Background: an optimization exercise with open tools, aiming at small area. Do not read the settings as production practice. In this exercise RTL edits were held to simulation tests only and were not proved equivalent to the original. The series may have gaps, and a smaller design here may also do less where the tests do not look.

**constraint.sdc**
```tcl
create_clock -name core_clock -period 10.0 [get_ports {clk}]
set_input_delay 2.0000 -clock core_clock [delete_from_list [all_inputs] [get_ports {clk}]]
set_output_delay 2.0000 -clock core_clock [all_outputs]
set_load 0.01 [all_outputs]
```
**config.mk**
```make
export PLATFORM = sky130hd
export DESIGN_NAME = dac8734_ctrl
export DESIGN_NICKNAME = dac8734_ctrl
export VERILOG_FILES = /design/flow/design.v
export SDC_FILE = /design/flow/constraint.sdc
export NUM_CORES = 4
export LEC_CHECK = 0
export CAP_MARGIN = 20
export CORE_MARGIN = 2
export CORE_UTILIZATION = 40
export SLEW_MARGIN = 20
```
**run.sh**
```bash
#!/bin/bash
# synth_recipe.tcl (not shown) runs the flow's synth.tcl, then flattens the netlist and writes it again
# the make line also repeats each setting of config.mk as NAME=value (left out here)
make -C /OpenROAD-flow-scripts/flow DESIGN_CONFIG=/design/flow/config.mk WORK_HOME=/design/flow/orfs CLKGATE_MAP_FILE= SYNTH_SCRIPT=/design/flow/synth_recipe.tcl finish
```
**design.v**
```verilog
`timescale 1ns / 1ps
module ascii2hex(
    input [7:0] ascii_input,
    output [3:0] hex_output,
	 output error
    );
	wire [3:0] hex_data;
	assign hex_data = ((ascii_input >= "0") & (ascii_input <= "9"))? ascii_input - "0" :
								( 
									(ascii_input >= "A" & ascii_input <= "F") ? ascii_input - "A" + 8'hA :
									( 
										(ascii_input >= "a" & ascii_input <= "f") ? ascii_input - "a" + 8'hA : 4'h0
									)
								);
	assign hex_output = hex_data;
	assign error = (ascii_input < "0") | ((ascii_input > "9") & (ascii_input < "A")) | 
						((ascii_input > "F") & (ascii_input < "a")) | (ascii_input > "f");
endmodule
`timescale 1ns / 1ps
module hex2ascii(
    input [3:0] hex_input,
    output [7:0] ascii_output
    );
	assign ascii_output = ((hex_input < 4'hA) ? "0" : "A"-8'h0A) +{4'h0, hex_input};
endmodule
module async_receiver(clk, rst, RxD, RxD_data_ready, RxD_data, RxD_endofpacket, RxD_idle);
input clk, rst, RxD;
output RxD_data_ready;   
output [7:0] RxD_data;
parameter ClkFrequency = 100000000;  
parameter Baud = 460800;
output RxD_endofpacket;   
output RxD_idle;   
parameter Baud8 = Baud*8;
parameter Baud8GeneratorAccWidth = 16;
wire [Baud8GeneratorAccWidth:0] Baud8GeneratorInc = ((Baud8<<(Baud8GeneratorAccWidth-7))+(ClkFrequency>>8))/(ClkFrequency>>7);
reg [Baud8GeneratorAccWidth:0] Baud8GeneratorAcc;
always @(posedge clk) if(rst) Baud8GeneratorAcc <= 0; else Baud8GeneratorAcc <= Baud8GeneratorAcc[Baud8GeneratorAccWidth-1:0] + Baud8GeneratorInc;
wire Baud8Tick = Baud8GeneratorAcc[Baud8GeneratorAccWidth];
reg [1:0] RxD_sync_inv;
always @(posedge clk) if(rst) RxD_sync_inv <= 0; else if(Baud8Tick) RxD_sync_inv <= {RxD_sync_inv[0], ~RxD};
reg [1:0] RxD_cnt_inv;
reg RxD_bit_inv;
always @(posedge clk)
if(rst)
begin
	RxD_cnt_inv <= 0;
	RxD_bit_inv <= 0;
end
else if(Baud8Tick)
begin
	if( RxD_sync_inv[1] && RxD_cnt_inv!=2'b11) RxD_cnt_inv <= RxD_cnt_inv + 2'h1;
	else 
	if(~RxD_sync_inv[1] && RxD_cnt_inv!=2'b00) RxD_cnt_inv <= RxD_cnt_inv - 2'h1;
	if(RxD_cnt_inv==2'b00) RxD_bit_inv <= 1'b0;
	else
	if(RxD_cnt_inv==2'b11) RxD_bit_inv <= 1'b1;
end
reg [3:0] state;
reg [3:0] bit_spacing;
wire next_bit = (bit_spacing==4'd10);
always @(posedge clk)
if(rst || state==0)
	bit_spacing <= 4'b0000;
else
if(Baud8Tick)
	bit_spacing <= {bit_spacing[2:0] + 4'b0001} | {bit_spacing[3], 3'b000};
always @(posedge clk)
if(rst)
	state <= 4'b0000;
else if(Baud8Tick)
case(state)
	4'b0000: if(RxD_bit_inv) state <= 4'b1000;   
	4'b1000: if(next_bit) state <= 4'b1001;   
	4'b1001: if(next_bit) state <= 4'b1010;   
	4'b1010: if(next_bit) state <= 4'b1011;   
	4'b1011: if(next_bit) state <= 4'b1100;   
	4'b1100: if(next_bit) state <= 4'b1101;   
	4'b1101: if(next_bit) state <= 4'b1110;   
	4'b1110: if(next_bit) state <= 4'b1111;   
	4'b1111: if(next_bit) state <= 4'b0001;   
	4'b0001: if(next_bit) state <= 4'b0000;   
	default: state <= 4'b0000;
endcase
reg [7:0] RxD_data;
always @(posedge clk)
if(rst) RxD_data <= 8'h00; else
if(Baud8Tick && next_bit && state[3]) RxD_data <= {~RxD_bit_inv, RxD_data[7:1]};
reg RxD_data_ready, RxD_data_error;
always @(posedge clk)
if(rst)
begin
	RxD_data_ready <= 1'b0;
	RxD_data_error <= 1'b0;
end
else
begin
	RxD_data_ready <= (Baud8Tick && next_bit && state==4'b0001 && ~RxD_bit_inv);   
	RxD_data_error <= (Baud8Tick && next_bit && state==4'b0001 &&  RxD_bit_inv);   
end
reg [4:0] gap_count;
always @(posedge clk) if (rst || state!=0) gap_count<=5'h00; else if(Baud8Tick & ~gap_count[4]) gap_count <= gap_count + 5'h01;
assign RxD_idle = gap_count[4];
reg RxD_endofpacket; always @(posedge clk) if (rst) RxD_endofpacket <= 1'b0; else RxD_endofpacket <= Baud8Tick & (gap_count==5'h0F);
endmodule
module async_transmitter(clk, rst, TxD_start, TxD_data, TxD, TxD_busy);
input clk, rst, TxD_start;
input [7:0] TxD_data;
output TxD, TxD_busy;
parameter ClkFrequency = 25000000;	 
parameter Baud = 115200;
parameter RegisterInputData = 1;	 
parameter BaudGeneratorAccWidth = 16;
reg [BaudGeneratorAccWidth:0] BaudGeneratorAcc;
wire [BaudGeneratorAccWidth:0] BaudGeneratorInc = ((Baud<<(BaudGeneratorAccWidth-4))+(ClkFrequency>>5))/(ClkFrequency>>4);
wire BaudTick = BaudGeneratorAcc[BaudGeneratorAccWidth];
wire TxD_busy;
always @(posedge clk) if(rst) BaudGeneratorAcc <= 'h0; else if(TxD_busy) BaudGeneratorAcc <= BaudGeneratorAcc[BaudGeneratorAccWidth-1:0] + BaudGeneratorInc;
reg [3:0] state;
wire TxD_ready = (state==0);
assign TxD_busy = ~TxD_ready;
reg [7:0] TxD_dataReg;
always @(posedge clk) if(rst) TxD_dataReg <= 8'h00; else if(TxD_ready & TxD_start) TxD_dataReg <= TxD_data;
wire [7:0] TxD_dataD = RegisterInputData ? TxD_dataReg : TxD_data;
always @(posedge clk)
if(rst) state <= 4'b0000; else
case(state)
	4'b0000: if(TxD_start) state <= 4'b0001;
	4'b0001: if(BaudTick) state <= 4'b0100;
	4'b0100: if(BaudTick) state <= 4'b1000;   
	4'b1000: if(BaudTick) state <= 4'b1001;   
	4'b1001: if(BaudTick) state <= 4'b1010;   
	4'b1010: if(BaudTick) state <= 4'b1011;   
	4'b1011: if(BaudTick) state <= 4'b1100;   
	4'b1100: if(BaudTick) state <= 4'b1101;   
	4'b1101: if(BaudTick) state <= 4'b1110;   
	4'b1110: if(BaudTick) state <= 4'b1111;   
	4'b1111: if(BaudTick) state <= 4'b0010;   
	4'b0010: if(BaudTick) state <= 4'b0011;   
	4'b0011: if(BaudTick) state <= 4'b0000;   
	default: if(BaudTick) state <= 4'b0000;
endcase
reg muxbit;
always @( * )
case(state[2:0])
	3'd0: muxbit <= TxD_dataD[0];
	3'd1: muxbit <= TxD_dataD[1];
	3'd2: muxbit <= TxD_dataD[2];
	3'd3: muxbit <= TxD_dataD[3];
	3'd4: muxbit <= TxD_dataD[4];
	3'd5: muxbit <= TxD_dataD[5];
	3'd6: muxbit <= TxD_dataD[6];
	3'd7: muxbit <= TxD_dataD[7];
endcase
reg TxD;
always @(posedge clk) if(rst) TxD <= 1'b0; else TxD <= (state<4) | (state[3] & muxbit);   
endmodule
`timescale 1ns / 1ps
module tx_fifo #(
    parameter DEPTH_LOG2 = 6
) (
    input  wire       clk,
    input  wire       rst,
    input  wire [7:0] din,
    input  wire       wr_en,
    input  wire       rd_en,
    output wire [7:0] dout,
    output wire       full,
    output reg        overflow,
    output wire       empty,
    output reg        underflow
);
reg [7:0] mem [0:(1<<DEPTH_LOG2)-1];
reg [DEPTH_LOG2:0] wr_ptr;
reg [DEPTH_LOG2:0] rd_ptr;
assign empty = (wr_ptr == rd_ptr);
assign full  = (wr_ptr[DEPTH_LOG2-1:0] == rd_ptr[DEPTH_LOG2-1:0]) && (wr_ptr[DEPTH_LOG2] != rd_ptr[DEPTH_LOG2]);
assign dout  = mem[rd_ptr[DEPTH_LOG2-1:0]];
always @(posedge clk) begin
    if (wr_en && !full && !rst)
        mem[wr_ptr[DEPTH_LOG2-1:0]] <= din;
end
always @(posedge clk) begin
    if (rst) begin
        wr_ptr <= 'd0;
        rd_ptr <= 'd0;
        overflow <= 1'b0;
        underflow <= 1'b0;
    end
    else begin
        overflow <= wr_en && full;
        underflow <= rd_en && empty;
        if (wr_en && !full)
            wr_ptr <= wr_ptr + 'd1;
        if (rd_en && !empty)
            rd_ptr <= rd_ptr + 'd1;
    end
end
endmodule
`timescale 1ns / 1ps
module data_receiver
    #(
      parameter BTF_RX_BUFFER_COUNT_WIDTH = 9,
      parameter BTF_RX_BUFFER_BYTES = 9'h100,  
      parameter BTF_RX_BUFFER_WIDTH = 8 * BTF_RX_BUFFER_BYTES,
      parameter BaudRate = 57600,     
      parameter ClkFreq = 100000000,	 
      parameter CMD_RX_BUFFER_BYTES = 4'hf,
      parameter CMD_RX_BUFFER_WIDTH = 8 * CMD_RX_BUFFER_BYTES,
      parameter WAVEFORM_WIDTH = 16,
      parameter WAVEFORM_MAX_DEPTH = 1024-1,
      parameter WAVEFORM_COUNTER_WIDTH = 10
      )  
    (
    input RxD,
    input clk,
    input rst,
    output reg [BTF_RX_BUFFER_WIDTH-1:0] BTF_Buffer,
    output reg [BTF_RX_BUFFER_COUNT_WIDTH-1:0] BTF_Length,
    output reg [CMD_RX_BUFFER_WIDTH-1:0] CMD_Buffer,
    output reg [3:0] CMD_Length,
    output reg CMD_Ready,
    output reg BTF_Ready,
    output reg esc_char_detected,
    output reg [7:0] esc_char,
    output reg wrong_format,
    output reg [WAVEFORM_WIDTH-1:0] trigger_mask,
    output reg [WAVEFORM_WIDTH-1:0] trigger_pattern,
    output reg [WAVEFORM_COUNTER_WIDTH-1:0] points_to_capture_after_trigger,
    output [3:0] FSMState,
    output reg debug1,
    output reg debug2,
    output reg debug3    
    );
	wire [7:0] usbdata ;
	wire usbready ;
	async_receiver RXUSB(.clk(clk), .rst(rst), .RxD(RxD), .RxD_data_ready(usbready), .RxD_data(usbdata));
	defparam RXUSB.ClkFrequency = ClkFreq;
	defparam RXUSB.Baud         = BaudRate;
	wire [3:0] hexadecimal_value;
	wire non_hexadecimal;
	ascii2hex ascii2hex_moudule(.ascii_input(usbdata), .hex_output(hexadecimal_value), .error(non_hexadecimal));
	reg [3:0] escape_state;
	parameter ESC_IDLE = 4'h0;
    parameter ESC_DETECT = 4'h1;
    parameter ESC_C_FOUND = 4'h2;
    parameter ESC_R_FOUND = 4'h3;
    parameter ESC_W_FOUND = 4'h4;
    parameter ESC_A_FOUND = 4'h5;
    always @ (posedge clk)
        if (rst) begin
            escape_state <= ESC_IDLE;
            esc_char_detected <= 1'b0;
            esc_char <= 8'h00;
            trigger_mask <= 16'hffff;  
            trigger_pattern <= 16'h0001;  
            points_to_capture_after_trigger <= WAVEFORM_MAX_DEPTH-'d32;
        end
        else
        case (escape_state)
            ESC_IDLE: begin
                    esc_char_detected <= 1'b0;
                    if (usbready == 1) begin
                        if (usbdata[7:0] == 8'h10) begin
                            escape_state <= ESC_DETECT;
                        end
                    end
                end
            ESC_DETECT:
                if (usbready == 1) begin
                    if (usbdata[7:0] == 8'h10) begin  
                        escape_state <= ESC_IDLE;
                    end
                    else if (usbdata[7:0] == "C") begin
                        escape_state <= ESC_C_FOUND;
                        esc_char_detected <= 1'b1;
                        esc_char <= "C";
                    end
                    else if (usbdata[7:0] == "R") begin
                        escape_state <= ESC_R_FOUND;
                        esc_char_detected <= 1'b1;
                        esc_char <= "R";
                     end
                    else if (usbdata[7:0] == "T") begin  
                        trigger_mask <= BTF_Buffer[2*WAVEFORM_WIDTH+16-1:WAVEFORM_WIDTH+16];
                        trigger_pattern <= BTF_Buffer[WAVEFORM_WIDTH+16-1:16];
                        points_to_capture_after_trigger <= BTF_Buffer[16-1:0];
                        escape_state <= ESC_IDLE;
                       end
                    else if (usbdata[7:0] == "A") begin  
                             escape_state <= ESC_A_FOUND;
                             esc_char_detected <= 1'b1;
                             esc_char <= "A";
                          end
                    else if (usbdata[7:0] == "W") begin  
                         escape_state <= ESC_W_FOUND;
                         esc_char_detected <= 1'b1;
                         esc_char <= "W";
                      end
                    else begin  
                        escape_state <= ESC_IDLE;
                    end
                end
            ESC_C_FOUND: begin
                    escape_state <= ESC_IDLE;
                    esc_char_detected <= 1'b0;
                end  
            ESC_R_FOUND: begin
                    escape_state <= ESC_IDLE;
                    esc_char_detected <= 1'b0;
                end  
            ESC_A_FOUND: begin
                    escape_state <= ESC_IDLE;
                    esc_char_detected <= 1'b0;
                end  
            ESC_W_FOUND: begin
                    escape_state <= ESC_IDLE;
                    esc_char_detected <= 1'b0;
                end  
            default:  
                escape_state <= ESC_IDLE;
        endcase  
	reg [3:0] main_state;
	assign FSMState = main_state;
	parameter MAIN_IDLE = 4'h0;
	parameter MAIN_BTF_READ_NUM_DIGITS = 4'h1;
	reg [3:0] btf_num_digits;
	parameter MAIN_BTF_READ_BYTE_COUNT = 4'h2;
	reg [BTF_RX_BUFFER_COUNT_WIDTH-1:0] btf_byte_count;
	reg [BTF_RX_BUFFER_COUNT_WIDTH-1:0] btf_actual_byte_count;
	parameter MAIN_BTF_READ_RAW_DATA = 4'h3;
    reg [BTF_RX_BUFFER_WIDTH-1:0] BTF_RXBuffer;
    parameter MAIN_BTF_READ_RAW_DATA_ESC_DETECTED = 4'h4;
	parameter MAIN_BTF_CHECK_TERMINATOR = 4'h5;
	parameter MAIN_BTF_EXECUTION = 4'h6;  
    parameter MAIN_CMD_READ_BYTE_COUNT = 4'h7;
    reg [3:0] cmd_byte_count;
    reg [3:0] cmd_actual_byte_count;
    parameter MAIN_CMD_READ_ASCII_STRING = 4'h8;
    reg [CMD_RX_BUFFER_WIDTH-1:0] CMD_RXBuffer;
    parameter MAIN_CMD_READ_ASCII_STRING_ESC_DETECTED = 4'h9;
	parameter MAIN_CMD_CHECK_TERMINATOR = 4'ha;
	parameter MAIN_CMD_EXECUTION = 4'hb;
    parameter MAIN_ESC_CHAR_DETECTED = 4'hc;
    parameter MAIN_WRONG_FORMAT = 4'hd;
    parameter MAIN_IDLE_FIRST_ESC_DETECTED = 4'he;
    reg [7:0] TERMINATOR_CURRENT_CHAR;
    parameter TERMINATOR_LENGTH = 'd2;
    reg TERMINATOR_CURRENT_CHAR_POINTER;
    always @(TERMINATOR_CURRENT_CHAR_POINTER)
        case(TERMINATOR_CURRENT_CHAR_POINTER)
            0: TERMINATOR_CURRENT_CHAR = 13;
            1: TERMINATOR_CURRENT_CHAR = 10;  
            default: TERMINATOR_CURRENT_CHAR = 'd0;
        endcase
    always @ (posedge clk)
        if (rst) begin
            main_state <= MAIN_IDLE;
            CMD_Ready <= 1'b0;
            BTF_Ready <= 1'b0;
            wrong_format <= 1'b0;
            BTF_RXBuffer <= 0;
            BTF_Buffer <= 0;
            BTF_Length <= 0;
            btf_num_digits <= 0;
            btf_byte_count <= 0;
            btf_actual_byte_count <= 0;
            CMD_RXBuffer <= 0;
            CMD_Buffer <= 0;
            CMD_Length <= 0;
            cmd_byte_count <= 0;
            cmd_actual_byte_count <= 0;
            TERMINATOR_CURRENT_CHAR_POINTER <= 1'h0;
            debug1 <= 1'b0;
            debug2 <= 1'b0;
            debug3 <= 1'b0;
        end
        else if (esc_char_detected == 1'b1) begin
            main_state <= MAIN_ESC_CHAR_DETECTED;
            CMD_Ready <= 1'b0;
            BTF_Ready <= 1'b0;
            wrong_format <= 1'b0;
        end
        else begin  
            case (main_state)
                MAIN_IDLE: begin 
                        CMD_Ready <= 1'b0;
                        BTF_Ready <= 1'b0;
                        wrong_format <= 1'b0;
                        if (usbready == 1) begin
                            if (usbdata[7:0] == "#") begin
                                main_state <= MAIN_BTF_READ_NUM_DIGITS;
                            end
                            else if (usbdata[7:0] == "!") begin
                                main_state <=  MAIN_CMD_READ_BYTE_COUNT;
                            end
                            else if (usbdata[7:0] == 8'h10) begin  
                                main_state <=  MAIN_IDLE_FIRST_ESC_DETECTED;
                            end
                            else begin
                                main_state <= MAIN_WRONG_FORMAT;
                            end
                        end
                    end
                MAIN_IDLE_FIRST_ESC_DETECTED:
                    if (usbready == 1) begin
                        if ((usbdata[7:0] != "C") && (usbdata[7:0] != "R") && (usbdata[7:0] != "T") &&
                            (usbdata[7:0] != "A") && (usbdata[7:0] != "W")) begin
                            main_state <= MAIN_WRONG_FORMAT;
                        end
                        else begin
                            main_state <= MAIN_IDLE;
                        end
                    end
                MAIN_BTF_READ_NUM_DIGITS: 
                    if (usbready == 1) begin
                        if (non_hexadecimal == 0) begin
                            btf_num_digits[3:0] <= hexadecimal_value[3:0];
                            main_state <= MAIN_BTF_READ_BYTE_COUNT;
                            btf_byte_count[BTF_RX_BUFFER_COUNT_WIDTH-1:0] <= 0;
                        end
                        else begin
                            main_state <= MAIN_WRONG_FORMAT;
                        end
                    end
                MAIN_BTF_READ_BYTE_COUNT: 
                    if  (usbready == 1) begin
                        if (non_hexadecimal == 0) begin
                            btf_byte_count[BTF_RX_BUFFER_COUNT_WIDTH-1:0] <= {btf_byte_count[BTF_RX_BUFFER_COUNT_WIDTH-1-4:0], hexadecimal_value[3:0]};
                            btf_num_digits[3:0] <= btf_num_digits[3:0] - 'h1;
                            if (btf_num_digits[3:0] == 'h1) begin
                                main_state <= MAIN_BTF_READ_RAW_DATA;
                                btf_actual_byte_count <= 'h0;
                            end
                        end
                        else begin
                            main_state <= MAIN_WRONG_FORMAT;
                        end
                    end
                MAIN_BTF_READ_RAW_DATA: 
                    if  (usbready == 1) begin
                        BTF_RXBuffer[BTF_RX_BUFFER_WIDTH-1:0] <= {BTF_RXBuffer[BTF_RX_BUFFER_WIDTH-1-8:0], usbdata[7:0]};
                        btf_byte_count[BTF_RX_BUFFER_COUNT_WIDTH-1:0] <= btf_byte_count[BTF_RX_BUFFER_COUNT_WIDTH-1:0] - 'h1;
                        btf_actual_byte_count[BTF_RX_BUFFER_COUNT_WIDTH-1:0] <= btf_actual_byte_count[BTF_RX_BUFFER_COUNT_WIDTH-1:0] + 'h1;
                        if (usbdata[7:0] == 8'h10) begin  
                            main_state <= MAIN_BTF_READ_RAW_DATA_ESC_DETECTED;
                        end
                        else if (btf_byte_count[BTF_RX_BUFFER_COUNT_WIDTH-1:0] == 'h1) begin
                            main_state <= MAIN_BTF_CHECK_TERMINATOR;
                            TERMINATOR_CURRENT_CHAR_POINTER <= 'h0;
                        end
                    end
                MAIN_BTF_READ_RAW_DATA_ESC_DETECTED: 
                    if  (usbready == 1) begin
                        if (usbdata[7:0] == 8'h10) begin  
                            if (btf_byte_count[BTF_RX_BUFFER_COUNT_WIDTH-1:0] == 'h0) begin  
                                main_state <= MAIN_BTF_CHECK_TERMINATOR;
                                TERMINATOR_CURRENT_CHAR_POINTER <= 'h0;
                            end
                            else begin
                                main_state <= MAIN_BTF_READ_RAW_DATA;
                            end
                        end
                        else begin
                            main_state <= MAIN_WRONG_FORMAT;
                        end
                    end
                MAIN_BTF_CHECK_TERMINATOR: 
                    if  (usbready == 1) begin
                        if (usbdata[7:0] == TERMINATOR_CURRENT_CHAR) begin
                            if (TERMINATOR_CURRENT_CHAR_POINTER == (TERMINATOR_LENGTH - 1)) begin
                                main_state <= MAIN_BTF_EXECUTION;
                                TERMINATOR_CURRENT_CHAR_POINTER <= 'd0;
                                BTF_Buffer <= BTF_RXBuffer;
                                BTF_Length <= btf_actual_byte_count;
                                BTF_Ready <= 1'b1;
                            end
                            else begin
                                TERMINATOR_CURRENT_CHAR_POINTER <= TERMINATOR_CURRENT_CHAR_POINTER + 'd1;
                            end
                        end
                        else begin
                            main_state <= MAIN_WRONG_FORMAT;
                        end
                    end
                MAIN_BTF_EXECUTION: 
                    begin
                        main_state <= MAIN_IDLE;
                        BTF_Ready <= 1'b0;
                        debug2 <= ~debug2;
                    end
                MAIN_CMD_READ_BYTE_COUNT:
                    if  (usbready == 1'b1) begin
                        if (non_hexadecimal == 1'b0) begin
                            cmd_byte_count[3:0] <= hexadecimal_value[3:0];
                            main_state <= MAIN_CMD_READ_ASCII_STRING;
                            cmd_actual_byte_count[3:0] <= 'd0;
                        end
                        else begin
                            main_state <= MAIN_WRONG_FORMAT;
                        end
                    end
                MAIN_CMD_READ_ASCII_STRING:
                    if  (usbready == 1) begin
                        CMD_RXBuffer[CMD_RX_BUFFER_WIDTH-1:0] <= {CMD_RXBuffer[CMD_RX_BUFFER_WIDTH-1-8:0], usbdata[7:0]};
                        cmd_byte_count[3:0] <= cmd_byte_count[3:0] - 'd1;
                        cmd_actual_byte_count[3:0] <= cmd_actual_byte_count[3:0] + 'd1;
                        if (usbdata[7:0] == 8'h10) begin  
                            main_state <= MAIN_CMD_READ_ASCII_STRING_ESC_DETECTED;
                        end
                        else if (cmd_byte_count[3:0] == 'd1) begin  
                            main_state <= MAIN_CMD_CHECK_TERMINATOR;
                            TERMINATOR_CURRENT_CHAR_POINTER <= 'h0;
                        end
                    end
                MAIN_CMD_READ_ASCII_STRING_ESC_DETECTED:
                    if  (usbready == 1) begin
                        if (usbdata[7:0] == 8'h10) begin  
                            if (cmd_byte_count[3:0] == 'd0) begin 
                                main_state <= MAIN_CMD_CHECK_TERMINATOR;
                                TERMINATOR_CURRENT_CHAR_POINTER <= 'h0;
                            end
                            else begin
                                main_state <= MAIN_CMD_READ_ASCII_STRING;
                            end
                        end
                        else begin
                            main_state <= MAIN_WRONG_FORMAT;
                        end
                    end
                MAIN_CMD_CHECK_TERMINATOR:
                    if  (usbready == 1) begin
                        if (usbdata[7:0] == TERMINATOR_CURRENT_CHAR) begin
                            if (TERMINATOR_CURRENT_CHAR_POINTER == (TERMINATOR_LENGTH - 1)) begin
                                main_state <= MAIN_CMD_EXECUTION;
                                TERMINATOR_CURRENT_CHAR_POINTER <= 'd0;
                                CMD_Buffer <= CMD_RXBuffer;
                                CMD_Length <= cmd_actual_byte_count;
                                CMD_Ready <= 1'b1;
                            end
                            else begin
                                TERMINATOR_CURRENT_CHAR_POINTER <= TERMINATOR_CURRENT_CHAR_POINTER + 'd1;
                            end
                        end
                        else begin
                            main_state <= MAIN_WRONG_FORMAT;
                        end
                    end
                MAIN_CMD_EXECUTION: begin
                        CMD_Ready <= 1'b0;
                        main_state <= MAIN_IDLE;
                        debug3 <= ~debug3;
                    end
                MAIN_ESC_CHAR_DETECTED: begin
                        debug1 <= ~debug1;
                        main_state <= MAIN_IDLE;
                    end
                MAIN_WRONG_FORMAT: begin
                        wrong_format <= 1'b1;
                        main_state <= MAIN_IDLE;
                    end
                default: 
                    main_state <= MAIN_IDLE;
            endcase  
        end
endmodule
`timescale 1ns / 1ps
module data_sender
#(parameter BaudRate = 57600,     
  parameter ClkFreq = 100000000,     
  parameter TX_BUFFER1_BYTES = 4'hf,
  parameter TX_BUFFER1_WIDTH = 8 * TX_BUFFER1_BYTES,
  parameter TX_BUFFER1_LENGTH_WIDTH = 4, 
  parameter TX_BUFFER2_BYTES = 9'h100,
  parameter TX_BUFFER2_WIDTH = 8 * TX_BUFFER2_BYTES,
  parameter TX_BUFFER2_LENGTH_WIDTH = 9,
  parameter TX_WAVEFORM_BUFFER_BYTES =  8'h80,
  parameter TX_WAVEFORM_BTF_HEADER = "#280",
  parameter TX_WAVEFORM_BUFFER_WIDTH = 8 * TX_WAVEFORM_BUFFER_BYTES,
  parameter TX_WAVEFORM_BUFFER_LENGTH_WIDTH = 8
)  
(
    output [3:0] FSMState,
    input clk,
    input rst,
    output TxD,
    input esc_char_detected,
    input [7:0] esc_char,
    input wrong_format,
    input [TX_BUFFER1_LENGTH_WIDTH-1:0] TX_buffer1_length,
    input [1:TX_BUFFER1_WIDTH] TX_buffer1,
    input TX_buffer1_ready,
    input [TX_BUFFER2_LENGTH_WIDTH-1:0] TX_buffer2_length,
    input [1:TX_BUFFER2_WIDTH] TX_buffer2,
    input TX_buffer2_ready,
    input [1:TX_WAVEFORM_BUFFER_WIDTH] TX_waveform_buffer,
    input TX_waveform_buffer_ready,  
    output TX_FIFO_ready,
    input [1:32] bits_to_send,
    input capture_waveform_data_implemented,
    input armed, 
    input triggered
);
    wire [7:0] TX_buffer1_length_ascii;
    hex2ascii buffer1_length_ascii(.hex_input(TX_buffer1_length), .ascii_output(TX_buffer1_length_ascii));
    wire [3*8-1:0] TX_buffer2_length_ascii;
    wire [8:0] TX_buffer2_length_9 = TX_buffer2_length;
    hex2ascii buffer2_0_length_ascii(.hex_input(TX_buffer2_length_9[3:0]), .ascii_output(TX_buffer2_length_ascii[1*8-1:0*8]));
    hex2ascii buffer2_1_length_ascii(.hex_input(TX_buffer2_length_9[7:4]), .ascii_output(TX_buffer2_length_ascii[2*8-1:1*8]));
    hex2ascii buffer2_2_length_ascii(.hex_input({3'b000, TX_buffer2_length_9[8]}), .ascii_output(TX_buffer2_length_ascii[3*8-1:2*8]));
	wire TX_buffer1_PosEdge;
	reg TX_buffer1_ready_delay;
	assign TX_buffer1_PosEdge = (TX_buffer1_ready & ~TX_buffer1_ready_delay);
	wire TX_buffer2_PosEdge;
	reg TX_buffer2_ready_delay;
	assign TX_buffer2_PosEdge = (TX_buffer2_ready & ~TX_buffer2_ready_delay);
	wire TX_waveform_buffer_PosEdge;
	reg TX_waveform_buffer_ready_delay;
	assign TX_waveform_buffer_PosEdge = (TX_waveform_buffer_ready & ~TX_waveform_buffer_ready_delay);
    always @ (posedge clk)
        if (rst) begin
            TX_buffer1_ready_delay <= 1'b0;
            TX_buffer2_ready_delay <= 1'b0;
            TX_waveform_buffer_ready_delay <= 1'b0;
        end
        else begin
            TX_buffer1_ready_delay <= TX_buffer1_ready;
            TX_buffer2_ready_delay <= TX_buffer2_ready;
            TX_waveform_buffer_ready_delay <= TX_waveform_buffer_ready;
        end
    reg reset_FIFO;
    reg [7:0] FIFO_din;
    reg FIFO_wr_en;
    reg FIFO_rd_en;
    wire [7:0] FIFO_dout;
    wire FIFO_full;
    wire FIFO_overflow;
    wire FIFO_empty;
    wire FIFO_underflow;
    tx_fifo transmitter_FIFO(
    .clk(clk),
    .rst(reset_FIFO | rst),
    .din(FIFO_din),
    .wr_en(FIFO_wr_en),
    .rd_en(FIFO_rd_en),
    .dout(FIFO_dout),
    .full(FIFO_full),
    .overflow(FIFO_overflow),
    .empty(FIFO_empty),
    .underflow(FIFO_underflow)
  );
	reg [7:0] TERMINATOR_CURRENT_CHAR;
    parameter TERMINATOR_LENGTH = 'd2;
    reg [1:0] TERMINATOR_CURRENT_CHAR_POINTER;
    always @(TERMINATOR_CURRENT_CHAR_POINTER)
        case(TERMINATOR_CURRENT_CHAR_POINTER)
            'd0: TERMINATOR_CURRENT_CHAR = "\r";
            'd1: TERMINATOR_CURRENT_CHAR = "\n";  
            default: TERMINATOR_CURRENT_CHAR = 'd0;
        endcase
	reg [5:0] main_state;
	assign FSMState = main_state;
	parameter MAIN_FIFO_INITIALIZE = 'd0;
	parameter MAIN_FIFO_INITIALIZE_WAIT = 'd1;
	parameter MAIN_IDLE = 'd4;
    parameter MAIN_ESC_CHAR_SEND = 'd5;
    parameter MAIN_SEND_FINISH = 'd6;
    reg [7:0] esc_char_latch;
	parameter MAIN_BUFFER1_SEND = 'd8;
    reg [1+TX_BUFFER1_LENGTH_WIDTH-1:0] TX_full_buffer1_length;
    parameter TX_FULL_BUFFER1_WIDTH = 2*8+TX_BUFFER1_WIDTH; 
    reg [1:TX_FULL_BUFFER1_WIDTH] TX_full_buffer1;
    reg esc_already_encountered;
	parameter MAIN_BUFFER2_SEND = 'd9;    
    reg [1+TX_BUFFER2_LENGTH_WIDTH-1:0] TX_full_buffer2_length;
    parameter TX_FULL_BUFFER2_WIDTH = 5*8+TX_BUFFER2_WIDTH; 
    reg [1:TX_FULL_BUFFER2_WIDTH] TX_full_buffer2;
	parameter MAIN_WAVEFORM_BUFFER_SEND = 'd10;
    reg [1+TX_WAVEFORM_BUFFER_LENGTH_WIDTH-1:0] TX_full_waveform_buffer_length;
    parameter TX_FULL_WAVEFORM_BUFFER_WIDTH = $bits(TX_WAVEFORM_BTF_HEADER)+TX_WAVEFORM_BUFFER_WIDTH;
    reg [1:TX_FULL_WAVEFORM_BUFFER_WIDTH] TX_full_waveform_buffer;
	parameter MAIN_SEND_TERMINATOR = 'd16;
    parameter MAIN_ESC_DETECTED = 'd17;
    parameter FIFO_RESET_WAIT_COUNTER_WIDTH = 4;
    parameter FIFO_RESET_WAIT_INTERVAL = 2 ** FIFO_RESET_WAIT_COUNTER_WIDTH - 1;
    reg [FIFO_RESET_WAIT_COUNTER_WIDTH-1:0] FIFO_reset_wait_counter;  
    reg TX_FIFO_busy;
    always @ (posedge clk)
        if (rst) begin
            main_state <= MAIN_FIFO_INITIALIZE;
            esc_char_latch <= 'd0;
            TX_FIFO_busy <= 1'b0;
            FIFO_reset_wait_counter <= FIFO_RESET_WAIT_INTERVAL;
            esc_already_encountered <= 1'b0;
            reset_FIFO <= 1'b0;
            FIFO_din <= 8'h00;
            FIFO_wr_en <= 1'b0;
            TERMINATOR_CURRENT_CHAR_POINTER <= 'd0;
            TX_full_buffer1_length <= 'd0;
            TX_full_buffer1 <= 'd0;
            TX_full_buffer2_length <= 'd0;
            TX_full_buffer2 <= 'd0;
            TX_full_waveform_buffer_length <= 'd0;
            TX_full_waveform_buffer <= 'd0;
        end
        else if (esc_char_detected == 1'b1) begin
            if ((esc_char == "C") || (esc_char == "R") || (esc_char == "W")) begin
                reset_FIFO <= 1'b1;
                FIFO_wr_en <= 1'b0;
                esc_char_latch <= esc_char;
                main_state <= MAIN_ESC_DETECTED;
                FIFO_reset_wait_counter <= FIFO_RESET_WAIT_INTERVAL;
            end
        end
        else begin
            case (main_state)
                MAIN_FIFO_INITIALIZE: begin
                        main_state <= MAIN_FIFO_INITIALIZE_WAIT;
                        reset_FIFO <= 1'b1;
                        FIFO_wr_en <= 1'b0;
                        FIFO_reset_wait_counter <= FIFO_RESET_WAIT_INTERVAL;
                        TX_FIFO_busy <= 1'b1;
                    end
                MAIN_FIFO_INITIALIZE_WAIT: begin
                        reset_FIFO <= 1'b0;
                        if (FIFO_reset_wait_counter == 'd0) begin
                            main_state <= MAIN_IDLE;
                            TX_FIFO_busy <= 1'b0;
                        end
                        else begin
                            FIFO_reset_wait_counter <= FIFO_reset_wait_counter - 'd1;
                        end
                    end
                MAIN_IDLE:
                    if (wrong_format == 1'b1) begin
                        main_state <= MAIN_BUFFER1_SEND;
                        TX_FIFO_busy <= 1'b1;
                        TX_full_buffer1_length <= 'd2 + 'd12;
                        TX_full_buffer1[1:14*8] <= {"!", "C", "Wrong format"};
                    end
                    else if (TX_buffer1_PosEdge == 1'b1) begin
                        main_state <= MAIN_BUFFER1_SEND;
                        TX_FIFO_busy <= 1'b1;
                        TX_full_buffer1_length <= 'd2 + {1'b0, TX_buffer1_length};
                        TX_full_buffer1[1:TX_FULL_BUFFER1_WIDTH] <= {"!", TX_buffer1_length_ascii[7:0], TX_buffer1[1:TX_BUFFER1_WIDTH]};
                    end
                    else if (TX_buffer2_PosEdge == 1'b1) begin
                        main_state <= MAIN_BUFFER2_SEND;
                        TX_FIFO_busy <= 1'b1;
                        TX_full_buffer2_length <= 'd2 +'d3 + {1'b0, TX_buffer2_length};
                        TX_full_buffer2[1:TX_FULL_BUFFER2_WIDTH] <= {"#3", TX_buffer2_length_ascii[3*8-1:0], TX_buffer2[1:TX_BUFFER2_WIDTH]};
                        esc_already_encountered <= 1'b0;
                    end
                    else if (TX_waveform_buffer_PosEdge == 1'b1) begin
                        main_state <= MAIN_WAVEFORM_BUFFER_SEND;
                        TX_FIFO_busy <= 1'b1;
                        TX_full_waveform_buffer_length <= $bits(TX_WAVEFORM_BTF_HEADER)/8 + TX_WAVEFORM_BUFFER_BYTES;
                        TX_full_waveform_buffer[1:TX_FULL_WAVEFORM_BUFFER_WIDTH] <= {TX_WAVEFORM_BTF_HEADER, TX_waveform_buffer[1:TX_WAVEFORM_BUFFER_WIDTH]};
                        esc_already_encountered <= 1'b0;
                    end
                    else begin
                        TX_FIFO_busy <= 1'b0;
                    end
                MAIN_ESC_DETECTED: begin
                        reset_FIFO <= 1'b0;
                        if (FIFO_reset_wait_counter == 'd0) begin
                            main_state <= MAIN_ESC_CHAR_SEND;
                            TX_FIFO_busy <= 1'b1;
                            FIFO_din <= 8'h10;
                            FIFO_wr_en <= 1'b1;
                        end
                        else begin
                            FIFO_reset_wait_counter <= FIFO_reset_wait_counter - 'd1;
                        end
                    end
                MAIN_ESC_CHAR_SEND: begin
                        TX_FIFO_busy <= 1'b1;
                        FIFO_din <= esc_char_latch;
                        FIFO_wr_en <= 1'b1;
                        if (esc_char_latch == "R") begin
                            main_state <= MAIN_BUFFER1_SEND;
                            TX_full_buffer1_length <= 'd5;
                            TX_full_buffer1[1:5*8] <= {bits_to_send, {5{1'b0}}, capture_waveform_data_implemented, armed, triggered };
                            TERMINATOR_CURRENT_CHAR_POINTER <= 'd0;
                        end
                        else begin  
                            main_state <= MAIN_SEND_FINISH;
                        end
                    end
                MAIN_SEND_FINISH: begin
                        main_state <= MAIN_IDLE;
                        TX_FIFO_busy <= 1'b0;
                        FIFO_wr_en <= 1'b0;
                    end
                MAIN_BUFFER1_SEND:
                    if (TX_full_buffer1_length > 0) begin
                        FIFO_din <= TX_full_buffer1[1:8];
                        FIFO_wr_en <= 1'b1;
                        TERMINATOR_CURRENT_CHAR_POINTER <= 'd0;
                        if ((TX_full_buffer1[1:8] == 8'h10) && (esc_already_encountered == 1'b0)) begin  
                            esc_already_encountered <= 1'b1;
                        end
                        else begin
                            esc_already_encountered <= 1'b0;
                            TX_full_buffer1_length <= TX_full_buffer1_length - 'd1;
                            TX_full_buffer1[1:TX_FULL_BUFFER1_WIDTH] <= {TX_full_buffer1[9:TX_FULL_BUFFER1_WIDTH], 8'h00};
                        end
                    end
                    else begin
                        main_state <= MAIN_SEND_TERMINATOR;
                        FIFO_din <= TERMINATOR_CURRENT_CHAR;
                        FIFO_wr_en <= 1'b1;
                        TERMINATOR_CURRENT_CHAR_POINTER <= TERMINATOR_CURRENT_CHAR_POINTER + 'd1;
                    end
                MAIN_SEND_TERMINATOR:
                    if (TERMINATOR_CURRENT_CHAR_POINTER == TERMINATOR_LENGTH) begin
                        main_state <= MAIN_IDLE;
                        FIFO_din <= TERMINATOR_CURRENT_CHAR;
                        FIFO_wr_en <= 1'b0;
                        TX_FIFO_busy <= 1'b0;
                        TERMINATOR_CURRENT_CHAR_POINTER <= 'd0;
                    end
                    else begin
                        FIFO_din <= TERMINATOR_CURRENT_CHAR;
                        FIFO_wr_en <= 1'b1;
                        TERMINATOR_CURRENT_CHAR_POINTER <= TERMINATOR_CURRENT_CHAR_POINTER + 'd1;
                    end
                MAIN_BUFFER2_SEND:
                        if (TX_full_buffer2_length > 0) begin
                            FIFO_din <= TX_full_buffer2[1:8];
                            FIFO_wr_en <= 1'b1;
                            TERMINATOR_CURRENT_CHAR_POINTER <= 'd0;
                            if ((TX_full_buffer2[1:8] == 8'h10) && (esc_already_encountered == 1'b0)) begin  
                                esc_already_encountered <= 1'b1;
                            end
                            else begin
                                esc_already_encountered <= 1'b0;
                                TX_full_buffer2_length <= TX_full_buffer2_length - 'd1;
                                TX_full_buffer2[1:TX_FULL_BUFFER2_WIDTH] <= {TX_full_buffer2[9:TX_FULL_BUFFER2_WIDTH], 8'h00};
                            end
                        end
                        else begin
                            main_state <= MAIN_SEND_TERMINATOR;
                            FIFO_din <= TERMINATOR_CURRENT_CHAR;
                            FIFO_wr_en <= 1'b1;
                            TERMINATOR_CURRENT_CHAR_POINTER <= TERMINATOR_CURRENT_CHAR_POINTER + 'd1;
                        end
                MAIN_WAVEFORM_BUFFER_SEND:
                        if (TX_full_waveform_buffer_length > 0) begin
                            FIFO_din <= TX_full_waveform_buffer[1:8];
                            FIFO_wr_en <= 1'b1;
                            TERMINATOR_CURRENT_CHAR_POINTER <= 'd0;
                            if ((TX_full_waveform_buffer[1:8] == 8'h10) && (esc_already_encountered == 1'b0)) begin  
                                esc_already_encountered <= 1'b1;
                            end
                            else begin
                                esc_already_encountered <= 1'b0;
                                TX_full_waveform_buffer_length <= TX_full_waveform_buffer_length - 'd1;
                                TX_full_waveform_buffer[1:TX_FULL_WAVEFORM_BUFFER_WIDTH] <= {TX_full_waveform_buffer[9:TX_FULL_WAVEFORM_BUFFER_WIDTH], 8'h00};
                            end
                        end
                        else begin
                            main_state <= MAIN_SEND_TERMINATOR;
                            FIFO_din <= TERMINATOR_CURRENT_CHAR;
                            FIFO_wr_en <= 1'b1;
                            TERMINATOR_CURRENT_CHAR_POINTER <= TERMINATOR_CURRENT_CHAR_POINTER + 'd1;
                        end
                default:
                    main_state <= MAIN_IDLE;
		endcase
	end
    assign TX_FIFO_ready = ~(TX_FIFO_busy | FIFO_full); 
	wire TxD_busy;
	reg TxD_start;
	async_transmitter TXUSB(.clk(clk), .rst(rst), .TxD(TxD), .TxD_busy(TxD_busy), .TxD_start(TxD_start),
									.TxD_data(FIFO_dout));
	defparam TXUSB.ClkFrequency = ClkFreq;
	defparam TXUSB.Baud         = BaudRate;
	reg [3:0] transmitter_state;
	parameter TX_IDLE = 4'h0;
	parameter TX_WAIT1 = 4'h1;
	parameter TX_WAIT2 = 4'h2;
    always @ (posedge clk)
        if (rst) begin
            transmitter_state <= TX_IDLE;
            TxD_start <= 1'b0;
            FIFO_rd_en <= 1'b0;
        end
        else
        case (transmitter_state)
            TX_IDLE:
                if (FIFO_empty != 1'b1) begin
                    TxD_start <= 1'b1;
                    transmitter_state <= TX_WAIT1;
                end
                else begin
                    TxD_start <= 1'b0;
                end
            TX_WAIT1:  
                begin
                    TxD_start <= 1'b0;
                    FIFO_rd_en <= 1'b1;
                    transmitter_state <= TX_WAIT2;
                end
            TX_WAIT2:
                begin
                    FIFO_rd_en <= 1'b0;
                    if (TxD_busy == 1'b0)  
                    transmitter_state <= TX_IDLE;
                end
            default:
                transmitter_state <= TX_IDLE;
		endcase
endmodule
`timescale 1ns / 1ps
module clock_divider(
    input wire CLK100MHZ,
    input wire reset,
    input wire [7:0] divide,
    input wire count_enable,
    output wire count_end
    );
reg[7:0] count;
assign count_end = (count == 8'h0);
always @(posedge CLK100MHZ) begin
    if(reset) begin
        count[7:0] <= 8'h0;
    end
    else begin
        if(count_enable == 1'b1) begin
            count[7:0] <= count[7:0] - 8'h1;
            if( count[7:0] == 8'h0 ) begin
                count[7:0] <= {1'b0,divide[7:1]} - 8'h1;
            end
        end
        else begin
            count[7:0] <= {1'b0,divide[7:1]} - 8'h1;
        end
    end
end
endmodule
`timescale 1ns / 1ps
module shift_register_out(
    input wire CLK100MHZ,
    input wire reset,
    input wire lsb_first,
    input wire data_load,
    input wire [31:0] data_in,
    input wire write,
    output wire sdo
    );
reg [33:0] data;
assign sdo = (lsb_first)? data[0]:data[33];
always @(posedge CLK100MHZ) begin
    if(reset) begin
        data[33:0] <= 34'h0;
    end
    else begin
        if(write == 1'b1) begin
            data[33:0] <= {1'b0,data_in[31:0],1'b0};
        end
        else if(data_load == 1'b1) begin
            if( lsb_first == 1'b1 ) begin
                data[33:0] <= {1'b0, data[33:1]};
            end
            else begin
                data[33:0] <= {data[32:0], 1'b0};
            end
        end
    end
end
endmodule
`timescale 1ns / 1ps
module shift_register_in(
    input wire CLK100MHZ,
    input wire reset,
    input wire lsb_first,
    input wire data_load,
    input wire sdi,
    input wire clear_register,
    output wire [31:0] data_out
    );
reg[31:0] data;
assign data_out[31:0] = data[31:0];
always@(posedge CLK100MHZ) begin
    if(reset) begin
        data[31:0] <= 32'h0;
    end
    else begin
        if( clear_register == 1'b1) begin
            data[31:0] <= 32'b0;
        end
        else if(data_load == 1'b1) begin
            if(lsb_first == 1'b1) begin
                data[31:0] <= {data[30:0], sdi};
            end
            else begin
                data[31:0] <= {sdi,data[31:1]};
            end
        end
    end
end
endmodule
`timescale 1ns / 1ps
module spi_fsm_module
#(
    parameter NUM_CS = 1
)
(
    input  wire CLK100MHZ,
    input  wire reset,
    input  wire [31:0] spi_config_in,
    input  wire spi_config_selected,
    input  wire [31:0] spi_data_in,
    input  wire spi_data_selected,
    input  wire sdi,
    output wire busy,
    output wire [31:0] spi_data_out,
    output wire data_write,
    output wire sdo,
    output wire cpha,
    output wire cpol,
    output wire cspol,
    output wire slave_en,
    output wire cs_next,
    output wire sck_next,
    output wire[NUM_CS-1:0] cs_val
);
reg config_lsb_first;
reg config_slave_en;
reg config_end_spi;
reg[4:0] config_dummy;
reg[7:0] config_cs;
reg[4:0] config_length;
reg config_cspol;
reg config_cpol;
reg config_cpha;
reg[7:0] clk_div;
reg busy_state;
reg spi_start;
reg [4:0] data_remain;
reg data_load;
reg sck_next_state;
reg cs_next_state;
reg spi_counter_state;
reg write_en;
reg initialize_reg;
reg [31:0] data_buffer;
wire spi_counter_end;
wire reduced_config_cpha;
typedef enum logic [3:0] {IDLE, LOW, HIGH, WAIT_LOW, LAST_HIGH, LAST_LOW, EXTEND_LOW} state_type;
state_type spi_fsm_state;
assign busy = busy_state;
assign cpha = config_cpha;
assign cpol = config_cpol;
assign cspol = config_cspol;
assign slave_en = config_slave_en;
assign cs_next = cs_next_state;
assign sck_next = sck_next_state;
assign cs_val[NUM_CS-1:0] = config_cs[NUM_CS-1:0];
assign reduced_config_cpha = config_cpha ^ config_slave_en;
assign data_write = write_en;
clock_divider clock_divider_0 (
    .CLK100MHZ(CLK100MHZ),
    .reset(reset),
    .divide(clk_div),
    .count_enable(spi_counter_state),
    .count_end(spi_counter_end)
);
shift_register_out shift_register_out_0(
    .CLK100MHZ(CLK100MHZ),
    .reset(reset),
    .lsb_first(config_lsb_first),
    .data_load(data_load),
    .data_in(data_buffer),
    .write(initialize_reg),
    .sdo(sdo)
);
shift_register_in shift_register_in_0(
    .CLK100MHZ(CLK100MHZ),
    .reset(reset),
    .lsb_first(config_lsb_first),
    .data_load(data_load),
    .sdi(sdi),
    .clear_register(initialize_reg),
    .data_out(spi_data_out)
);
always @(posedge CLK100MHZ) begin
    if(reset) begin
        spi_start <= 1'b0;
        data_buffer[31:0] <= 32'h0;
        {config_lsb_first, config_slave_en, config_end_spi, config_dummy, config_cs, config_length, config_cspol, config_cpol, config_cpha, clk_div} <= 32'h0;
    end
    else begin
        if( spi_config_selected & ~busy_state) begin
            {config_lsb_first, config_slave_en, config_end_spi, config_dummy, config_cs, config_length, config_cspol, config_cpol, config_cpha, clk_div} <= spi_config_in;
        end
        spi_start <= spi_data_selected & ~busy_state;
        data_buffer[31:0] <= spi_data_in[31:0];
    end
end
always @(posedge CLK100MHZ) begin
    if(reset) begin
        busy_state <= 1'b0;
        spi_fsm_state <= IDLE;
        data_remain[4:0] <= 5'h0;
        data_load <= 1'b0;
        sck_next_state <= 1'b0;
        cs_next_state <= 1'b0;
        spi_counter_state <= 1'b0;
        write_en <= 1'b0;
        initialize_reg <= 1'b0;
    end
    else begin
        case(spi_fsm_state)
            IDLE:
            begin
                data_remain[4:0] <= config_length[4:0];
                if(spi_start == 1'b1) begin
                    busy_state <= 1'b1;
                    cs_next_state <= 1'b1;
                    if(reduced_config_cpha == 1'b0) begin
                        data_load <= 1'b1;
                        spi_fsm_state <= LOW;
                    end
                    else begin
                        data_load <= 1'b0;
                        spi_fsm_state <= EXTEND_LOW;
                    end
                    spi_counter_state <= 1'b1;
                    sck_next_state <= 1'b0;
                    write_en <= 1'b0;
                    initialize_reg <= 1'b0;
                end
                else begin
                    cs_next_state <= 1'b0;
                    sck_next_state <= 1'b0;
                    busy_state <= spi_data_selected;
                    data_load <= 1'b0;
                    spi_counter_state <= 1'b0;
                    initialize_reg <= 1'b1;
                    write_en <= 1'b0;
                end
            end
            LOW:
            begin
                initialize_reg <= 1'b0;
                if(spi_counter_end == 1'b1) begin
                    if(data_remain[4:0] == 5'h0) begin
                        spi_fsm_state <= LAST_HIGH;
                        sck_next_state <= 1'b1;
                        if( reduced_config_cpha == 1'b1 ) begin
                            data_load <= 1'b1;
                        end
                        else begin
                            data_load <= 1'b0;
                        end
                    end
                    else begin
                        spi_fsm_state <= HIGH;
                        sck_next_state <= 1'b1;
                        if( reduced_config_cpha == 1'b1 ) begin
                            data_load <= 1'b1;
                        end
                        else begin
                            data_load <= 1'b0;
                        end
                    end
                end
                else begin
                    sck_next_state <= 1'b0;
                    data_load <= 1'b0;
                end
            end
            HIGH:
            begin
                if( spi_counter_end == 1'b1 ) begin
                    data_remain[4:0] <= data_remain[4:0] - 5'h1;
                    spi_fsm_state <= LOW;
                    if( reduced_config_cpha == 1'b1 ) begin
                        data_load <= 1'b0;
                    end
                    else begin
                        data_load <= 1'b1;
                    end
                    sck_next_state <= 1'b0;
                end
                else begin
                    sck_next_state <= 1'b1;
                    data_load <= 1'b0;
                end
            end
            WAIT_LOW:
            begin
                data_remain[4:0] <= config_length[4:0];
                if(spi_start == 1'b1) begin
                    busy_state <= 1'b1;
                    if(reduced_config_cpha == 1'b0) begin
                        spi_fsm_state <= LOW;
                        data_load <= 1'b1;
                    end
                    else begin
                        spi_fsm_state <= EXTEND_LOW;
                        data_load <= 1'b0;
                    end
                    write_en <= 1'b0;
                    spi_counter_state <= 1'b1;
                    initialize_reg <= 1'b0;
                    sck_next_state <= 1'b0;
                end
                else begin
                    initialize_reg <= 1'b1;
                    spi_counter_state <= 1'b0;
                    busy_state <= 1'b0;
                    data_load <= 1'b0;
                    write_en <= 1'b0;
                    sck_next_state <= 1'b0;
                end
            end
            LAST_HIGH:
            begin
                if(spi_counter_end == 1'b1) begin
                    spi_fsm_state <= LAST_LOW;
                    if( reduced_config_cpha == 1'b1 ) begin
                        data_load <= 1'b0;
                    end
                    else if( config_slave_en == 1'b0) begin
                        data_load <= 1'b1;
                    end
                    sck_next_state <= 1'b0;
                end
                else begin
                    sck_next_state <= 1'b1;
                    data_load <= 1'b0;
                end
            end
            LAST_LOW:
            begin
                if(spi_counter_end == 1'b1) begin
                    if(config_end_spi == 1'b1) begin
                        sck_next_state <= 1'b0;
                        spi_fsm_state <= IDLE;
                        data_load <= 1'b0;
                        busy_state <= 1'b1;
                        write_en <= config_slave_en;
                        cs_next_state <= 1'b0;
                    end
                    else begin
                        spi_fsm_state <= WAIT_LOW;
                        sck_next_state <= 1'b0;
                        data_load <= 1'b0;
                        busy_state <= 1'b1;
                        write_en <= config_slave_en;
                    end
                end
                else begin
                    sck_next_state <= 1'b0;
                    data_load <= 1'b0;
                end
            end
            EXTEND_LOW:
            begin
                initialize_reg <= 1'b0;
                if(spi_counter_end == 1'b1) begin
                    begin
                        spi_fsm_state <= LOW;
                        sck_next_state <= 1'b0;
                        data_load <= 1'b0;
                    end
                end
                else begin
                    sck_next_state <= 1'b0;
                    data_load <= 1'b0;
                end
            end
        endcase
    end
end
endmodule
`timescale 1ns / 1ps
module spi_multiple_single_output
#(
    parameter NUM_CS = 1
)
(
    input wire CLK100MHZ,
    input wire cpol,
    input wire cspol,
    input wire slave_en,
    input wire cs_next,
    input wire sdo,
    input wire sck_next,
    input wire [NUM_CS - 1:0]cs_val,
    output wire io_out,
    output wire io_oe,
    output wire sck,
    output wire [NUM_CS - 1:0] cs
);
genvar i;
reg sck_buffer;
reg[NUM_CS -1 :0] cs_buffer;
generate
    for (i = 0; i < NUM_CS; i = i + 1) begin : io_buf_gen
        always @(posedge CLK100MHZ) begin
            cs_buffer[i] <= ~ ( cspol ^( cs_next && cs_val[i] ));
        end
    end
endgenerate
assign io_out = sdo;
assign io_oe = ~slave_en;
assign sck = sck_buffer;
assign cs[NUM_CS-1:0] = cs_buffer[NUM_CS-1:0];
always @(posedge CLK100MHZ) begin
    sck_buffer <= sck_next ^ cpol;
end
endmodule
`timescale 1ns / 1ps
module dac8734_ctrl(
    input  wire       clk,
    input  wire       reset,
    input  wire       uart_rxd,
    output wire       uart_txd,
    output wire       sck,
    output wire [7:0] cs,
    output wire       io_out,
    output wire       io_oe,
    output wire       ldac_n
);
    function integer bits_to_represent;  
        input integer value;
        begin
            for (bits_to_represent=0; value>0; bits_to_represent=bits_to_represent+1)
                value = value>>1;
        end
    endfunction
wire CLK100MHZ = clk;
wire Uart_RXD = uart_rxd;
wire Uart_TXD;
assign uart_txd = Uart_TXD;
parameter ClkFreq                       = 100000000;	 
parameter BaudRate                      = 460800;     
parameter BTF_MAX_BYTES                 = 32;
parameter BTF_MAX_BUFFER_WIDTH          = 8 * BTF_MAX_BYTES;
parameter BTF_MAX_BUFFER_COUNT_WIDTH    = bits_to_represent(BTF_MAX_BYTES);
parameter BTF_RX_BUFFER_BYTES           = BTF_MAX_BYTES;
parameter BTF_RX_BUFFER_WIDTH           = BTF_MAX_BUFFER_WIDTH;
parameter BTF_RX_BUFFER_COUNT_WIDTH     = BTF_MAX_BUFFER_COUNT_WIDTH;
parameter CMD_RX_BUFFER_BYTES           = 4'hf;
parameter CMD_RX_BUFFER_WIDTH           = 8 * CMD_RX_BUFFER_BYTES;
wire [BTF_RX_BUFFER_WIDTH:1] BTF_Buffer;
wire [BTF_RX_BUFFER_COUNT_WIDTH-1:0] BTF_Length;
wire [CMD_RX_BUFFER_WIDTH:1] CMD_Buffer;
wire [3:0] CMD_Length;    
wire CMD_Ready;
wire esc_char_detected;
wire [7:0] esc_char;
wire wrong_format;
data_receiver receiver(
    .RxD                                (Uart_RXD), 
    .clk                                (CLK100MHZ), 
    .rst                                (reset), 
    .BTF_Buffer                         (BTF_Buffer), 
    .BTF_Length                         (BTF_Length), 
    .CMD_Buffer                         (CMD_Buffer), 
    .CMD_Length                         (CMD_Length), 
    .CMD_Ready                          (CMD_Ready), 
    .esc_char_detected                  (esc_char_detected), 
    .esc_char                           (esc_char),
    .wrong_format                       (wrong_format)
);
defparam receiver.BTF_RX_BUFFER_COUNT_WIDTH = BTF_RX_BUFFER_COUNT_WIDTH;
defparam receiver.BTF_RX_BUFFER_BYTES   = BTF_RX_BUFFER_BYTES;  
defparam receiver.BTF_RX_BUFFER_WIDTH   = BTF_RX_BUFFER_WIDTH;
defparam receiver.ClkFreq               = ClkFreq;
defparam receiver.BaudRate              = BaudRate;
defparam receiver.CMD_RX_BUFFER_BYTES   = CMD_RX_BUFFER_BYTES;
defparam receiver.CMD_RX_BUFFER_WIDTH   = CMD_RX_BUFFER_WIDTH;
parameter TX_BUFFER1_BYTES              = 4'hf;
parameter TX_BUFFER1_WIDTH              = 8 * TX_BUFFER1_BYTES;
parameter TX_BUFFER1_LENGTH_WIDTH       = bits_to_represent(TX_BUFFER1_BYTES);
parameter TX_BUFFER2_BYTES              = BTF_MAX_BYTES;
parameter TX_BUFFER2_WIDTH              = BTF_MAX_BUFFER_WIDTH;
parameter TX_BUFFER2_LENGTH_WIDTH       = BTF_MAX_BUFFER_COUNT_WIDTH;
reg [TX_BUFFER1_LENGTH_WIDTH-1:0] TX_buffer1_length;
reg [1:TX_BUFFER1_WIDTH] TX_buffer1;
reg TX_buffer1_ready;
reg [TX_BUFFER2_LENGTH_WIDTH-1:0] TX_buffer2_length;
reg [1:TX_BUFFER2_WIDTH] TX_buffer2;
reg TX_buffer2_ready;
wire TX_FIFO_ready;
wire [1:32] monitoring_32bits;
data_sender sender(
    .FSMState                               (),
    .clk                                    (CLK100MHZ),
    .rst                                    (reset),
    .TxD                                    (Uart_TXD),
    .esc_char_detected                      (esc_char_detected),
    .esc_char                               (esc_char),
    .wrong_format                           (wrong_format),
    .TX_buffer1_length                      (TX_buffer1_length),
    .TX_buffer1                             (TX_buffer1),
    .TX_buffer1_ready                       (TX_buffer1_ready),
    .TX_buffer2_length                      (TX_buffer2_length),
    .TX_buffer2                             (TX_buffer2),
    .TX_buffer2_ready                       (TX_buffer2_ready),
    .TX_FIFO_ready                          (TX_FIFO_ready),
    .bits_to_send                           (monitoring_32bits),
    .TX_waveform_buffer                     ({(8*8'h80){1'b0}}),
    .TX_waveform_buffer_ready               (1'b0),
    .capture_waveform_data_implemented      (1'b0),
    .armed                                  (1'b0),
    .triggered                              (1'b0)
);
defparam sender.ClkFreq                 = ClkFreq;
defparam sender.BaudRate                = BaudRate;
defparam sender.TX_BUFFER1_LENGTH_WIDTH = TX_BUFFER1_LENGTH_WIDTH;
defparam sender.TX_BUFFER1_BYTES        =  TX_BUFFER1_BYTES;
defparam sender.TX_BUFFER1_WIDTH        = TX_BUFFER1_WIDTH;
defparam sender.TX_BUFFER2_LENGTH_WIDTH = TX_BUFFER2_LENGTH_WIDTH;
defparam sender.TX_BUFFER2_BYTES        = TX_BUFFER2_BYTES;
defparam sender.TX_BUFFER2_WIDTH        = TX_BUFFER2_WIDTH;
reg waveform_capture_start_trigger;
reg [7:0] LED_intensity;  
parameter CMD_IDN                       = "*IDN?";
parameter IDN_REPLY                     = "DAC v1_10";  
parameter CMD_TEST                      = {8'h10, "TEST", 8'h10};
localparam NUM_CS                        = 8;
parameter CMD_SET_SPI_CONFIG            = "SET CONFIG";
parameter CMD_WRITE_REG                 = "WRITE REG";  
parameter CMD_RESET                     = "RESET";
parameter DAC_DATA_WIDTH                = 24;
reg spi_reset;
reg [31:0] spi_config_in;
reg spi_config_selected;
reg [31:0] spi_data_in;
reg spi_data_selected;
wire sdi;
wire busy;
wire [31:0] spi_data_out;
wire data_write;
wire sdo;
wire cpha;
wire cpol;
wire cspol;
wire slave_en;
wire cs_next;
wire sck_next;
wire [NUM_CS-1:0] cs_val;
wire io;
spi_fsm_module #(
    .NUM_CS                              (NUM_CS)
) spi_fsm_inst (
    .CLK100MHZ                           (CLK100MHZ),
    .reset                               (spi_reset | reset),
    .spi_config_in                       (spi_config_in),
    .spi_config_selected                 (spi_config_selected),
    .spi_data_in                         (spi_data_in),
    .spi_data_selected                   (spi_data_selected),
    .sdi                                 (sdi),
    .busy                                (busy),
    .spi_data_out                        (spi_data_out),
    .data_write                          (data_write),
    .sdo                                 (sdo),
    .cpha                                (cpha),
    .cpol                                (cpol),
    .cspol                               (cspol),
    .slave_en                            (slave_en),
    .cs_next                             (cs_next),
    .sck_next                            (sck_next),
    .cs_val                              (cs_val)
);
spi_multiple_single_output #(
    .NUM_CS                              (NUM_CS)
) spi_mso_inst (
    .CLK100MHZ                           (CLK100MHZ),
    .cpol                                (cpol),
    .cspol                               (cspol),
    .slave_en                            (slave_en),
    .cs_next                             (cs_next),
    .sdo                                 (sdo),
    .sck_next                            (sck_next),
    .cs_val                              (cs_val),
    .io_out                              (io_out),
    .io_oe                               (io_oe),
    .sck                                 (sck),
    .cs                                  (cs)
);
reg ldac_bar;  
assign sdi = 1'b0;  
assign ldac_n = ldac_bar;
parameter CMD_LDAC                      = "LDAC";  
parameter CMD_UPDATE_LDAC_LENGTH        = "LDAC LENGTH";  
reg [7:0] ldac_length;
reg [7:0] ldac_pause_count;  
parameter CMD_ADJUST_INTENSITY          = "ADJ INTENSITY";  
parameter CMD_READ_INTENSITY            = "READ INTENSITY";  
parameter CMD_CAPTURE_BTF_BUFFER        = "CAPTURE BTF";  
reg [BTF_RX_BUFFER_WIDTH:1] BTF_capture;
parameter CMD_SET_BTF_BUFFER_READING_COUNT = "BTF READ COUNT";  
reg [BTF_RX_BUFFER_COUNT_WIDTH-1:0] BTF_read_count;
parameter CMD_READ_BTF_BUFFER           = "READ BTF";  
parameter CMD_UPDATE_BIT_PATTERNS       = "UPDATE BITS";  
parameter PATTERN_BYTES = 4;
parameter PATTERN_WIDTH = PATTERN_BYTES * 8; 
reg [1:PATTERN_WIDTH] patterns;
wire [1:PATTERN_WIDTH] pattern_masks;
wire [1:PATTERN_WIDTH] pattern_data;
assign pattern_masks = BTF_Buffer[2*PATTERN_WIDTH:PATTERN_WIDTH+1];
assign pattern_data = BTF_Buffer[PATTERN_WIDTH:1];
parameter CMD_READ_BIT_PATTERNS         = "READ BITS";  
typedef enum logic [3:0] {MAIN_IDLE, 
                        MAIN_SPI_CONFIG,
                        MAIN_RESET,
                        MAIN_DAC_WAIT_FOR_BUSY_ON, 
                        MAIN_DAC_WAIT_FOR_BUSY_OFF,
                        MAIN_DAC_LDAC_PAUSE, 
                        MAIN_DAC_LDAC_OFF, 
                        MAIN_UNKNOWN_CMD} state_type;
state_type main_state;
wire [7:0] BTF_Length_8 = BTF_Length;  
always @ (posedge CLK100MHZ) begin
    if (reset) begin
        main_state <= MAIN_IDLE;
        patterns <= 'd0;
        TX_buffer1_ready <= 1'b0;
        TX_buffer2_ready <= 1'b0;
        waveform_capture_start_trigger <= 1'b0;
        TX_buffer1_length <= 'd0;
        TX_buffer1 <= 'd0;
        TX_buffer2_length <= 'd0;
        TX_buffer2 <= 'd0;
        LED_intensity <= 8'd0;
        spi_reset <= 1'b0;
        spi_config_in <= 32'h0;
        spi_config_selected <= 1'b0;
        spi_data_in <= 32'h0;
        spi_data_selected <= 1'b0;
        ldac_bar <= 1'b1;
        ldac_length <= 8'd40;
        ldac_pause_count <= 8'd0;
        BTF_capture <= 'd0;
        BTF_read_count <= 'd0;
    end
    else if (esc_char_detected == 1'b1) begin
        if (esc_char == "C") begin
            TX_buffer1_ready <= 1'b0;
            TX_buffer2_ready <= 1'b0;
            main_state <= MAIN_IDLE;
            spi_reset <= 1'b0;
            spi_config_in <= 32'h0;
            spi_config_selected <= 1'b0;
            spi_data_in <= 32'h0;
            spi_data_selected <= 1'b0;
        end
    end
    else begin
        case (main_state)
            MAIN_IDLE: begin
                spi_config_in <= 32'h0;
                spi_config_selected <= 1'b0;
                spi_data_in <= 32'h0;
                spi_data_selected <= 1'b0;
                if (CMD_Ready == 1'b1) begin
                    if ((CMD_Length == $bits(CMD_IDN)/8) && (CMD_Buffer[$bits(CMD_IDN):1] == CMD_IDN)) begin
                        TX_buffer1[1:$bits(IDN_REPLY)] <= IDN_REPLY;
                        TX_buffer1_length[TX_BUFFER1_LENGTH_WIDTH-1:0] <= $bits(IDN_REPLY)/8;
                        TX_buffer1_ready <= 1'b1;
                    end
                    else if ((CMD_Length == $bits(CMD_TEST)/8) && (CMD_Buffer[$bits(CMD_TEST):1] == CMD_TEST)) begin
                        TX_buffer1[1:10*8] <= "Test rec'd";
                        TX_buffer1_length[TX_BUFFER1_LENGTH_WIDTH-1:0] <= 'd10;
                        TX_buffer1_ready <= 1'b1;
                    end
                    else if ((CMD_Length == $bits(CMD_WRITE_REG)/8) && (CMD_Buffer[$bits(CMD_WRITE_REG):1] == CMD_WRITE_REG)) begin
                        if (BTF_Length != (4)) begin
                            TX_buffer1[1:13*8] <= {"Wrong length", BTF_Length_8};  
                            TX_buffer1_length[TX_BUFFER1_LENGTH_WIDTH-1:0] <= 'd13;
                            TX_buffer1_ready <= 1'b1;
                        end
                        else if (busy != 1'b1) begin
                            spi_data_in <= BTF_Buffer[32:1];
                            main_state <= MAIN_DAC_WAIT_FOR_BUSY_ON;
                            spi_data_selected <= 1'b1;
                        end
                    end
                    else if ((CMD_Length == $bits(CMD_SET_SPI_CONFIG)/8) && (CMD_Buffer[$bits(CMD_SET_SPI_CONFIG):1] == CMD_SET_SPI_CONFIG)) begin
                        if (BTF_Length != (8)) begin
                            TX_buffer1[1:13*8] <= {"Wrong length", BTF_Length_8};  
                            TX_buffer1_length[TX_BUFFER1_LENGTH_WIDTH-1:0] <= 'd13;
                            TX_buffer1_ready <= 1'b1;
                        end
                        else if (busy != 1'b1) begin
                            spi_config_in <= BTF_Buffer[32:1];
                            main_state <= MAIN_SPI_CONFIG;
                            spi_config_selected <= 1'b1;
                        end
                    end
                    else if ((CMD_Length == $bits(CMD_RESET)/8) && (CMD_Buffer[$bits(CMD_RESET):1] == CMD_RESET)) begin
                        spi_reset <= 1'b1;
                        main_state <= MAIN_RESET;
                    end
                    else if ((CMD_Length == $bits(CMD_LDAC)/8) && (CMD_Buffer[$bits(CMD_LDAC):1] == CMD_LDAC)) begin
                        ldac_bar <= 1'b0;
                        ldac_pause_count <= ldac_length;
                        main_state <= MAIN_DAC_LDAC_PAUSE;
                    end
                    else if ((CMD_Length == $bits(CMD_UPDATE_LDAC_LENGTH)/8) && (CMD_Buffer[$bits(CMD_UPDATE_LDAC_LENGTH):1] == CMD_UPDATE_LDAC_LENGTH)) begin
                        ldac_length[7:0] <= BTF_Buffer[8:1];
                    end
                    else if ((CMD_Length == $bits(CMD_ADJUST_INTENSITY)/8) && (CMD_Buffer[$bits(CMD_ADJUST_INTENSITY):1] == CMD_ADJUST_INTENSITY)) begin
                        LED_intensity[7:0] <= BTF_Buffer[8:1];
                    end
                    else if ((CMD_Length == $bits(CMD_READ_INTENSITY)/8) && (CMD_Buffer[$bits(CMD_READ_INTENSITY):1] == CMD_READ_INTENSITY)) begin
                        TX_buffer1[1:8] <= LED_intensity;
                        TX_buffer1_length[TX_BUFFER1_LENGTH_WIDTH-1:0] <= 'd1;
                        TX_buffer1_ready <= 1'b1;
                        main_state <= MAIN_IDLE;
                    end
                    else if ((CMD_Length == $bits(CMD_CAPTURE_BTF_BUFFER)/8) && (CMD_Buffer[$bits(CMD_CAPTURE_BTF_BUFFER):1] == CMD_CAPTURE_BTF_BUFFER)) begin
                        BTF_capture[BTF_RX_BUFFER_WIDTH:1] <= BTF_Buffer[BTF_RX_BUFFER_WIDTH:1];
                        main_state <= MAIN_IDLE;
                    end
                    else if ((CMD_Length == $bits(CMD_SET_BTF_BUFFER_READING_COUNT)/8) && (CMD_Buffer[$bits(CMD_SET_BTF_BUFFER_READING_COUNT):1] == CMD_SET_BTF_BUFFER_READING_COUNT)) begin
                        BTF_read_count[BTF_RX_BUFFER_COUNT_WIDTH-1:0] <= BTF_Buffer[BTF_RX_BUFFER_COUNT_WIDTH:1];
                        main_state <= MAIN_IDLE;
                    end
                    else if ((CMD_Length == $bits(CMD_READ_BTF_BUFFER)/8) && (CMD_Buffer[$bits(CMD_READ_BTF_BUFFER):1] == CMD_READ_BTF_BUFFER)) begin
                        TX_buffer2[1:TX_BUFFER2_WIDTH] <= BTF_capture[BTF_RX_BUFFER_WIDTH:1];
                        TX_buffer2_length[TX_BUFFER2_LENGTH_WIDTH-1:0] <= BTF_read_count[BTF_RX_BUFFER_COUNT_WIDTH-1:0];
                        TX_buffer2_ready <= 1'b1;
                        main_state <= MAIN_IDLE;
                    end
                    else if ((CMD_Length == $bits(CMD_UPDATE_BIT_PATTERNS)/8) && (CMD_Buffer[$bits(CMD_UPDATE_BIT_PATTERNS):1] == CMD_UPDATE_BIT_PATTERNS)) begin
                        patterns <= (patterns & ~pattern_masks) | (pattern_masks & pattern_data);
                    end
                    else if ((CMD_Length == $bits(CMD_READ_BIT_PATTERNS)/8) && (CMD_Buffer[$bits(CMD_READ_BIT_PATTERNS):1] == CMD_READ_BIT_PATTERNS)) begin
                        TX_buffer1[1:PATTERN_WIDTH] <= patterns;
                        TX_buffer1_length[TX_BUFFER1_LENGTH_WIDTH-1:0] <= PATTERN_WIDTH/8;
                        TX_buffer1_ready <= 1'b1;
                        main_state <= MAIN_IDLE;
                    end
                    else begin
                        main_state <= MAIN_UNKNOWN_CMD;
                    end
                end
                else begin
                    TX_buffer1_ready <= 1'b0;
                    TX_buffer2_ready <= 1'b0;
                end
            end
            MAIN_DAC_WAIT_FOR_BUSY_ON: begin
                spi_data_selected <= 1'b0;
                if (busy != 1'b1) begin
                    main_state <= MAIN_DAC_WAIT_FOR_BUSY_OFF;
                end
            end
            MAIN_DAC_WAIT_FOR_BUSY_OFF: begin
                if (busy != 1'b1) begin 
                    main_state <= MAIN_IDLE;
                end
            end
            MAIN_SPI_CONFIG : begin
                if (busy != 1'b1) begin 
                    main_state <= MAIN_IDLE;
                end
            end
            MAIN_DAC_LDAC_PAUSE: begin  
                if (ldac_pause_count == 0) begin
                    main_state <= MAIN_DAC_LDAC_OFF;
                end
                ldac_pause_count <= ldac_pause_count - 'd1;
            end
            MAIN_DAC_LDAC_OFF: begin
                ldac_bar <= 1'b1;
                main_state <= MAIN_IDLE;
            end
            MAIN_RESET: begin
                spi_reset <= 1'b0;
                main_state <= MAIN_IDLE;
            end
            MAIN_UNKNOWN_CMD: begin
                TX_buffer1[1:11*8] <= "Unknown CMD";
                TX_buffer1_length[TX_BUFFER1_LENGTH_WIDTH-1:0] <= 'd11;
                TX_buffer1_ready <= 1'b1;
                main_state <= MAIN_IDLE;
            end
            default: begin
                main_state <= MAIN_IDLE;
            end
        endcase
    end            
end
assign monitoring_32bits = patterns[1:32];
endmodule
```
==> run_1/final_all.png <==
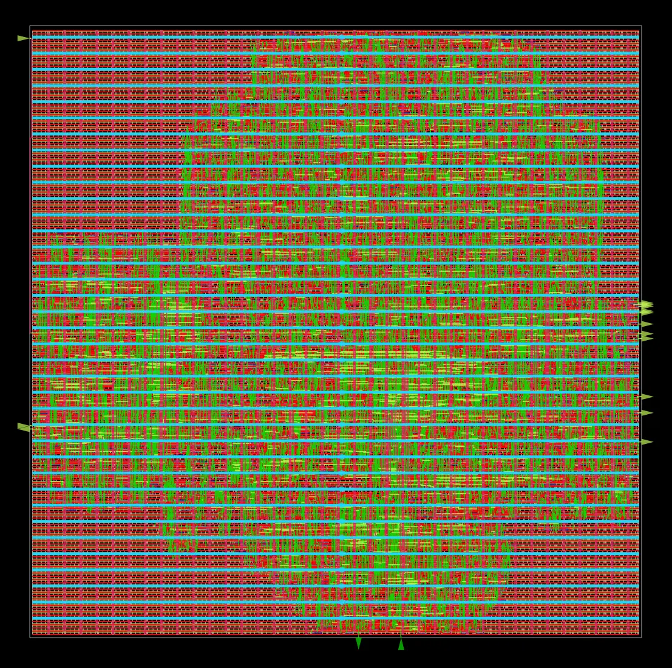
row count: 187
fin area: 117000 um^2

==> run_1/port_nets.png <==
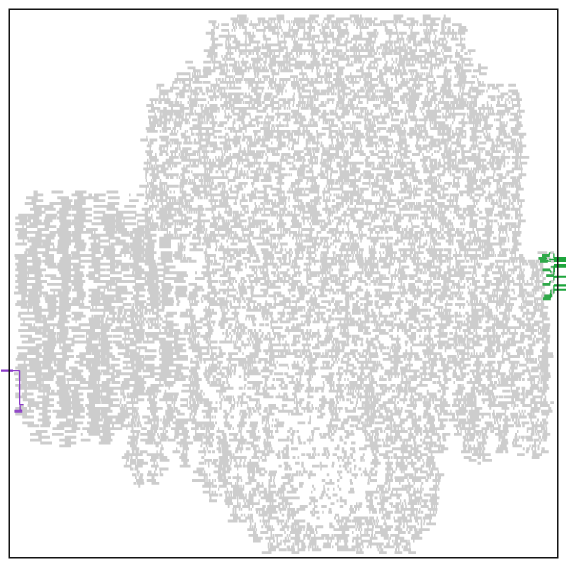
Green is cs, direction output, edge right, end cells 8, buffers 8, wire 77.0 um. Purple is uart_txd, direction output, edge left, end cells 1, buffers 1, wire 50.9 um.

==> run_1/pins.png <==
The bar under the picture is 200 um long. Pins as bars across the die edge, other pins in gray.
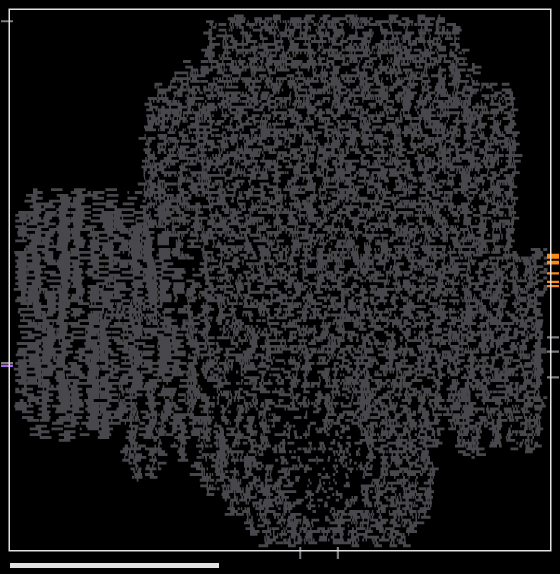
Purple is uart_txd, pins 1, direction output, edge left. Orange is cs, pins 8, direction output, edge right.
All pins by edge: 11 right, 3 left, 2 bottom.
Die W: 516 um
Die Y: 516 um
Port Buffers: 15

==> impl_metrics.ini, run 1 <==
[setup_path]
r2r-start = receiver.CMD_Buffer[44]
startpoint = receiver.CMD_Buffer[44]
cp_top_family = simple AND/OR/NAND/NOR gates
rr_endpoint = TX_buffer2[29]
rrSetupSlack_ns = 4.78
crit_slowest_cell = nor4_1
critical_path_arrival_ns = 6.06
criticalPathCategory = flip-flop to flip-flop
reg2reg_depth = 9
required_ns = 10.84
cp_num_buf_inv = 2
crit_chain = nor4b_1 -> and2_1 -> nand3_1 -> nor4_1 -> or4_4 -> buf_12 -> buf_4 -> nand2_1 -> a21oi_1

[timing]
setup_viol_count_final = 0
rsz0062_at_grt = false
worst_pin_slew_ns = 1.23
min_period_ns = 5.22

[placed_design]
dp_hpwl_um = 163000
dpl.cell_count = 14300
place_congestion = 0.890

[floorplanning]
start_util_pct = 40.3
core_um2 = 260000
top_level_ports = 16
tap_cells = 3496

[cells_and_area]
syn2layout_area_growth_pct = 11.4
drive_above_1_share_pct = 7.26
bufAreaShareNonClock_pct = 1.05
multi_input_cells = 7958
regArea_um2 = 58600
fin_util_pct = 44.9
buffers = 131
fin_nets = 11200
multi_input_area_um2 = 42300
final_common_cell = nand2_1
seq_share_pct = 50.3
multi_input_area_share_pct = 36.3
fin_cells = 14800

[drt]
wl_per_cell_um = 18.8
antenna_left = 0
drt-total-wl_um = 279000
first_iter_violations = 7005
wl_met2_um = 129000

[clocking]
htreeDepth = 5
clkLatencyLatePin_ns = 0.94
postCtsSetupBuffers = 0
clk_pin_slew_ns = 0.06
clk_path_buf_depth = 4

[status]
status = timing/DRC/antenna clean

[yosys]
yosysWarnings = 11
synth.avg_cell_area_um2 = 9.04
yosysMostFrequentCell = nand2_1
synth_compound_area_share_pct = 13.9
synth_adder_area_share_pct = 0.621
synth_top_family_by_area = simple AND/OR/NAND/NOR gates
yosysTopAreaCellShare_pct = 41.3
synth_simple_gate_area_share_pct = 20.2
synth_xor_area_share_pct = 0.694
synth_edf_count = 512

[hold_path]
hold_end = TX_buffer2[164]
hold-path-cell-count = 2
hold_class = flip-flop to flip-flop

[global_route]
use_met2_pct = 32.8
grtUsageTotal_pct = 20.4
use_met3_pct = 2.69
gr-usage-met1_pct = 28.4
antenna_found_initial = 3
grt_overflow_total = 0
==> run_1/zoom.png <==
Window x 119 to 139, y 377 to 397 um. Cells in gray, sequential cells in the stronger gray; small squares are vias.
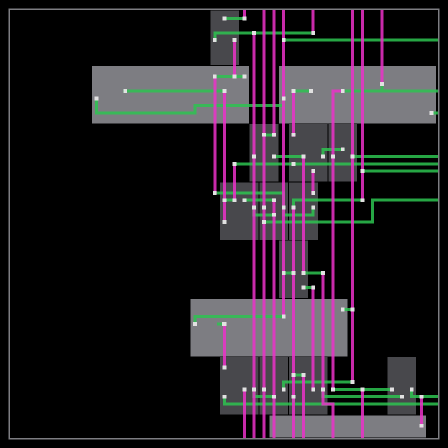

--- run 2 (changed files replaced; the others as in run 1) ---
==> design.v <==
`timescale 1ns / 1ps
module ascii2hex(
    input [7:0] ascii_input,
    output [3:0] hex_output,
	 output error
    );
	wire [3:0] hex_data;
	assign hex_data = ((ascii_input >= "0") & (ascii_input <= "9"))? ascii_input - "0" :
								( 
									(ascii_input >= "A" & ascii_input <= "F") ? ascii_input - "A" + 8'hA :
									( 
										(ascii_input >= "a" & ascii_input <= "f") ? ascii_input - "a" + 8'hA : 4'h0
									)
								);
	assign hex_output = hex_data;
	assign error = (ascii_input < "0") | ((ascii_input > "9") & (ascii_input < "A")) | 
						((ascii_input > "F") & (ascii_input < "a")) | (ascii_input > "f");
endmodule
`timescale 1ns / 1ps
module hex2ascii(
    input [3:0] hex_input,
    output [7:0] ascii_output
    );
	assign ascii_output = ((hex_input < 4'hA) ? "0" : "A"-8'h0A) +{4'h0, hex_input};
endmodule
module async_receiver(clk, rst, RxD, RxD_data_ready, RxD_data);
input clk, rst, RxD;
output reg RxD_data_ready;   
output reg [7:0] RxD_data;
reg [11:0] acc;
reg Baud8Tick;
always @(posedge clk)
    if (rst) {Baud8Tick, acc} <= 13'd0;
    else {Baud8Tick, acc} <= {1'b0, acc} + 13'd151;
reg [1:0] RxD_sync_inv;
always @(posedge clk) if(rst) RxD_sync_inv <= 0; else if(Baud8Tick) RxD_sync_inv <= {RxD_sync_inv[0], ~RxD};
reg [1:0] RxD_cnt_inv;
reg RxD_bit_inv;
always @(posedge clk)
if(rst)
begin
	RxD_cnt_inv <= 0;
	RxD_bit_inv <= 0;
end
else if(Baud8Tick)
begin
	if( RxD_sync_inv[1] && RxD_cnt_inv!=2'b11) RxD_cnt_inv <= RxD_cnt_inv + 2'h1;
	else
	if(~RxD_sync_inv[1] && RxD_cnt_inv!=2'b00) RxD_cnt_inv <= RxD_cnt_inv - 2'h1;
	if(RxD_cnt_inv==2'b00) RxD_bit_inv <= 1'b0;
	else
	if(RxD_cnt_inv==2'b11) RxD_bit_inv <= 1'b1;
end
reg [3:0] state;
reg [3:0] bit_spacing;
wire next_bit = (bit_spacing==4'd10);
always @(posedge clk)
if(rst || state==0)
	bit_spacing <= 4'b0000;
else
if(Baud8Tick)
	bit_spacing <= {bit_spacing[2:0] + 4'b0001} | {bit_spacing[3], 3'b000};
always @(posedge clk)
if(rst)
	state <= 4'b0000;
else if(Baud8Tick)
case(state)
	4'b0000: if(RxD_bit_inv) state <= 4'b1000;   
	4'b1000: if(next_bit) state <= 4'b1001;   
	4'b1001: if(next_bit) state <= 4'b1010;   
	4'b1010: if(next_bit) state <= 4'b1011;   
	4'b1011: if(next_bit) state <= 4'b1100;   
	4'b1100: if(next_bit) state <= 4'b1101;   
	4'b1101: if(next_bit) state <= 4'b1110;   
	4'b1110: if(next_bit) state <= 4'b1111;   
	4'b1111: if(next_bit) state <= 4'b0001;   
	4'b0001: if(next_bit) state <= 4'b0000;   
	default: state <= 4'b0000;
endcase
always @(posedge clk)
if(rst) RxD_data <= 8'h00; else
if(Baud8Tick && next_bit && state[3]) RxD_data <= {~RxD_bit_inv, RxD_data[7:1]};
always @(posedge clk)
if(rst)
	RxD_data_ready <= 1'b0;
else
	RxD_data_ready <= (Baud8Tick && next_bit && state==4'b0001 && ~RxD_bit_inv);   
endmodule
module async_transmitter(clk, rst, TxD_start, TxD_data, TxD, TxD_busy);
input clk, rst, TxD_start;
input [7:0] TxD_data;
output TxD, TxD_busy;
reg [14:0] acc;
reg BaudTick;
wire TxD_busy;
always @(posedge clk)
    if (rst) {BaudTick, acc} <= 16'd0;
    else if (TxD_busy) {BaudTick, acc} <= {1'b0, acc} + 16'd151;
reg [3:0] state;
wire TxD_ready = (state==0);
assign TxD_busy = ~TxD_ready;
reg [7:0] TxD_dataReg;
always @(posedge clk) if(rst) TxD_dataReg <= 8'h00; else if(TxD_ready & TxD_start) TxD_dataReg <= TxD_data;
always @(posedge clk)
if(rst) state <= 4'b0000; else
case(state)
	4'b0000: if(TxD_start) state <= 4'b0001;
	4'b0001: if(BaudTick) state <= 4'b0100;
	4'b0100: if(BaudTick) state <= 4'b1000;   
	4'b1000: if(BaudTick) state <= 4'b1001;   
	4'b1001: if(BaudTick) state <= 4'b1010;   
	4'b1010: if(BaudTick) state <= 4'b1011;   
	4'b1011: if(BaudTick) state <= 4'b1100;   
	4'b1100: if(BaudTick) state <= 4'b1101;   
	4'b1101: if(BaudTick) state <= 4'b1110;   
	4'b1110: if(BaudTick) state <= 4'b1111;   
	4'b1111: if(BaudTick) state <= 4'b0010;   
	4'b0010: if(BaudTick) state <= 4'b0011;   
	4'b0011: if(BaudTick) state <= 4'b0000;   
	default: if(BaudTick) state <= 4'b0000;
endcase
wire muxbit = TxD_dataReg[state[2:0]];
reg TxD;
always @(posedge clk) if(rst) TxD <= 1'b0; else TxD <= (state<4) | (state[3] & muxbit);
endmodule
`timescale 1ns / 1ps
module tx_fifo #(
    parameter DEPTH_LOG2 = 6
) (
    input  wire       clk,
    input  wire       rst,
    input  wire [7:0] din,
    input  wire       wr_en,
    input  wire       rd_en,
    output wire [7:0] dout,
    output wire       empty
);
reg [7:0] mem [0:(1<<DEPTH_LOG2)-1];
reg [DEPTH_LOG2:0] wr_ptr;
reg [DEPTH_LOG2:0] rd_ptr;
wire full = (wr_ptr[DEPTH_LOG2-1:0] == rd_ptr[DEPTH_LOG2-1:0]) && (wr_ptr[DEPTH_LOG2] != rd_ptr[DEPTH_LOG2]);
assign empty = (wr_ptr == rd_ptr);
assign dout  = mem[rd_ptr[DEPTH_LOG2-1:0]];
always @(posedge clk) begin
    if (wr_en && !full && !rst)
        mem[wr_ptr[DEPTH_LOG2-1:0]] <= din;
end
always @(posedge clk) begin
    if (rst) begin
        wr_ptr <= 'd0;
        rd_ptr <= 'd0;
    end
    else begin
        if (wr_en && !full)
            wr_ptr <= wr_ptr + 'd1;
        if (rd_en && !empty)
            rd_ptr <= rd_ptr + 'd1;
    end
end
endmodule
`timescale 1ns / 1ps
module data_receiver
    #(
      parameter BTF_RX_BUFFER_COUNT_WIDTH = 6,
      parameter BTF_RX_BUFFER_BYTES = 32,
      parameter BTF_RX_BUFFER_WIDTH = 8 * BTF_RX_BUFFER_BYTES
      )
    (
    input RxD,
    input clk,
    input rst,
    output reg [BTF_RX_BUFFER_WIDTH-1:0] BTF_Buffer,
    output reg [BTF_RX_BUFFER_COUNT_WIDTH-1:0] BTF_Length,
    output [13:0] CMD_Hit,           
    output CMD_Ready,
    output esc_char_detected,
    output reg [1:0] esc_char,       
    output reg wrong_format
    );
	wire [7:0] usbdata ;
	wire usbready ;
	async_receiver RXUSB(.clk(clk), .rst(rst), .RxD(RxD), .RxD_data_ready(usbready), .RxD_data(usbdata));
	wire [3:0] hexadecimal_value;
	wire non_hexadecimal;
	ascii2hex ascii2hex_moudule(.ascii_input(usbdata), .hex_output(hexadecimal_value), .error(non_hexadecimal));
    wire is_dle = (usbdata == 8'h10);
    wire is_C = (usbdata == "C");
    wire is_R = (usbdata == "R");
    wire is_T = (usbdata == "T");
    wire is_A = (usbdata == "A");
    wire is_W = (usbdata == "W");
    reg esc_detect;    
    reg esc_found;     
    assign esc_char_detected = esc_found;
    always @ (posedge clk)
        if (rst) begin
            esc_detect <= 1'b0;
            esc_found <= 1'b0;
        end
        else begin
            esc_found <= 1'b0;
            if (esc_found) begin
                esc_detect <= 1'b0;
            end
            else if (usbready) begin
                if (!esc_detect) begin
                    esc_detect <= is_dle;
                end
                else begin
                    esc_detect <= 1'b0;
                    esc_found <= is_C | is_R | is_A | is_W;
                end
            end
        end
    always @ (posedge clk)
        if (usbready & esc_detect & ~esc_found)
            esc_char <= {is_A | is_W, is_R | is_W};
	reg [3:0] main_state;
	localparam MAIN_IDLE = 4'h0;
	localparam MAIN_BTF_READ_NUM_DIGITS = 4'h1;
	localparam MAIN_BTF_READ_BYTE_COUNT = 4'h2;
	localparam MAIN_BTF_READ_RAW_DATA = 4'h3;
    localparam MAIN_BTF_READ_RAW_DATA_ESC_DETECTED = 4'h4;
	localparam MAIN_BTF_CHECK_TERMINATOR = 4'h5;
	localparam MAIN_BTF_EXECUTION = 4'h6;
    localparam MAIN_CMD_READ_BYTE_COUNT = 4'h7;
    localparam MAIN_CMD_READ_ASCII_STRING = 4'h8;
    localparam MAIN_CMD_READ_ASCII_STRING_ESC_DETECTED = 4'h9;
	localparam MAIN_CMD_CHECK_TERMINATOR = 4'ha;
	localparam MAIN_CMD_EXECUTION = 4'hb;
    localparam MAIN_ESC_CHAR_DETECTED = 4'hc;
    localparam MAIN_WRONG_FORMAT = 4'hd;
    localparam MAIN_IDLE_FIRST_ESC_DETECTED = 4'he;
	reg [3:0] btf_num_digits;
	reg [BTF_RX_BUFFER_COUNT_WIDTH-1:0] btf_byte_count;
	reg [BTF_RX_BUFFER_COUNT_WIDTH-1:0] btf_actual_byte_count;
    reg [BTF_RX_BUFFER_WIDTH-1:0] BTF_RXBuffer;
    reg [3:0] cmd_byte_count;
    reg [3:0] cmd_actual_byte_count;
    reg term_ptr;    
    assign CMD_Ready = (main_state == MAIN_CMD_EXECUTION);
    wire term_ok = (usbdata == (term_ptr ? 8'd10 : 8'd13));
    localparam NCMD = 14;
    localparam [8*14-1:0] S1  = "*IDN?";
    localparam [8*14-1:0] S2  = {8'h10, "TEST", 8'h10};
    localparam [8*14-1:0] S3  = "WRITE REG";
    localparam [8*14-1:0] S4  = "SET CONFIG";
    localparam [8*14-1:0] S5  = "RESET";
    localparam [8*14-1:0] S6  = "LDAC";
    localparam [8*14-1:0] S7  = "LDAC LENGTH";
    localparam [8*14-1:0] S8  = "ADJ INTENSITY";
    localparam [8*14-1:0] S9  = "READ INTENSITY";
    localparam [8*14-1:0] S10 = "CAPTURE BTF";
    localparam [8*14-1:0] S11 = "BTF READ COUNT";
    localparam [8*14-1:0] S12 = "READ BTF";
    localparam [8*14-1:0] S13 = "UPDATE BITS";
    localparam [8*14-1:0] S14 = "READ BITS";
    localparam [8*14*NCMD-1:0] SALL = {S14, S13, S12, S11, S10, S9, S8, S7, S6, S5, S4, S3, S2, S1};
    localparam [4*NCMD-1:0] LALL = {4'd9, 4'd11, 4'd8, 4'd14, 4'd11, 4'd14, 4'd13, 4'd11, 4'd4, 4'd5, 4'd10, 4'd9, 4'd6, 4'd5};
    reg [NCMD-1:0] cmd_match;
    wire [NCMD-1:0] cmd_match_next;
    wire [NCMD-1:0] cmd_hit;
    genvar gk, gp;
    generate
        for (gk = 0; gk < NCMD; gk = gk + 1) begin : match_gen
            localparam [3:0] LEN = LALL[4*gk +: 4];
            wire [LEN-1:0] pos_ok;
            for (gp = 0; gp < LEN; gp = gp + 1) begin : pos_gen
                assign pos_ok[gp] = (cmd_actual_byte_count == gp) &&
                                    (usbdata == SALL[8*14*gk + 8*(LEN-1-gp) +: 8]);
            end
            assign cmd_match_next[gk] = cmd_match[gk] & (|pos_ok);
            assign cmd_hit[gk] = cmd_match[gk] & (cmd_actual_byte_count == LEN);
        end
    endgenerate
    assign CMD_Hit = cmd_hit;
    always @ (posedge clk)
        if (rst) begin
            main_state <= MAIN_IDLE;
            wrong_format <= 1'b0;
            BTF_RXBuffer <= 0;
            BTF_Buffer <= 0;
            BTF_Length <= 0;
            btf_num_digits <= 0;
            btf_byte_count <= 0;
            btf_actual_byte_count <= 0;
            cmd_byte_count <= 0;
            cmd_actual_byte_count <= 0;
            term_ptr <= 1'b0;
        end
        else if (esc_char_detected == 1'b1) begin
            main_state <= MAIN_ESC_CHAR_DETECTED;
            wrong_format <= 1'b0;
        end
        else begin
            case (main_state)
                MAIN_IDLE: begin
                        wrong_format <= 1'b0;
                        if (usbready == 1) begin
                            if (usbdata[7:0] == "#")
                                main_state <= MAIN_BTF_READ_NUM_DIGITS;
                            else if (usbdata[7:0] == "!")
                                main_state <=  MAIN_CMD_READ_BYTE_COUNT;
                            else if (is_dle)
                                main_state <=  MAIN_IDLE_FIRST_ESC_DETECTED;
                            else
                                main_state <= MAIN_WRONG_FORMAT;
                        end
                    end
                MAIN_IDLE_FIRST_ESC_DETECTED:
                    if (usbready == 1) begin
                        if (!(is_C | is_R | is_T | is_A | is_W))
                            main_state <= MAIN_WRONG_FORMAT;
                        else
                            main_state <= MAIN_IDLE;
                    end
                MAIN_BTF_READ_NUM_DIGITS:
                    if (usbready == 1) begin
                        if (non_hexadecimal == 0) begin
                            btf_num_digits[3:0] <= hexadecimal_value[3:0];
                            main_state <= MAIN_BTF_READ_BYTE_COUNT;
                            btf_byte_count <= 0;
                        end
                        else
                            main_state <= MAIN_WRONG_FORMAT;
                    end
                MAIN_BTF_READ_BYTE_COUNT:
                    if  (usbready == 1) begin
                        if (non_hexadecimal == 0) begin
                            btf_byte_count <= {btf_byte_count[BTF_RX_BUFFER_COUNT_WIDTH-1-4:0], hexadecimal_value[3:0]};
                            btf_num_digits[3:0] <= btf_num_digits[3:0] - 'h1;
                            if (btf_num_digits[3:0] == 'h1) begin
                                main_state <= MAIN_BTF_READ_RAW_DATA;
                                btf_actual_byte_count <= 'h0;
                            end
                        end
                        else
                            main_state <= MAIN_WRONG_FORMAT;
                    end
                MAIN_BTF_READ_RAW_DATA:
                    if  (usbready == 1) begin
                        BTF_RXBuffer <= {BTF_RXBuffer[BTF_RX_BUFFER_WIDTH-1-8:0], usbdata[7:0]};
                        btf_byte_count <= btf_byte_count - 'h1;
                        btf_actual_byte_count <= btf_actual_byte_count + 'h1;
                        if (is_dle)
                            main_state <= MAIN_BTF_READ_RAW_DATA_ESC_DETECTED;
                        else if (btf_byte_count == 'h1) begin
                            main_state <= MAIN_BTF_CHECK_TERMINATOR;
                            term_ptr <= 1'b0;
                        end
                    end
                MAIN_BTF_READ_RAW_DATA_ESC_DETECTED:
                    if  (usbready == 1) begin
                        if (is_dle) begin
                            if (btf_byte_count == 'h0) begin
                                main_state <= MAIN_BTF_CHECK_TERMINATOR;
                                term_ptr <= 1'b0;
                            end
                            else
                                main_state <= MAIN_BTF_READ_RAW_DATA;
                        end
                        else
                            main_state <= MAIN_WRONG_FORMAT;
                    end
                MAIN_BTF_CHECK_TERMINATOR:
                    if  (usbready == 1) begin
                        if (term_ok) begin
                            if (term_ptr) begin
                                main_state <= MAIN_BTF_EXECUTION;
                                term_ptr <= 1'b0;
                                BTF_Buffer <= BTF_RXBuffer;
                                BTF_Length <= btf_actual_byte_count;
                            end
                            else
                                term_ptr <= 1'b1;
                        end
                        else
                            main_state <= MAIN_WRONG_FORMAT;
                    end
                MAIN_BTF_EXECUTION:
                    main_state <= MAIN_IDLE;
                MAIN_CMD_READ_BYTE_COUNT:
                    if  (usbready == 1'b1) begin
                        if (non_hexadecimal == 1'b0) begin
                            cmd_byte_count[3:0] <= hexadecimal_value[3:0];
                            main_state <= MAIN_CMD_READ_ASCII_STRING;
                            cmd_actual_byte_count[3:0] <= 'd0;
                        end
                        else
                            main_state <= MAIN_WRONG_FORMAT;
                    end
                MAIN_CMD_READ_ASCII_STRING:
                    if  (usbready == 1) begin
                        cmd_byte_count[3:0] <= cmd_byte_count[3:0] - 'd1;
                        cmd_actual_byte_count[3:0] <= cmd_actual_byte_count[3:0] + 'd1;
                        if (is_dle)
                            main_state <= MAIN_CMD_READ_ASCII_STRING_ESC_DETECTED;
                        else if (cmd_byte_count[3:0] == 'd1) begin
                            main_state <= MAIN_CMD_CHECK_TERMINATOR;
                            term_ptr <= 1'b0;
                        end
                    end
                MAIN_CMD_READ_ASCII_STRING_ESC_DETECTED:
                    if  (usbready == 1) begin
                        if (is_dle) begin
                            if (cmd_byte_count[3:0] == 'd0) begin
                                main_state <= MAIN_CMD_CHECK_TERMINATOR;
                                term_ptr <= 1'b0;
                            end
                            else
                                main_state <= MAIN_CMD_READ_ASCII_STRING;
                        end
                        else
                            main_state <= MAIN_WRONG_FORMAT;
                    end
                MAIN_CMD_CHECK_TERMINATOR:
                    if  (usbready == 1) begin
                        if (term_ok) begin
                            if (term_ptr) begin
                                main_state <= MAIN_CMD_EXECUTION;
                                term_ptr <= 1'b0;
                            end
                            else
                                term_ptr <= 1'b1;
                        end
                        else
                            main_state <= MAIN_WRONG_FORMAT;
                    end
                MAIN_CMD_EXECUTION:
                    main_state <= MAIN_IDLE;
                MAIN_ESC_CHAR_DETECTED:
                    main_state <= MAIN_IDLE;
                MAIN_WRONG_FORMAT: begin
                        wrong_format <= 1'b1;
                        main_state <= MAIN_IDLE;
                    end
                default:
                    main_state <= MAIN_IDLE;
            endcase
        end
    always @ (posedge clk)
        if (!rst && !esc_char_detected && usbready) begin
            if (main_state == MAIN_CMD_READ_BYTE_COUNT)
                cmd_match <= {NCMD{1'b1}};
            else if (main_state == MAIN_CMD_READ_ASCII_STRING)
                cmd_match <= cmd_match_next;
        end
endmodule
`timescale 1ns / 1ps
module data_sender
(
    input clk,
    input rst,
    output TxD,
    input esc_char_detected,
    input [1:0] esc_char,             
    input wrong_format,
    input [2:0] tx1_kind,
    input TX_buffer1_ready,
    input TX_buffer2_ready,
    input [255:0] BTF_capture,
    input [5:0] BTF_read_count,
    input [5:0] BTF_Length,
    input [7:0] LED_intensity,
    input [31:0] patterns
);
    localparam [2:0] K_WF = 3'd0, K_RSTAT = 3'd1, K_IDN = 3'd2, K_TEST = 3'd3,
                     K_WLEN = 3'd4, K_LED = 3'd5, K_UNK = 3'd6, K_PAT = 3'd7;
	reg TX_buffer1_ready_delay;
	reg TX_buffer2_ready_delay;
	wire TX_buffer1_PosEdge = TX_buffer1_ready & ~TX_buffer1_ready_delay;
	wire TX_buffer2_PosEdge = TX_buffer2_ready & ~TX_buffer2_ready_delay;
    always @ (posedge clk)
        if (rst) begin
            TX_buffer1_ready_delay <= 1'b0;
            TX_buffer2_ready_delay <= 1'b0;
        end
        else begin
            TX_buffer1_ready_delay <= TX_buffer1_ready;
            TX_buffer2_ready_delay <= TX_buffer2_ready;
        end
    reg reset_FIFO;
    reg [7:0] FIFO_din;
    reg FIFO_wr_en;
    reg FIFO_rd_en;
    wire [7:0] FIFO_dout;
    wire FIFO_empty;
    tx_fifo transmitter_FIFO(
    .clk(clk),
    .rst(reset_FIFO | rst),
    .din(FIFO_din),
    .wr_en(FIFO_wr_en),
    .rd_en(FIFO_rd_en),
    .dout(FIFO_dout),
    .empty(FIFO_empty)
  );
    reg [2:0] kind;
    reg [6:0] idx;       
    reg [1:0] TERMINATOR_CURRENT_CHAR_POINTER;
    wire [7:0] TERMINATOR_CURRENT_CHAR = (TERMINATOR_CURRENT_CHAR_POINTER == 2'd0) ? 8'h0d :
                                         (TERMINATOR_CURRENT_CHAR_POINTER == 2'd1) ? 8'h0a : 8'h00;
    function [7:0] hexc(input [3:0] v);
        hexc = ((v < 4'hA) ? "0" : "A"-8'h0A) + {4'h0, v};
    endfunction
    function [7:0] str_byte(input [8*14-1:0] s, input [3:0] n, input [3:0] i);
        str_byte = s[8*(n-1-i) +: 8];
    endfunction
    reg [7:0] b1_byte;
    reg [4:0] b1_len;
    always @(*) begin
        b1_byte = 8'h00;
        b1_len = 5'd0;
        case (kind)
            K_WF: begin
                b1_len = 5'd14;
                b1_byte = str_byte("!CWrong format", 4'd14, idx[3:0]);
            end
            K_RSTAT: begin
                b1_len = 5'd5;
                case (idx[2:0])
                    3'd0: b1_byte = patterns[31:24];
                    3'd1: b1_byte = patterns[23:16];
                    3'd2: b1_byte = patterns[15:8];
                    3'd3: b1_byte = patterns[7:0];
                    default: b1_byte = 8'h00;
                endcase
            end
            K_IDN: begin
                b1_len = 5'd11;
                b1_byte = str_byte("!9DAC v1_10", 4'd11, idx[3:0]);
            end
            K_TEST: begin
                b1_len = 5'd12;
                b1_byte = str_byte("!ATest rec'd", 4'd12, idx[3:0]);
            end
            K_WLEN: begin
                b1_len = 5'd15;
                b1_byte = (idx[3:0] == 4'd14) ? {2'b00, BTF_Length} : str_byte("!DWrong length", 4'd14, idx[3:0]);
            end
            K_LED: begin
                b1_len = 5'd3;
                b1_byte = (idx[1:0] == 2'd0) ? "!" : (idx[1:0] == 2'd1) ? "1" : LED_intensity;
            end
            K_UNK: begin
                b1_len = 5'd13;
                b1_byte = str_byte("!BUnknown CMD", 4'd13, idx[3:0]);
            end
            K_PAT: begin
                b1_len = 5'd6;
                case (idx[2:0])
                    3'd0: b1_byte = "!";
                    3'd1: b1_byte = "4";
                    3'd2: b1_byte = patterns[31:24];
                    3'd3: b1_byte = patterns[23:16];
                    3'd4: b1_byte = patterns[15:8];
                    default: b1_byte = patterns[7:0];
                endcase
            end
        endcase
    end
    wire b1_more = (idx[4:0] != b1_len);
    reg [7:0] b2_byte;
    always @(*) begin
        if (idx[6]) begin
            case (idx[2:0])
                3'd3: b2_byte = "#";
                3'd4: b2_byte = "3";
                3'd5: b2_byte = "0";
                3'd6: b2_byte = hexc({2'b00, BTF_read_count[5:4]});
                default: b2_byte = hexc(BTF_read_count[3:0]);
            endcase
        end
        else if (idx[5])
            b2_byte = 8'h00;
        else
            b2_byte = BTF_capture[8*(31-idx[4:0]) +: 8];
    end
    wire b2_more = (idx != {1'b0, BTF_read_count});
	localparam [3:0] MAIN_FIFO_INITIALIZE = 4'd0;
	localparam [3:0] MAIN_FIFO_INITIALIZE_WAIT = 4'd1;
	localparam [3:0] MAIN_IDLE = 4'd2;
    localparam [3:0] MAIN_ESC_CHAR_SEND = 4'd3;
    localparam [3:0] MAIN_SEND_FINISH = 4'd4;
	localparam [3:0] MAIN_BUFFER1_SEND = 4'd5;
	localparam [3:0] MAIN_BUFFER2_SEND = 4'd6;
	localparam [3:0] MAIN_SEND_TERMINATOR = 4'd7;
    localparam [3:0] MAIN_ESC_DETECTED = 4'd8;
	reg [3:0] main_state;
    reg [1:0] esc_char_latch;
    reg esc_already_encountered;
    reg [3:0] FIFO_reset_wait_counter;
    wire [7:0] head = (main_state == MAIN_BUFFER2_SEND) ? b2_byte : b1_byte;
    wire more = (main_state == MAIN_BUFFER2_SEND) ? b2_more : b1_more;
    always @ (posedge clk)
        if (rst) begin
            main_state <= MAIN_FIFO_INITIALIZE;
            esc_char_latch <= 2'd0;
            FIFO_reset_wait_counter <= 4'd15;
            esc_already_encountered <= 1'b0;
            reset_FIFO <= 1'b0;
            FIFO_din <= 8'h00;
            FIFO_wr_en <= 1'b0;
            TERMINATOR_CURRENT_CHAR_POINTER <= 'd0;
        end
        else if (esc_char_detected == 1'b1) begin
            if (esc_char != 2'd2) begin    
                reset_FIFO <= 1'b1;
                FIFO_wr_en <= 1'b0;
                esc_char_latch <= esc_char;
                main_state <= MAIN_ESC_DETECTED;
                FIFO_reset_wait_counter <= 4'd15;
            end
        end
        else begin
            case (main_state)
                MAIN_FIFO_INITIALIZE: begin
                        main_state <= MAIN_FIFO_INITIALIZE_WAIT;
                        reset_FIFO <= 1'b1;
                        FIFO_wr_en <= 1'b0;
                        FIFO_reset_wait_counter <= 4'd15;
                    end
                MAIN_FIFO_INITIALIZE_WAIT: begin
                        reset_FIFO <= 1'b0;
                        if (FIFO_reset_wait_counter == 'd0)
                            main_state <= MAIN_IDLE;
                        else
                            FIFO_reset_wait_counter <= FIFO_reset_wait_counter - 'd1;
                    end
                MAIN_IDLE:
                    if (wrong_format == 1'b1) begin
                        main_state <= MAIN_BUFFER1_SEND;
                        kind <= K_WF;
                        idx <= 7'd0;
                    end
                    else if (TX_buffer1_PosEdge == 1'b1) begin
                        main_state <= MAIN_BUFFER1_SEND;
                        kind <= tx1_kind;
                        idx <= 7'd0;
                    end
                    else if (TX_buffer2_PosEdge == 1'b1) begin
                        main_state <= MAIN_BUFFER2_SEND;
                        idx <= 7'd123;
                        esc_already_encountered <= 1'b0;
                    end
                MAIN_ESC_DETECTED: begin
                        reset_FIFO <= 1'b0;
                        if (FIFO_reset_wait_counter == 'd0) begin
                            main_state <= MAIN_ESC_CHAR_SEND;
                            FIFO_din <= 8'h10;
                            FIFO_wr_en <= 1'b1;
                        end
                        else
                            FIFO_reset_wait_counter <= FIFO_reset_wait_counter - 'd1;
                    end
                MAIN_ESC_CHAR_SEND: begin
                        FIFO_din <= (esc_char_latch == 2'd0) ? "C" : (esc_char_latch == 2'd1) ? "R" : "W";
                        FIFO_wr_en <= 1'b1;
                        if (esc_char_latch == 2'd1) begin
                            main_state <= MAIN_BUFFER1_SEND;
                            kind <= K_RSTAT;
                            idx <= 7'd0;
                            TERMINATOR_CURRENT_CHAR_POINTER <= 'd0;
                        end
                        else
                            main_state <= MAIN_SEND_FINISH;
                    end
                MAIN_SEND_FINISH: begin
                        main_state <= MAIN_IDLE;
                        FIFO_wr_en <= 1'b0;
                    end
                MAIN_BUFFER1_SEND, MAIN_BUFFER2_SEND:
                    if (more) begin
                        FIFO_din <= head;
                        FIFO_wr_en <= 1'b1;
                        TERMINATOR_CURRENT_CHAR_POINTER <= 'd0;
                        if ((head == 8'h10) && (esc_already_encountered == 1'b0))
                            esc_already_encountered <= 1'b1;
                        else begin
                            esc_already_encountered <= 1'b0;
                            idx <= idx + 7'd1;
                        end
                    end
                    else begin
                        main_state <= MAIN_SEND_TERMINATOR;
                        FIFO_din <= TERMINATOR_CURRENT_CHAR;
                        FIFO_wr_en <= 1'b1;
                        TERMINATOR_CURRENT_CHAR_POINTER <= TERMINATOR_CURRENT_CHAR_POINTER + 'd1;
                    end
                MAIN_SEND_TERMINATOR:
                    if (TERMINATOR_CURRENT_CHAR_POINTER == 2'd2) begin
                        main_state <= MAIN_IDLE;
                        FIFO_din <= TERMINATOR_CURRENT_CHAR;
                        FIFO_wr_en <= 1'b0;
                        TERMINATOR_CURRENT_CHAR_POINTER <= 'd0;
                    end
                    else begin
                        FIFO_din <= TERMINATOR_CURRENT_CHAR;
                        FIFO_wr_en <= 1'b1;
                        TERMINATOR_CURRENT_CHAR_POINTER <= TERMINATOR_CURRENT_CHAR_POINTER + 'd1;
                    end
                default:
                    main_state <= MAIN_IDLE;
		endcase
	end
	wire TxD_busy;
	reg TxD_start;
	async_transmitter TXUSB(.clk(clk), .rst(rst), .TxD(TxD), .TxD_busy(TxD_busy), .TxD_start(TxD_start),
									.TxD_data(FIFO_dout));
	reg [1:0] transmitter_state;
	localparam [1:0] TX_IDLE = 2'd0;
	localparam [1:0] TX_WAIT1 = 2'd1;
	localparam [1:0] TX_WAIT2 = 2'd2;
    always @ (posedge clk)
        if (rst) begin
            transmitter_state <= TX_IDLE;
            TxD_start <= 1'b0;
            FIFO_rd_en <= 1'b0;
        end
        else
        case (transmitter_state)
            TX_IDLE:
                if (FIFO_empty != 1'b1) begin
                    TxD_start <= 1'b1;
                    transmitter_state <= TX_WAIT1;
                end
                else
                    TxD_start <= 1'b0;
            TX_WAIT1:
                begin
                    TxD_start <= 1'b0;
                    FIFO_rd_en <= 1'b1;
                    transmitter_state <= TX_WAIT2;
                end
            TX_WAIT2:
                begin
                    FIFO_rd_en <= 1'b0;
                    if (TxD_busy == 1'b0)
                        transmitter_state <= TX_IDLE;
                end
            default:
                transmitter_state <= TX_IDLE;
		endcase
endmodule
`timescale 1ns / 1ps
module clock_divider(
    input wire CLK100MHZ,
    input wire reset,
    input wire [7:0] divide,
    input wire count_enable,
    output wire count_end
    );
reg[7:0] count;
assign count_end = (count == 8'h0);
always @(posedge CLK100MHZ) begin
    if(reset) begin
        count[7:0] <= 8'h0;
    end
    else begin
        if(count_enable == 1'b1) begin
            count[7:0] <= count[7:0] - 8'h1;
            if( count[7:0] == 8'h0 ) begin
                count[7:0] <= {1'b0,divide[7:1]} - 8'h1;
            end
        end
        else begin
            count[7:0] <= {1'b0,divide[7:1]} - 8'h1;
        end
    end
end
endmodule
`timescale 1ns / 1ps
module shift_register_out(
    input wire CLK100MHZ,
    input wire reset,
    input wire lsb_first,
    input wire data_load,
    input wire [31:0] data_in,
    input wire write,
    output wire sdo
    );
reg [33:0] data;
assign sdo = (lsb_first)? data[0]:data[33];
always @(posedge CLK100MHZ) begin
    if(reset) begin
        data[33:0] <= 34'h0;
    end
    else begin
        if(write == 1'b1) begin
            data[33:0] <= {1'b0,data_in[31:0],1'b0};
        end
        else if(data_load == 1'b1) begin
            if( lsb_first == 1'b1 ) begin
                data[33:0] <= {1'b0, data[33:1]};
            end
            else begin
                data[33:0] <= {data[32:0], 1'b0};
            end
        end
    end
end
endmodule
`timescale 1ns / 1ps
module shift_register_in(
    input wire CLK100MHZ,
    input wire reset,
    input wire lsb_first,
    input wire data_load,
    input wire sdi,
    input wire clear_register,
    output wire [31:0] data_out
    );
reg[31:0] data;
assign data_out[31:0] = data[31:0];
always@(posedge CLK100MHZ) begin
    if(reset) begin
        data[31:0] <= 32'h0;
    end
    else begin
        if( clear_register == 1'b1) begin
            data[31:0] <= 32'b0;
        end
        else if(data_load == 1'b1) begin
            if(lsb_first == 1'b1) begin
                data[31:0] <= {data[30:0], sdi};
            end
            else begin
                data[31:0] <= {sdi,data[31:1]};
            end
        end
    end
end
endmodule
`timescale 1ns / 1ps
module spi_fsm_module
#(
    parameter NUM_CS = 1
)
(
    input  wire CLK100MHZ,
    input  wire reset,
    input  wire [31:0] spi_word,
    input  wire spi_config_selected,
    input  wire spi_data_selected,
    output wire busy,
    output wire sdo,
    output wire cpol,
    output wire cspol,
    output wire slave_en,
    output wire cs_next,
    output wire sck_next,
    output wire[NUM_CS-1:0] cs_val
);
reg config_lsb_first;
reg config_slave_en;
reg config_end_spi;
reg[7:0] config_cs;
reg[4:0] config_length;
reg config_cspol;
reg config_cpol;
reg config_cpha;
reg[7:0] clk_div;
reg busy_state;
reg spi_start;
reg [4:0] data_remain;
reg data_load;
reg sck_next_state;
reg cs_next_state;
reg spi_counter_state;
reg initialize_reg;
wire spi_counter_end;
wire reduced_config_cpha = config_cpha ^ config_slave_en;
localparam [2:0] IDLE = 3'd0, LOW = 3'd1, HIGH = 3'd2, WAIT_LOW = 3'd3,
                 LAST_HIGH = 3'd4, LAST_LOW = 3'd5, EXTEND_LOW = 3'd6;
reg [2:0] spi_fsm_state;
assign busy = busy_state;
assign cpol = config_cpol;
assign cspol = config_cspol;
assign slave_en = config_slave_en;
assign cs_next = cs_next_state;
assign sck_next = sck_next_state;
assign cs_val[NUM_CS-1:0] = config_cs[NUM_CS-1:0];
clock_divider clock_divider_0 (
    .CLK100MHZ(CLK100MHZ),
    .reset(reset),
    .divide(clk_div),
    .count_enable(spi_counter_state),
    .count_end(spi_counter_end)
);
shift_register_out shift_register_out_0(
    .CLK100MHZ(CLK100MHZ),
    .reset(reset),
    .lsb_first(config_lsb_first),
    .data_load(data_load),
    .data_in(spi_word),
    .write(initialize_reg),
    .sdo(sdo)
);
always @(posedge CLK100MHZ) begin
    if(reset) begin
        spi_start <= 1'b0;
        {config_lsb_first, config_slave_en, config_end_spi, config_cs, config_length, config_cspol, config_cpol, config_cpha, clk_div} <= 27'h0;
    end
    else begin
        if( spi_config_selected & ~busy_state) begin
            {config_lsb_first, config_slave_en, config_end_spi} <= spi_word[31:29];
            {config_cs, config_length, config_cspol, config_cpol, config_cpha, clk_div} <= spi_word[23:0];
        end
        spi_start <= spi_data_selected & ~busy_state;
    end
end
always @(posedge CLK100MHZ) begin
    if(reset) begin
        busy_state <= 1'b0;
        spi_fsm_state <= IDLE;
        data_remain[4:0] <= 5'h0;
        data_load <= 1'b0;
        sck_next_state <= 1'b0;
        cs_next_state <= 1'b0;
        spi_counter_state <= 1'b0;
        initialize_reg <= 1'b0;
    end
    else begin
        case(spi_fsm_state)
            IDLE:
            begin
                data_remain[4:0] <= config_length[4:0];
                if(spi_start == 1'b1) begin
                    busy_state <= 1'b1;
                    cs_next_state <= 1'b1;
                    if(reduced_config_cpha == 1'b0) begin
                        data_load <= 1'b1;
                        spi_fsm_state <= LOW;
                    end
                    else begin
                        data_load <= 1'b0;
                        spi_fsm_state <= EXTEND_LOW;
                    end
                    spi_counter_state <= 1'b1;
                    sck_next_state <= 1'b0;
                    initialize_reg <= 1'b0;
                end
                else begin
                    cs_next_state <= 1'b0;
                    sck_next_state <= 1'b0;
                    busy_state <= spi_data_selected;
                    data_load <= 1'b0;
                    spi_counter_state <= 1'b0;
                    initialize_reg <= 1'b1;
                end
            end
            LOW:
            begin
                initialize_reg <= 1'b0;
                if(spi_counter_end == 1'b1) begin
                    spi_fsm_state <= (data_remain[4:0] == 5'h0) ? LAST_HIGH : HIGH;
                    sck_next_state <= 1'b1;
                    data_load <= reduced_config_cpha;
                end
                else begin
                    sck_next_state <= 1'b0;
                    data_load <= 1'b0;
                end
            end
            HIGH:
            begin
                if( spi_counter_end == 1'b1 ) begin
                    data_remain[4:0] <= data_remain[4:0] - 5'h1;
                    spi_fsm_state <= LOW;
                    data_load <= ~reduced_config_cpha;
                    sck_next_state <= 1'b0;
                end
                else begin
                    sck_next_state <= 1'b1;
                    data_load <= 1'b0;
                end
            end
            WAIT_LOW:
            begin
                data_remain[4:0] <= config_length[4:0];
                if(spi_start == 1'b1) begin
                    busy_state <= 1'b1;
                    if(reduced_config_cpha == 1'b0) begin
                        spi_fsm_state <= LOW;
                        data_load <= 1'b1;
                    end
                    else begin
                        spi_fsm_state <= EXTEND_LOW;
                        data_load <= 1'b0;
                    end
                    spi_counter_state <= 1'b1;
                    initialize_reg <= 1'b0;
                    sck_next_state <= 1'b0;
                end
                else begin
                    initialize_reg <= 1'b1;
                    spi_counter_state <= 1'b0;
                    busy_state <= 1'b0;
                    data_load <= 1'b0;
                    sck_next_state <= 1'b0;
                end
            end
            LAST_HIGH:
            begin
                if(spi_counter_end == 1'b1) begin
                    spi_fsm_state <= LAST_LOW;
                    if( reduced_config_cpha == 1'b1 )
                        data_load <= 1'b0;
                    else if( config_slave_en == 1'b0)
                        data_load <= 1'b1;
                    sck_next_state <= 1'b0;
                end
                else begin
                    sck_next_state <= 1'b1;
                    data_load <= 1'b0;
                end
            end
            LAST_LOW:
            begin
                sck_next_state <= 1'b0;
                data_load <= 1'b0;
                if(spi_counter_end == 1'b1) begin
                    busy_state <= 1'b1;
                    if(config_end_spi == 1'b1) begin
                        spi_fsm_state <= IDLE;
                        cs_next_state <= 1'b0;
                    end
                    else
                        spi_fsm_state <= WAIT_LOW;
                end
            end
            EXTEND_LOW:
            begin
                initialize_reg <= 1'b0;
                sck_next_state <= 1'b0;
                data_load <= 1'b0;
                if(spi_counter_end == 1'b1)
                    spi_fsm_state <= LOW;
            end
            default: ;
        endcase
    end
end
endmodule
`timescale 1ns / 1ps
module spi_multiple_single_output
#(
    parameter NUM_CS = 1
)
(
    input wire CLK100MHZ,
    input wire cpol,
    input wire cspol,
    input wire slave_en,
    input wire cs_next,
    input wire sdo,
    input wire sck_next,
    input wire [NUM_CS - 1:0]cs_val,
    output wire io_out,
    output wire io_oe,
    output wire sck,
    output wire [NUM_CS - 1:0] cs
);
genvar i;
reg sck_buffer;
reg[NUM_CS -1 :0] cs_buffer;
generate
    for (i = 0; i < NUM_CS; i = i + 1) begin : io_buf_gen
        always @(posedge CLK100MHZ) begin
            cs_buffer[i] <= ~ ( cspol ^( cs_next && cs_val[i] ));
        end
    end
endgenerate
assign io_out = sdo;
assign io_oe = ~slave_en;
assign sck = sck_buffer;
assign cs[NUM_CS-1:0] = cs_buffer[NUM_CS-1:0];
always @(posedge CLK100MHZ) begin
    sck_buffer <= sck_next ^ cpol;
end
endmodule
`timescale 1ns / 1ps
module dac8734_ctrl(
    input  wire       clk,
    input  wire       reset,
    input  wire       uart_rxd,
    output wire       uart_txd,
    output wire       sck,
    output wire [7:0] cs,
    output wire       io_out,
    output wire       io_oe,
    output wire       ldac_n
);
localparam NUM_CS = 8;
localparam C_IDN = 0, C_TEST = 1, C_WRITE_REG = 2, C_SET_CONFIG = 3, C_RESET = 4,
           C_LDAC = 5, C_LDAC_LENGTH = 6, C_ADJ_INTENSITY = 7, C_READ_INTENSITY = 8,
           C_CAPTURE_BTF = 9, C_BTF_READ_COUNT = 10, C_READ_BTF = 11,
           C_UPDATE_BITS = 12, C_READ_BITS = 13;
localparam [2:0] K_IDN = 3'd2, K_TEST = 3'd3, K_WLEN = 3'd4, K_LED = 3'd5,
                 K_UNK = 3'd6, K_PAT = 3'd7;
wire [255:0] BTF_Buffer;
wire [5:0] BTF_Length;
wire [13:0] CMD_Hit;
wire CMD_Ready;
wire esc_char_detected;
wire [1:0] esc_char;
wire wrong_format;
data_receiver receiver(
    .RxD                                (uart_rxd),
    .clk                                (clk),
    .rst                                (reset),
    .BTF_Buffer                         (BTF_Buffer),
    .BTF_Length                         (BTF_Length),
    .CMD_Hit                            (CMD_Hit),
    .CMD_Ready                          (CMD_Ready),
    .esc_char_detected                  (esc_char_detected),
    .esc_char                           (esc_char),
    .wrong_format                       (wrong_format)
);
reg [2:0] tx1_kind;
reg TX_buffer1_ready;
reg TX_buffer2_ready;
reg [255:0] BTF_capture;
reg [5:0] BTF_read_count;
reg [7:0] LED_intensity;
reg [31:0] patterns;
data_sender sender(
    .clk                                    (clk),
    .rst                                    (reset),
    .TxD                                    (uart_txd),
    .esc_char_detected                      (esc_char_detected),
    .esc_char                               (esc_char),
    .wrong_format                           (wrong_format),
    .tx1_kind                               (tx1_kind),
    .TX_buffer1_ready                       (TX_buffer1_ready),
    .TX_buffer2_ready                       (TX_buffer2_ready),
    .BTF_capture                            (BTF_capture),
    .BTF_read_count                         (BTF_read_count),
    .BTF_Length                             (BTF_Length),
    .LED_intensity                          (LED_intensity),
    .patterns                               (patterns)
);
reg spi_reset;
reg spi_config_selected;
reg spi_data_selected;
wire busy;
wire sdo;
wire cpol;
wire cspol;
wire slave_en;
wire cs_next;
wire sck_next;
wire [NUM_CS-1:0] cs_val;
spi_fsm_module #(
    .NUM_CS                              (NUM_CS)
) spi_fsm_inst (
    .CLK100MHZ                           (clk),
    .reset                               (spi_reset | reset),
    .spi_word                            (BTF_Buffer[31:0]),
    .spi_config_selected                 (spi_config_selected),
    .spi_data_selected                   (spi_data_selected),
    .busy                                (busy),
    .sdo                                 (sdo),
    .cpol                                (cpol),
    .cspol                               (cspol),
    .slave_en                            (slave_en),
    .cs_next                             (cs_next),
    .sck_next                            (sck_next),
    .cs_val                              (cs_val)
);
spi_multiple_single_output #(
    .NUM_CS                              (NUM_CS)
) spi_mso_inst (
    .CLK100MHZ                           (clk),
    .cpol                                (cpol),
    .cspol                               (cspol),
    .slave_en                            (slave_en),
    .cs_next                             (cs_next),
    .sdo                                 (sdo),
    .sck_next                            (sck_next),
    .cs_val                              (cs_val),
    .io_out                              (io_out),
    .io_oe                               (io_oe),
    .sck                                 (sck),
    .cs                                  (cs)
);
reg ldac_bar;
assign ldac_n = ldac_bar;
reg [7:0] ldac_length;
reg [7:0] ldac_pause_count;
wire [31:0] pattern_masks = BTF_Buffer[63:32];
wire [31:0] pattern_data = BTF_Buffer[31:0];
localparam [2:0] MAIN_IDLE = 3'd0,
                 MAIN_SPI_CONFIG = 3'd1,
                 MAIN_RESET = 3'd2,
                 MAIN_DAC_WAIT_FOR_BUSY_ON = 3'd3,
                 MAIN_DAC_WAIT_FOR_BUSY_OFF = 3'd4,
                 MAIN_DAC_LDAC_PAUSE = 3'd5,
                 MAIN_DAC_LDAC_OFF = 3'd6,
                 MAIN_UNKNOWN_CMD = 3'd7;
reg [2:0] main_state;
always @ (posedge clk) begin
    if (reset) begin
        main_state <= MAIN_IDLE;
        patterns <= 'd0;
        TX_buffer1_ready <= 1'b0;
        TX_buffer2_ready <= 1'b0;
        LED_intensity <= 8'd0;
        spi_reset <= 1'b0;
        spi_config_selected <= 1'b0;
        spi_data_selected <= 1'b0;
        ldac_bar <= 1'b1;
        ldac_length <= 8'd40;
        ldac_pause_count <= 8'd0;
        BTF_capture <= 'd0;
        BTF_read_count <= 'd0;
    end
    else if (esc_char_detected == 1'b1) begin
        if (esc_char == 2'd0) begin    
            TX_buffer1_ready <= 1'b0;
            TX_buffer2_ready <= 1'b0;
            main_state <= MAIN_IDLE;
            spi_reset <= 1'b0;
            spi_config_selected <= 1'b0;
            spi_data_selected <= 1'b0;
        end
    end
    else begin
        case (main_state)
            MAIN_IDLE: begin
                spi_config_selected <= 1'b0;
                spi_data_selected <= 1'b0;
                if (CMD_Ready == 1'b1) begin
                    if (CMD_Hit[C_IDN]) begin
                        tx1_kind <= K_IDN;
                        TX_buffer1_ready <= 1'b1;
                    end
                    else if (CMD_Hit[C_TEST]) begin
                        tx1_kind <= K_TEST;
                        TX_buffer1_ready <= 1'b1;
                    end
                    else if (CMD_Hit[C_WRITE_REG]) begin
                        if (BTF_Length != 6'd4) begin
                            tx1_kind <= K_WLEN;
                            TX_buffer1_ready <= 1'b1;
                        end
                        else if (busy != 1'b1) begin
                            main_state <= MAIN_DAC_WAIT_FOR_BUSY_ON;
                            spi_data_selected <= 1'b1;
                        end
                    end
                    else if (CMD_Hit[C_SET_CONFIG]) begin
                        if (BTF_Length != 6'd8) begin
                            tx1_kind <= K_WLEN;
                            TX_buffer1_ready <= 1'b1;
                        end
                        else if (busy != 1'b1) begin
                            main_state <= MAIN_SPI_CONFIG;
                            spi_config_selected <= 1'b1;
                        end
                    end
                    else if (CMD_Hit[C_RESET]) begin
                        spi_reset <= 1'b1;
                        main_state <= MAIN_RESET;
                    end
                    else if (CMD_Hit[C_LDAC]) begin
                        ldac_bar <= 1'b0;
                        ldac_pause_count <= ldac_length;
                        main_state <= MAIN_DAC_LDAC_PAUSE;
                    end
                    else if (CMD_Hit[C_LDAC_LENGTH]) begin
                        ldac_length <= BTF_Buffer[7:0];
                    end
                    else if (CMD_Hit[C_ADJ_INTENSITY]) begin
                        LED_intensity <= BTF_Buffer[7:0];
                    end
                    else if (CMD_Hit[C_READ_INTENSITY]) begin
                        tx1_kind <= K_LED;
                        TX_buffer1_ready <= 1'b1;
                    end
                    else if (CMD_Hit[C_CAPTURE_BTF]) begin
                        BTF_capture <= BTF_Buffer;
                    end
                    else if (CMD_Hit[C_BTF_READ_COUNT]) begin
                        BTF_read_count <= BTF_Buffer[5:0];
                    end
                    else if (CMD_Hit[C_READ_BTF]) begin
                        TX_buffer2_ready <= 1'b1;
                    end
                    else if (CMD_Hit[C_UPDATE_BITS]) begin
                        patterns <= (patterns & ~pattern_masks) | (pattern_masks & pattern_data);
                    end
                    else if (CMD_Hit[C_READ_BITS]) begin
                        tx1_kind <= K_PAT;
                        TX_buffer1_ready <= 1'b1;
                    end
                    else begin
                        main_state <= MAIN_UNKNOWN_CMD;
                    end
                end
                else begin
                    TX_buffer1_ready <= 1'b0;
                    TX_buffer2_ready <= 1'b0;
                end
            end
            MAIN_DAC_WAIT_FOR_BUSY_ON: begin
                spi_data_selected <= 1'b0;
                if (busy != 1'b1)
                    main_state <= MAIN_DAC_WAIT_FOR_BUSY_OFF;
            end
            MAIN_DAC_WAIT_FOR_BUSY_OFF: begin
                if (busy != 1'b1)
                    main_state <= MAIN_IDLE;
            end
            MAIN_SPI_CONFIG : begin
                if (busy != 1'b1)
                    main_state <= MAIN_IDLE;
            end
            MAIN_DAC_LDAC_PAUSE: begin
                if (ldac_pause_count == 0)
                    main_state <= MAIN_DAC_LDAC_OFF;
                ldac_pause_count <= ldac_pause_count - 'd1;
            end
            MAIN_DAC_LDAC_OFF: begin
                ldac_bar <= 1'b1;
                main_state <= MAIN_IDLE;
            end
            MAIN_RESET: begin
                spi_reset <= 1'b0;
                main_state <= MAIN_IDLE;
            end
            MAIN_UNKNOWN_CMD: begin
                tx1_kind <= K_UNK;
                TX_buffer1_ready <= 1'b1;
                main_state <= MAIN_IDLE;
            end
        endcase
    end
end
endmodule
==> config.mk <==
export PLATFORM = sky130hd
export DESIGN_NAME = dac8734_ctrl
export DESIGN_NICKNAME = dac8734_ctrl
export VERILOG_FILES = /design/flow/design.v
export SDC_FILE = /design/flow/constraint.sdc
export NUM_CORES = 4
export LEC_CHECK = 0
export ABC_AREA = 1
export CAP_MARGIN = 20
export CORE_MARGIN = 2
export CORE_UTILIZATION = 40
export SLEW_MARGIN = 20
==> run_2/zoom.png <==
Window x 95 to 115, y 304 to 324 um. Cells in gray, sequential cells in the stronger gray; small squares are vias.
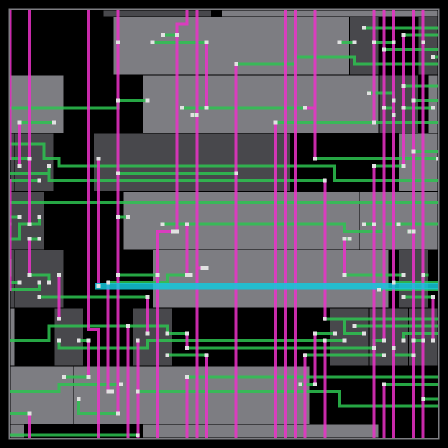
Magenta is met2. Cyan is met3. Green is met1.
Sequential cells in the window: 5. Netlist names of flops here include sender.transmitter_FIFO.mem (5). Most frequent: o21ai_0 (5), edfxtp_1 (5), nor2_1 (3). 16 logic cells have their middle in the window.

==> run_2/final_congestion.png <==
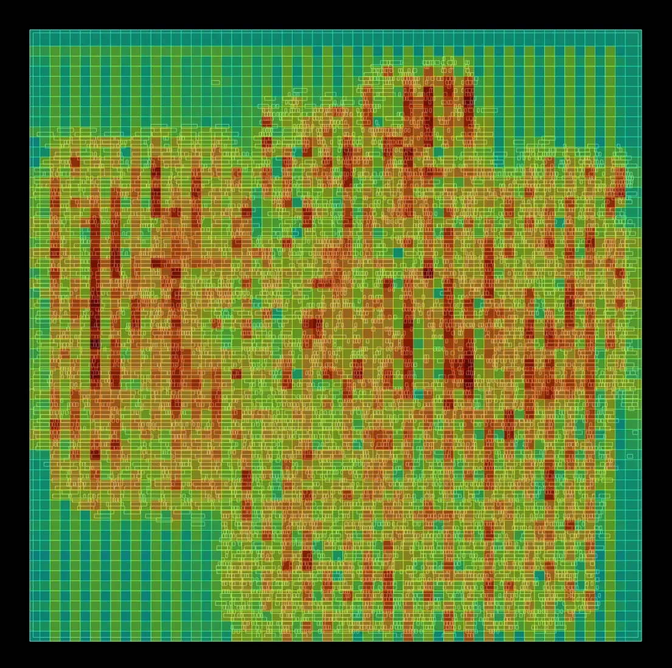
GRT Util Overall: 21.0%
met3 GRT Util: 2.84%
Util after Layout: 44.3%
global routing's busiest layer: met2

==> run_2/drive_strength.png <==
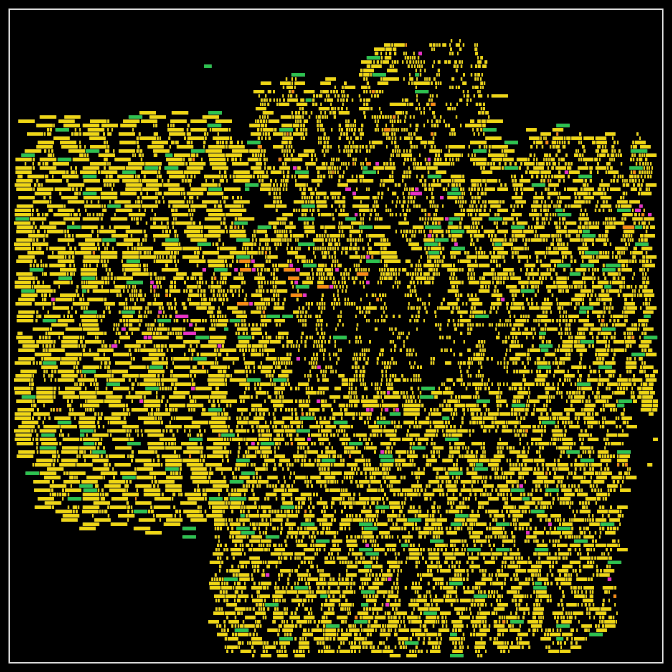
Orange is drive 2, cells 62, share 0.77%, most used clkinv_2. Green is drive 6 and up, cells 230, share 2.9%, most used clkbuf_16. Yellow is drive 1 or less, cells 7659, share 96%, most used o21ai_0. Magenta is drive 3 to 4, cells 64, share 0.80%, most used buf_4.

==> impl_metrics.ini, run 2 <==
[status]
status = timing/DRC/antenna clean

[cells_and_area]
fin_cells = 10200
clockNetworkAreaShare_pct = 7.27
antenna_cells = 1
syn2layout_area_growth_pct = 10.3
multi_input_cells = 5093
final_common_cell = o21ai_0
buffers = 74
fin_nets = 7947
multi_input_area_um2 = 25400
bufAreaShareNonClock_pct = 0.933
regArea_um2 = 37800
design_area_um2 = 75700
drive_above_1_share_pct = 4.44
seq_share_pct = 50.0
num-fill-cells = 16800
multi_input_area_share_pct = 33.5

[global_route]
gr-usage-met1_pct = 28.6
grt_max_degree = 265
grt_pass1_vias = 51800
antenna_found_initial = 1
use_met2_pct = 34.8
grt_overflow_total = 0
grt_pass1_wl_um = 295000

[drt]
wl_per_cell_um = 18.3
viasPerCell = 5.35
first_iter_violations = 4832
wl_met2_um = 87500
antenna_left = 0
drt-total-wl_um = 187000

[timing]
slew_headroom_pct = 26.9
worst_pin_slew_ns = 1.10
layout_setup_ws_ns = 5.25
rsz0062_at_grt = false
hold_viol = 0
min_period_over_period_pct = 47.5
holdWs_ns = 0.420
setup_viol_count_final = 0
min_period_ns = 4.75

[setup_path]
cp_top_family = simple AND/OR/NAND/NOR gates
cp_num_buf_inv = 4
startpoint = sender.idx[1]
rr_endpoint = sender.idx[2]
critical_path_arrival_ns = 5.23
criticalPathCategory = flip-flop to flip-flop
r2r-start = sender.idx[1]
crit_chain = buf_4 -> buf_4 -> ha_1 -> ha_1 -> nor2_1 -> nand3_1 -> inv_1 -> nand2_1 -> nand3_1 -> nand2_1 -> nor2_1 -> nand3_1 -> nand2_1 -> nand2_1 -> nor2_1 -> nand3_1 -> nand3_1 -> inv_1
cpPeakStageDelay_ns = 0.71
reg2reg_depth = 18
rrSetupSlack_ns = 5.25
required_ns = 10.47
crit_slowest_cell = ha_1

[placed_design]
dpl.cell_count = 9945
place_congestion = 0.939
dp_hpwl_um = 113000
port_buffers = 15

[yosys]
synth_top_family_by_area = compound AO/OA/AOI/OAI gates
synth_edf_count = 541
yosysWarnings = 10
yosys.area.top_type = dfxtp_1
synth_xor_area_share_pct = 0.434
synth.avg_cell_area_um2 = 8.41
synth_adder_area_share_pct = 1.10
yosysMostFrequentCell = o21ai_0
synth_compound_area_share_pct = 21.0
yosysTopAreaCellShare_pct = 31.4
synth_simple_gate_area_share_pct = 14.3
synth.top_cells.by_count = 1163 x o21ai_0, 1089 x nor2_1, 1076 x dfxtp_1

[floorplanning]
rows = 152
tap_cells = 2233
die_h_um = 418
die_w_um = 418
start_util_pct = 40.1
top_level_ports = 16
core_um2 = 171000

[clocking]
htreeDepth = 4
clk_path_buf_depth = 3
post_cts_resized = 0
cts_buffers = 169
clkLatencyLatePin_ns = 0.81
postCtsSetupBuffers = 0
clk_pin_slew_ns = 0.06

[hold_path]
hold_class = flip-flop to flip-flop
min-delay-start = receiver.RXUSB.acc[0]
hold-path-cell-count = 1
hold_end = receiver.RXUSB.acc[0]

[job]
cap_violations = 0
==> run_2/pins.png <==
The bar under the picture is 100 um long. Pins as bars across the die edge, other pins in gray.
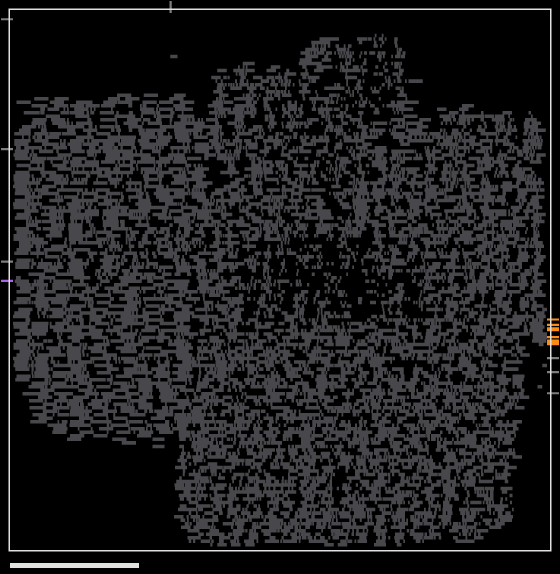

==> run 3: changes to the inputs <==
--- a/config.mk
+++ b/config.mk
@@ -6,5 +6,4 @@
 export NUM_CORES = 4
 export LEC_CHECK = 0
-export ABC_AREA = 1
 export CAP_MARGIN = 20
 export CORE_MARGIN = 2
==> run_3/pins.png <==
The bar under the picture is 100 um long. Pins as bars across the die edge, other pins in gray.
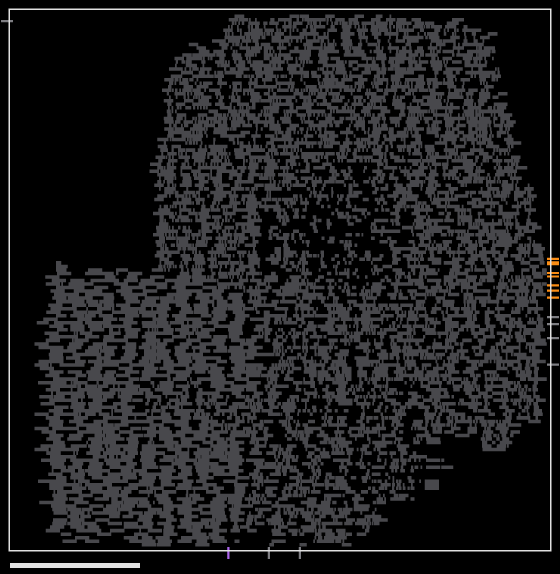
Die Y: 417 um
Die W: 417 um

==> run_3/final_congestion.png <==
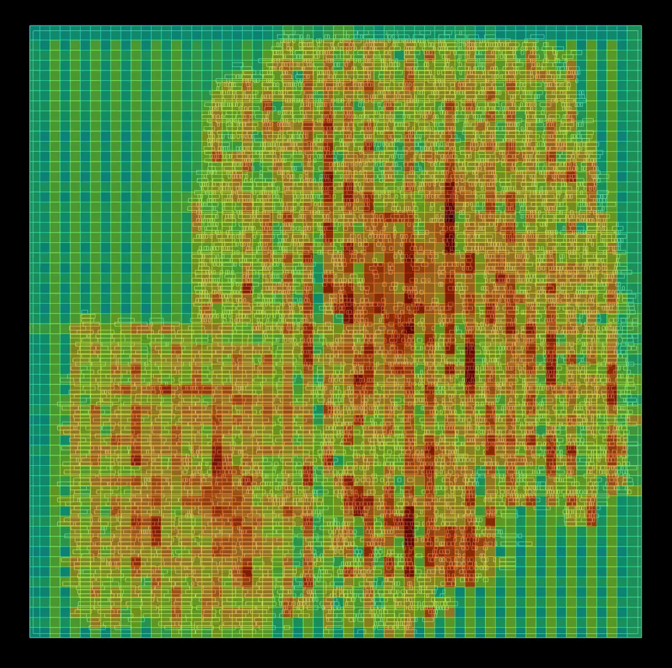
GRT Util Overall: 20.1%
Util after Layout: 44.7%
WL per Instance: 19.6 um
met2 GRT Util: 32.0%
met3 GRT Util: 3.05%

==> run_3/final_all.png <==
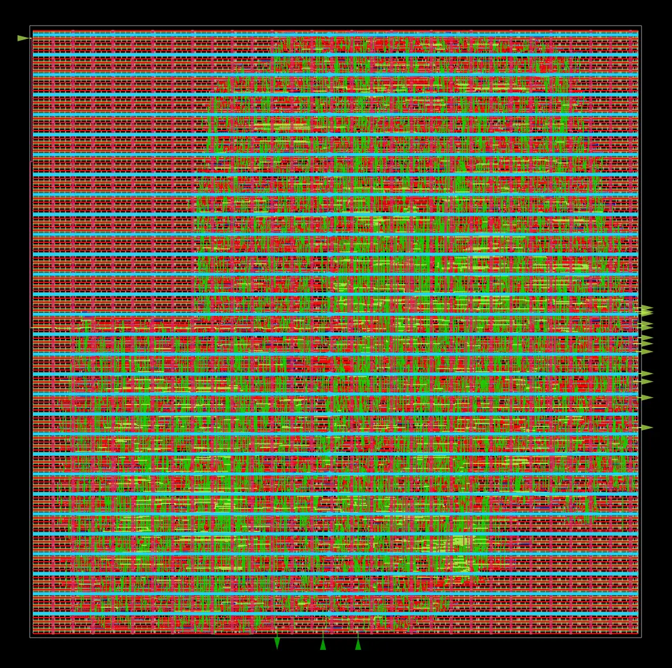
Post-Route WL: 179000 um
# IOs: 16
fin cells: 9109
row count: 151
fin area: 75700 um^2

==> impl_metrics.ini, run 3 <==
[floorplanning]
tap_cells = 2218
core_um2 = 169000

[yosys]
synth_edf_count = 541
synth_simple_gate_area_share_pct = 17.0
synth.avg_cell_area_um2 = 9.72
synth_compound_area_share_pct = 13.1
yosys.area.top_type = dfxtp_1
synth_top_family_by_area = simple AND/OR/NAND/NOR gates
yosysMostFrequentCell = nand2_1

[timing]
worst_pin_slew_ns = 1.24
setup_viol_count_final = 0
layout_setup_ws_ns = 4.70
min_period_over_period_pct = 53.0
slew_headroom_pct = 17.0
hold_viol = 0

[cells_and_area]
fin_nets = 6809
seq_share_pct = 50.0
drive_above_1_share_pct = 9.00
final_common_cell = nand2_1
syn2layout_area_growth_pct = 11.0
num-fill-cells = 16000
regArea_um2 = 37800
multi_input_cells = 4809
buffers = 78
multi_input_area_share_pct = 37.2
clockNetworkAreaShare_pct = 7.87
antenna_cells = 1

[global_route]
antenna_found_initial = 1
grt_max_degree = 251
grt_pass1_wl_um = 278000
top_usage_layer = met2
gr-usage-met1_pct = 28.3

[clocking]
cts_buffers = 170
htreeDepth = 4
clk_pin_slew_ns = 0.06
clk_path_buf_depth = 3
postCtsSetupBuffers = 0
clkLatencyLatePin_ns = 0.83

[setup_path]
r2r-start = sender.idx[1]
required_ns = 10.49
rrSetupSlack_ns = 4.70
crit_chain = buf_4 -> buf_4 -> ha_1 -> ha_1 -> nor2_1 -> and3b_1 -> a221oi_1 -> nor2_1 -> a2111oi_0 -> a31oi_1 -> nor2_1 -> a31oi_1
critical_path_arrival_ns = 5.79
rr_endpoint = sender.idx[2]
cp_num_buf_inv = 2
crit_slowest_cell = buf_4
criticalPathCategory = flip-flop to flip-flop
cpPeakStageDelay_ns = 0.72

[hold_path]
hold-path-cell-count = 2
min-delay-start = receiver.BTF_Buffer[184]
hold_class = flip-flop to flip-flop

[placed_design]
dp_hpwl_um = 109000
port_buffers = 15

[job]
cap_violations = 0

[drt]
wl_met2_um = 83200
antenna_left = 0

[status]
status = timing/DRC/antenna clean
==> run_3/port_nets.png <==
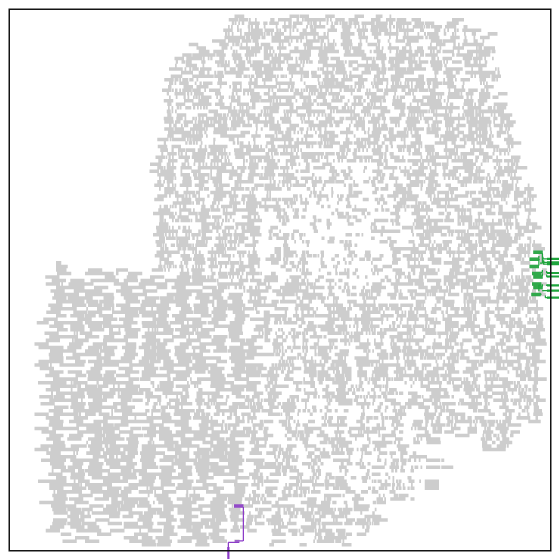

==> run 4: changes to the inputs <==
--- a/design.v
+++ b/design.v
@@ -79,5 +79,4 @@
 endcase
 always @(posedge clk)
-if(rst) RxD_data <= 8'h00; else
 if(Baud8Tick && next_bit && state[3]) RxD_data <= {~RxD_bit_inv, RxD_data[7:1]};
 always @(posedge clk)
@@ -101,5 +100,5 @@
 assign TxD_busy = ~TxD_ready;
 reg [7:0] TxD_dataReg;
-always @(posedge clk) if(rst) TxD_dataReg <= 8'h00; else if(TxD_ready & TxD_start) TxD_dataReg <= TxD_data;
+always @(posedge clk) if(TxD_ready & TxD_start) TxD_dataReg <= TxD_data;
 always @(posedge clk)
 if(rst) state <= 4'b0000; else
@@ -125,7 +124,5 @@
 endmodule
 `timescale 1ns / 1ps
-module tx_fifo #(
-    parameter DEPTH_LOG2 = 6
-) (
+module tx_fifo (
     input  wire       clk,
     input  wire       rst,
@@ -136,26 +133,20 @@
     output wire       empty
 );
-reg [7:0] mem [0:(1<<DEPTH_LOG2)-1];
-reg [DEPTH_LOG2:0] wr_ptr;
-reg [DEPTH_LOG2:0] rd_ptr;
-wire full = (wr_ptr[DEPTH_LOG2-1:0] == rd_ptr[DEPTH_LOG2-1:0]) && (wr_ptr[DEPTH_LOG2] != rd_ptr[DEPTH_LOG2]);
-assign empty = (wr_ptr == rd_ptr);
-assign dout  = mem[rd_ptr[DEPTH_LOG2-1:0]];
-always @(posedge clk) begin
-    if (wr_en && !full && !rst)
-        mem[wr_ptr[DEPTH_LOG2-1:0]] <= din;
-end
-always @(posedge clk) begin
-    if (rst) begin
-        wr_ptr <= 'd0;
-        rd_ptr <= 'd0;
-    end
-    else begin
-        if (wr_en && !full)
-            wr_ptr <= wr_ptr + 'd1;
-        if (rd_en && !empty)
-            rd_ptr <= rd_ptr + 'd1;
-    end
-end
+reg [511:0] mem;
+reg [6:0] count;
+wire full = count[6];
+assign empty = (count == 7'd0);
+wire [5:0] head = count[5:0] - 6'd1;
+assign dout = mem[8*head +: 8];
+wire wr = wr_en && !full;
+wire rd = rd_en && !empty;
+always @(posedge clk)
+    if (wr && !rst)
+        mem <= {mem[503:0], din};
+always @(posedge clk)
+    if (rst)
+        count <= 7'd0;
+    else
+        count <= count + {6'd0, wr} - {6'd0, rd};
 endmodule
 `timescale 1ns / 1ps
@@ -170,5 +161,7 @@
     input clk,
     input rst,
-    output reg [BTF_RX_BUFFER_WIDTH-1:0] BTF_Buffer,
+    output btf_wr,                   
+    output [7:0] btf_byte,
+    output btf_commit,               
     output reg [BTF_RX_BUFFER_COUNT_WIDTH-1:0] BTF_Length,
     output [13:0] CMD_Hit,           
@@ -235,10 +228,13 @@
 	reg [BTF_RX_BUFFER_COUNT_WIDTH-1:0] btf_byte_count;
 	reg [BTF_RX_BUFFER_COUNT_WIDTH-1:0] btf_actual_byte_count;
-    reg [BTF_RX_BUFFER_WIDTH-1:0] BTF_RXBuffer;
     reg [3:0] cmd_byte_count;
     reg [3:0] cmd_actual_byte_count;
     reg term_ptr;    
     assign CMD_Ready = (main_state == MAIN_CMD_EXECUTION);
+    wire active = !rst && !esc_char_detected && usbready;
+    assign btf_byte = usbdata;
+    assign btf_wr = active && (main_state == MAIN_BTF_READ_RAW_DATA);
     wire term_ok = (usbdata == (term_ptr ? 8'd10 : 8'd13));
+    assign btf_commit = active && (main_state == MAIN_BTF_CHECK_TERMINATOR) && term_ok && term_ptr;
     localparam NCMD = 14;
     localparam [8*14-1:0] S1  = "*IDN?";
@@ -279,13 +275,5 @@
             main_state <= MAIN_IDLE;
             wrong_format <= 1'b0;
-            BTF_RXBuffer <= 0;
-            BTF_Buffer <= 0;
             BTF_Length <= 0;
-            btf_num_digits <= 0;
-            btf_byte_count <= 0;
-            btf_actual_byte_count <= 0;
-            cmd_byte_count <= 0;
-            cmd_actual_byte_count <= 0;
-            term_ptr <= 1'b0;
         end
         else if (esc_char_detected == 1'b1) begin
@@ -340,5 +328,4 @@
                 MAIN_BTF_READ_RAW_DATA:
                     if  (usbready == 1) begin
-                        BTF_RXBuffer <= {BTF_RXBuffer[BTF_RX_BUFFER_WIDTH-1-8:0], usbdata[7:0]};
                         btf_byte_count <= btf_byte_count - 'h1;
                         btf_actual_byte_count <= btf_actual_byte_count + 'h1;
@@ -369,5 +356,4 @@
                                 main_state <= MAIN_BTF_EXECUTION;
                                 term_ptr <= 1'b0;
-                                BTF_Buffer <= BTF_RXBuffer;
                                 BTF_Length <= btf_actual_byte_count;
                             end
@@ -447,4 +433,73 @@
         end
 endmodule
+module btf_rings(
+    input clk,
+    input rst,
+    input rx_wr,              
+    input [7:0] rx_byte,      
+    input commit,             
+    input capture,            
+    input [4:0] rd_j,         
+    output reg [63:0] S,      
+    output [7:0] rd_byte
+);
+    reg [255:0] R, B, C;
+    reg [4:0] ph;
+    reg clr;                  
+    reg [4:0] hR, hB, hC;
+    reg rx_pend;
+    reg cb_req, cb_act, cc_req, cc_act;
+    wire wr_now = rx_pend && (ph == hR + 5'd1);
+    wire zero = rst | clr;
+    wire [7:0] R_out = R[255:248];
+    wire [7:0] B_out = B[255:248];
+    wire [7:0] C_out = C[255:248];
+    always @(posedge clk) begin
+        R <= {R[247:0], zero ? 8'h00 : (wr_now ? rx_byte : R_out)};
+        B <= {B[247:0], zero ? 8'h00 : (cb_act ? R_out : B_out)};
+        C <= {C[247:0], zero ? 8'h00 : (cc_act ? B_out : C_out)};
+    end
+    wire [4:0] kS = hR - ph;
+    always @(posedge clk)
+        if (rst) begin
+            ph <= 5'd0;
+            clr <= 1'b1;
+            hR <= 5'd0;
+            hB <= 5'd0;
+            hC <= 5'd0;
+            rx_pend <= 1'b0;
+            cb_req <= 1'b0;
+            cb_act <= 1'b0;
+            cc_req <= 1'b0;
+            cc_act <= 1'b0;
+            S <= 64'd0;
+        end
+        else begin
+            ph <= ph + 5'd1;
+            if (ph == 5'd31) clr <= 1'b0;
+            if (rx_wr) rx_pend <= 1'b1;
+            else if (wr_now) begin
+                rx_pend <= 1'b0;
+                hR <= hR + 5'd1;
+            end
+            if (commit) cb_req <= 1'b1;
+            else if (cb_req && ph == 5'd31) begin
+                cb_req <= 1'b0;
+                cb_act <= 1'b1;
+                hB <= hR;
+            end
+            else if (cb_act && ph == 5'd31) cb_act <= 1'b0;
+            if (cb_act && kS[4:3] == 2'b00) S[8*kS[2:0] +: 8] <= R_out;
+            if (capture) cc_req <= 1'b1;
+            else if (cc_req && ph == 5'd31) begin
+                cc_req <= 1'b0;
+                cc_act <= 1'b1;
+                hC <= hB;
+            end
+            else if (cc_act && ph == 5'd31) cc_act <= 1'b0;
+        end
+    wire [4:0] rd_pos = ph - hC - 5'd2 - rd_j;
+    assign rd_byte = C[8*rd_pos +: 8];
+endmodule
 `timescale 1ns / 1ps
 module data_sender
@@ -459,5 +514,6 @@
     input TX_buffer1_ready,
     input TX_buffer2_ready,
-    input [255:0] BTF_capture,
+    output [4:0] cap_rd_j,            
+    input [7:0] cap_rd_byte,
     input [5:0] BTF_read_count,
     input [5:0] BTF_Length,
@@ -574,6 +630,7 @@
             b2_byte = 8'h00;
         else
-            b2_byte = BTF_capture[8*(31-idx[4:0]) +: 8];
+            b2_byte = cap_rd_byte;
     end
+    assign cap_rd_j = idx[4:0];
     wire b2_more = (idx != {1'b0, BTF_read_count});
 	localparam [3:0] MAIN_FIFO_INITIALIZE = 4'd0;
@@ -595,11 +652,7 @@
         if (rst) begin
             main_state <= MAIN_FIFO_INITIALIZE;
-            esc_char_latch <= 2'd0;
-            FIFO_reset_wait_counter <= 4'd15;
             esc_already_encountered <= 1'b0;
             reset_FIFO <= 1'b0;
-            FIFO_din <= 8'h00;
             FIFO_wr_en <= 1'b0;
-            TERMINATOR_CURRENT_CHAR_POINTER <= 'd0;
         end
         else if (esc_char_detected == 1'b1) begin
@@ -753,8 +806,5 @@
 assign count_end = (count == 8'h0);
 always @(posedge CLK100MHZ) begin
-    if(reset) begin
-        count[7:0] <= 8'h0;
-    end
-    else begin
+    begin
         if(count_enable == 1'b1) begin
             count[7:0] <= count[7:0] - 8'h1;
@@ -913,5 +963,4 @@
         busy_state <= 1'b0;
         spi_fsm_state <= IDLE;
-        data_remain[4:0] <= 5'h0;
         data_load <= 1'b0;
         sck_next_state <= 1'b0;
@@ -1098,5 +1147,10 @@
 localparam [2:0] K_IDN = 3'd2, K_TEST = 3'd3, K_WLEN = 3'd4, K_LED = 3'd5,
                  K_UNK = 3'd6, K_PAT = 3'd7;
-wire [255:0] BTF_Buffer;
+wire [63:0] BTF_Buffer;       
+wire btf_wr, btf_commit;
+wire [7:0] btf_byte;
+wire btf_capture;
+wire [4:0] cap_rd_j;
+wire [7:0] cap_rd_byte;
 wire [5:0] BTF_Length;
 wire [13:0] CMD_Hit;
@@ -1109,5 +1163,7 @@
     .clk                                (clk),
     .rst                                (reset),
-    .BTF_Buffer                         (BTF_Buffer),
+    .btf_wr                             (btf_wr),
+    .btf_byte                           (btf_byte),
+    .btf_commit                         (btf_commit),
     .BTF_Length                         (BTF_Length),
     .CMD_Hit                            (CMD_Hit),
@@ -1117,8 +1173,18 @@
     .wrong_format                       (wrong_format)
 );
+btf_rings rings(
+    .clk                                (clk),
+    .rst                                (reset),
+    .rx_wr                              (btf_wr),
+    .rx_byte                            (btf_byte),
+    .commit                             (btf_commit),
+    .capture                            (btf_capture),
+    .rd_j                               (cap_rd_j),
+    .S                                  (BTF_Buffer),
+    .rd_byte                            (cap_rd_byte)
+);
 reg [2:0] tx1_kind;
 reg TX_buffer1_ready;
 reg TX_buffer2_ready;
-reg [255:0] BTF_capture;
 reg [5:0] BTF_read_count;
 reg [7:0] LED_intensity;
@@ -1134,5 +1200,6 @@
     .TX_buffer1_ready                       (TX_buffer1_ready),
     .TX_buffer2_ready                       (TX_buffer2_ready),
-    .BTF_capture                            (BTF_capture),
+    .cap_rd_j                               (cap_rd_j),
+    .cap_rd_byte                            (cap_rd_byte),
     .BTF_read_count                         (BTF_read_count),
     .BTF_Length                             (BTF_Length),
@@ -1199,4 +1266,5 @@
                  MAIN_UNKNOWN_CMD = 3'd7;
 reg [2:0] main_state;
+assign btf_capture = !reset && !esc_char_detected && main_state == MAIN_IDLE && CMD_Ready && CMD_Hit[C_CAPTURE_BTF];
 always @ (posedge clk) begin
     if (reset) begin
@@ -1211,6 +1279,4 @@
         ldac_bar <= 1'b1;
         ldac_length <= 8'd40;
-        ldac_pause_count <= 8'd0;
-        BTF_capture <= 'd0;
         BTF_read_count <= 'd0;
     end
@@ -1279,5 +1345,4 @@
                     end
                     else if (CMD_Hit[C_CAPTURE_BTF]) begin
-                        BTF_capture <= BTF_Buffer;
                     end
                     else if (CMD_Hit[C_BTF_READ_COUNT]) begin
==> run_4/port_nets.png <==
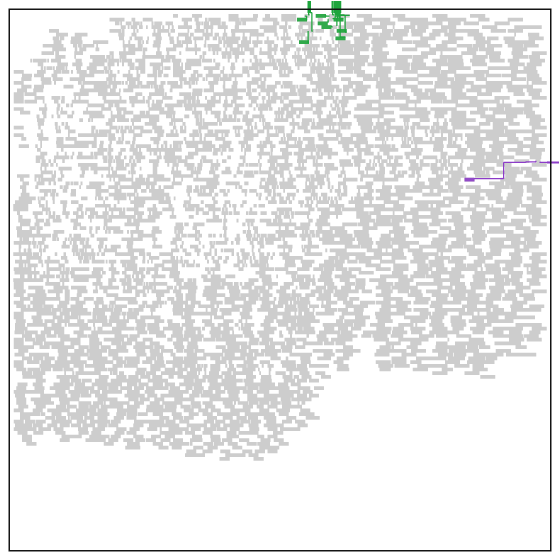
Green is cs, direction output, edge top, end cells 8, buffers 8, wire 128 um. Purple is uart_txd, direction output, edge right, end cells 1, buffers 1, wire 64.8 um.

==> run_4/final_congestion.png <==
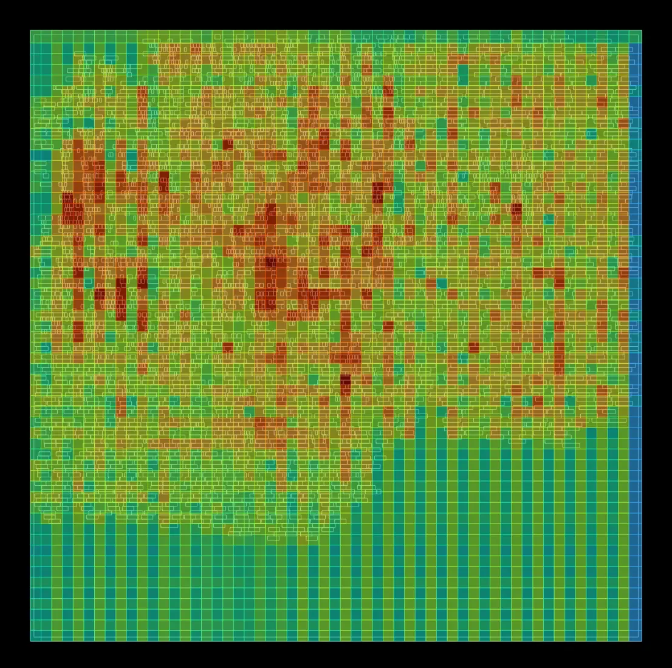
met3 GRT Util: 2.94%
GRT Util Overall: 15.8%

==> run_4/zoom.png <==
Window x 89 to 109, y 286 to 306 um. Cells in gray, sequential cells in the stronger gray; small squares are vias.
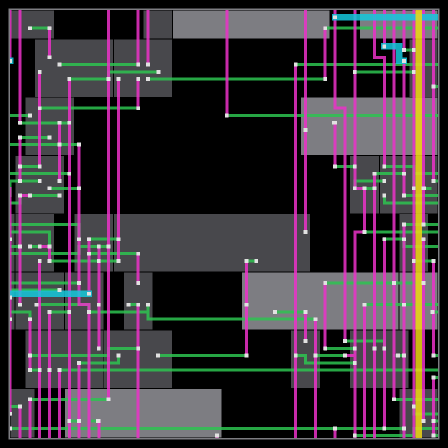
Magenta is met2. Green is met1. Cyan is met3. Yellow is met4.
22 logic cells have their middle in the window. Sequential cells in the window: 3. Most frequent: dfxtp_1 (3), a22oi_1 (3). Netlist names of flops here include rings.S (2), TX_buffer2_ready (1).

==> impl_metrics.ini, run 4 <==
[status]
status = timing/DRC/antenna clean

[yosys]
synth.avg_cell_area_um2 = 13.3
synth_simple_gate_area_share_pct = 9.23
yosysMostFrequentCell = dfxtp_1
synth_xor_area_share_pct = 1.71
synth.top_cells.by_count = 1089 x dfxtp_1, 611 x edfxtp_1, 416 x nor2_1
yosysTopAreaCellShare_pct = 35.7
yosysWarnings = 11
synth_edf_count = 611
synth_top_family_by_area = multiplexers
yosys.area.top_type = dfxtp_1
synthFlopType = dfxtp_1
synth_compound_area_share_pct = 8.15
synth_adder_area_share_pct = 2.07
seq_area_frac_synth_pct = 65.8

[hold_path]
hold_end = rings.R[240]
min-delay-start = rings.R[232]
hold-path-cell-count = 0
hold_class = flip-flop to flip-flop

[timing]
hold_viol = 0
holdWs_ns = 0.312
slew_headroom_pct = 21.6
worst_pin_slew_ns = 1.17
rsz0062_at_grt = false
layout_setup_ws_ns = 4.24
min_period_over_period_pct = 57.6
setup_viol_count_final = 0

[setup_path]
crit_slowest_cell = fa_4
critical_path_arrival_ns = 6.24
rrSetupSlack_ns = 4.24
cpPeakStageDelay_ns = 1.30
required_ns = 10.48
cp_num_buf_inv = 3
cp_top_family = buffers and inverters
criticalPathCategory = flip-flop to flip-flop
rr_endpoint = sender.idx[4]
reg2reg_depth = 12
r2r-start = sender.idx[0]
crit_chain = buf_4 -> inv_1 -> fa_4 -> buf_4 -> mux4_2 -> and2_1 -> a211oi_1 -> a311oi_1 -> a21oi_1 -> o21ai_0 -> a22o_1 -> o31a_1

[clocking]
htreeDepth = 4
clkLatencyLatePin_ns = 0.80
cts_buffers = 162
clk_pin_slew_ns = 0.06
clk_path_buf_depth = 3
post_cts_resized = 0

[job]
cap_violations = 0

[cells_and_area]
clockNetworkAreaShare_pct = 7.82
syn2layout_area_growth_pct = 12.2
fin_nets = 4672
multi_input_area_um2 = 19500
drive_above_1_share_pct = 12.3
fin_util_pct = 45.1
seq_share_pct = 58.6
multi_input_cells = 2539
regArea_um2 = 40200
inverters = 112
num-fill-cells = 13700
antenna_cells = 1
final_common_cell = dfxtp_1
design_area_um2 = 68500
bufAreaShareNonClock_pct = 0.751
multi_input_area_share_pct = 28.4
fin_cells = 6738
dominant_cells = registers

[global_route]
use_met2_pct = 23.7
grt_max_degree = 203
grt_overflow_total = 0
antenna_found_initial = 8
top_usage_layer = met2
grt_pass1_wl_um = 198000
gr-usage-met1_pct = 23.0

[drt]
via_count = 35600
drt-total-wl_um = 125000
viasPerCell = 5.29
antenna_left = 0
wl_per_cell_um = 18.6
wl_met2_um = 55600
first_iter_violations = 3092

[floorplanning]
start_util_pct = 40.2
rows = 143
top_level_ports = 16
die_h_um = 395
core_um2 = 152000
tap_cells = 2030

[placed_design]
dpl.cell_count = 6441
dp_hpwl_um = 78400
port_buffers = 15
==> run_4/pins.png <==
The bar under the picture is 100 um long. Pins as bars across the die edge, other pins in gray.
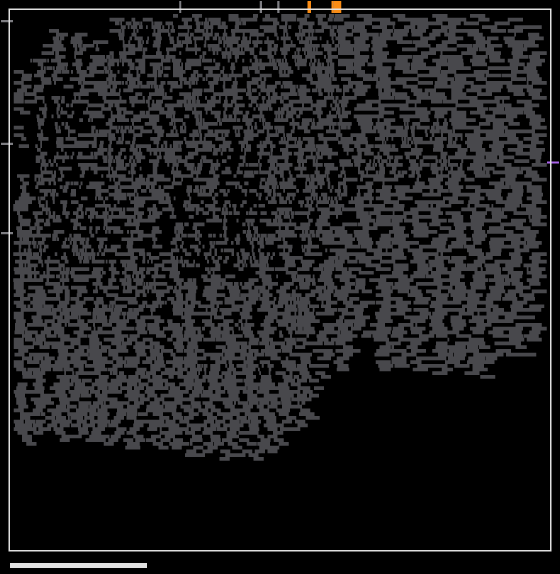

==> run 5: changes to the inputs <==
--- a/design.v
+++ b/design.v
@@ -441,5 +441,7 @@
     input capture,            
     input [4:0] rd_j,         
-    output reg [63:0] S,      
+    output reg [31:0] S,      
+    output [7:0] B_out,       
+    output [4:0] B_k,         
     output [7:0] rd_byte
 );
@@ -453,5 +455,6 @@
     wire zero = rst | clr;
     wire [7:0] R_out = R[255:248];
-    wire [7:0] B_out = B[255:248];
+    assign B_out = B[255:248];
+    assign B_k = hB - ph;
     wire [7:0] C_out = C[255:248];
     always @(posedge clk) begin
@@ -473,5 +476,5 @@
             cc_req <= 1'b0;
             cc_act <= 1'b0;
-            S <= 64'd0;
+            S <= 32'd0;
         end
         else begin
@@ -490,5 +493,5 @@
             end
             else if (cb_act && ph == 5'd31) cb_act <= 1'b0;
-            if (cb_act && kS[4:3] == 2'b00) S[8*kS[2:0] +: 8] <= R_out;
+            if (cb_act && kS[4:2] == 3'b000) S[8*kS[1:0] +: 8] <= R_out;
             if (capture) cc_req <= 1'b1;
             else if (cc_req && ph == 5'd31) begin
@@ -1147,8 +1150,11 @@
 localparam [2:0] K_IDN = 3'd2, K_TEST = 3'd3, K_WLEN = 3'd4, K_LED = 3'd5,
                  K_UNK = 3'd6, K_PAT = 3'd7;
-wire [63:0] BTF_Buffer;       
+wire [31:0] BTF_Buffer;       
+wire [7:0] B_out;
+wire [4:0] B_k;
 wire btf_wr, btf_commit;
 wire [7:0] btf_byte;
 wire btf_capture;
+wire upd_set;
 wire [4:0] cap_rd_j;
 wire [7:0] cap_rd_byte;
@@ -1182,4 +1188,6 @@
     .rd_j                               (cap_rd_j),
     .S                                  (BTF_Buffer),
+    .B_out                              (B_out),
+    .B_k                                (B_k),
     .rd_byte                            (cap_rd_byte)
 );
@@ -1255,6 +1263,24 @@
 reg [7:0] ldac_length;
 reg [7:0] ldac_pause_count;
-wire [31:0] pattern_masks = BTF_Buffer[63:32];
-wire [31:0] pattern_data = BTF_Buffer[31:0];
+reg upd_pend, upd_act;
+wire upd_now = (upd_pend && B_k == 5'd7) || upd_act;
+wire [1:0] upd_m = B_k[1:0];            
+wire [7:0] upd_data = BTF_Buffer[8*upd_m +: 8];
+always @(posedge clk)
+    if (reset) begin
+        upd_pend <= 1'b0;
+        upd_act <= 1'b0;
+        patterns <= 32'd0;
+    end
+    else begin
+        if (upd_set) upd_pend <= 1'b1;
+        else if (upd_pend && B_k == 5'd7) begin
+            upd_pend <= 1'b0;
+            upd_act <= 1'b1;
+        end
+        else if (upd_act && B_k == 5'd4) upd_act <= 1'b0;
+        if (upd_now)
+            patterns[8*upd_m +: 8] <= (patterns[8*upd_m +: 8] & ~B_out) | (B_out & upd_data);
+    end
 localparam [2:0] MAIN_IDLE = 3'd0,
                  MAIN_SPI_CONFIG = 3'd1,
@@ -1266,9 +1292,9 @@
                  MAIN_UNKNOWN_CMD = 3'd7;
 reg [2:0] main_state;
+assign upd_set = !reset && !esc_char_detected && main_state == MAIN_IDLE && CMD_Ready && CMD_Hit[C_UPDATE_BITS];
 assign btf_capture = !reset && !esc_char_detected && main_state == MAIN_IDLE && CMD_Ready && CMD_Hit[C_CAPTURE_BTF];
 always @ (posedge clk) begin
     if (reset) begin
         main_state <= MAIN_IDLE;
-        patterns <= 'd0;
         TX_buffer1_ready <= 1'b0;
         TX_buffer2_ready <= 1'b0;
@@ -1353,5 +1379,4 @@
                     end
                     else if (CMD_Hit[C_UPDATE_BITS]) begin
-                        patterns <= (patterns & ~pattern_masks) | (pattern_masks & pattern_data);
                     end
                     else if (CMD_Hit[C_READ_BITS]) begin
--- a/config.mk
+++ b/config.mk
@@ -9,3 +9,5 @@
 export CORE_MARGIN = 2
 export CORE_UTILIZATION = 40
+export CTS_CLUSTER_DIAMETER = 100
+export CTS_CLUSTER_SIZE = 25
 export SLEW_MARGIN = 20
==> run_5/pins.png <==
The bar under the picture is 100 um long. Pins as bars across the die edge, other pins in gray.
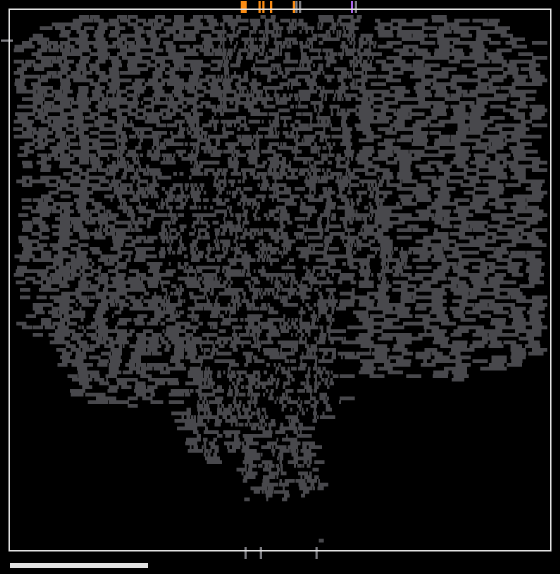
Orange is cs, pins 8, direction output, edge top. Purple is uart_txd, pins 1, direction output, edge top.
All pins by edge: 12 top, 3 bottom, 1 left.

==> run_5/zoom.png <==
Window x 88 to 108, y 284 to 304 um. Cells in gray, sequential cells in the stronger gray; small squares are vias.
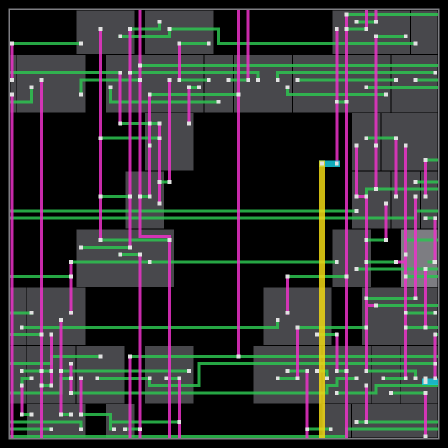
Yellow is met4. Green is met1. Cyan is met3. Magenta is met2.
Sequential cells in the window: 0. Most frequent: xnor2_1 (4), ha_1 (4), inv_1 (3). 32 logic cells have their middle in the window.

==> impl_metrics.ini, run 5 <==
[yosys]
synth_edf_count = 611
yosysWarnings = 11
synth.top_cells.by_count = 1059 x dfxtp_1, 611 x edfxtp_1, 410 x nor2_1
yosys.area.top_type = dfxtp_1
synthFlopType = dfxtp_1
synth_simple_gate_area_share_pct = 8.85
yosysTopAreaCellShare_pct = 35.1
synth_top_family_by_area = multiplexers
synth_adder_area_share_pct = 2.25
yosysMostFrequentCell = dfxtp_1
synth_compound_area_share_pct = 8.00
synth.avg_cell_area_um2 = 13.5

[timing]
rsz0062_at_grt = false
slew_headroom_pct = 29.2
min_period_over_period_pct = 63.4
hold_viol = 0
worst_pin_slew_ns = 1.05

[cells_and_area]
bufAreaShareNonClock_pct = 0.708
multi_input_cells = 2452
multi_input_area_um2 = 19600
final_common_cell = dfxtp_1
seq_share_pct = 61.0
antenna_cells = 1
clockNetworkAreaShare_pct = 3.60
inverters = 108
drive_above_1_share_pct = 10.2
num-fill-cells = 13600
multi_input_area_share_pct = 30.2
buffers = 53
design_area_um2 = 64900
dominant_cells = registers

[placed_design]
place_congestion = 0.898
dp_hpwl_um = 77700
port_buffers = 15

[setup_path]
cp_top_family = buffers and inverters
rrSetupSlack_ns = 3.66
startpoint = sender.idx[0]
rr_endpoint = sender.idx[4]
cp_num_buf_inv = 3
criticalPathCategory = flip-flop to flip-flop
crit_slowest_cell = fa_4
crit_chain = buf_4 -> clkinv_1 -> fa_4 -> buf_4 -> mux4_2 -> and3_1 -> o311a_1 -> a2111oi_1 -> and4_1 -> nand4_1 -> o31a_1
critical_path_arrival_ns = 6.79
cpPeakStageDelay_ns = 1.57

[floorplanning]
start_util_pct = 40.3
top_level_ports = 16

[drt]
via_count = 34200
antenna_left = 0
drt-total-wl_um = 120000
first_iter_violations = 2803
viasPerCell = 5.34

[status]
status = timing/DRC/antenna clean

[hold_path]
min-delay-start = rings.B[169]
hold_class = flip-flop to flip-flop
hold-path-cell-count = 0
hold_end = rings.B[177]

[clocking]
clk_pin_slew_ns = 0.10
cts_buffers = 79
htreeDepth = 3
postCtsSetupBuffers = 0
post_cts_resized = 0
clkLatencyLatePin_ns = 0.73
clk_path_buf_depth = 3

[global_route]
gr-usage-met1_pct = 22.2
grt_pass1_vias = 33000
use_met3_pct = 2.79
use_met2_pct = 23.4
grt_overflow_total = 0

[job]
cap_violations = 0
==> run_5/final_all.png <==
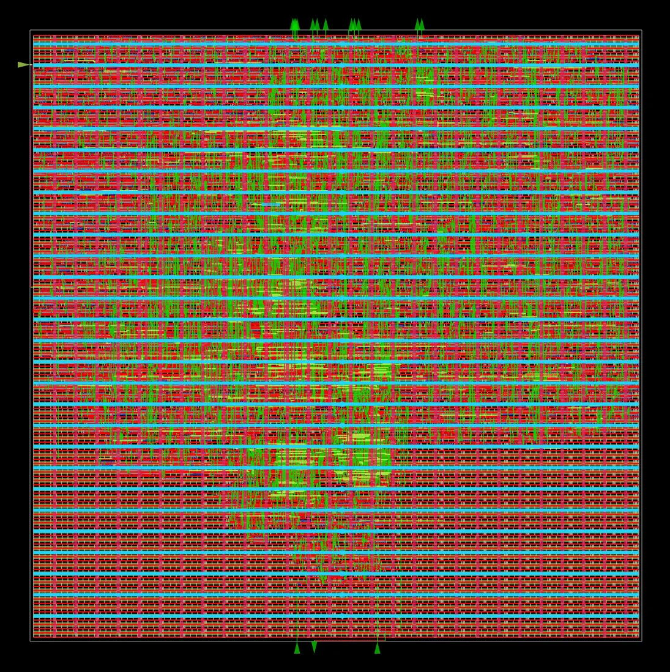
die area: 154000 um^2
row count: 142
fin cells: 6408
Die Y: 393 um
Die W: 393 um

==> run_5/final_congestion.png <==
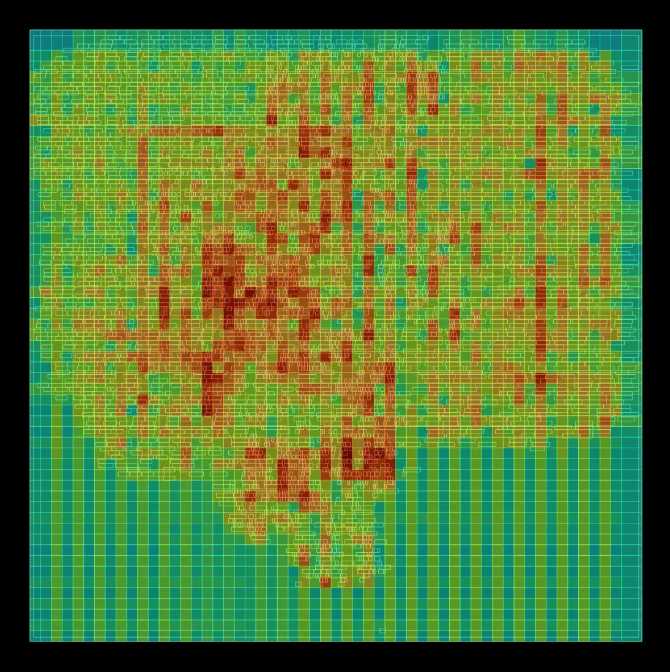

==> run 6: changes to the inputs <==
--- a/design.v
+++ b/design.v
@@ -440,4 +440,5 @@
     input commit,             
     input capture,            
+    input s_ok,               
     input [4:0] rd_j,         
     output reg [31:0] S,      
@@ -452,4 +453,5 @@
     reg rx_pend;
     reg cb_req, cb_act, cc_req, cc_act;
+    reg [3:0] s_pend;         
     wire wr_now = rx_pend && (ph == hR + 5'd1);
     wire zero = rst | clr;
@@ -463,5 +465,4 @@
         C <= {C[247:0], zero ? 8'h00 : (cc_act ? B_out : C_out)};
     end
-    wire [4:0] kS = hR - ph;
     always @(posedge clk)
         if (rst) begin
@@ -476,4 +477,5 @@
             cc_req <= 1'b0;
             cc_act <= 1'b0;
+            s_pend <= 4'd0;
             S <= 32'd0;
         end
@@ -492,6 +494,12 @@
                 hB <= hR;
             end
-            else if (cb_act && ph == 5'd31) cb_act <= 1'b0;
-            if (cb_act && kS[4:2] == 3'b000) S[8*kS[1:0] +: 8] <= R_out;
+            else if (cb_act && ph == 5'd31) begin
+                cb_act <= 1'b0;
+                s_pend <= 4'hf;
+            end
+            if (s_ok && B_k[4:2] == 3'b000 && s_pend[B_k[1:0]]) begin
+                S[8*B_k[1:0] +: 8] <= B_out;
+                s_pend[B_k[1:0]] <= 1'b0;
+            end
             if (capture) cc_req <= 1'b1;
             else if (cc_req && ph == 5'd31) begin
@@ -832,24 +840,13 @@
     output wire sdo
     );
-reg [33:0] data;
-assign sdo = (lsb_first)? data[0]:data[33];
-always @(posedge CLK100MHZ) begin
-    if(reset) begin
-        data[33:0] <= 34'h0;
-    end
-    else begin
-        if(write == 1'b1) begin
-            data[33:0] <= {1'b0,data_in[31:0],1'b0};
-        end
-        else if(data_load == 1'b1) begin
-            if( lsb_first == 1'b1 ) begin
-                data[33:0] <= {1'b0, data[33:1]};
-            end
-            else begin
-                data[33:0] <= {data[32:0], 1'b0};
-            end
-        end
-    end
-end
+reg [5:0] k;     
+always @(posedge CLK100MHZ)
+    if (reset || write)
+        k <= 6'd0;
+    else if (data_load && k != 6'd33)
+        k <= k + 6'd1;
+wire [4:0] j = k[4:0] - 5'd1;                   
+wire [4:0] sel = lsb_first ? j : ~j;
+assign sdo = (k != 6'd0) && (k[5] == 1'b0 || k[4:0] == 5'd0) && data_in[sel];
 endmodule
 `timescale 1ns / 1ps
@@ -896,4 +893,5 @@
     input  wire spi_data_selected,
     output wire busy,
+    output wire loading,            
     output wire sdo,
     output wire cpol,
@@ -927,4 +925,5 @@
 reg [2:0] spi_fsm_state;
 assign busy = busy_state;
+assign loading = initialize_reg;
 assign cpol = config_cpol;
 assign cspol = config_cspol;
@@ -1186,4 +1185,5 @@
     .commit                             (btf_commit),
     .capture                            (btf_capture),
+    .s_ok                               (spi_loading),
     .rd_j                               (cap_rd_j),
     .S                                  (BTF_Buffer),
@@ -1219,4 +1219,5 @@
 reg spi_data_selected;
 wire busy;
+wire spi_loading;
 wire sdo;
 wire cpol;
@@ -1235,4 +1236,5 @@
     .spi_data_selected                   (spi_data_selected),
     .busy                                (busy),
+    .loading                             (spi_loading),
     .sdo                                 (sdo),
     .cpol                                (cpol),
==> run_6/final_congestion.png <==
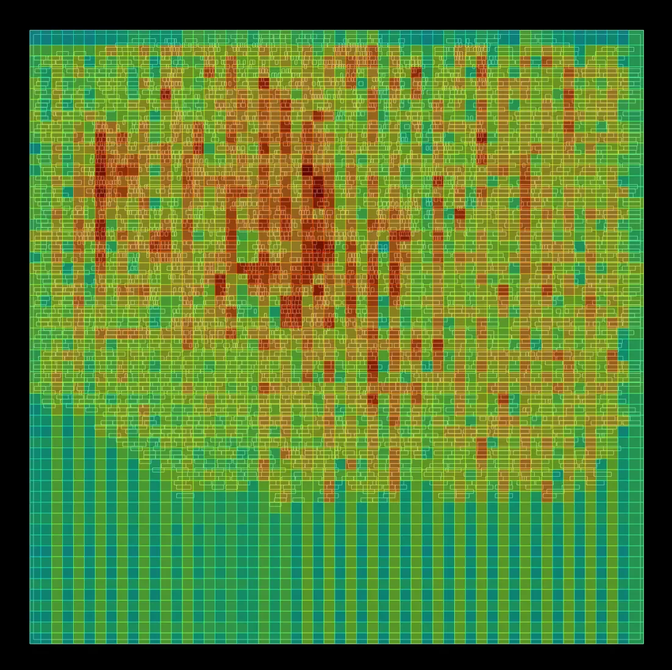
met3 GRT Util: 1.88%
GRT Util Overall: 14.9%
Util after Layout: 43.1%
met2 GRT Util: 23.3%

==> run_6/drive_strength.png <==
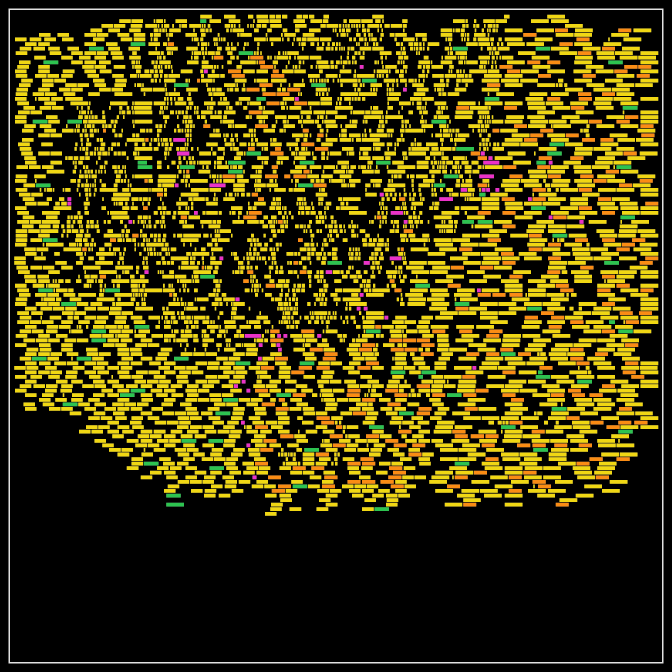
Orange is drive 2, cells 304, share 7.2%, most used mux4_2. Green is drive 6 and up, cells 91, share 2.1%, most used clkbuf_16. Magenta is drive 3 to 4, cells 54, share 1.3%, most used buf_4. Yellow is drive 1 or less, cells 3796, share 89%, most used dfxtp_1.

==> run_6/port_nets.png <==
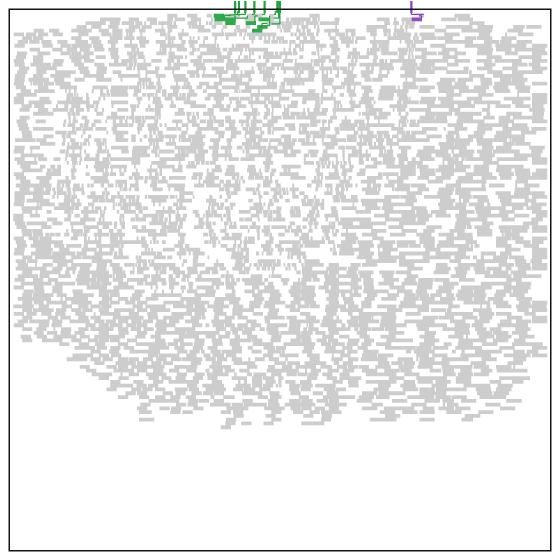
Green is cs, direction output, edge top, end cells 8, buffers 8, wire 111 um. Purple is uart_txd, direction output, edge top, end cells 1, buffers 1, wire 15.2 um.

==> impl_metrics.ini, run 6 <==
[timing]
min_period_over_period_pct = 59.6
worst_pin_slew_ns = 1.08
setup_viol_count_final = 0
min_period_ns = 5.96
holdWs_ns = 0.309
slew_headroom_pct = 27.3
layout_setup_ws_ns = 4.04
hold_viol = 0

[global_route]
antenna_found_initial = 2
grt_overflow_total = 0
grt_max_degree = 186
top_usage_layer = met2
gr-usage-met1_pct = 21.9
grt_pass1_vias = 32100

[job]
cap_violations = 0

[yosys]
synth_edf_count = 611
netlist_area_um2 = 59200
synth_adder_area_share_pct = 2.15
synth_xor_area_share_pct = 1.97
yosys.area.top_type = dfxtp_1
synth_compound_area_share_pct = 7.55
yosysTopAreaCellShare_pct = 35.0
synth_simple_gate_area_share_pct = 8.51
yosysWarnings = 11
seq_area_frac_synth_pct = 65.9
synth.top_cells.by_count = 1035 x dfxtp_1, 611 x edfxtp_1, 333 x nor2_1
yosysMostFrequentCell = dfxtp_1
synth_top_family_by_area = multiplexers
synth.avg_cell_area_um2 = 13.8

[setup_path]
cp_top_family = multiplexers
crit_chain = inv_1 -> ha_1 -> xnor2_2 -> mux4_1 -> mux2_2 -> nand2_1 -> o21ai_0 -> mux2i_1 -> o32ai_1 -> clkdlybuf4s50_1
startpoint = spi_fsm_inst.shift_register_out_0.k[0]
rr_endpoint = sender.idx[4]
reg2reg_depth = 11
cp_num_buf_inv = 2
cpPeakStageDelay_ns = 0.64
critical_path_arrival_ns = 3.96
criticalPathCategory = flip-flop to primary output
r2r-start = sender.idx[0]
crit_slowest_cell = mux4_1
required_ns = 8.00
endpoint = io_out

[clocking]
htreeDepth = 3
post_cts_resized = 0
cts_buffers = 76
postCtsHoldBufs = 0
postCtsSetupBuffers = 0
clk_pin_slew_ns = 0.09
clkLatencyLatePin_ns = 0.70

[cells_and_area]
clockNetworkAreaShare_pct = 3.51
buffers = 61
drive_above_1_share_pct = 10.6
final_common_cell = dfxtp_1
antenna_cells = 0
bufAreaShareNonClock_pct = 0.808
multi_input_area_share_pct = 29.8
seq_share_pct = 61.4
regArea_um2 = 39100
inverters = 104
design_area_um2 = 63600
num-fill-cells = 13300
fin_cells = 6175
layout_common_cells = 1034 x dfxtp_1, 611 x edfxtp_1, 332 x nor2_1, 306 x nand2_1, 254 x mux4_2
syn2layout_area_growth_pct = 7.37

[placed_design]
place_congestion = 0.890
dpl.cell_count = 6051
dp_hpwl_um = 73700
port_buffers = 15

[floorplanning]
core_um2 = 147000
dieArea_um2 = 151000
die_h_um = 389
die_w_um = 389
rows = 141
start_util_pct = 40.2
tap_cells = 1930

[drt]
wl_met2_um = 51900
drt-total-wl_um = 114000
antenna_left = 0
via_count = 33200
first_iter_violations = 3136

[status]
status = timing/DRC/antenna clean

[hold_path]
hold_class = flip-flop to flip-flop
hold_end = rings.B[151]
min-delay-start = rings.B[143]
==> run_6/final_all.png <==
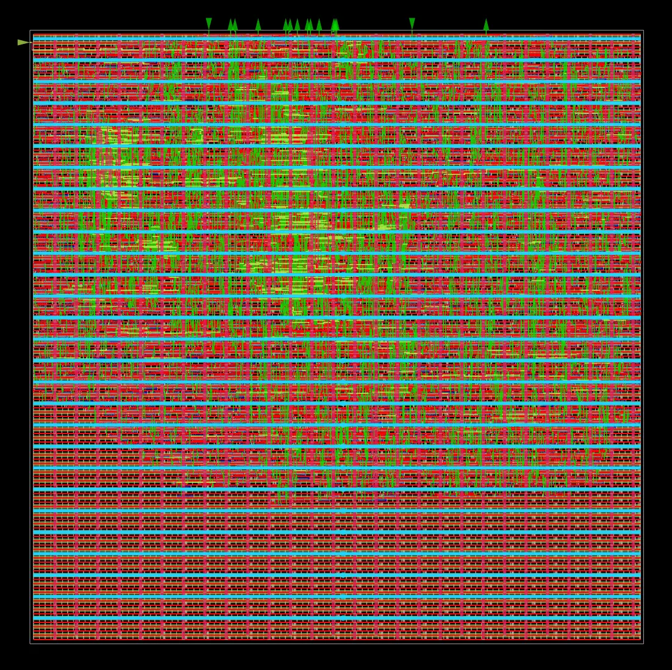

==> run 7: changes to the inputs <==
==> flow/run.sh (new file) <==
#!/bin/bash
# Own layout flow: the standard layout (standard.sh), except that the
# standard synthesis maps its combinational logic with an area-oriented ABC
# script (flow/abc_area.script) instead of ORFS's speed script. Everything
# else in the synthesis, registers included, is unchanged: the only change
# is the -script argument of yosys's abc call.
# Each tool's output goes to a log file of its own in the work folder.
set -euo pipefail
W=$(pwd)
F="$W/flow"

# synthesis script: synth_recipe.tcl with abc's -script argument replaced
{
  echo "proc abc {args} { set i [lsearch \$args -script]; lset args [expr {\$i+1}] {$F/abc_area.script}; yosys abc {*}\$args }"
  cat "$W/synth_recipe.tcl"
} > "$W/own_synth.tcl"

# the standard make command with that synthesis script, for the synthesis only
sed "s#SYNTH_SCRIPT=[^ ]*#SYNTH_SCRIPT=$W/own_synth.tcl#" "$W/standard.sh" > "$W/own_synth.sh"
grep -q "SYNTH_SCRIPT=$W/own_synth.tcl" "$W/own_synth.sh"

bash "$W/own_synth.sh" synth > "$W/synth.log" 2>&1
# the rest of the standard layout, from the floorplan to the final DEF
bash "$W/standard.sh" finish > "$W/layout.log" 2>&1
test -f "$W/out/final.def"
==> flow/abc_area.script (new file) <==
&get -n
&st
&synch2
&dch -f
&nf -R 1000 -p -F 8 -A 4 -a
&put
==> standard.sh (new file) <==
#!/bin/bash
# synth_recipe.tcl (not shown) runs the flow's synth.tcl, then flattens the netlist and writes it again
# the make line also repeats each setting of config.mk as NAME=value (left out here)
make -C /OpenROAD-flow-scripts/flow DESIGN_CONFIG=/design/flow/config.mk WORK_HOME=/design/flow/orfs CLKGATE_MAP_FILE= SYNTH_SCRIPT=/design/flow/synth_recipe.tcl "${@:-finish}"
removed: run.sh
==> run_7/final_all.png <==
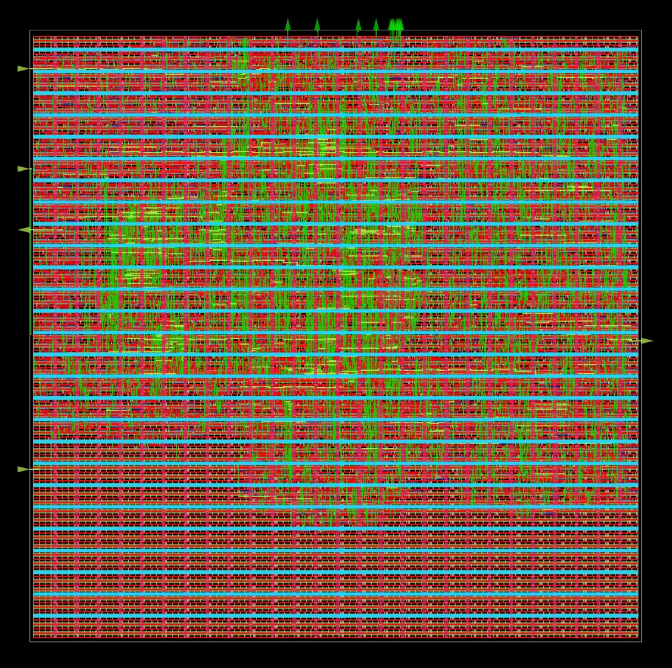
Post-Route WL: 115000 um
Die W: 382 um

==> run_7/final_congestion.png <==
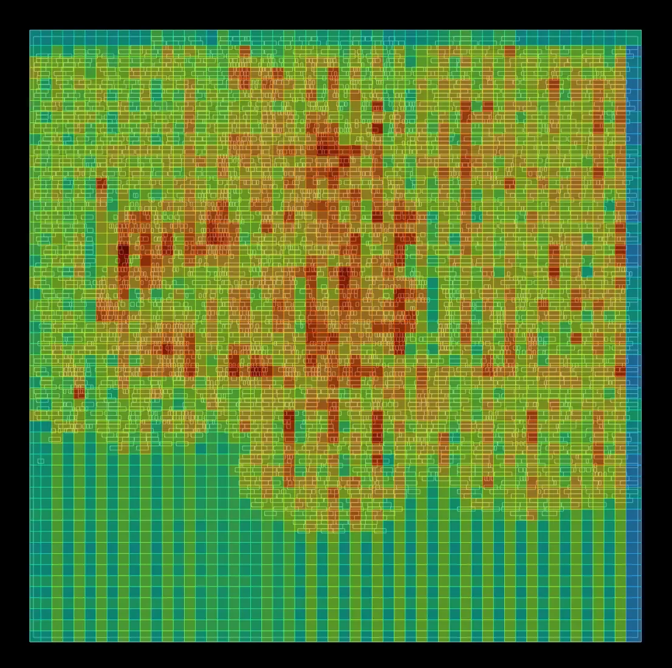
WL per Instance: 18.6 um
GRT Util Overall: 15.6%
Util after Layout: 44.1%
met2 GRT Util: 24.6%

==> impl_metrics.ini, run 7 <==
[cells_and_area]
inverters = 97
fin_cells = 6199
bufAreaShareNonClock_pct = 0.847
antenna_cells = 0
syn2layout_area_growth_pct = 9.23
design_area_um2 = 62500
final_common_cell = dfxtp_1
fin_nets = 4363
dominant_cells = registers
regArea_um2 = 39100
layout_common_cells = 1034 x dfxtp_1, 611 x edfxtp_1, 396 x nor2_1, 337 x nand2_1, 232 x a21oi_1
buffers = 61
num-fill-cells = 12800

[yosys]
synth.avg_cell_area_um2 = 13.9
netlist_area_um2 = 57200
yosysWarnings = 11
synth.top_cells.by_count = 1035 x dfxtp_1, 611 x edfxtp_1, 397 x nor2_1
synth_simple_gate_area_share_pct = 8.58
yosysMostFrequentCell = dfxtp_1
synthFlopType = dfxtp_1

[timing]
layout_setup_ws_ns = 3.99
min_period_over_period_pct = 60.1
holdWs_ns = 0.305
rsz0062_at_grt = false

[floorplanning]
core_um2 = 142000
tap_cells = 1890
rows = 138
top_level_ports = 16
start_util_pct = 40.3

[setup_path]
startpoint = spi_fsm_inst.shift_register_out_0.k[0]
r2r-start = sender.idx[2]
endpoint = io_out
reg2reg_depth = 14

[hold_path]
hold_end = rings.R[224]
hold_class = flip-flop to flip-flop

[global_route]
grt_max_degree = 191
grt_overflow_total = 0
gr-usage-met1_pct = 22.7

[drt]
antenna_left = 0

[status]
status = timing/DRC/antenna clean

[job]
cap_violations = 0

[clocking]
postCtsHoldBufs = 0
==> run_7/port_nets.png <==
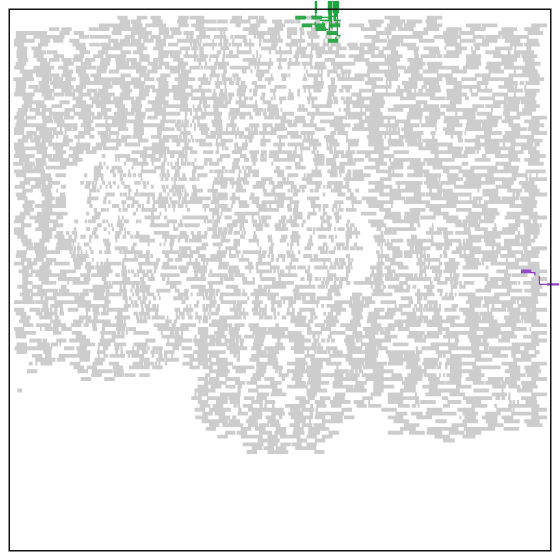
Purple is uart_txd, direction output, edge right, end cells 1, buffers 1, wire 17.1 um. Green is cs, direction output, edge top, end cells 8, buffers 8, wire 129 um.

==> run_7/pins.png <==
The bar under the picture is 100 um long. Pins as bars across the die edge, other pins in gray.
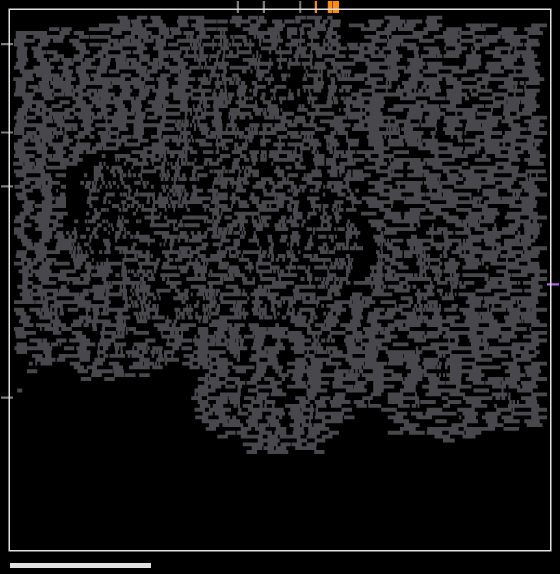

==> run 8: changes to the inputs <==
--- a/design.v
+++ b/design.v
@@ -225,9 +225,7 @@
     localparam MAIN_WRONG_FORMAT = 4'hd;
     localparam MAIN_IDLE_FIRST_ESC_DETECTED = 4'he;
-	reg [3:0] btf_num_digits;
-	reg [BTF_RX_BUFFER_COUNT_WIDTH-1:0] btf_byte_count;
-	reg [BTF_RX_BUFFER_COUNT_WIDTH-1:0] btf_actual_byte_count;
-    reg [3:0] cmd_byte_count;
-    reg [3:0] cmd_actual_byte_count;
+	reg [5:0] cnt_rem;
+	reg [5:0] cnt_act;
+    wire [3:0] cmd_actual_byte_count = cnt_act[3:0];
     reg term_ptr;    
     assign CMD_Ready = (main_state == MAIN_CMD_EXECUTION);
@@ -306,7 +304,7 @@
                     if (usbready == 1) begin
                         if (non_hexadecimal == 0) begin
-                            btf_num_digits[3:0] <= hexadecimal_value[3:0];
+                            cnt_act <= {2'b00, hexadecimal_value[3:0]};
                             main_state <= MAIN_BTF_READ_BYTE_COUNT;
-                            btf_byte_count <= 0;
+                            cnt_rem <= 0;
                         end
                         else
@@ -316,9 +314,9 @@
                     if  (usbready == 1) begin
                         if (non_hexadecimal == 0) begin
-                            btf_byte_count <= {btf_byte_count[BTF_RX_BUFFER_COUNT_WIDTH-1-4:0], hexadecimal_value[3:0]};
-                            btf_num_digits[3:0] <= btf_num_digits[3:0] - 'h1;
-                            if (btf_num_digits[3:0] == 'h1) begin
+                            cnt_rem <= {cnt_rem[1:0], hexadecimal_value[3:0]};
+                            cnt_act <= cnt_act - 6'd1;
+                            if (cnt_act[3:0] == 4'h1) begin
                                 main_state <= MAIN_BTF_READ_RAW_DATA;
-                                btf_actual_byte_count <= 'h0;
+                                cnt_act <= 6'h0;
                             end
                         end
@@ -328,9 +326,9 @@
                 MAIN_BTF_READ_RAW_DATA:
                     if  (usbready == 1) begin
-                        btf_byte_count <= btf_byte_count - 'h1;
-                        btf_actual_byte_count <= btf_actual_byte_count + 'h1;
+                        cnt_rem <= cnt_rem - 6'd1;
+                        cnt_act <= cnt_act + 6'd1;
                         if (is_dle)
                             main_state <= MAIN_BTF_READ_RAW_DATA_ESC_DETECTED;
-                        else if (btf_byte_count == 'h1) begin
+                        else if (cnt_rem == 6'h1) begin
                             main_state <= MAIN_BTF_CHECK_TERMINATOR;
                             term_ptr <= 1'b0;
@@ -340,5 +338,5 @@
                     if  (usbready == 1) begin
                         if (is_dle) begin
-                            if (btf_byte_count == 'h0) begin
+                            if (cnt_rem == 6'h0) begin
                                 main_state <= MAIN_BTF_CHECK_TERMINATOR;
                                 term_ptr <= 1'b0;
@@ -356,5 +354,5 @@
                                 main_state <= MAIN_BTF_EXECUTION;
                                 term_ptr <= 1'b0;
-                                BTF_Length <= btf_actual_byte_count;
+                                BTF_Length <= cnt_act;
                             end
                             else
@@ -369,7 +367,7 @@
                     if  (usbready == 1'b1) begin
                         if (non_hexadecimal == 1'b0) begin
-                            cmd_byte_count[3:0] <= hexadecimal_value[3:0];
+                            cnt_rem <= {2'b00, hexadecimal_value[3:0]};
                             main_state <= MAIN_CMD_READ_ASCII_STRING;
-                            cmd_actual_byte_count[3:0] <= 'd0;
+                            cnt_act <= 6'd0;
                         end
                         else
@@ -378,9 +376,9 @@
                 MAIN_CMD_READ_ASCII_STRING:
                     if  (usbready == 1) begin
-                        cmd_byte_count[3:0] <= cmd_byte_count[3:0] - 'd1;
-                        cmd_actual_byte_count[3:0] <= cmd_actual_byte_count[3:0] + 'd1;
+                        cnt_rem <= cnt_rem - 6'd1;
+                        cnt_act <= cnt_act + 6'd1;
                         if (is_dle)
                             main_state <= MAIN_CMD_READ_ASCII_STRING_ESC_DETECTED;
-                        else if (cmd_byte_count[3:0] == 'd1) begin
+                        else if (cnt_rem[3:0] == 4'd1) begin
                             main_state <= MAIN_CMD_CHECK_TERMINATOR;
                             term_ptr <= 1'b0;
@@ -390,5 +388,5 @@
                     if  (usbready == 1) begin
                         if (is_dle) begin
-                            if (cmd_byte_count[3:0] == 'd0) begin
+                            if (cnt_rem[3:0] == 4'd0) begin
                                 main_state <= MAIN_CMD_CHECK_TERMINATOR;
                                 term_ptr <= 1'b0;
@@ -562,9 +560,7 @@
     .empty(FIFO_empty)
   );
-    reg [2:0] kind;
+    reg [1:0] src;
     reg [6:0] idx;       
-    reg [1:0] TERMINATOR_CURRENT_CHAR_POINTER;
-    wire [7:0] TERMINATOR_CURRENT_CHAR = (TERMINATOR_CURRENT_CHAR_POINTER == 2'd0) ? 8'h0d :
-                                         (TERMINATOR_CURRENT_CHAR_POINTER == 2'd1) ? 8'h0a : 8'h00;
+    wire [2:0] kind = (src == 2'd0) ? K_WF : (src == 2'd1) ? K_RSTAT : tx1_kind;
     function [7:0] hexc(input [3:0] v);
         hexc = ((v < 4'hA) ? "0" : "A"-8'h0A) + {4'h0, v};
@@ -655,7 +651,5 @@
     localparam [3:0] MAIN_ESC_DETECTED = 4'd8;
 	reg [3:0] main_state;
-    reg [1:0] esc_char_latch;
     reg esc_already_encountered;
-    reg [3:0] FIFO_reset_wait_counter;
     wire [7:0] head = (main_state == MAIN_BUFFER2_SEND) ? b2_byte : b1_byte;
     wire more = (main_state == MAIN_BUFFER2_SEND) ? b2_more : b1_more;
@@ -671,7 +665,7 @@
                 reset_FIFO <= 1'b1;
                 FIFO_wr_en <= 1'b0;
-                esc_char_latch <= esc_char;
+                src <= esc_char;
                 main_state <= MAIN_ESC_DETECTED;
-                FIFO_reset_wait_counter <= 4'd15;
+                idx <= 7'd15;
             end
         end
@@ -682,22 +676,22 @@
                         reset_FIFO <= 1'b1;
                         FIFO_wr_en <= 1'b0;
-                        FIFO_reset_wait_counter <= 4'd15;
+                        idx <= 7'd15;
                     end
                 MAIN_FIFO_INITIALIZE_WAIT: begin
                         reset_FIFO <= 1'b0;
-                        if (FIFO_reset_wait_counter == 'd0)
+                        if (idx[3:0] == 4'd0)
                             main_state <= MAIN_IDLE;
                         else
-                            FIFO_reset_wait_counter <= FIFO_reset_wait_counter - 'd1;
+                            idx <= idx - 7'd1;
                     end
                 MAIN_IDLE:
                     if (wrong_format == 1'b1) begin
                         main_state <= MAIN_BUFFER1_SEND;
-                        kind <= K_WF;
+                        src <= 2'd0;
                         idx <= 7'd0;
                     end
                     else if (TX_buffer1_PosEdge == 1'b1) begin
                         main_state <= MAIN_BUFFER1_SEND;
-                        kind <= tx1_kind;
+                        src <= 2'd2;
                         idx <= 7'd0;
                     end
@@ -709,5 +703,5 @@
                 MAIN_ESC_DETECTED: begin
                         reset_FIFO <= 1'b0;
-                        if (FIFO_reset_wait_counter == 'd0) begin
+                        if (idx[3:0] == 4'd0) begin
                             main_state <= MAIN_ESC_CHAR_SEND;
                             FIFO_din <= 8'h10;
@@ -715,14 +709,12 @@
                         end
                         else
-                            FIFO_reset_wait_counter <= FIFO_reset_wait_counter - 'd1;
+                            idx <= idx - 7'd1;
                     end
                 MAIN_ESC_CHAR_SEND: begin
-                        FIFO_din <= (esc_char_latch == 2'd0) ? "C" : (esc_char_latch == 2'd1) ? "R" : "W";
+                        FIFO_din <= (src == 2'd0) ? "C" : (src == 2'd1) ? "R" : "W";
                         FIFO_wr_en <= 1'b1;
-                        if (esc_char_latch == 2'd1) begin
+                        if (src == 2'd1) begin    
                             main_state <= MAIN_BUFFER1_SEND;
-                            kind <= K_RSTAT;
                             idx <= 7'd0;
-                            TERMINATOR_CURRENT_CHAR_POINTER <= 'd0;
                         end
                         else
@@ -737,5 +729,4 @@
                         FIFO_din <= head;
                         FIFO_wr_en <= 1'b1;
-                        TERMINATOR_CURRENT_CHAR_POINTER <= 'd0;
                         if ((head == 8'h10) && (esc_already_encountered == 1'b0))
                             esc_already_encountered <= 1'b1;
@@ -747,19 +738,17 @@
                     else begin
                         main_state <= MAIN_SEND_TERMINATOR;
-                        FIFO_din <= TERMINATOR_CURRENT_CHAR;
+                        FIFO_din <= 8'h0d;
                         FIFO_wr_en <= 1'b1;
-                        TERMINATOR_CURRENT_CHAR_POINTER <= TERMINATOR_CURRENT_CHAR_POINTER + 'd1;
+                        idx <= 7'd1;
                     end
                 MAIN_SEND_TERMINATOR:
-                    if (TERMINATOR_CURRENT_CHAR_POINTER == 2'd2) begin
+                    if (idx[1]) begin
                         main_state <= MAIN_IDLE;
-                        FIFO_din <= TERMINATOR_CURRENT_CHAR;
                         FIFO_wr_en <= 1'b0;
-                        TERMINATOR_CURRENT_CHAR_POINTER <= 'd0;
                     end
                     else begin
-                        FIFO_din <= TERMINATOR_CURRENT_CHAR;
+                        FIFO_din <= 8'h0a;
                         FIFO_wr_en <= 1'b1;
-                        TERMINATOR_CURRENT_CHAR_POINTER <= TERMINATOR_CURRENT_CHAR_POINTER + 'd1;
+                        idx <= 7'd2;
                     end
                 default:
==> run_8/pins.png <==
The bar under the picture is 100 um long. Pins as bars across the die edge, other pins in gray.
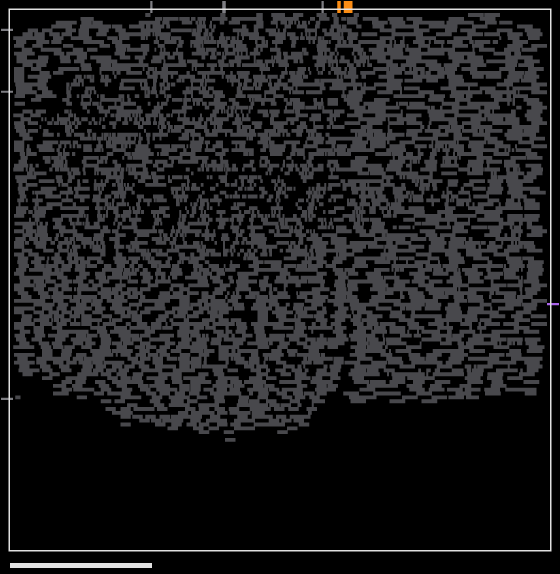
Die Y: 380 um
Die W: 380 um

==> run_8/final_all.png <==
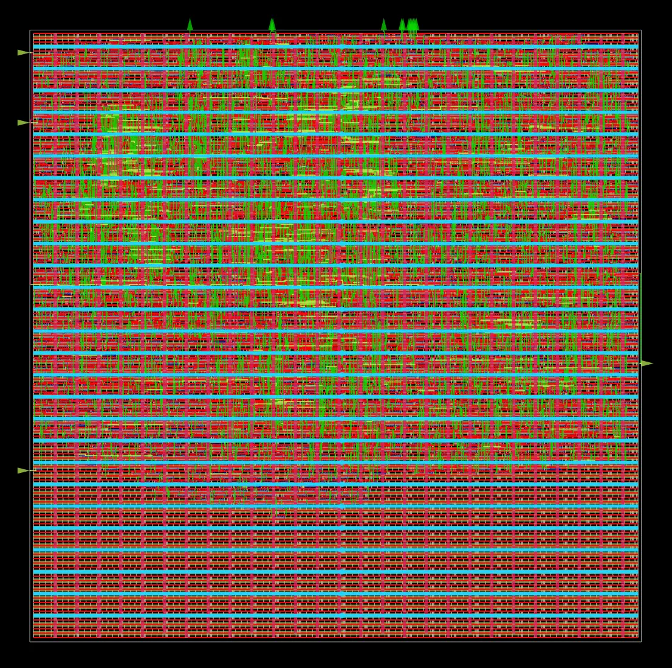
fin cells: 6171
Util after Layout: 43.9%
Post-Route WL: 115000 um
row count: 138
fin area: 61900 um^2

==> run_8/zoom.png <==
Window x 85 to 105, y 275 to 295 um. Cells in gray, sequential cells in the stronger gray; small squares are vias.
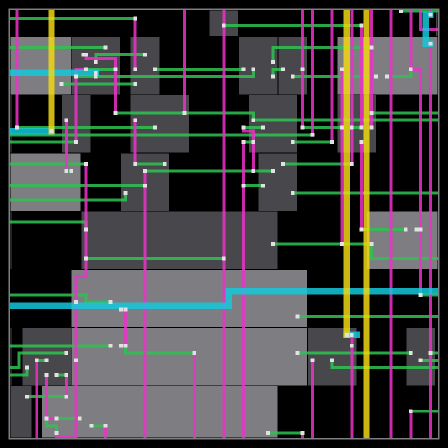

==> impl_metrics.ini, run 8 <==
[status]
status = timing/DRC/antenna clean

[clocking]
postCtsHoldBufs = 0
cts_buffers = 75
htreeDepth = 3
postCtsSetupBuffers = 0
clkLatencyLatePin_ns = 0.71
post_cts_resized = 0

[cells_and_area]
inverters = 94
antenna_cells = 0
multi_input_cells = 2381
syn2layout_area_growth_pct = 9.29
drive_above_1_share_pct = 8.67
regArea_um2 = 38400
layout_common_cells = 1034 x dfxtp_1, 590 x edfxtp_1, 396 x nor2_1, 335 x nand2_1, 222 x a21oi_1
clockNetworkAreaShare_pct = 3.54
multi_input_area_um2 = 17900
num-fill-cells = 12800

[yosys]
yosys.area.top_type = dfxtp_1
yosysWarnings = 11
synth.avg_cell_area_um2 = 13.8
synth_top_family_by_area = multiplexers
yosysTopAreaCellShare_pct = 36.6
seq_area_frac_synth_pct = 67.9
netlist_area_um2 = 56600
synthFlopType = dfxtp_1
synth_xor_area_share_pct = 1.79
synth.top_cells.by_count = 1035 x dfxtp_1, 590 x edfxtp_1, 397 x nor2_1
synth_compound_area_share_pct = 8.63
ys_ff_latch = 1625
synth_simple_gate_area_share_pct = 8.94
yosysMostFrequentCell = dfxtp_1

[timing]
hold_viol = 0
holdWs_ns = 0.299
min_period_ns = 6.17
min_period_over_period_pct = 61.7
setup_viol_count_final = 0
worst_pin_slew_ns = 1.10
rsz0062_at_grt = false
slew_headroom_pct = 26.0

[global_route]
grt_pass1_vias = 32100
gr-usage-met1_pct = 22.9
grt_pass1_wl_um = 182000
grt_max_degree = 161
use_met2_pct = 23.7
antenna_found_initial = 0
grtUsageTotal_pct = 15.5
use_met3_pct = 2.17
grt_overflow_total = 0

[drt]
antenna_left = 0
viasPerCell = 5.35
wl_per_cell_um = 18.6
via_count = 33000

[setup_path]
r2r-start = sender.idx[0]
rrSetupSlack_ns = 4.03
cp_num_buf_inv = 2
reg2reg_depth = 15
crit_chain = clkinv_1 -> ha_1 -> xor2_1 -> mux2i_1 -> a22oi_1 -> mux4_2 -> mux2i_1 -> nor2_1 -> clkdlybuf4s50_1
cp_top_family = multiplexers
criticalPathCategory = flip-flop to primary output
endpoint = io_out
critical_path_arrival_ns = 4.17
rr_endpoint = sender.idx[3]
crit_slowest_cell = xor2_1
cpPeakStageDelay_ns = 0.85
required_ns = 8.00

[placed_design]
place_ws_ns = 3.92
dp_hpwl_um = 72700
port_buffers = 15
dpl.cell_count = 6060
place_congestion = 0.900

[floorplanning]
tap_cells = 1890
top_level_ports = 16
core_um2 = 141000

[job]
cap_violations = 0

[hold_path]
hold_class = flip-flop to flip-flop
min-delay-start = rings.R[196]
hold-path-cell-count = 0
hold_end = rings.R[204]
==> run_8/port_nets.png <==
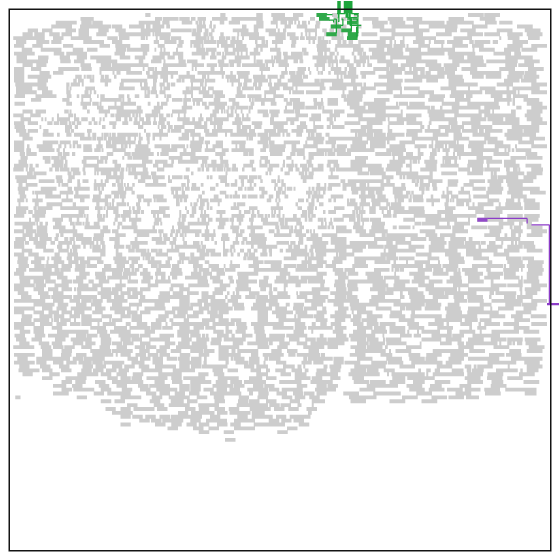

==> run 9: changes to the inputs <==
==> run.sh (new file) <==
#!/bin/bash
# synth_recipe.tcl (not shown) runs the flow's synth.tcl, then flattens the netlist and writes it again
# the make line also repeats each setting of config.mk as NAME=value (left out here)
make -C /OpenROAD-flow-scripts/flow DESIGN_CONFIG=/design/flow/config.mk WORK_HOME=/design/flow/orfs CLKGATE_MAP_FILE= SYNTH_SCRIPT=/design/flow/synth_recipe.tcl finish
removed: flow/run.sh
removed: flow/abc_area.script
removed: standard.sh
==> run_9/port_nets.png <==
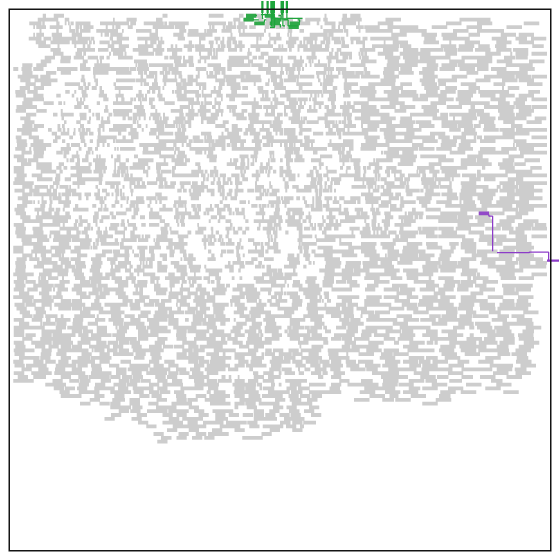

==> run_9/final_congestion.png <==
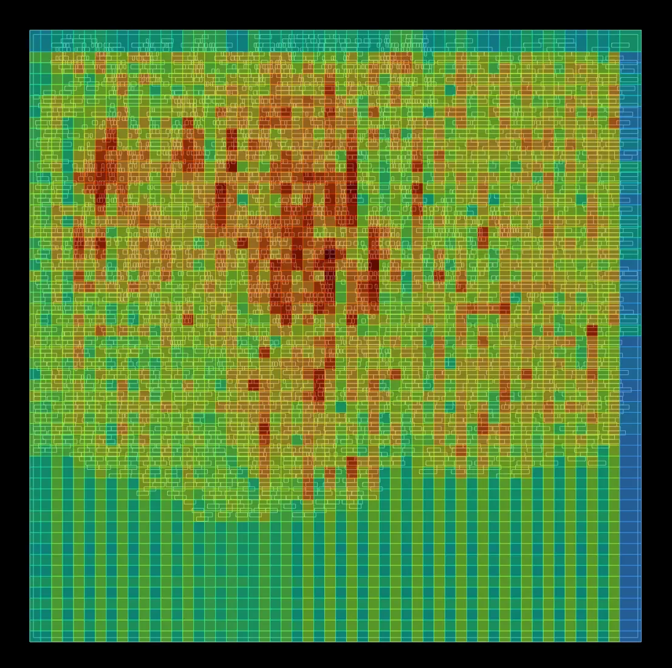
GRT Util Overall: 15.5%
met2 GRT Util: 23.9%
Util after Layout: 43.1%

==> impl_metrics.ini, run 9 <==
[status]
status = timing/DRC/antenna clean

[setup_path]
cp_top_family = adder cells
startpoint = sender.idx[1]
required_ns = 10.34
criticalPathCategory = flip-flop to flip-flop
reg2reg_depth = 16
endpoint = sender.idx[3]
cpPeakStageDelay_ns = 1.15
crit_slowest_cell = fa_2
cp_num_buf_inv = 4
crit_chain = buf_4 -> clkinv_1 -> fa_1 -> ha_1 -> inv_1 -> fa_2 -> buf_4 -> mux4_2 -> and3_1 -> a21oi_1 -> nand3_1 -> a221oi_1 -> a41o_1 -> and2_1 -> and4_1 -> nor3_1
critical_path_arrival_ns = 6.67
r2r-start = sender.idx[1]

[clocking]
htreeDepth = 3
post_cts_resized = 0
cts_buffers = 75
clk_path_buf_depth = 3
postCtsSetupBuffers = 0
postCtsHoldBufs = 0
clkLatencyLatePin_ns = 0.73

[cells_and_area]
regArea_um2 = 38400
clockNetworkAreaShare_pct = 3.44
multi_input_area_share_pct = 30.0
num-fill-cells = 13200
inverters = 100
dominant_cells = registers
antenna_cells = 0
fin_nets = 4281
layout_common_cells = 1034 x dfxtp_1, 590 x edfxtp_1, 347 x nor2_1, 289 x nand2_1, 252 x mux4_2
seq_share_pct = 61.3
multi_input_cells = 2322
final_common_cell = dfxtp_1

[global_route]
antenna_found_initial = 2
use_met3_pct = 2.70
grt_overflow_total = 0
top_usage_layer = met2
grt_pass1_wl_um = 185000
grt_max_degree = 185
grt_pass1_vias = 32100

[yosys]
synthFlopType = dfxtp_1
synth_top_family_by_area = multiplexers
synth.top_cells.by_count = 1035 x dfxtp_1, 590 x edfxtp_1, 349 x nor2_1
synth_adder_area_share_pct = 2.04
yosys.area.top_type = dfxtp_1
synth_simple_gate_area_share_pct = 8.25
synth_xor_area_share_pct = 1.96
yosysMostFrequentCell = dfxtp_1
netlist_area_um2 = 58500
yosysWarnings = 11
ys_ff_latch = 1625
synth_compound_area_share_pct = 8.13

[placed_design]
dpl.cell_count = 6028
place_ws_ns = 3.70
port_buffers = 15
dp_hpwl_um = 75200

[floorplanning]
die_w_um = 386
tap_cells = 1917
core_um2 = 145000
dieArea_um2 = 149000
start_util_pct = 40.2
die_h_um = 386

[drt]
drt-total-wl_um = 117000
via_count = 33000
wl_per_cell_um = 19.1
wl_met2_um = 52800

[job]
cap_violations = 0

[timing]
slew_headroom_pct = 27.2
min_period_over_period_pct = 63.3
holdWs_ns = 0.309
rsz0062_at_grt = false
setup_viol_count_final = 0

[hold_path]
hold_end = rings.R[237]
hold_class = flip-flop to flip-flop
hold-path-cell-count = 0
==> run_9/drive_strength.png <==
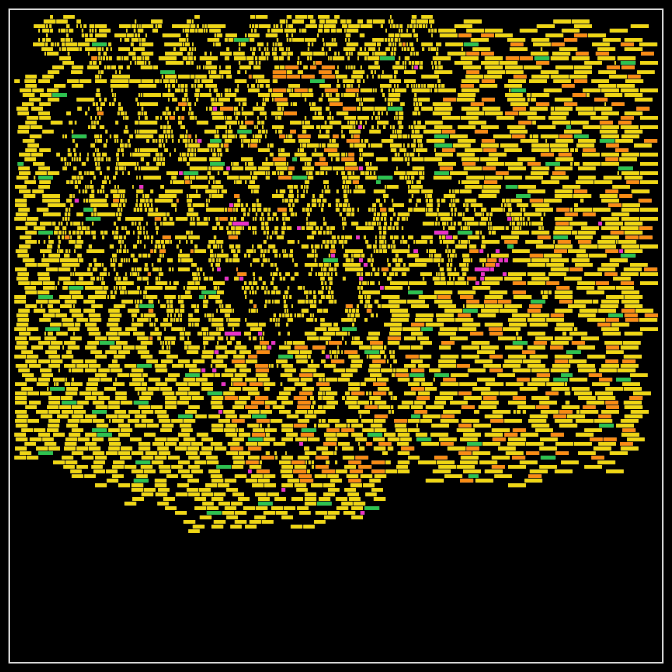
Orange is drive 2, cells 307, share 7.3%, most used mux4_2. Green is drive 6 and up, cells 90, share 2.1%, most used clkbuf_16. Yellow is drive 1 or less, cells 3774, share 89%, most used dfxtp_1. Magenta is drive 3 to 4, cells 52, share 1.2%, most used buf_4.
Layout area overhead: 7.28%
worst setup margin: 3.67 ns
Plain + repair buffers: 64
fin area: 62700 um^2

==> run_9/zoom.png <==
Window x 87 to 107, y 280 to 300 um. Cells in gray, sequential cells in the stronger gray; small squares are vias.
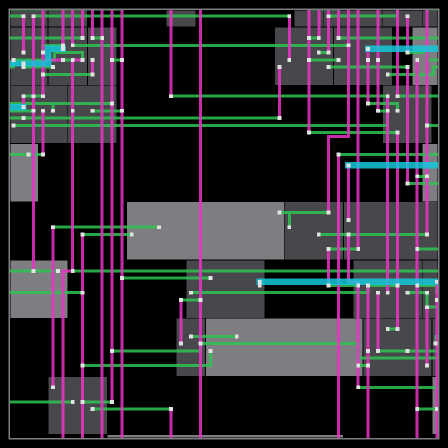

==> run 10: changes to the inputs <==
--- a/design.v
+++ b/design.v
@@ -135,18 +135,26 @@
 reg [511:0] mem;
 reg [6:0] count;
+reg [5:0] wptr;
+reg [7:0] slot0;
 wire full = count[6];
 assign empty = (count == 7'd0);
 wire [5:0] head = count[5:0] - 6'd1;
-assign dout = mem[8*head +: 8];
+assign dout = empty ? slot0 : mem[8*head +: 8];
 wire wr = wr_en && !full;
 wire rd = rd_en && !empty;
 always @(posedge clk)
-    if (wr && !rst)
+    if (wr && !rst) begin
         mem <= {mem[503:0], din};
+        if (wptr == 6'd0) slot0 <= din;
+    end
 always @(posedge clk)
-    if (rst)
+    if (rst) begin
         count <= 7'd0;
-    else
+        wptr <= 6'd0;
+    end
+    else begin
         count <= count + {6'd0, wr} - {6'd0, rd};
+        if (wr) wptr <= wptr + 6'd1;
+    end
 endmodule
 `timescale 1ns / 1ps
@@ -252,7 +260,7 @@
     localparam [8*14*NCMD-1:0] SALL = {S14, S13, S12, S11, S10, S9, S8, S7, S6, S5, S4, S3, S2, S1};
     localparam [4*NCMD-1:0] LALL = {4'd9, 4'd11, 4'd8, 4'd14, 4'd11, 4'd14, 4'd13, 4'd11, 4'd4, 4'd5, 4'd10, 4'd9, 4'd6, 4'd5};
-    reg [NCMD-1:0] cmd_match;
-    wire [NCMD-1:0] cmd_match_next;
-    wire [NCMD-1:0] cmd_hit;
+    reg [3:0] cmd_k;
+    wire [NCMD-1:0] first_hit;    
+    wire [NCMD-1:0] next_ok;      
     genvar gk, gp;
     generate
@@ -260,10 +268,25 @@
             localparam [3:0] LEN = LALL[4*gk +: 4];
             wire [LEN-1:0] pos_ok;
-            for (gp = 0; gp < LEN; gp = gp + 1) begin : pos_gen
+            assign pos_ok[0] = 1'b0;
+            for (gp = 1; gp < LEN; gp = gp + 1) begin : pos_gen
                 assign pos_ok[gp] = (cmd_actual_byte_count == gp) &&
                                     (usbdata == SALL[8*14*gk + 8*(LEN-1-gp) +: 8]);
             end
-            assign cmd_match_next[gk] = cmd_match[gk] & (|pos_ok);
-            assign cmd_hit[gk] = cmd_match[gk] & (cmd_actual_byte_count == LEN);
+            assign first_hit[gk] = (cnt_rem[3:0] == LEN) && (usbdata == SALL[8*14*gk + 8*(LEN-1) +: 8]);
+            assign next_ok[gk] = (cmd_k == gk + 1) && (|pos_ok);
+        end
+    endgenerate
+    reg [3:0] k_first;
+    integer ki;
+    always @(*) begin
+        k_first = 4'd0;
+        for (ki = 0; ki < NCMD; ki = ki + 1)
+            if (first_hit[ki]) k_first = k_first | (ki + 1);
+    end
+    wire k_ok = |next_ok;
+    wire [NCMD-1:0] cmd_hit;
+    generate
+        for (gk = 0; gk < NCMD; gk = gk + 1) begin : hit_gen
+            assign cmd_hit[gk] = (cmd_k == gk + 1);
         end
     endgenerate
@@ -424,10 +447,6 @@
         end
     always @ (posedge clk)
-        if (!rst && !esc_char_detected && usbready) begin
-            if (main_state == MAIN_CMD_READ_BYTE_COUNT)
-                cmd_match <= {NCMD{1'b1}};
-            else if (main_state == MAIN_CMD_READ_ASCII_STRING)
-                cmd_match <= cmd_match_next;
-        end
+        if (!rst && !esc_char_detected && usbready && main_state == MAIN_CMD_READ_ASCII_STRING)
+            cmd_k <= (cmd_actual_byte_count == 4'd0) ? k_first : (k_ok ? cmd_k : 4'd0);
 endmodule
 module btf_rings(
==> run_10/zoom.png <==
Window x 87 to 107, y 281 to 301 um. Cells in gray, sequential cells in the stronger gray; small squares are vias.
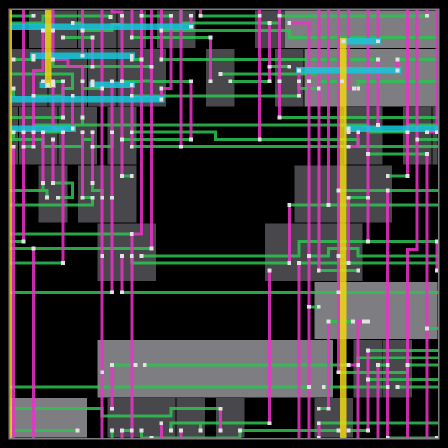
Magenta is met2. Green is met1. Yellow is met4. Cyan is met3.
Most frequent: nand2_1 (6), nor2_1 (5), a21oi_1 (5). 31 logic cells have their middle in the window. Netlist names of flops here include receiver.cmd_k (2), receiver.cnt_act (2). Sequential cells in the window: 4.

==> run_10/drive_strength.png <==
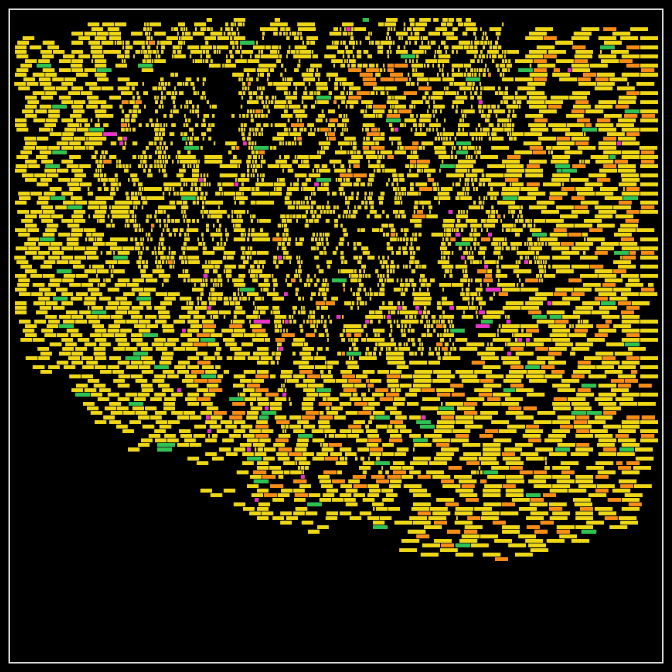
Layout area overhead: 7.18%
Plain + repair buffers: 60
fin area: 63200 um^2

==> impl_metrics.ini, run 10 <==
[status]
status = timing/DRC/antenna clean

[cells_and_area]
seq_share_pct = 60.9
clockNetworkAreaShare_pct = 3.42
dominant_cells = registers
num-fill-cells = 13200
bufAreaShareNonClock_pct = 0.839
final_common_cell = dfxtp_1
antenna_cells = 0
multi_input_area_um2 = 19300
layout_common_cells = 1040 x dfxtp_1, 588 x edfxtp_1, 370 x nor2_1, 300 x nand2_1, 249 x mux4_2
multi_input_cells = 2397
fin_cells = 6207
drive_above_1_share_pct = 10.4
regArea_um2 = 38500
fin_nets = 4352
inverters = 91
multi_input_area_share_pct = 30.5

[yosys]
seq_area_frac_synth_pct = 65.3
synth_adder_area_share_pct = 2.15
synth.avg_cell_area_um2 = 13.6
synth_top_family_by_area = multiplexers
synth.top_cells.by_count = 1041 x dfxtp_1, 588 x edfxtp_1, 371 x nor2_1
synth_edf_count = 588
synth_xor_area_share_pct = 1.92
netlist_area_um2 = 59000
synthFlopType = dfxtp_1
synth_simple_gate_area_share_pct = 8.65
yosys.area.top_type = dfxtp_1
synth_compound_area_share_pct = 8.12
yosysMostFrequentCell = dfxtp_1
yosysWarnings = 11
ys_ff_latch = 1629
yosysTopAreaCellShare_pct = 35.3

[setup_path]
r2r-start = sender.idx[2]
cp_num_buf_inv = 2
rr_endpoint = sender.idx[5]
cpPeakStageDelay_ns = 0.58
required_ns = 8.00
criticalPathCategory = flip-flop to primary output
crit_chain = inv_1 -> ha_1 -> xnor2_1 -> mux4_2 -> mux2_2 -> nand2_1 -> o21ai_0 -> mux2i_1 -> o32ai_1 -> clkdlybuf4s50_1
startpoint = spi_fsm_inst.shift_register_out_0.k[0]
reg2reg_depth = 14
critical_path_arrival_ns = 3.91

[clocking]
cts_buffers = 75
postCtsSetupBuffers = 0
htreeDepth = 3
postCtsHoldBufs = 0
clk_pin_slew_ns = 0.10
clkLatencyLatePin_ns = 0.72
post_cts_resized = 0

[timing]
holdWs_ns = 0.301
min_period_ns = 5.91
worst_pin_slew_ns = 1.14
layout_setup_ws_ns = 4.09
setup_viol_count_final = 0
min_period_over_period_pct = 59.1
hold_viol = 0

[floorplanning]
top_level_ports = 16
start_util_pct = 40.4
rows = 140
tap_cells = 1917
die_w_um = 388
core_um2 = 146000
dieArea_um2 = 151000

[placed_design]
dpl.cell_count = 6094
port_buffers = 15
place_ws_ns = 4.24
dp_hpwl_um = 76800

[global_route]
grt_pass1_wl_um = 188000
grt_pass1_vias = 32300
grt_overflow_total = 0
gr-usage-met1_pct = 22.5
antenna_found_initial = 1
top_usage_layer = met2

[drt]
wl_met1_um = 56200
first_iter_violations = 3292
via_count = 33500
wl_per_cell_um = 19.1
drt-total-wl_um = 119000
wl_met2_um = 54100
viasPerCell = 5.39

[hold_path]
hold-path-cell-count = 0
hold_class = flip-flop to flip-flop
hold_end = rings.R[195]

[job]
cap_violations = 0
==> run_10/final_congestion.png <==
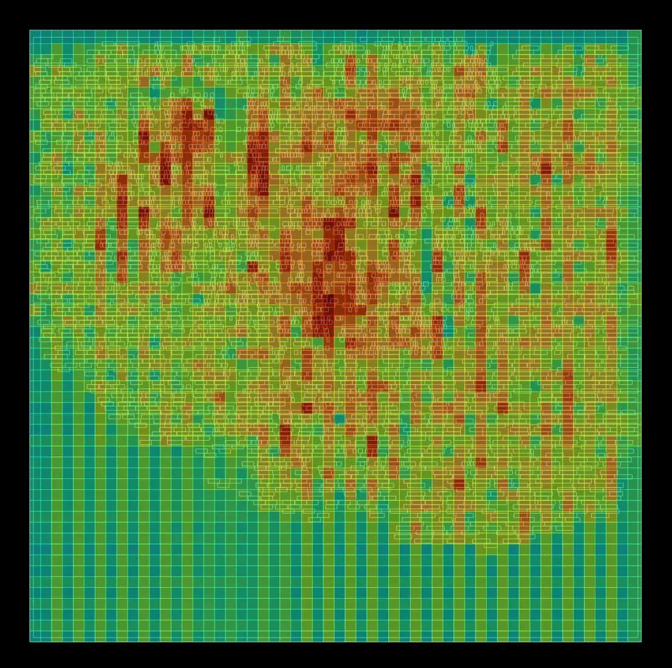
GRT Util Overall: 15.5%
met3 GRT Util: 2.10%
met2 GRT Util: 24.2%

==> run_10/final_all.png <==
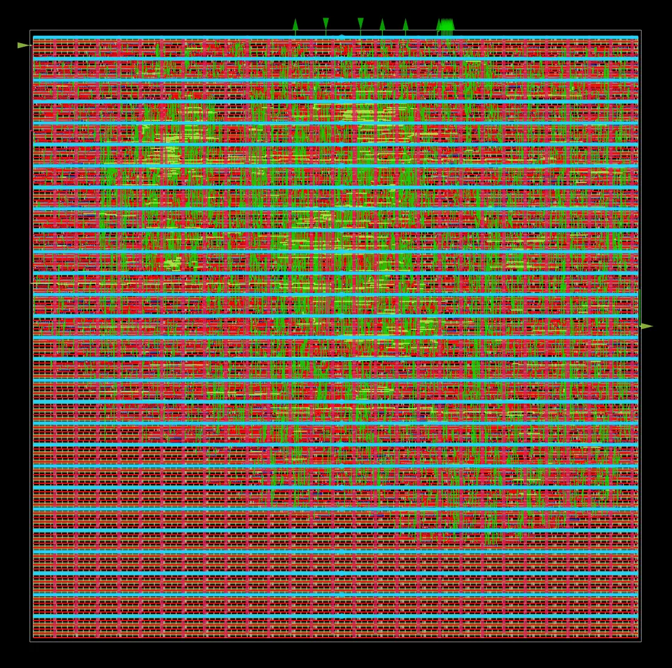

==> run 11: changes to the inputs <==
==> flow/run.sh (new file) <==
#!/bin/bash
# Own layout flow: the standard layout (standard.sh), except that
# - the standard synthesis maps its combinational logic with an area-oriented
#   ABC script (flow/abc_area.script) instead of ORFS's speed script; the rest
#   of the synthesis, registers included, is unchanged: the only change is
#   the -script argument of yosys's abc call;
# - clock tree synthesis inserts no dummy loads and uses clkbuf_8 above the
#   sink clusters (CTS_ARGS, which ORFS's cts.tcl uses in place of its own).
# Each tool's output goes to a log file of its own in the work folder.
set -euo pipefail
W=$(pwd)
F="$W/flow"

# synthesis script: synth_recipe.tcl with abc's -script argument replaced
{
  echo "proc abc {args} { set i [lsearch \$args -script]; lset args [expr {\$i+1}] {$F/abc_area.script}; yosys abc {*}\$args }"
  cat "$W/synth_recipe.tcl"
} > "$W/own_synth.tcl"

# the standard make command with that synthesis script, for the synthesis only
sed "s#SYNTH_SCRIPT=[^ ]*#SYNTH_SCRIPT=$W/own_synth.tcl#" "$W/standard.sh" > "$W/own_synth.sh"
grep -q "SYNTH_SCRIPT=$W/own_synth.tcl" "$W/own_synth.sh"

bash "$W/own_synth.sh" synth > "$W/synth.log" 2>&1
# the rest of the standard layout, from the floorplan to the final DEF
B=sky130_fd_sc_hd__clkbuf
CTS="-sink_clustering_enable -repair_clock_nets -dont_use_dummy_load -sink_clustering_size 25 -sink_clustering_max_diameter 120 -tree_buf ${B}_8 -root_buf ${B}_8"
bash "$W/standard.sh" "CTS_ARGS=$CTS" finish > "$W/layout.log" 2>&1
test -f "$W/out/final.def"
==> flow/abc_area.script (new file) <==
&get -n
&st
&synch2
&dch -f
&nf -R 1000 -p -F 8 -A 4 -a
&put
==> standard.sh (new file) <==
#!/bin/bash
# synth_recipe.tcl (not shown) runs the flow's synth.tcl, then flattens the netlist and writes it again
# the make line also repeats each setting of config.mk as NAME=value (left out here)
make -C /OpenROAD-flow-scripts/flow DESIGN_CONFIG=/design/flow/config.mk WORK_HOME=/design/flow/orfs CLKGATE_MAP_FILE= SYNTH_SCRIPT=/design/flow/synth_recipe.tcl "${@:-finish}"
removed: run.sh
==> run_11/final_all.png <==
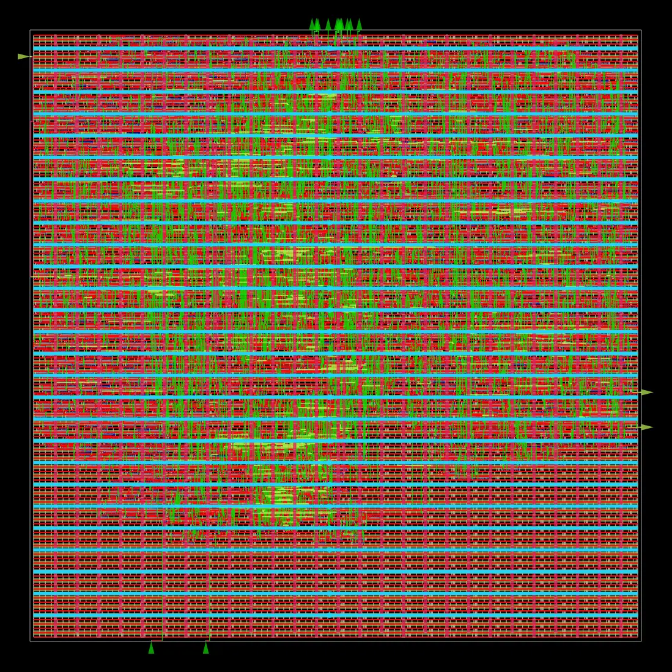
fin cells: 6233
Util after Layout: 43.7%
Die W: 381 um

==> run_11/pins.png <==
The bar under the picture is 100 um long. Pins as bars across the die edge, other pins in gray.
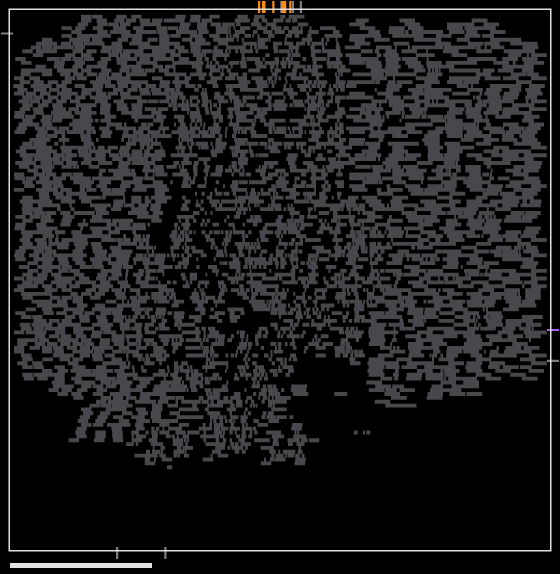
Orange is cs, pins 8, direction output, edge top. Purple is uart_txd, pins 1, direction output, edge right.
Die Y: 381 um

==> run_11/zoom.png <==
Window x 85 to 105, y 276 to 296 um. Cells in gray, sequential cells in the stronger gray; small squares are vias.
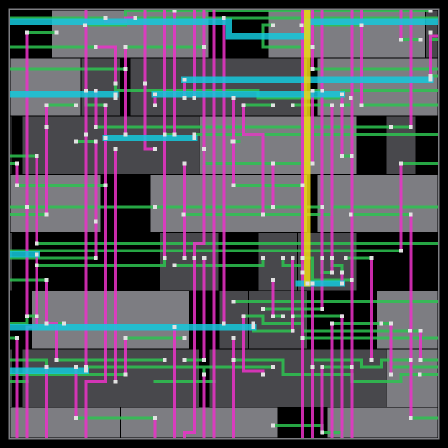
Yellow is met4. Magenta is met2. Cyan is met3. Green is met1.
Sequential cells in the window: 11. Most frequent: dfxtp_1 (11), mux4_2 (4). Netlist names of flops here include rings.C (11). 22 logic cells have their middle in the window.

==> impl_metrics.ini, run 11 <==
[cells_and_area]
multi_input_area_um2 = 18200
num-fill-cells = 12700
syn2layout_area_growth_pct = 8.53
final_common_cell = dfxtp_1
drive_above_1_share_pct = 8.39
multi_input_cells = 2452
design_area_um2 = 61800
inverters = 115
regArea_um2 = 38500

[timing]
layout_setup_ws_ns = 3.69
rsz0062_at_grt = false
slew_headroom_pct = 22.9
min_period_ns = 6.31
setup_viol_count_final = 0

[setup_path]
reg2reg_depth = 14
endpoint = sender.idx[6]
cp_num_buf_inv = 3
r2r-start = sender.idx[0]
rr_endpoint = sender.idx[6]
criticalPathCategory = flip-flop to flip-flop
critical_path_arrival_ns = 6.87
startpoint = sender.idx[0]

[yosys]
synth_xor_area_share_pct = 1.84
seq_area_frac_synth_pct = 67.6
synth_compound_area_share_pct = 9.12
yosysWarnings = 11
netlist_area_um2 = 57000
yosysTopAreaCellShare_pct = 36.6
synth_adder_area_share_pct = 2.20

[drt]
wl_met2_um = 53300
viasPerCell = 5.39
first_iter_violations = 3123
wl_per_cell_um = 18.8
via_count = 33600

[clocking]
htreeDepth = 3
postCtsHoldBufs = 0
post_cts_resized = 0
postCtsSetupBuffers = 0
clkLatencyLatePin_ns = 0.87

[global_route]
antenna_found_initial = 2
grtUsageTotal_pct = 15.8
use_met3_pct = 2.62
grt_max_degree = 201
grt_overflow_total = 0
grt_pass1_wl_um = 186000
gr-usage-met1_pct = 22.7

[placed_design]
dp_hpwl_um = 75100
port_buffers = 15
place_ws_ns = 3.67

[floorplanning]
start_util_pct = 40.3
core_um2 = 141000
dieArea_um2 = 145000

[status]
status = timing/DRC/antenna clean

[job]
cap_violations = 0
==> run_11/port_nets.png <==
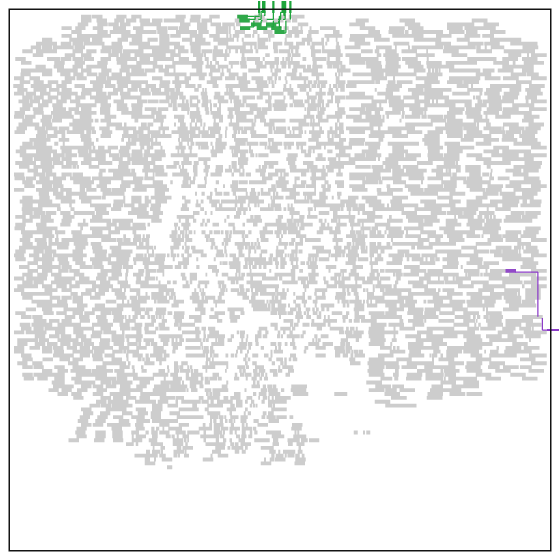

==> run 12: changes to the inputs <==
--- a/design.v
+++ b/design.v
@@ -135,26 +135,18 @@
 reg [511:0] mem;
 reg [6:0] count;
-reg [5:0] wptr;
-reg [7:0] slot0;
 wire full = count[6];
 assign empty = (count == 7'd0);
 wire [5:0] head = count[5:0] - 6'd1;
-assign dout = empty ? slot0 : mem[8*head +: 8];
+assign dout = mem[8*head +: 8];
 wire wr = wr_en && !full;
 wire rd = rd_en && !empty;
 always @(posedge clk)
-    if (wr && !rst) begin
+    if (wr && !rst)
         mem <= {mem[503:0], din};
-        if (wptr == 6'd0) slot0 <= din;
-    end
 always @(posedge clk)
-    if (rst) begin
+    if (rst)
         count <= 7'd0;
-        wptr <= 6'd0;
-    end
-    else begin
+    else
         count <= count + {6'd0, wr} - {6'd0, rd};
-        if (wr) wptr <= wptr + 6'd1;
-    end
 endmodule
 `timescale 1ns / 1ps
==> run_12/port_nets.png <==
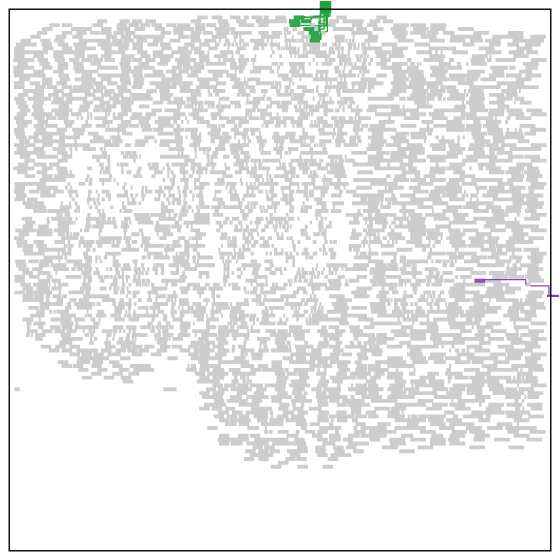
Green is cs, direction output, edge top, end cells 8, buffers 8, wire 163 um. Purple is uart_txd, direction output, edge right, end cells 1, buffers 1, wire 52.5 um.

==> run_12/pins.png <==
The bar under the picture is 100 um long. Pins as bars across the die edge, other pins in gray.
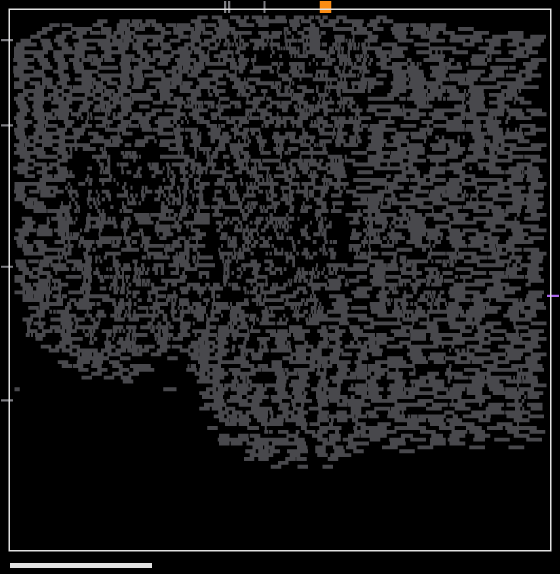
Purple is uart_txd, pins 1, direction output, edge right. Orange is cs, pins 8, direction output, edge top.
All pins by edge: 11 top, 4 left, 1 right.

==> run_12/drive_strength.png <==
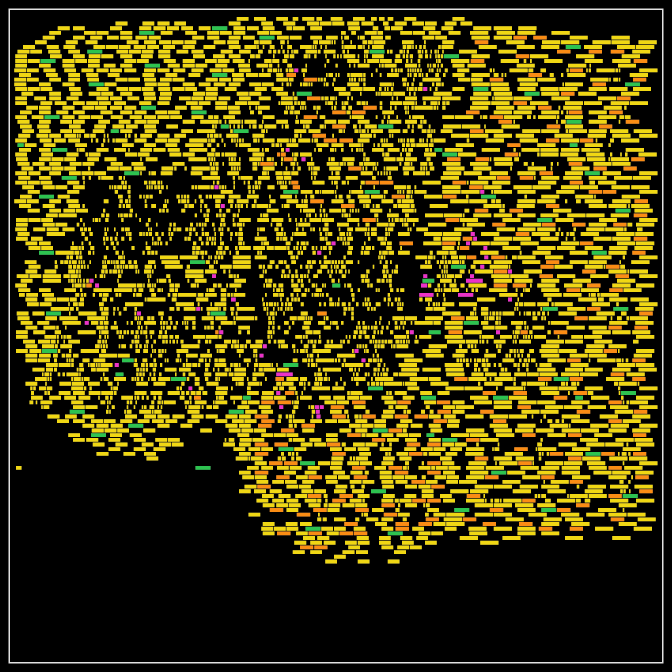
Plain + repair buffers: 58
fin area: 61100 um^2
worst setup margin: 4.01 ns
Layout area overhead: 8.51%

==> impl_metrics.ini, run 12 <==
[clocking]
clkLatencyLatePin_ns = 0.86
postCtsSetupBuffers = 0
htreeDepth = 3
clk_pin_slew_ns = 0.09
post_cts_resized = 0
cts_buffers = 75

[placed_design]
dpl.cell_count = 6071
place_ws_ns = 4.24
dp_hpwl_um = 74100
port_buffers = 15

[status]
status = timing/DRC/antenna clean

[floorplanning]
dieArea_um2 = 144000
top_level_ports = 16
die_w_um = 379
core_um2 = 140000
start_util_pct = 40.3

[cells_and_area]
nClkBuffers = 75
multi_input_area_share_pct = 29.3
seq_share_pct = 62.4
fin_util_pct = 43.8
fin_cells = 6152
multi_input_area_um2 = 17900
drive_above_1_share_pct = 8.29
dominant_cells = registers
num-fill-cells = 12700
antenna_cells = 6
bufAreaShareNonClock_pct = 0.838
inverters = 103
final_common_cell = dfxtp_1
regArea_um2 = 38100

[global_route]
use_met3_pct = 2.66
antenna_found_initial = 3
grt_pass1_wl_um = 182000
grt_pass1_vias = 32000
grt_max_degree = 203
grt_overflow_total = 0
gr-usage-met1_pct = 22.9
top_usage_layer = met2
grtUsageTotal_pct = 15.9
use_met2_pct = 24.2

[timing]
worst_pin_slew_ns = 1.13
min_period_over_period_pct = 59.9
rsz0062_at_grt = false
holdWs_ns = 0.242
min_period_ns = 5.99
setup_viol_count_final = 0
slew_headroom_pct = 24.4
hold_viol = 0

[setup_path]
critical_path_arrival_ns = 3.99
startpoint = spi_fsm_inst.shift_register_out_0.k[0]
crit_chain = clkinv_1 -> ha_1 -> xnor2_1 -> a21oi_1 -> a32oi_1 -> mux4_2 -> mux2i_1 -> nor2_1 -> clkdlybuf4s50_1
cpPeakStageDelay_ns = 0.82
cp_top_family = XOR/XNOR gates
required_ns = 8.00
endpoint = io_out
cp_num_buf_inv = 2
rr_endpoint = sender.idx[0]
r2r-start = sender.idx[0]
crit_slowest_cell = xnor2_1
criticalPathCategory = flip-flop to primary output
reg2reg_depth = 14

[yosys]
netlist_area_um2 = 56300
ys_ff_latch = 1615
synth_compound_area_share_pct = 9.20
synth_adder_area_share_pct = 2.16
yosysMostFrequentCell = dfxtp_1
synth.top_cells.by_count = 1035 x dfxtp_1, 580 x edfxtp_1, 390 x nor2_1
seq_area_frac_synth_pct = 67.7
synth_xor_area_share_pct = 1.77
synth_top_family_by_area = multiplexers
yosys.area.top_type = dfxtp_1
synth.avg_cell_area_um2 = 13.6
synth_edf_count = 580
yosysWarnings = 11
synthFlopType = dfxtp_1

[drt]
via_count = 33000
wl_met2_um = 51400
wl_per_cell_um = 18.8
first_iter_violations = 2898
wl_met1_um = 54600
drt-total-wl_um = 115000
viasPerCell = 5.37

[job]
cap_violations = 0

[hold_path]
min-delay-start = rings.B[205]
hold_end = rings.B[213]
hold-path-cell-count = 0
==> run_12/zoom.png <==
Window x 85 to 105, y 274 to 294 um. Cells in gray, sequential cells in the stronger gray; small squares are vias.
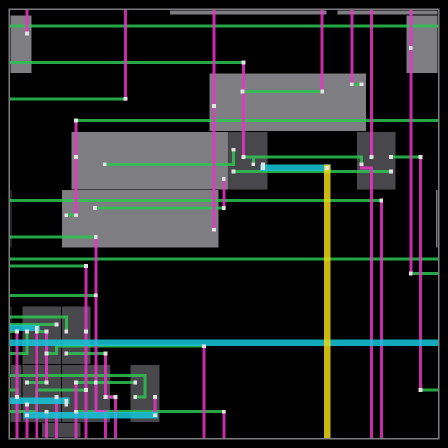

==> run 13: changes to the inputs <==
--- a/design.v
+++ b/design.v
@@ -126,5 +126,6 @@
 module tx_fifo (
     input  wire       clk,
-    input  wire       rst,
+    input  wire       rst,      
+    input  wire       grst,     
     input  wire [7:0] din,
     input  wire       wr_en,
@@ -133,20 +134,64 @@
     output wire       empty
 );
-reg [511:0] mem;
-reg [6:0] count;
-wire full = count[6];
-assign empty = (count == 7'd0);
-wire [5:0] head = count[5:0] - 6'd1;
-assign dout = mem[8*head +: 8];
-wire wr = wr_en && !full;
-wire rd = rd_en && !empty;
+reg [6:0] wr_ptr;
+reg [6:0] rd_ptr;
+wire full = (wr_ptr[5:0] == rd_ptr[5:0]) && (wr_ptr[6] != rd_ptr[6]);
+assign empty = (wr_ptr == rd_ptr);
+wire acc = wr_en && !full && !rst;
+reg [5:0] ph;
+reg [511:0] ring;
+reg [7:0] d0, d1, d2;
+reg [5:0] l0, l1, l2;
+reg v0, v1, v2;
+wire [5:0] ph1 = ph + 6'd1;
+wire [5:0] q_in = ph1 - wr_ptr[5:0];
+wire [5:0] q0 = ph1 - l0;
+wire [5:0] q1 = ph1 - l1;
+wire [5:0] q2 = ph1 - l2;
+wire c_in = acc && q_in[1:0] == 2'd0;
+wire c0 = v0 && q0[1:0] == 2'd0;
+wire c1 = v1 && q1[1:0] == 2'd0;
+wire c2 = v2;                     
+wire we = c_in | c0 | c1 | c2;
+wire [7:0] wbus = c_in ? din : c0 ? d0 : c1 ? d1 : d2;
+wire [3:0] wtap = c_in ? q_in[5:2] : c0 ? q0[5:2] : c1 ? q1[5:2] : q2[5:2];
+integer t;
+always @(posedge clk) begin
+    ring <= {ring[503:0], ring[511:504]};
+    for (t = 0; t < 16; t = t + 1)
+        if (we && wtap == t)
+            ring[32*t +: 8] <= wbus;
+end
+always @(posedge clk) begin
+    d0 <= din;
+    l0 <= wr_ptr[5:0];
+    v0 <= acc && !c_in;
+    d1 <= d0;
+    l1 <= l0;
+    v1 <= v0 && !c0;
+    d2 <= d1;
+    l2 <= l1;
+    v2 <= v1 && !c1;
+end
+wire [5:0] H = rd_ptr[5:0];
+wire [5:0] hpos = ph - H;
+assign dout = (v0 && l0 == H) ? d0 :
+              (v1 && l1 == H) ? d1 :
+              (v2 && l2 == H) ? d2 : ring[8*hpos +: 8];
 always @(posedge clk)
-    if (wr && !rst)
-        mem <= {mem[503:0], din};
-always @(posedge clk)
-    if (rst)
-        count <= 7'd0;
-    else
-        count <= count + {6'd0, wr} - {6'd0, rd};
+    if (grst) ph <= 6'd0;
+    else ph <= ph + 6'd1;
+always @(posedge clk) begin
+    if (rst) begin
+        wr_ptr <= 'd0;
+        rd_ptr <= 'd0;
+    end
+    else begin
+        if (wr_en && !full)
+            wr_ptr <= wr_ptr + 'd1;
+        if (rd_en && !empty)
+            rd_ptr <= rd_ptr + 'd1;
+    end
+end
 endmodule
 `timescale 1ns / 1ps
@@ -565,4 +610,5 @@
     .clk(clk),
     .rst(reset_FIFO | rst),
+    .grst(rst),
     .din(FIFO_din),
     .wr_en(FIFO_wr_en),
==> run_13/zoom.png <==
Window x 84 to 104, y 272 to 292 um. Cells in gray, sequential cells in the stronger gray; small squares are vias.
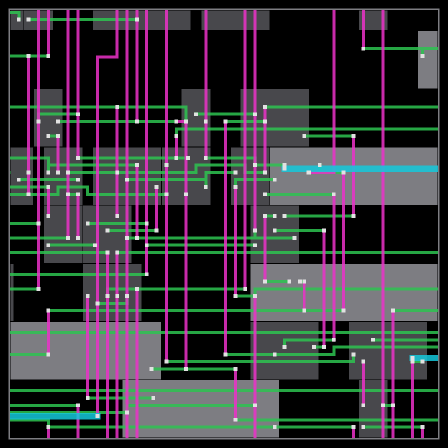

==> run_13/pins.png <==
The bar under the picture is 100 um long. Pins as bars across the die edge, other pins in gray.
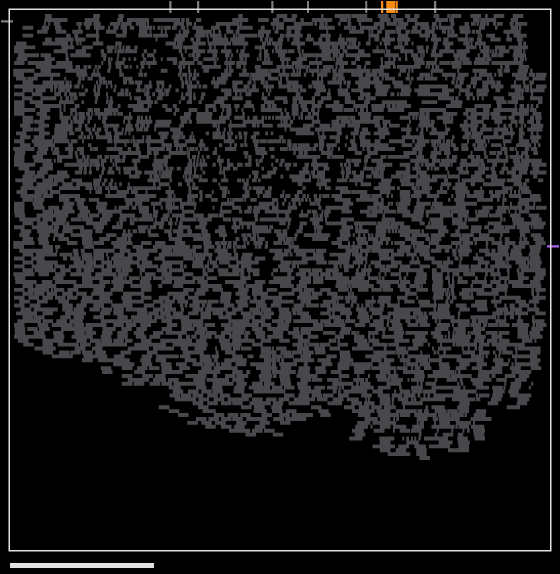
Purple is uart_txd, pins 1, direction output, edge right. Orange is cs, pins 8, direction output, edge top.
All pins by edge: 14 top, 1 left, 1 right.
Die Y: 375 um
Die W: 375 um

==> impl_metrics.ini, run 13 <==
[status]
status = timing/DRC/antenna clean

[placed_design]
place_congestion = 0.929
port_buffers = 15
dp_hpwl_um = 84800

[drt]
first_iter_violations = 2999
drt-total-wl_um = 126000
via_count = 35600

[clocking]
post_cts_resized = 0
postCtsHoldBufs = 0
clk_pin_slew_ns = 0.10
clkLatencyLatePin_ns = 0.87
cts_buffers = 76

[yosys]
yosysWarnings = 11
synth_adder_area_share_pct = 2.52
seq_area_frac_synth_pct = 61.9
yosysTopAreaCellShare_pct = 58.2
synth_top_family_by_area = simple AND/OR/NAND/NOR gates
ys_ff_latch = 1673
netlist_area_um2 = 55200
synth_xor_area_share_pct = 2.55

[setup_path]
endpoint = io_out
crit_slowest_cell = mux4_2
required_ns = 8.00
startpoint = spi_fsm_inst.shift_register_out_0.k[0]
crit_chain = clkinv_1 -> ha_1 -> xor2_2 -> mux4_2 -> mux4_2 -> mux2i_1 -> nor2_1 -> clkdlybuf4s50_1

[global_route]
grt_pass1_vias = 34500
grtUsageTotal_pct = 17.7
grt_overflow_total = 0
grt_pass1_wl_um = 200000

[hold_path]
hold_class = flip-flop to flip-flop
min-delay-start = rings.B[192]

[cells_and_area]
multi_input_area_share_pct = 34.6
layout_common_cells = 1605 x dfxtp_1, 460 x nor2_1, 432 x nand2_1, 380 x a21oi_1, 244 x o21ai_0
antenna_cells = 6
buffers = 77

[timing]
slew_headroom_pct = 24.5

[floorplanning]
top_level_ports = 16
core_um2 = 137000
rows = 136
start_util_pct = 40.2
==> run_13/drive_strength.png <==
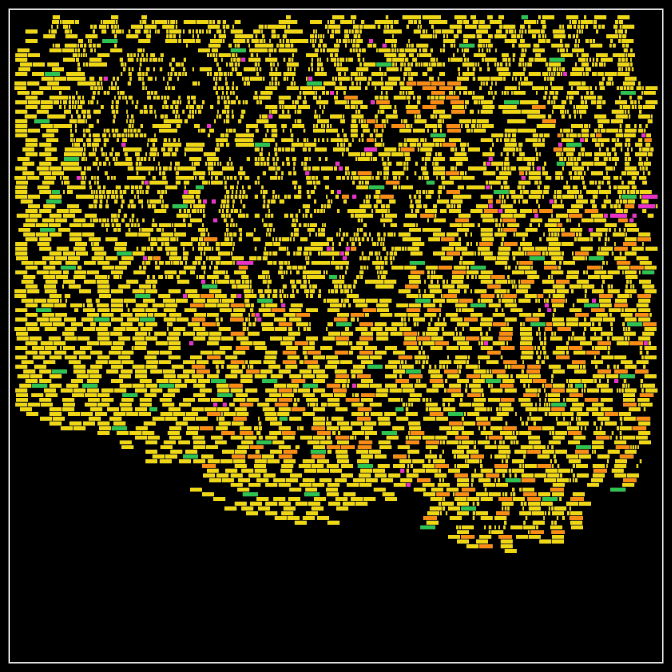
Green is drive 6 and up, cells 78, share 1.6%, most used clkbuf_16. Magenta is drive 3 to 4, cells 66, share 1.4%, most used buf_4. Orange is drive 2, cells 252, share 5.2%, most used mux4_2. Yellow is drive 1 or less, cells 4439, share 92%, most used dfxtp_1.

==> run_13/final_all.png <==
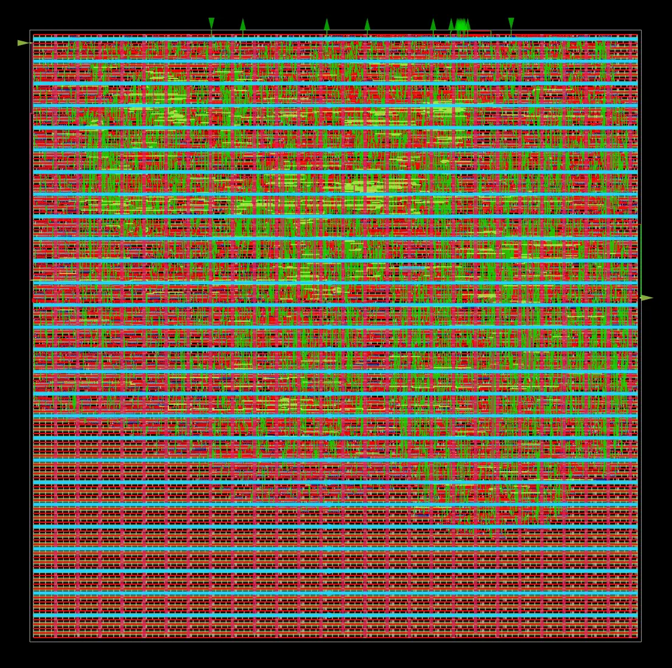

==> run 14: changes to the inputs <==
--- a/design.v
+++ b/design.v
@@ -174,9 +174,37 @@
     v2 <= v1 && !c1;
 end
-wire [5:0] H = rd_ptr[5:0];
-wire [5:0] hpos = ph - H;
-assign dout = (v0 && l0 == H) ? d0 :
-              (v1 && l1 == H) ? d1 :
-              (v2 && l2 == H) ? d2 : ring[8*hpos +: 8];
+reg [7:0] hreg;
+reg [7:0] slot0;
+reg [2:0] fwait;
+reg fact;
+assign dout = hreg;
+wire rd = rd_en && !empty && !rst;
+wire [5:0] hcell = ph - rd_ptr[5:0];
+always @(posedge clk) begin
+    if (acc && wr_ptr[5:0] == 6'd0)
+        slot0 <= din;
+    if (rst) begin
+        hreg <= slot0;
+        fwait <= 3'd0;
+        fact <= 1'b0;
+    end
+    else if (acc && empty) begin
+        hreg <= din;
+        fwait <= 3'd0;
+        fact <= 1'b0;
+    end
+    else if (rd) begin
+        fwait <= 3'd4;
+        fact <= 1'b0;
+    end
+    else if (fwait != 3'd0) begin
+        fwait <= fwait - 3'd1;
+        if (fwait == 3'd1) fact <= 1'b1;
+    end
+    else if (fact && hcell == 6'd63) begin
+        hreg <= ring[511:504];
+        fact <= 1'b0;
+    end
+end
 always @(posedge clk)
     if (grst) ph <= 6'd0;
==> run_14/final_all.png <==
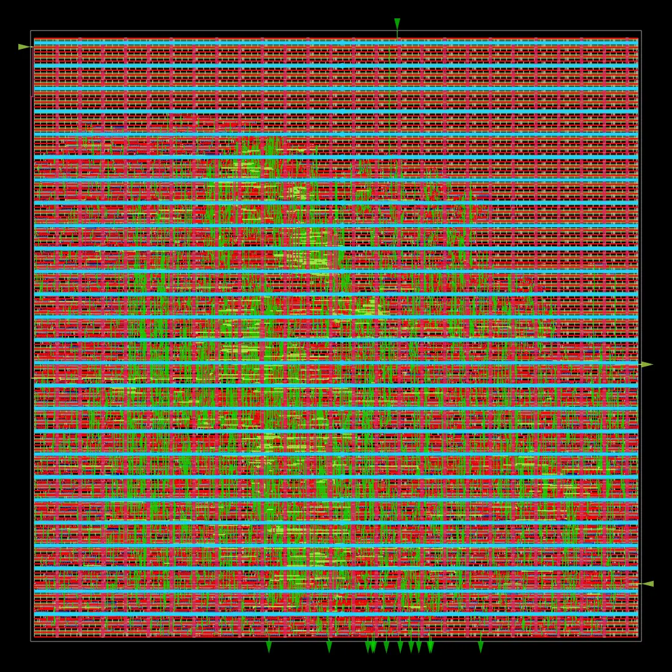
fin cells: 6255
Die Y: 364 um

==> run_14/zoom.png <==
Window x 81 to 101, y 263 to 283 um. Cells in gray, sequential cells in the stronger gray; small squares are vias.
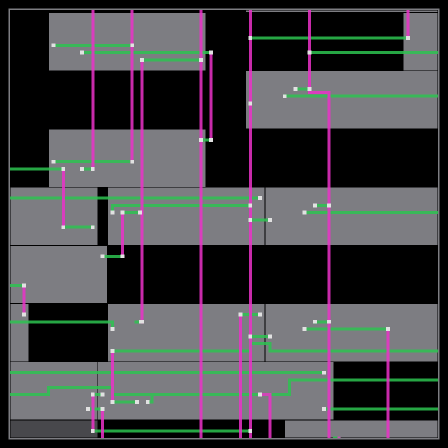
Green is met1. Magenta is met2.
10 logic cells have their middle in the window. Sequential cells in the window: 10. Netlist names of flops here include rings.R (6), receiver.cnt_rem (3). Most frequent: dfxtp_1 (6), edfxtp_1 (4).

==> impl_metrics.ini, run 14 <==
[drt]
drt-total-wl_um = 109000
wl_per_cell_um = 17.4
wl_met1_um = 51900
via_count = 31800
wl_met2_um = 49000
antenna_left = 0
first_iter_violations = 2739

[yosys]
synth_xor_area_share_pct = 2.42
seq_area_frac_synth_pct = 67.1
synthFlopType = dfxtp_1
synth_compound_area_share_pct = 10.4
yosysTopAreaCellShare_pct = 62.3
synth_simple_gate_area_share_pct = 11.1
ys_ff_latch = 1693
yosys.area.top_type = dfxtp_1
yosysWarnings = 11
yosysMostFrequentCell = dfxtp_1
synth.avg_cell_area_um2 = 11.8

[setup_path]
critical_path_arrival_ns = 4.24
required_ns = 8.00
startpoint = spi_fsm_inst.shift_register_out_0.k[0]
crit_chain = clkinv_1 -> ha_1 -> xor2_1 -> mux4_2 -> mux4_2 -> mux2i_1 -> nor2_1 -> clkdlybuf4s50_1
rrSetupSlack_ns = 4.35
r2r-start = sender.idx[0]
criticalPathCategory = flip-flop to primary output
rr_endpoint = sender.idx[0]
cp_num_buf_inv = 2
cpPeakStageDelay_ns = 0.71
crit_slowest_cell = xor2_1
endpoint = io_out

[cells_and_area]
multi_input_cells = 2586
fin_nets = 4638
bufAreaShareNonClock_pct = 0.890
buffers = 62
num-fill-cells = 12000
multi_input_area_share_pct = 29.6
multi_input_area_um2 = 16700
final_common_cell = dfxtp_1
drive_above_1_share_pct = 5.13
seq_share_pct = 61.6
fin_util_pct = 44.0
regArea_um2 = 34700
syn2layout_area_growth_pct = 8.93
nClkBuffers = 78
dominant_cells = registers
design_area_um2 = 56400

[floorplanning]
rows = 131
start_util_pct = 40.4
top_level_ports = 16
core_um2 = 128000

[global_route]
use_met2_pct = 26.1
gr-usage-met1_pct = 22.9
use_met3_pct = 2.57
antenna_found_initial = 2
grtUsageTotal_pct = 16.4
grt_overflow_total = 0
grt_pass1_wl_um = 173000
grt_pass1_vias = 30400

[clocking]
post_cts_resized = 0
cts_buffers = 78
postCtsSetupBuffers = 0
clk_pin_slew_ns = 0.09
postCtsHoldBufs = 0

[timing]
setup_viol_count_final = 0
slew_headroom_pct = 28.9
min_period_ns = 6.24
worst_pin_slew_ns = 1.06
holdWs_ns = 0.239
rsz0062_at_grt = false
min_period_over_period_pct = 62.4

[status]
status = timing/DRC/antenna clean

[placed_design]
dp_hpwl_um = 72900
place_congestion = 0.885
port_buffers = 15
dpl.cell_count = 6174
place_ws_ns = 4.32

[job]
cap_violations = 0

[hold_path]
hold_end = sender.transmitter_FIFO.ring[350]
min-delay-start = sender.transmitter_FIFO.ring[342]
hold-path-cell-count = 0
==> run_14/drive_strength.png <==
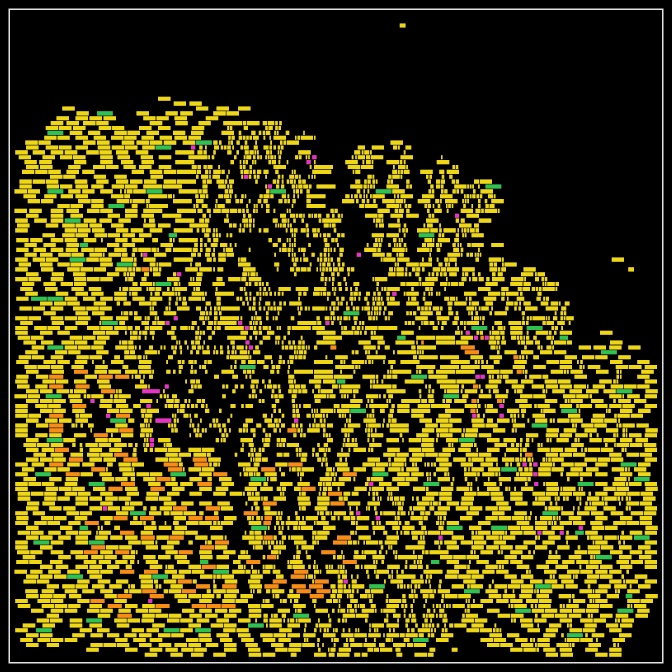
Orange is drive 2, cells 105, share 2.3%, most used mux4_2. Green is drive 6 and up, cells 79, share 1.7%, most used clkbuf_16. Yellow is drive 1 or less, cells 4291, share 95%, most used dfxtp_1. Magenta is drive 3 to 4, cells 48, share 1.1%, most used buf_4.


==> notes/layouts.md <==
Pictures saved along the way, in no particular order.

Finished layout with every layer on.
image #1
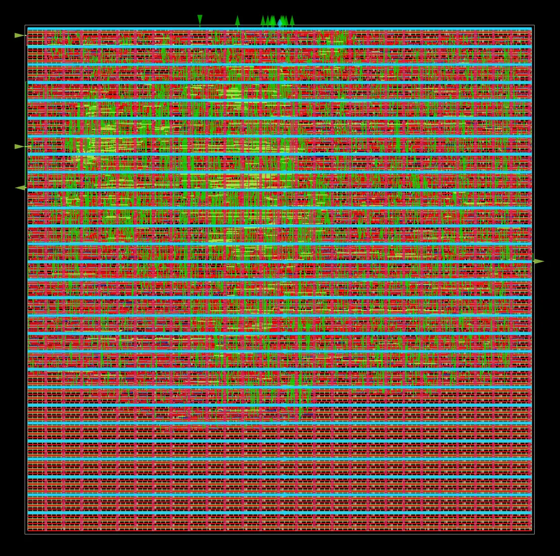
image #2
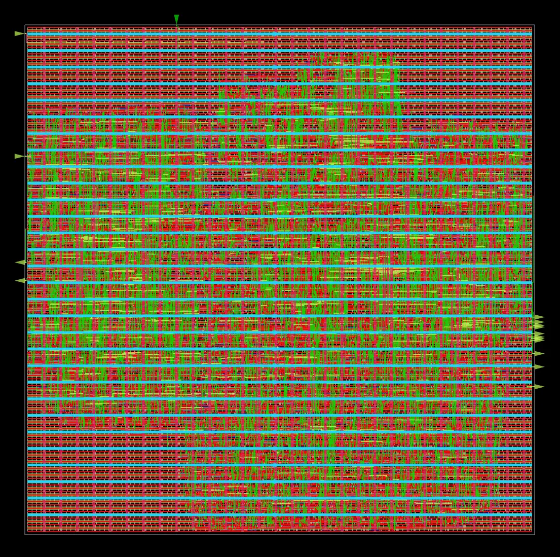
run 9: image #1
run 2: image #2


==> gallery <==
Routing congestion.
Plate I
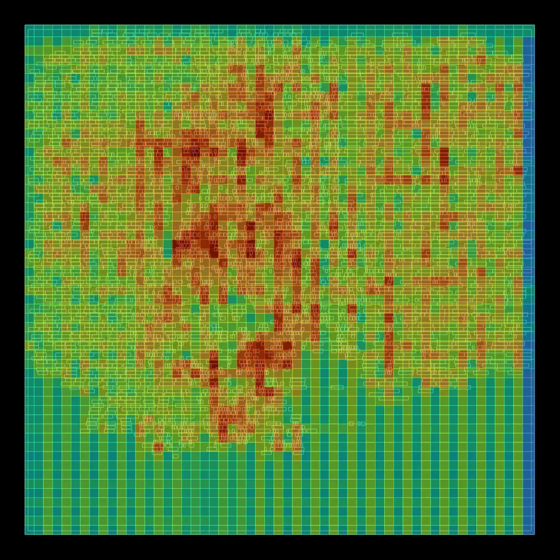
Plate II
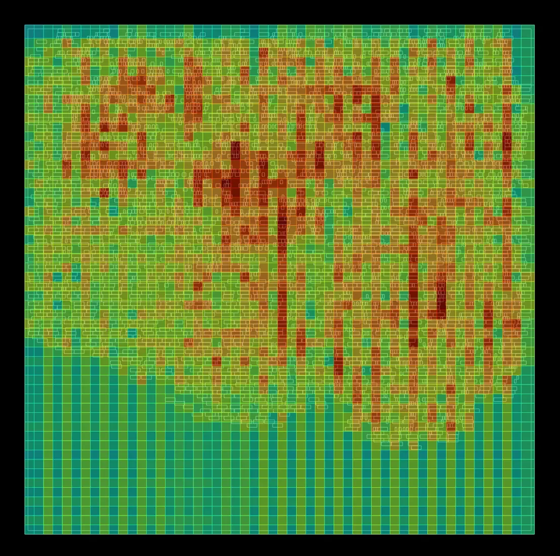
Plate III
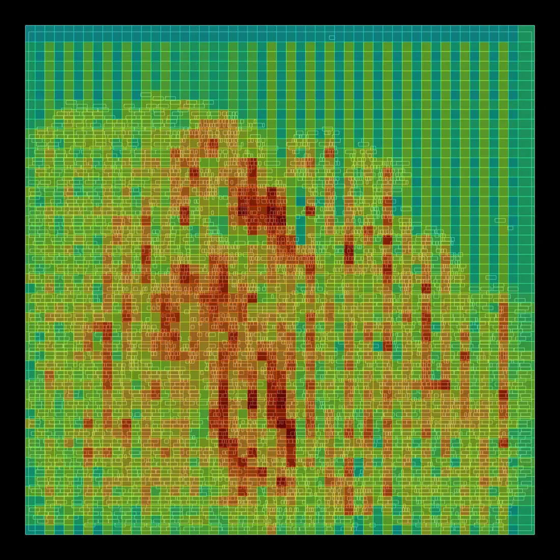
Plate IV
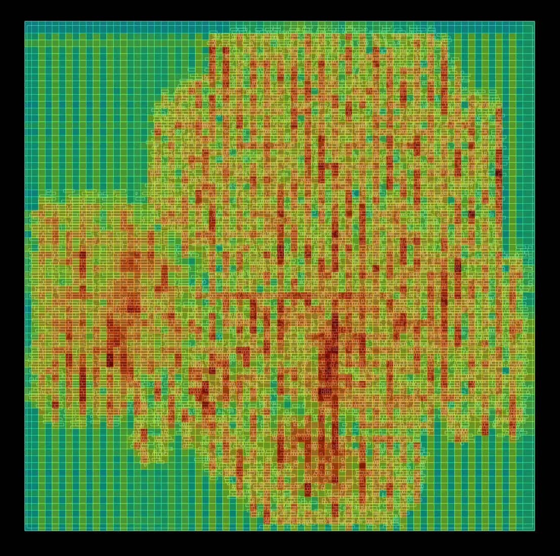
Of these, highest track usage: Plate IV
Run 14 is Plate III.
Run 1 is Plate IV.
Run 13 is Plate II.
Run 11 is Plate I.

what the ideal ports hide:
In the flow no input, the clock included, has a driving cell. The finished layouts below were timed again as built, in two steps.
Step 1 sets driving cells, clkbuf_16 on the clock port and buf_2 on the other inputs (assumed; they add their load-dependent delay and slew).
Step 2 adds t to the input delays and takes it off the output delays; t is the mean of the earliest and latest rising clock arrival at the registers after step 1. Input paths then give back, and output paths get back, about the clock's delay inside the block.
Slacks: no drivers / after step 1 / after step 2; pairs: no drivers / after step 1.
run	shift t [ns]	setup WS [ns]	worst setup path at the end	clock arrival spread, ns	cell pins on the clock port's net
run 1	0.985	4.779 / 4.779 / 4.446	input to register	0.094 / 0.094	1
run 2	0.876	5.249 / 5.249 / 5.248	input to register	0.032 / 0.032	1
run 3	0.899	4.703 / 4.703 / 4.703	register to register	0.037 / 0.037	1
run 4	0.853	4.242 / 4.242 / 4.242	register to register	0.048 / 0.048	1
run 5	0.787	3.662 / 3.662 / 3.662	register to register	0.040 / 0.040	1
run 6	0.755	4.036 / 3.958 / 4.211	register to register	0.044 / 0.044	1
run 7	0.787	3.988 / 3.916 / 4.311	register to register	0.053 / 0.053	1
run 8	0.762	3.832 / 3.761 / 4.029	register to register	0.048 / 0.048	1
run 9	0.784	3.666 / 3.666 / 3.666	register to register	0.045 / 0.045	1
run 10	0.768	4.093 / 4.024 / 4.223	register to register	0.043 / 0.044	1
run 11	0.890	3.687 / 3.687 / 3.687	register to register	0.108 / 0.107	1
run 12	0.852	4.014 / 3.946 / 4.338	register to register	0.154 / 0.154	1
run 13	0.888	3.925 / 3.857 / 3.903	input to register	0.107 / 0.107	1
run 14	0.873	3.762 / 3.690 / 4.345	register to register	0.149 / 0.149	1
After both steps every run listed still meets setup and hold. For run 1, which loses most, drivers alone change the setup slack by 0.000 ns; drivers and shift together by -0.333 ns.
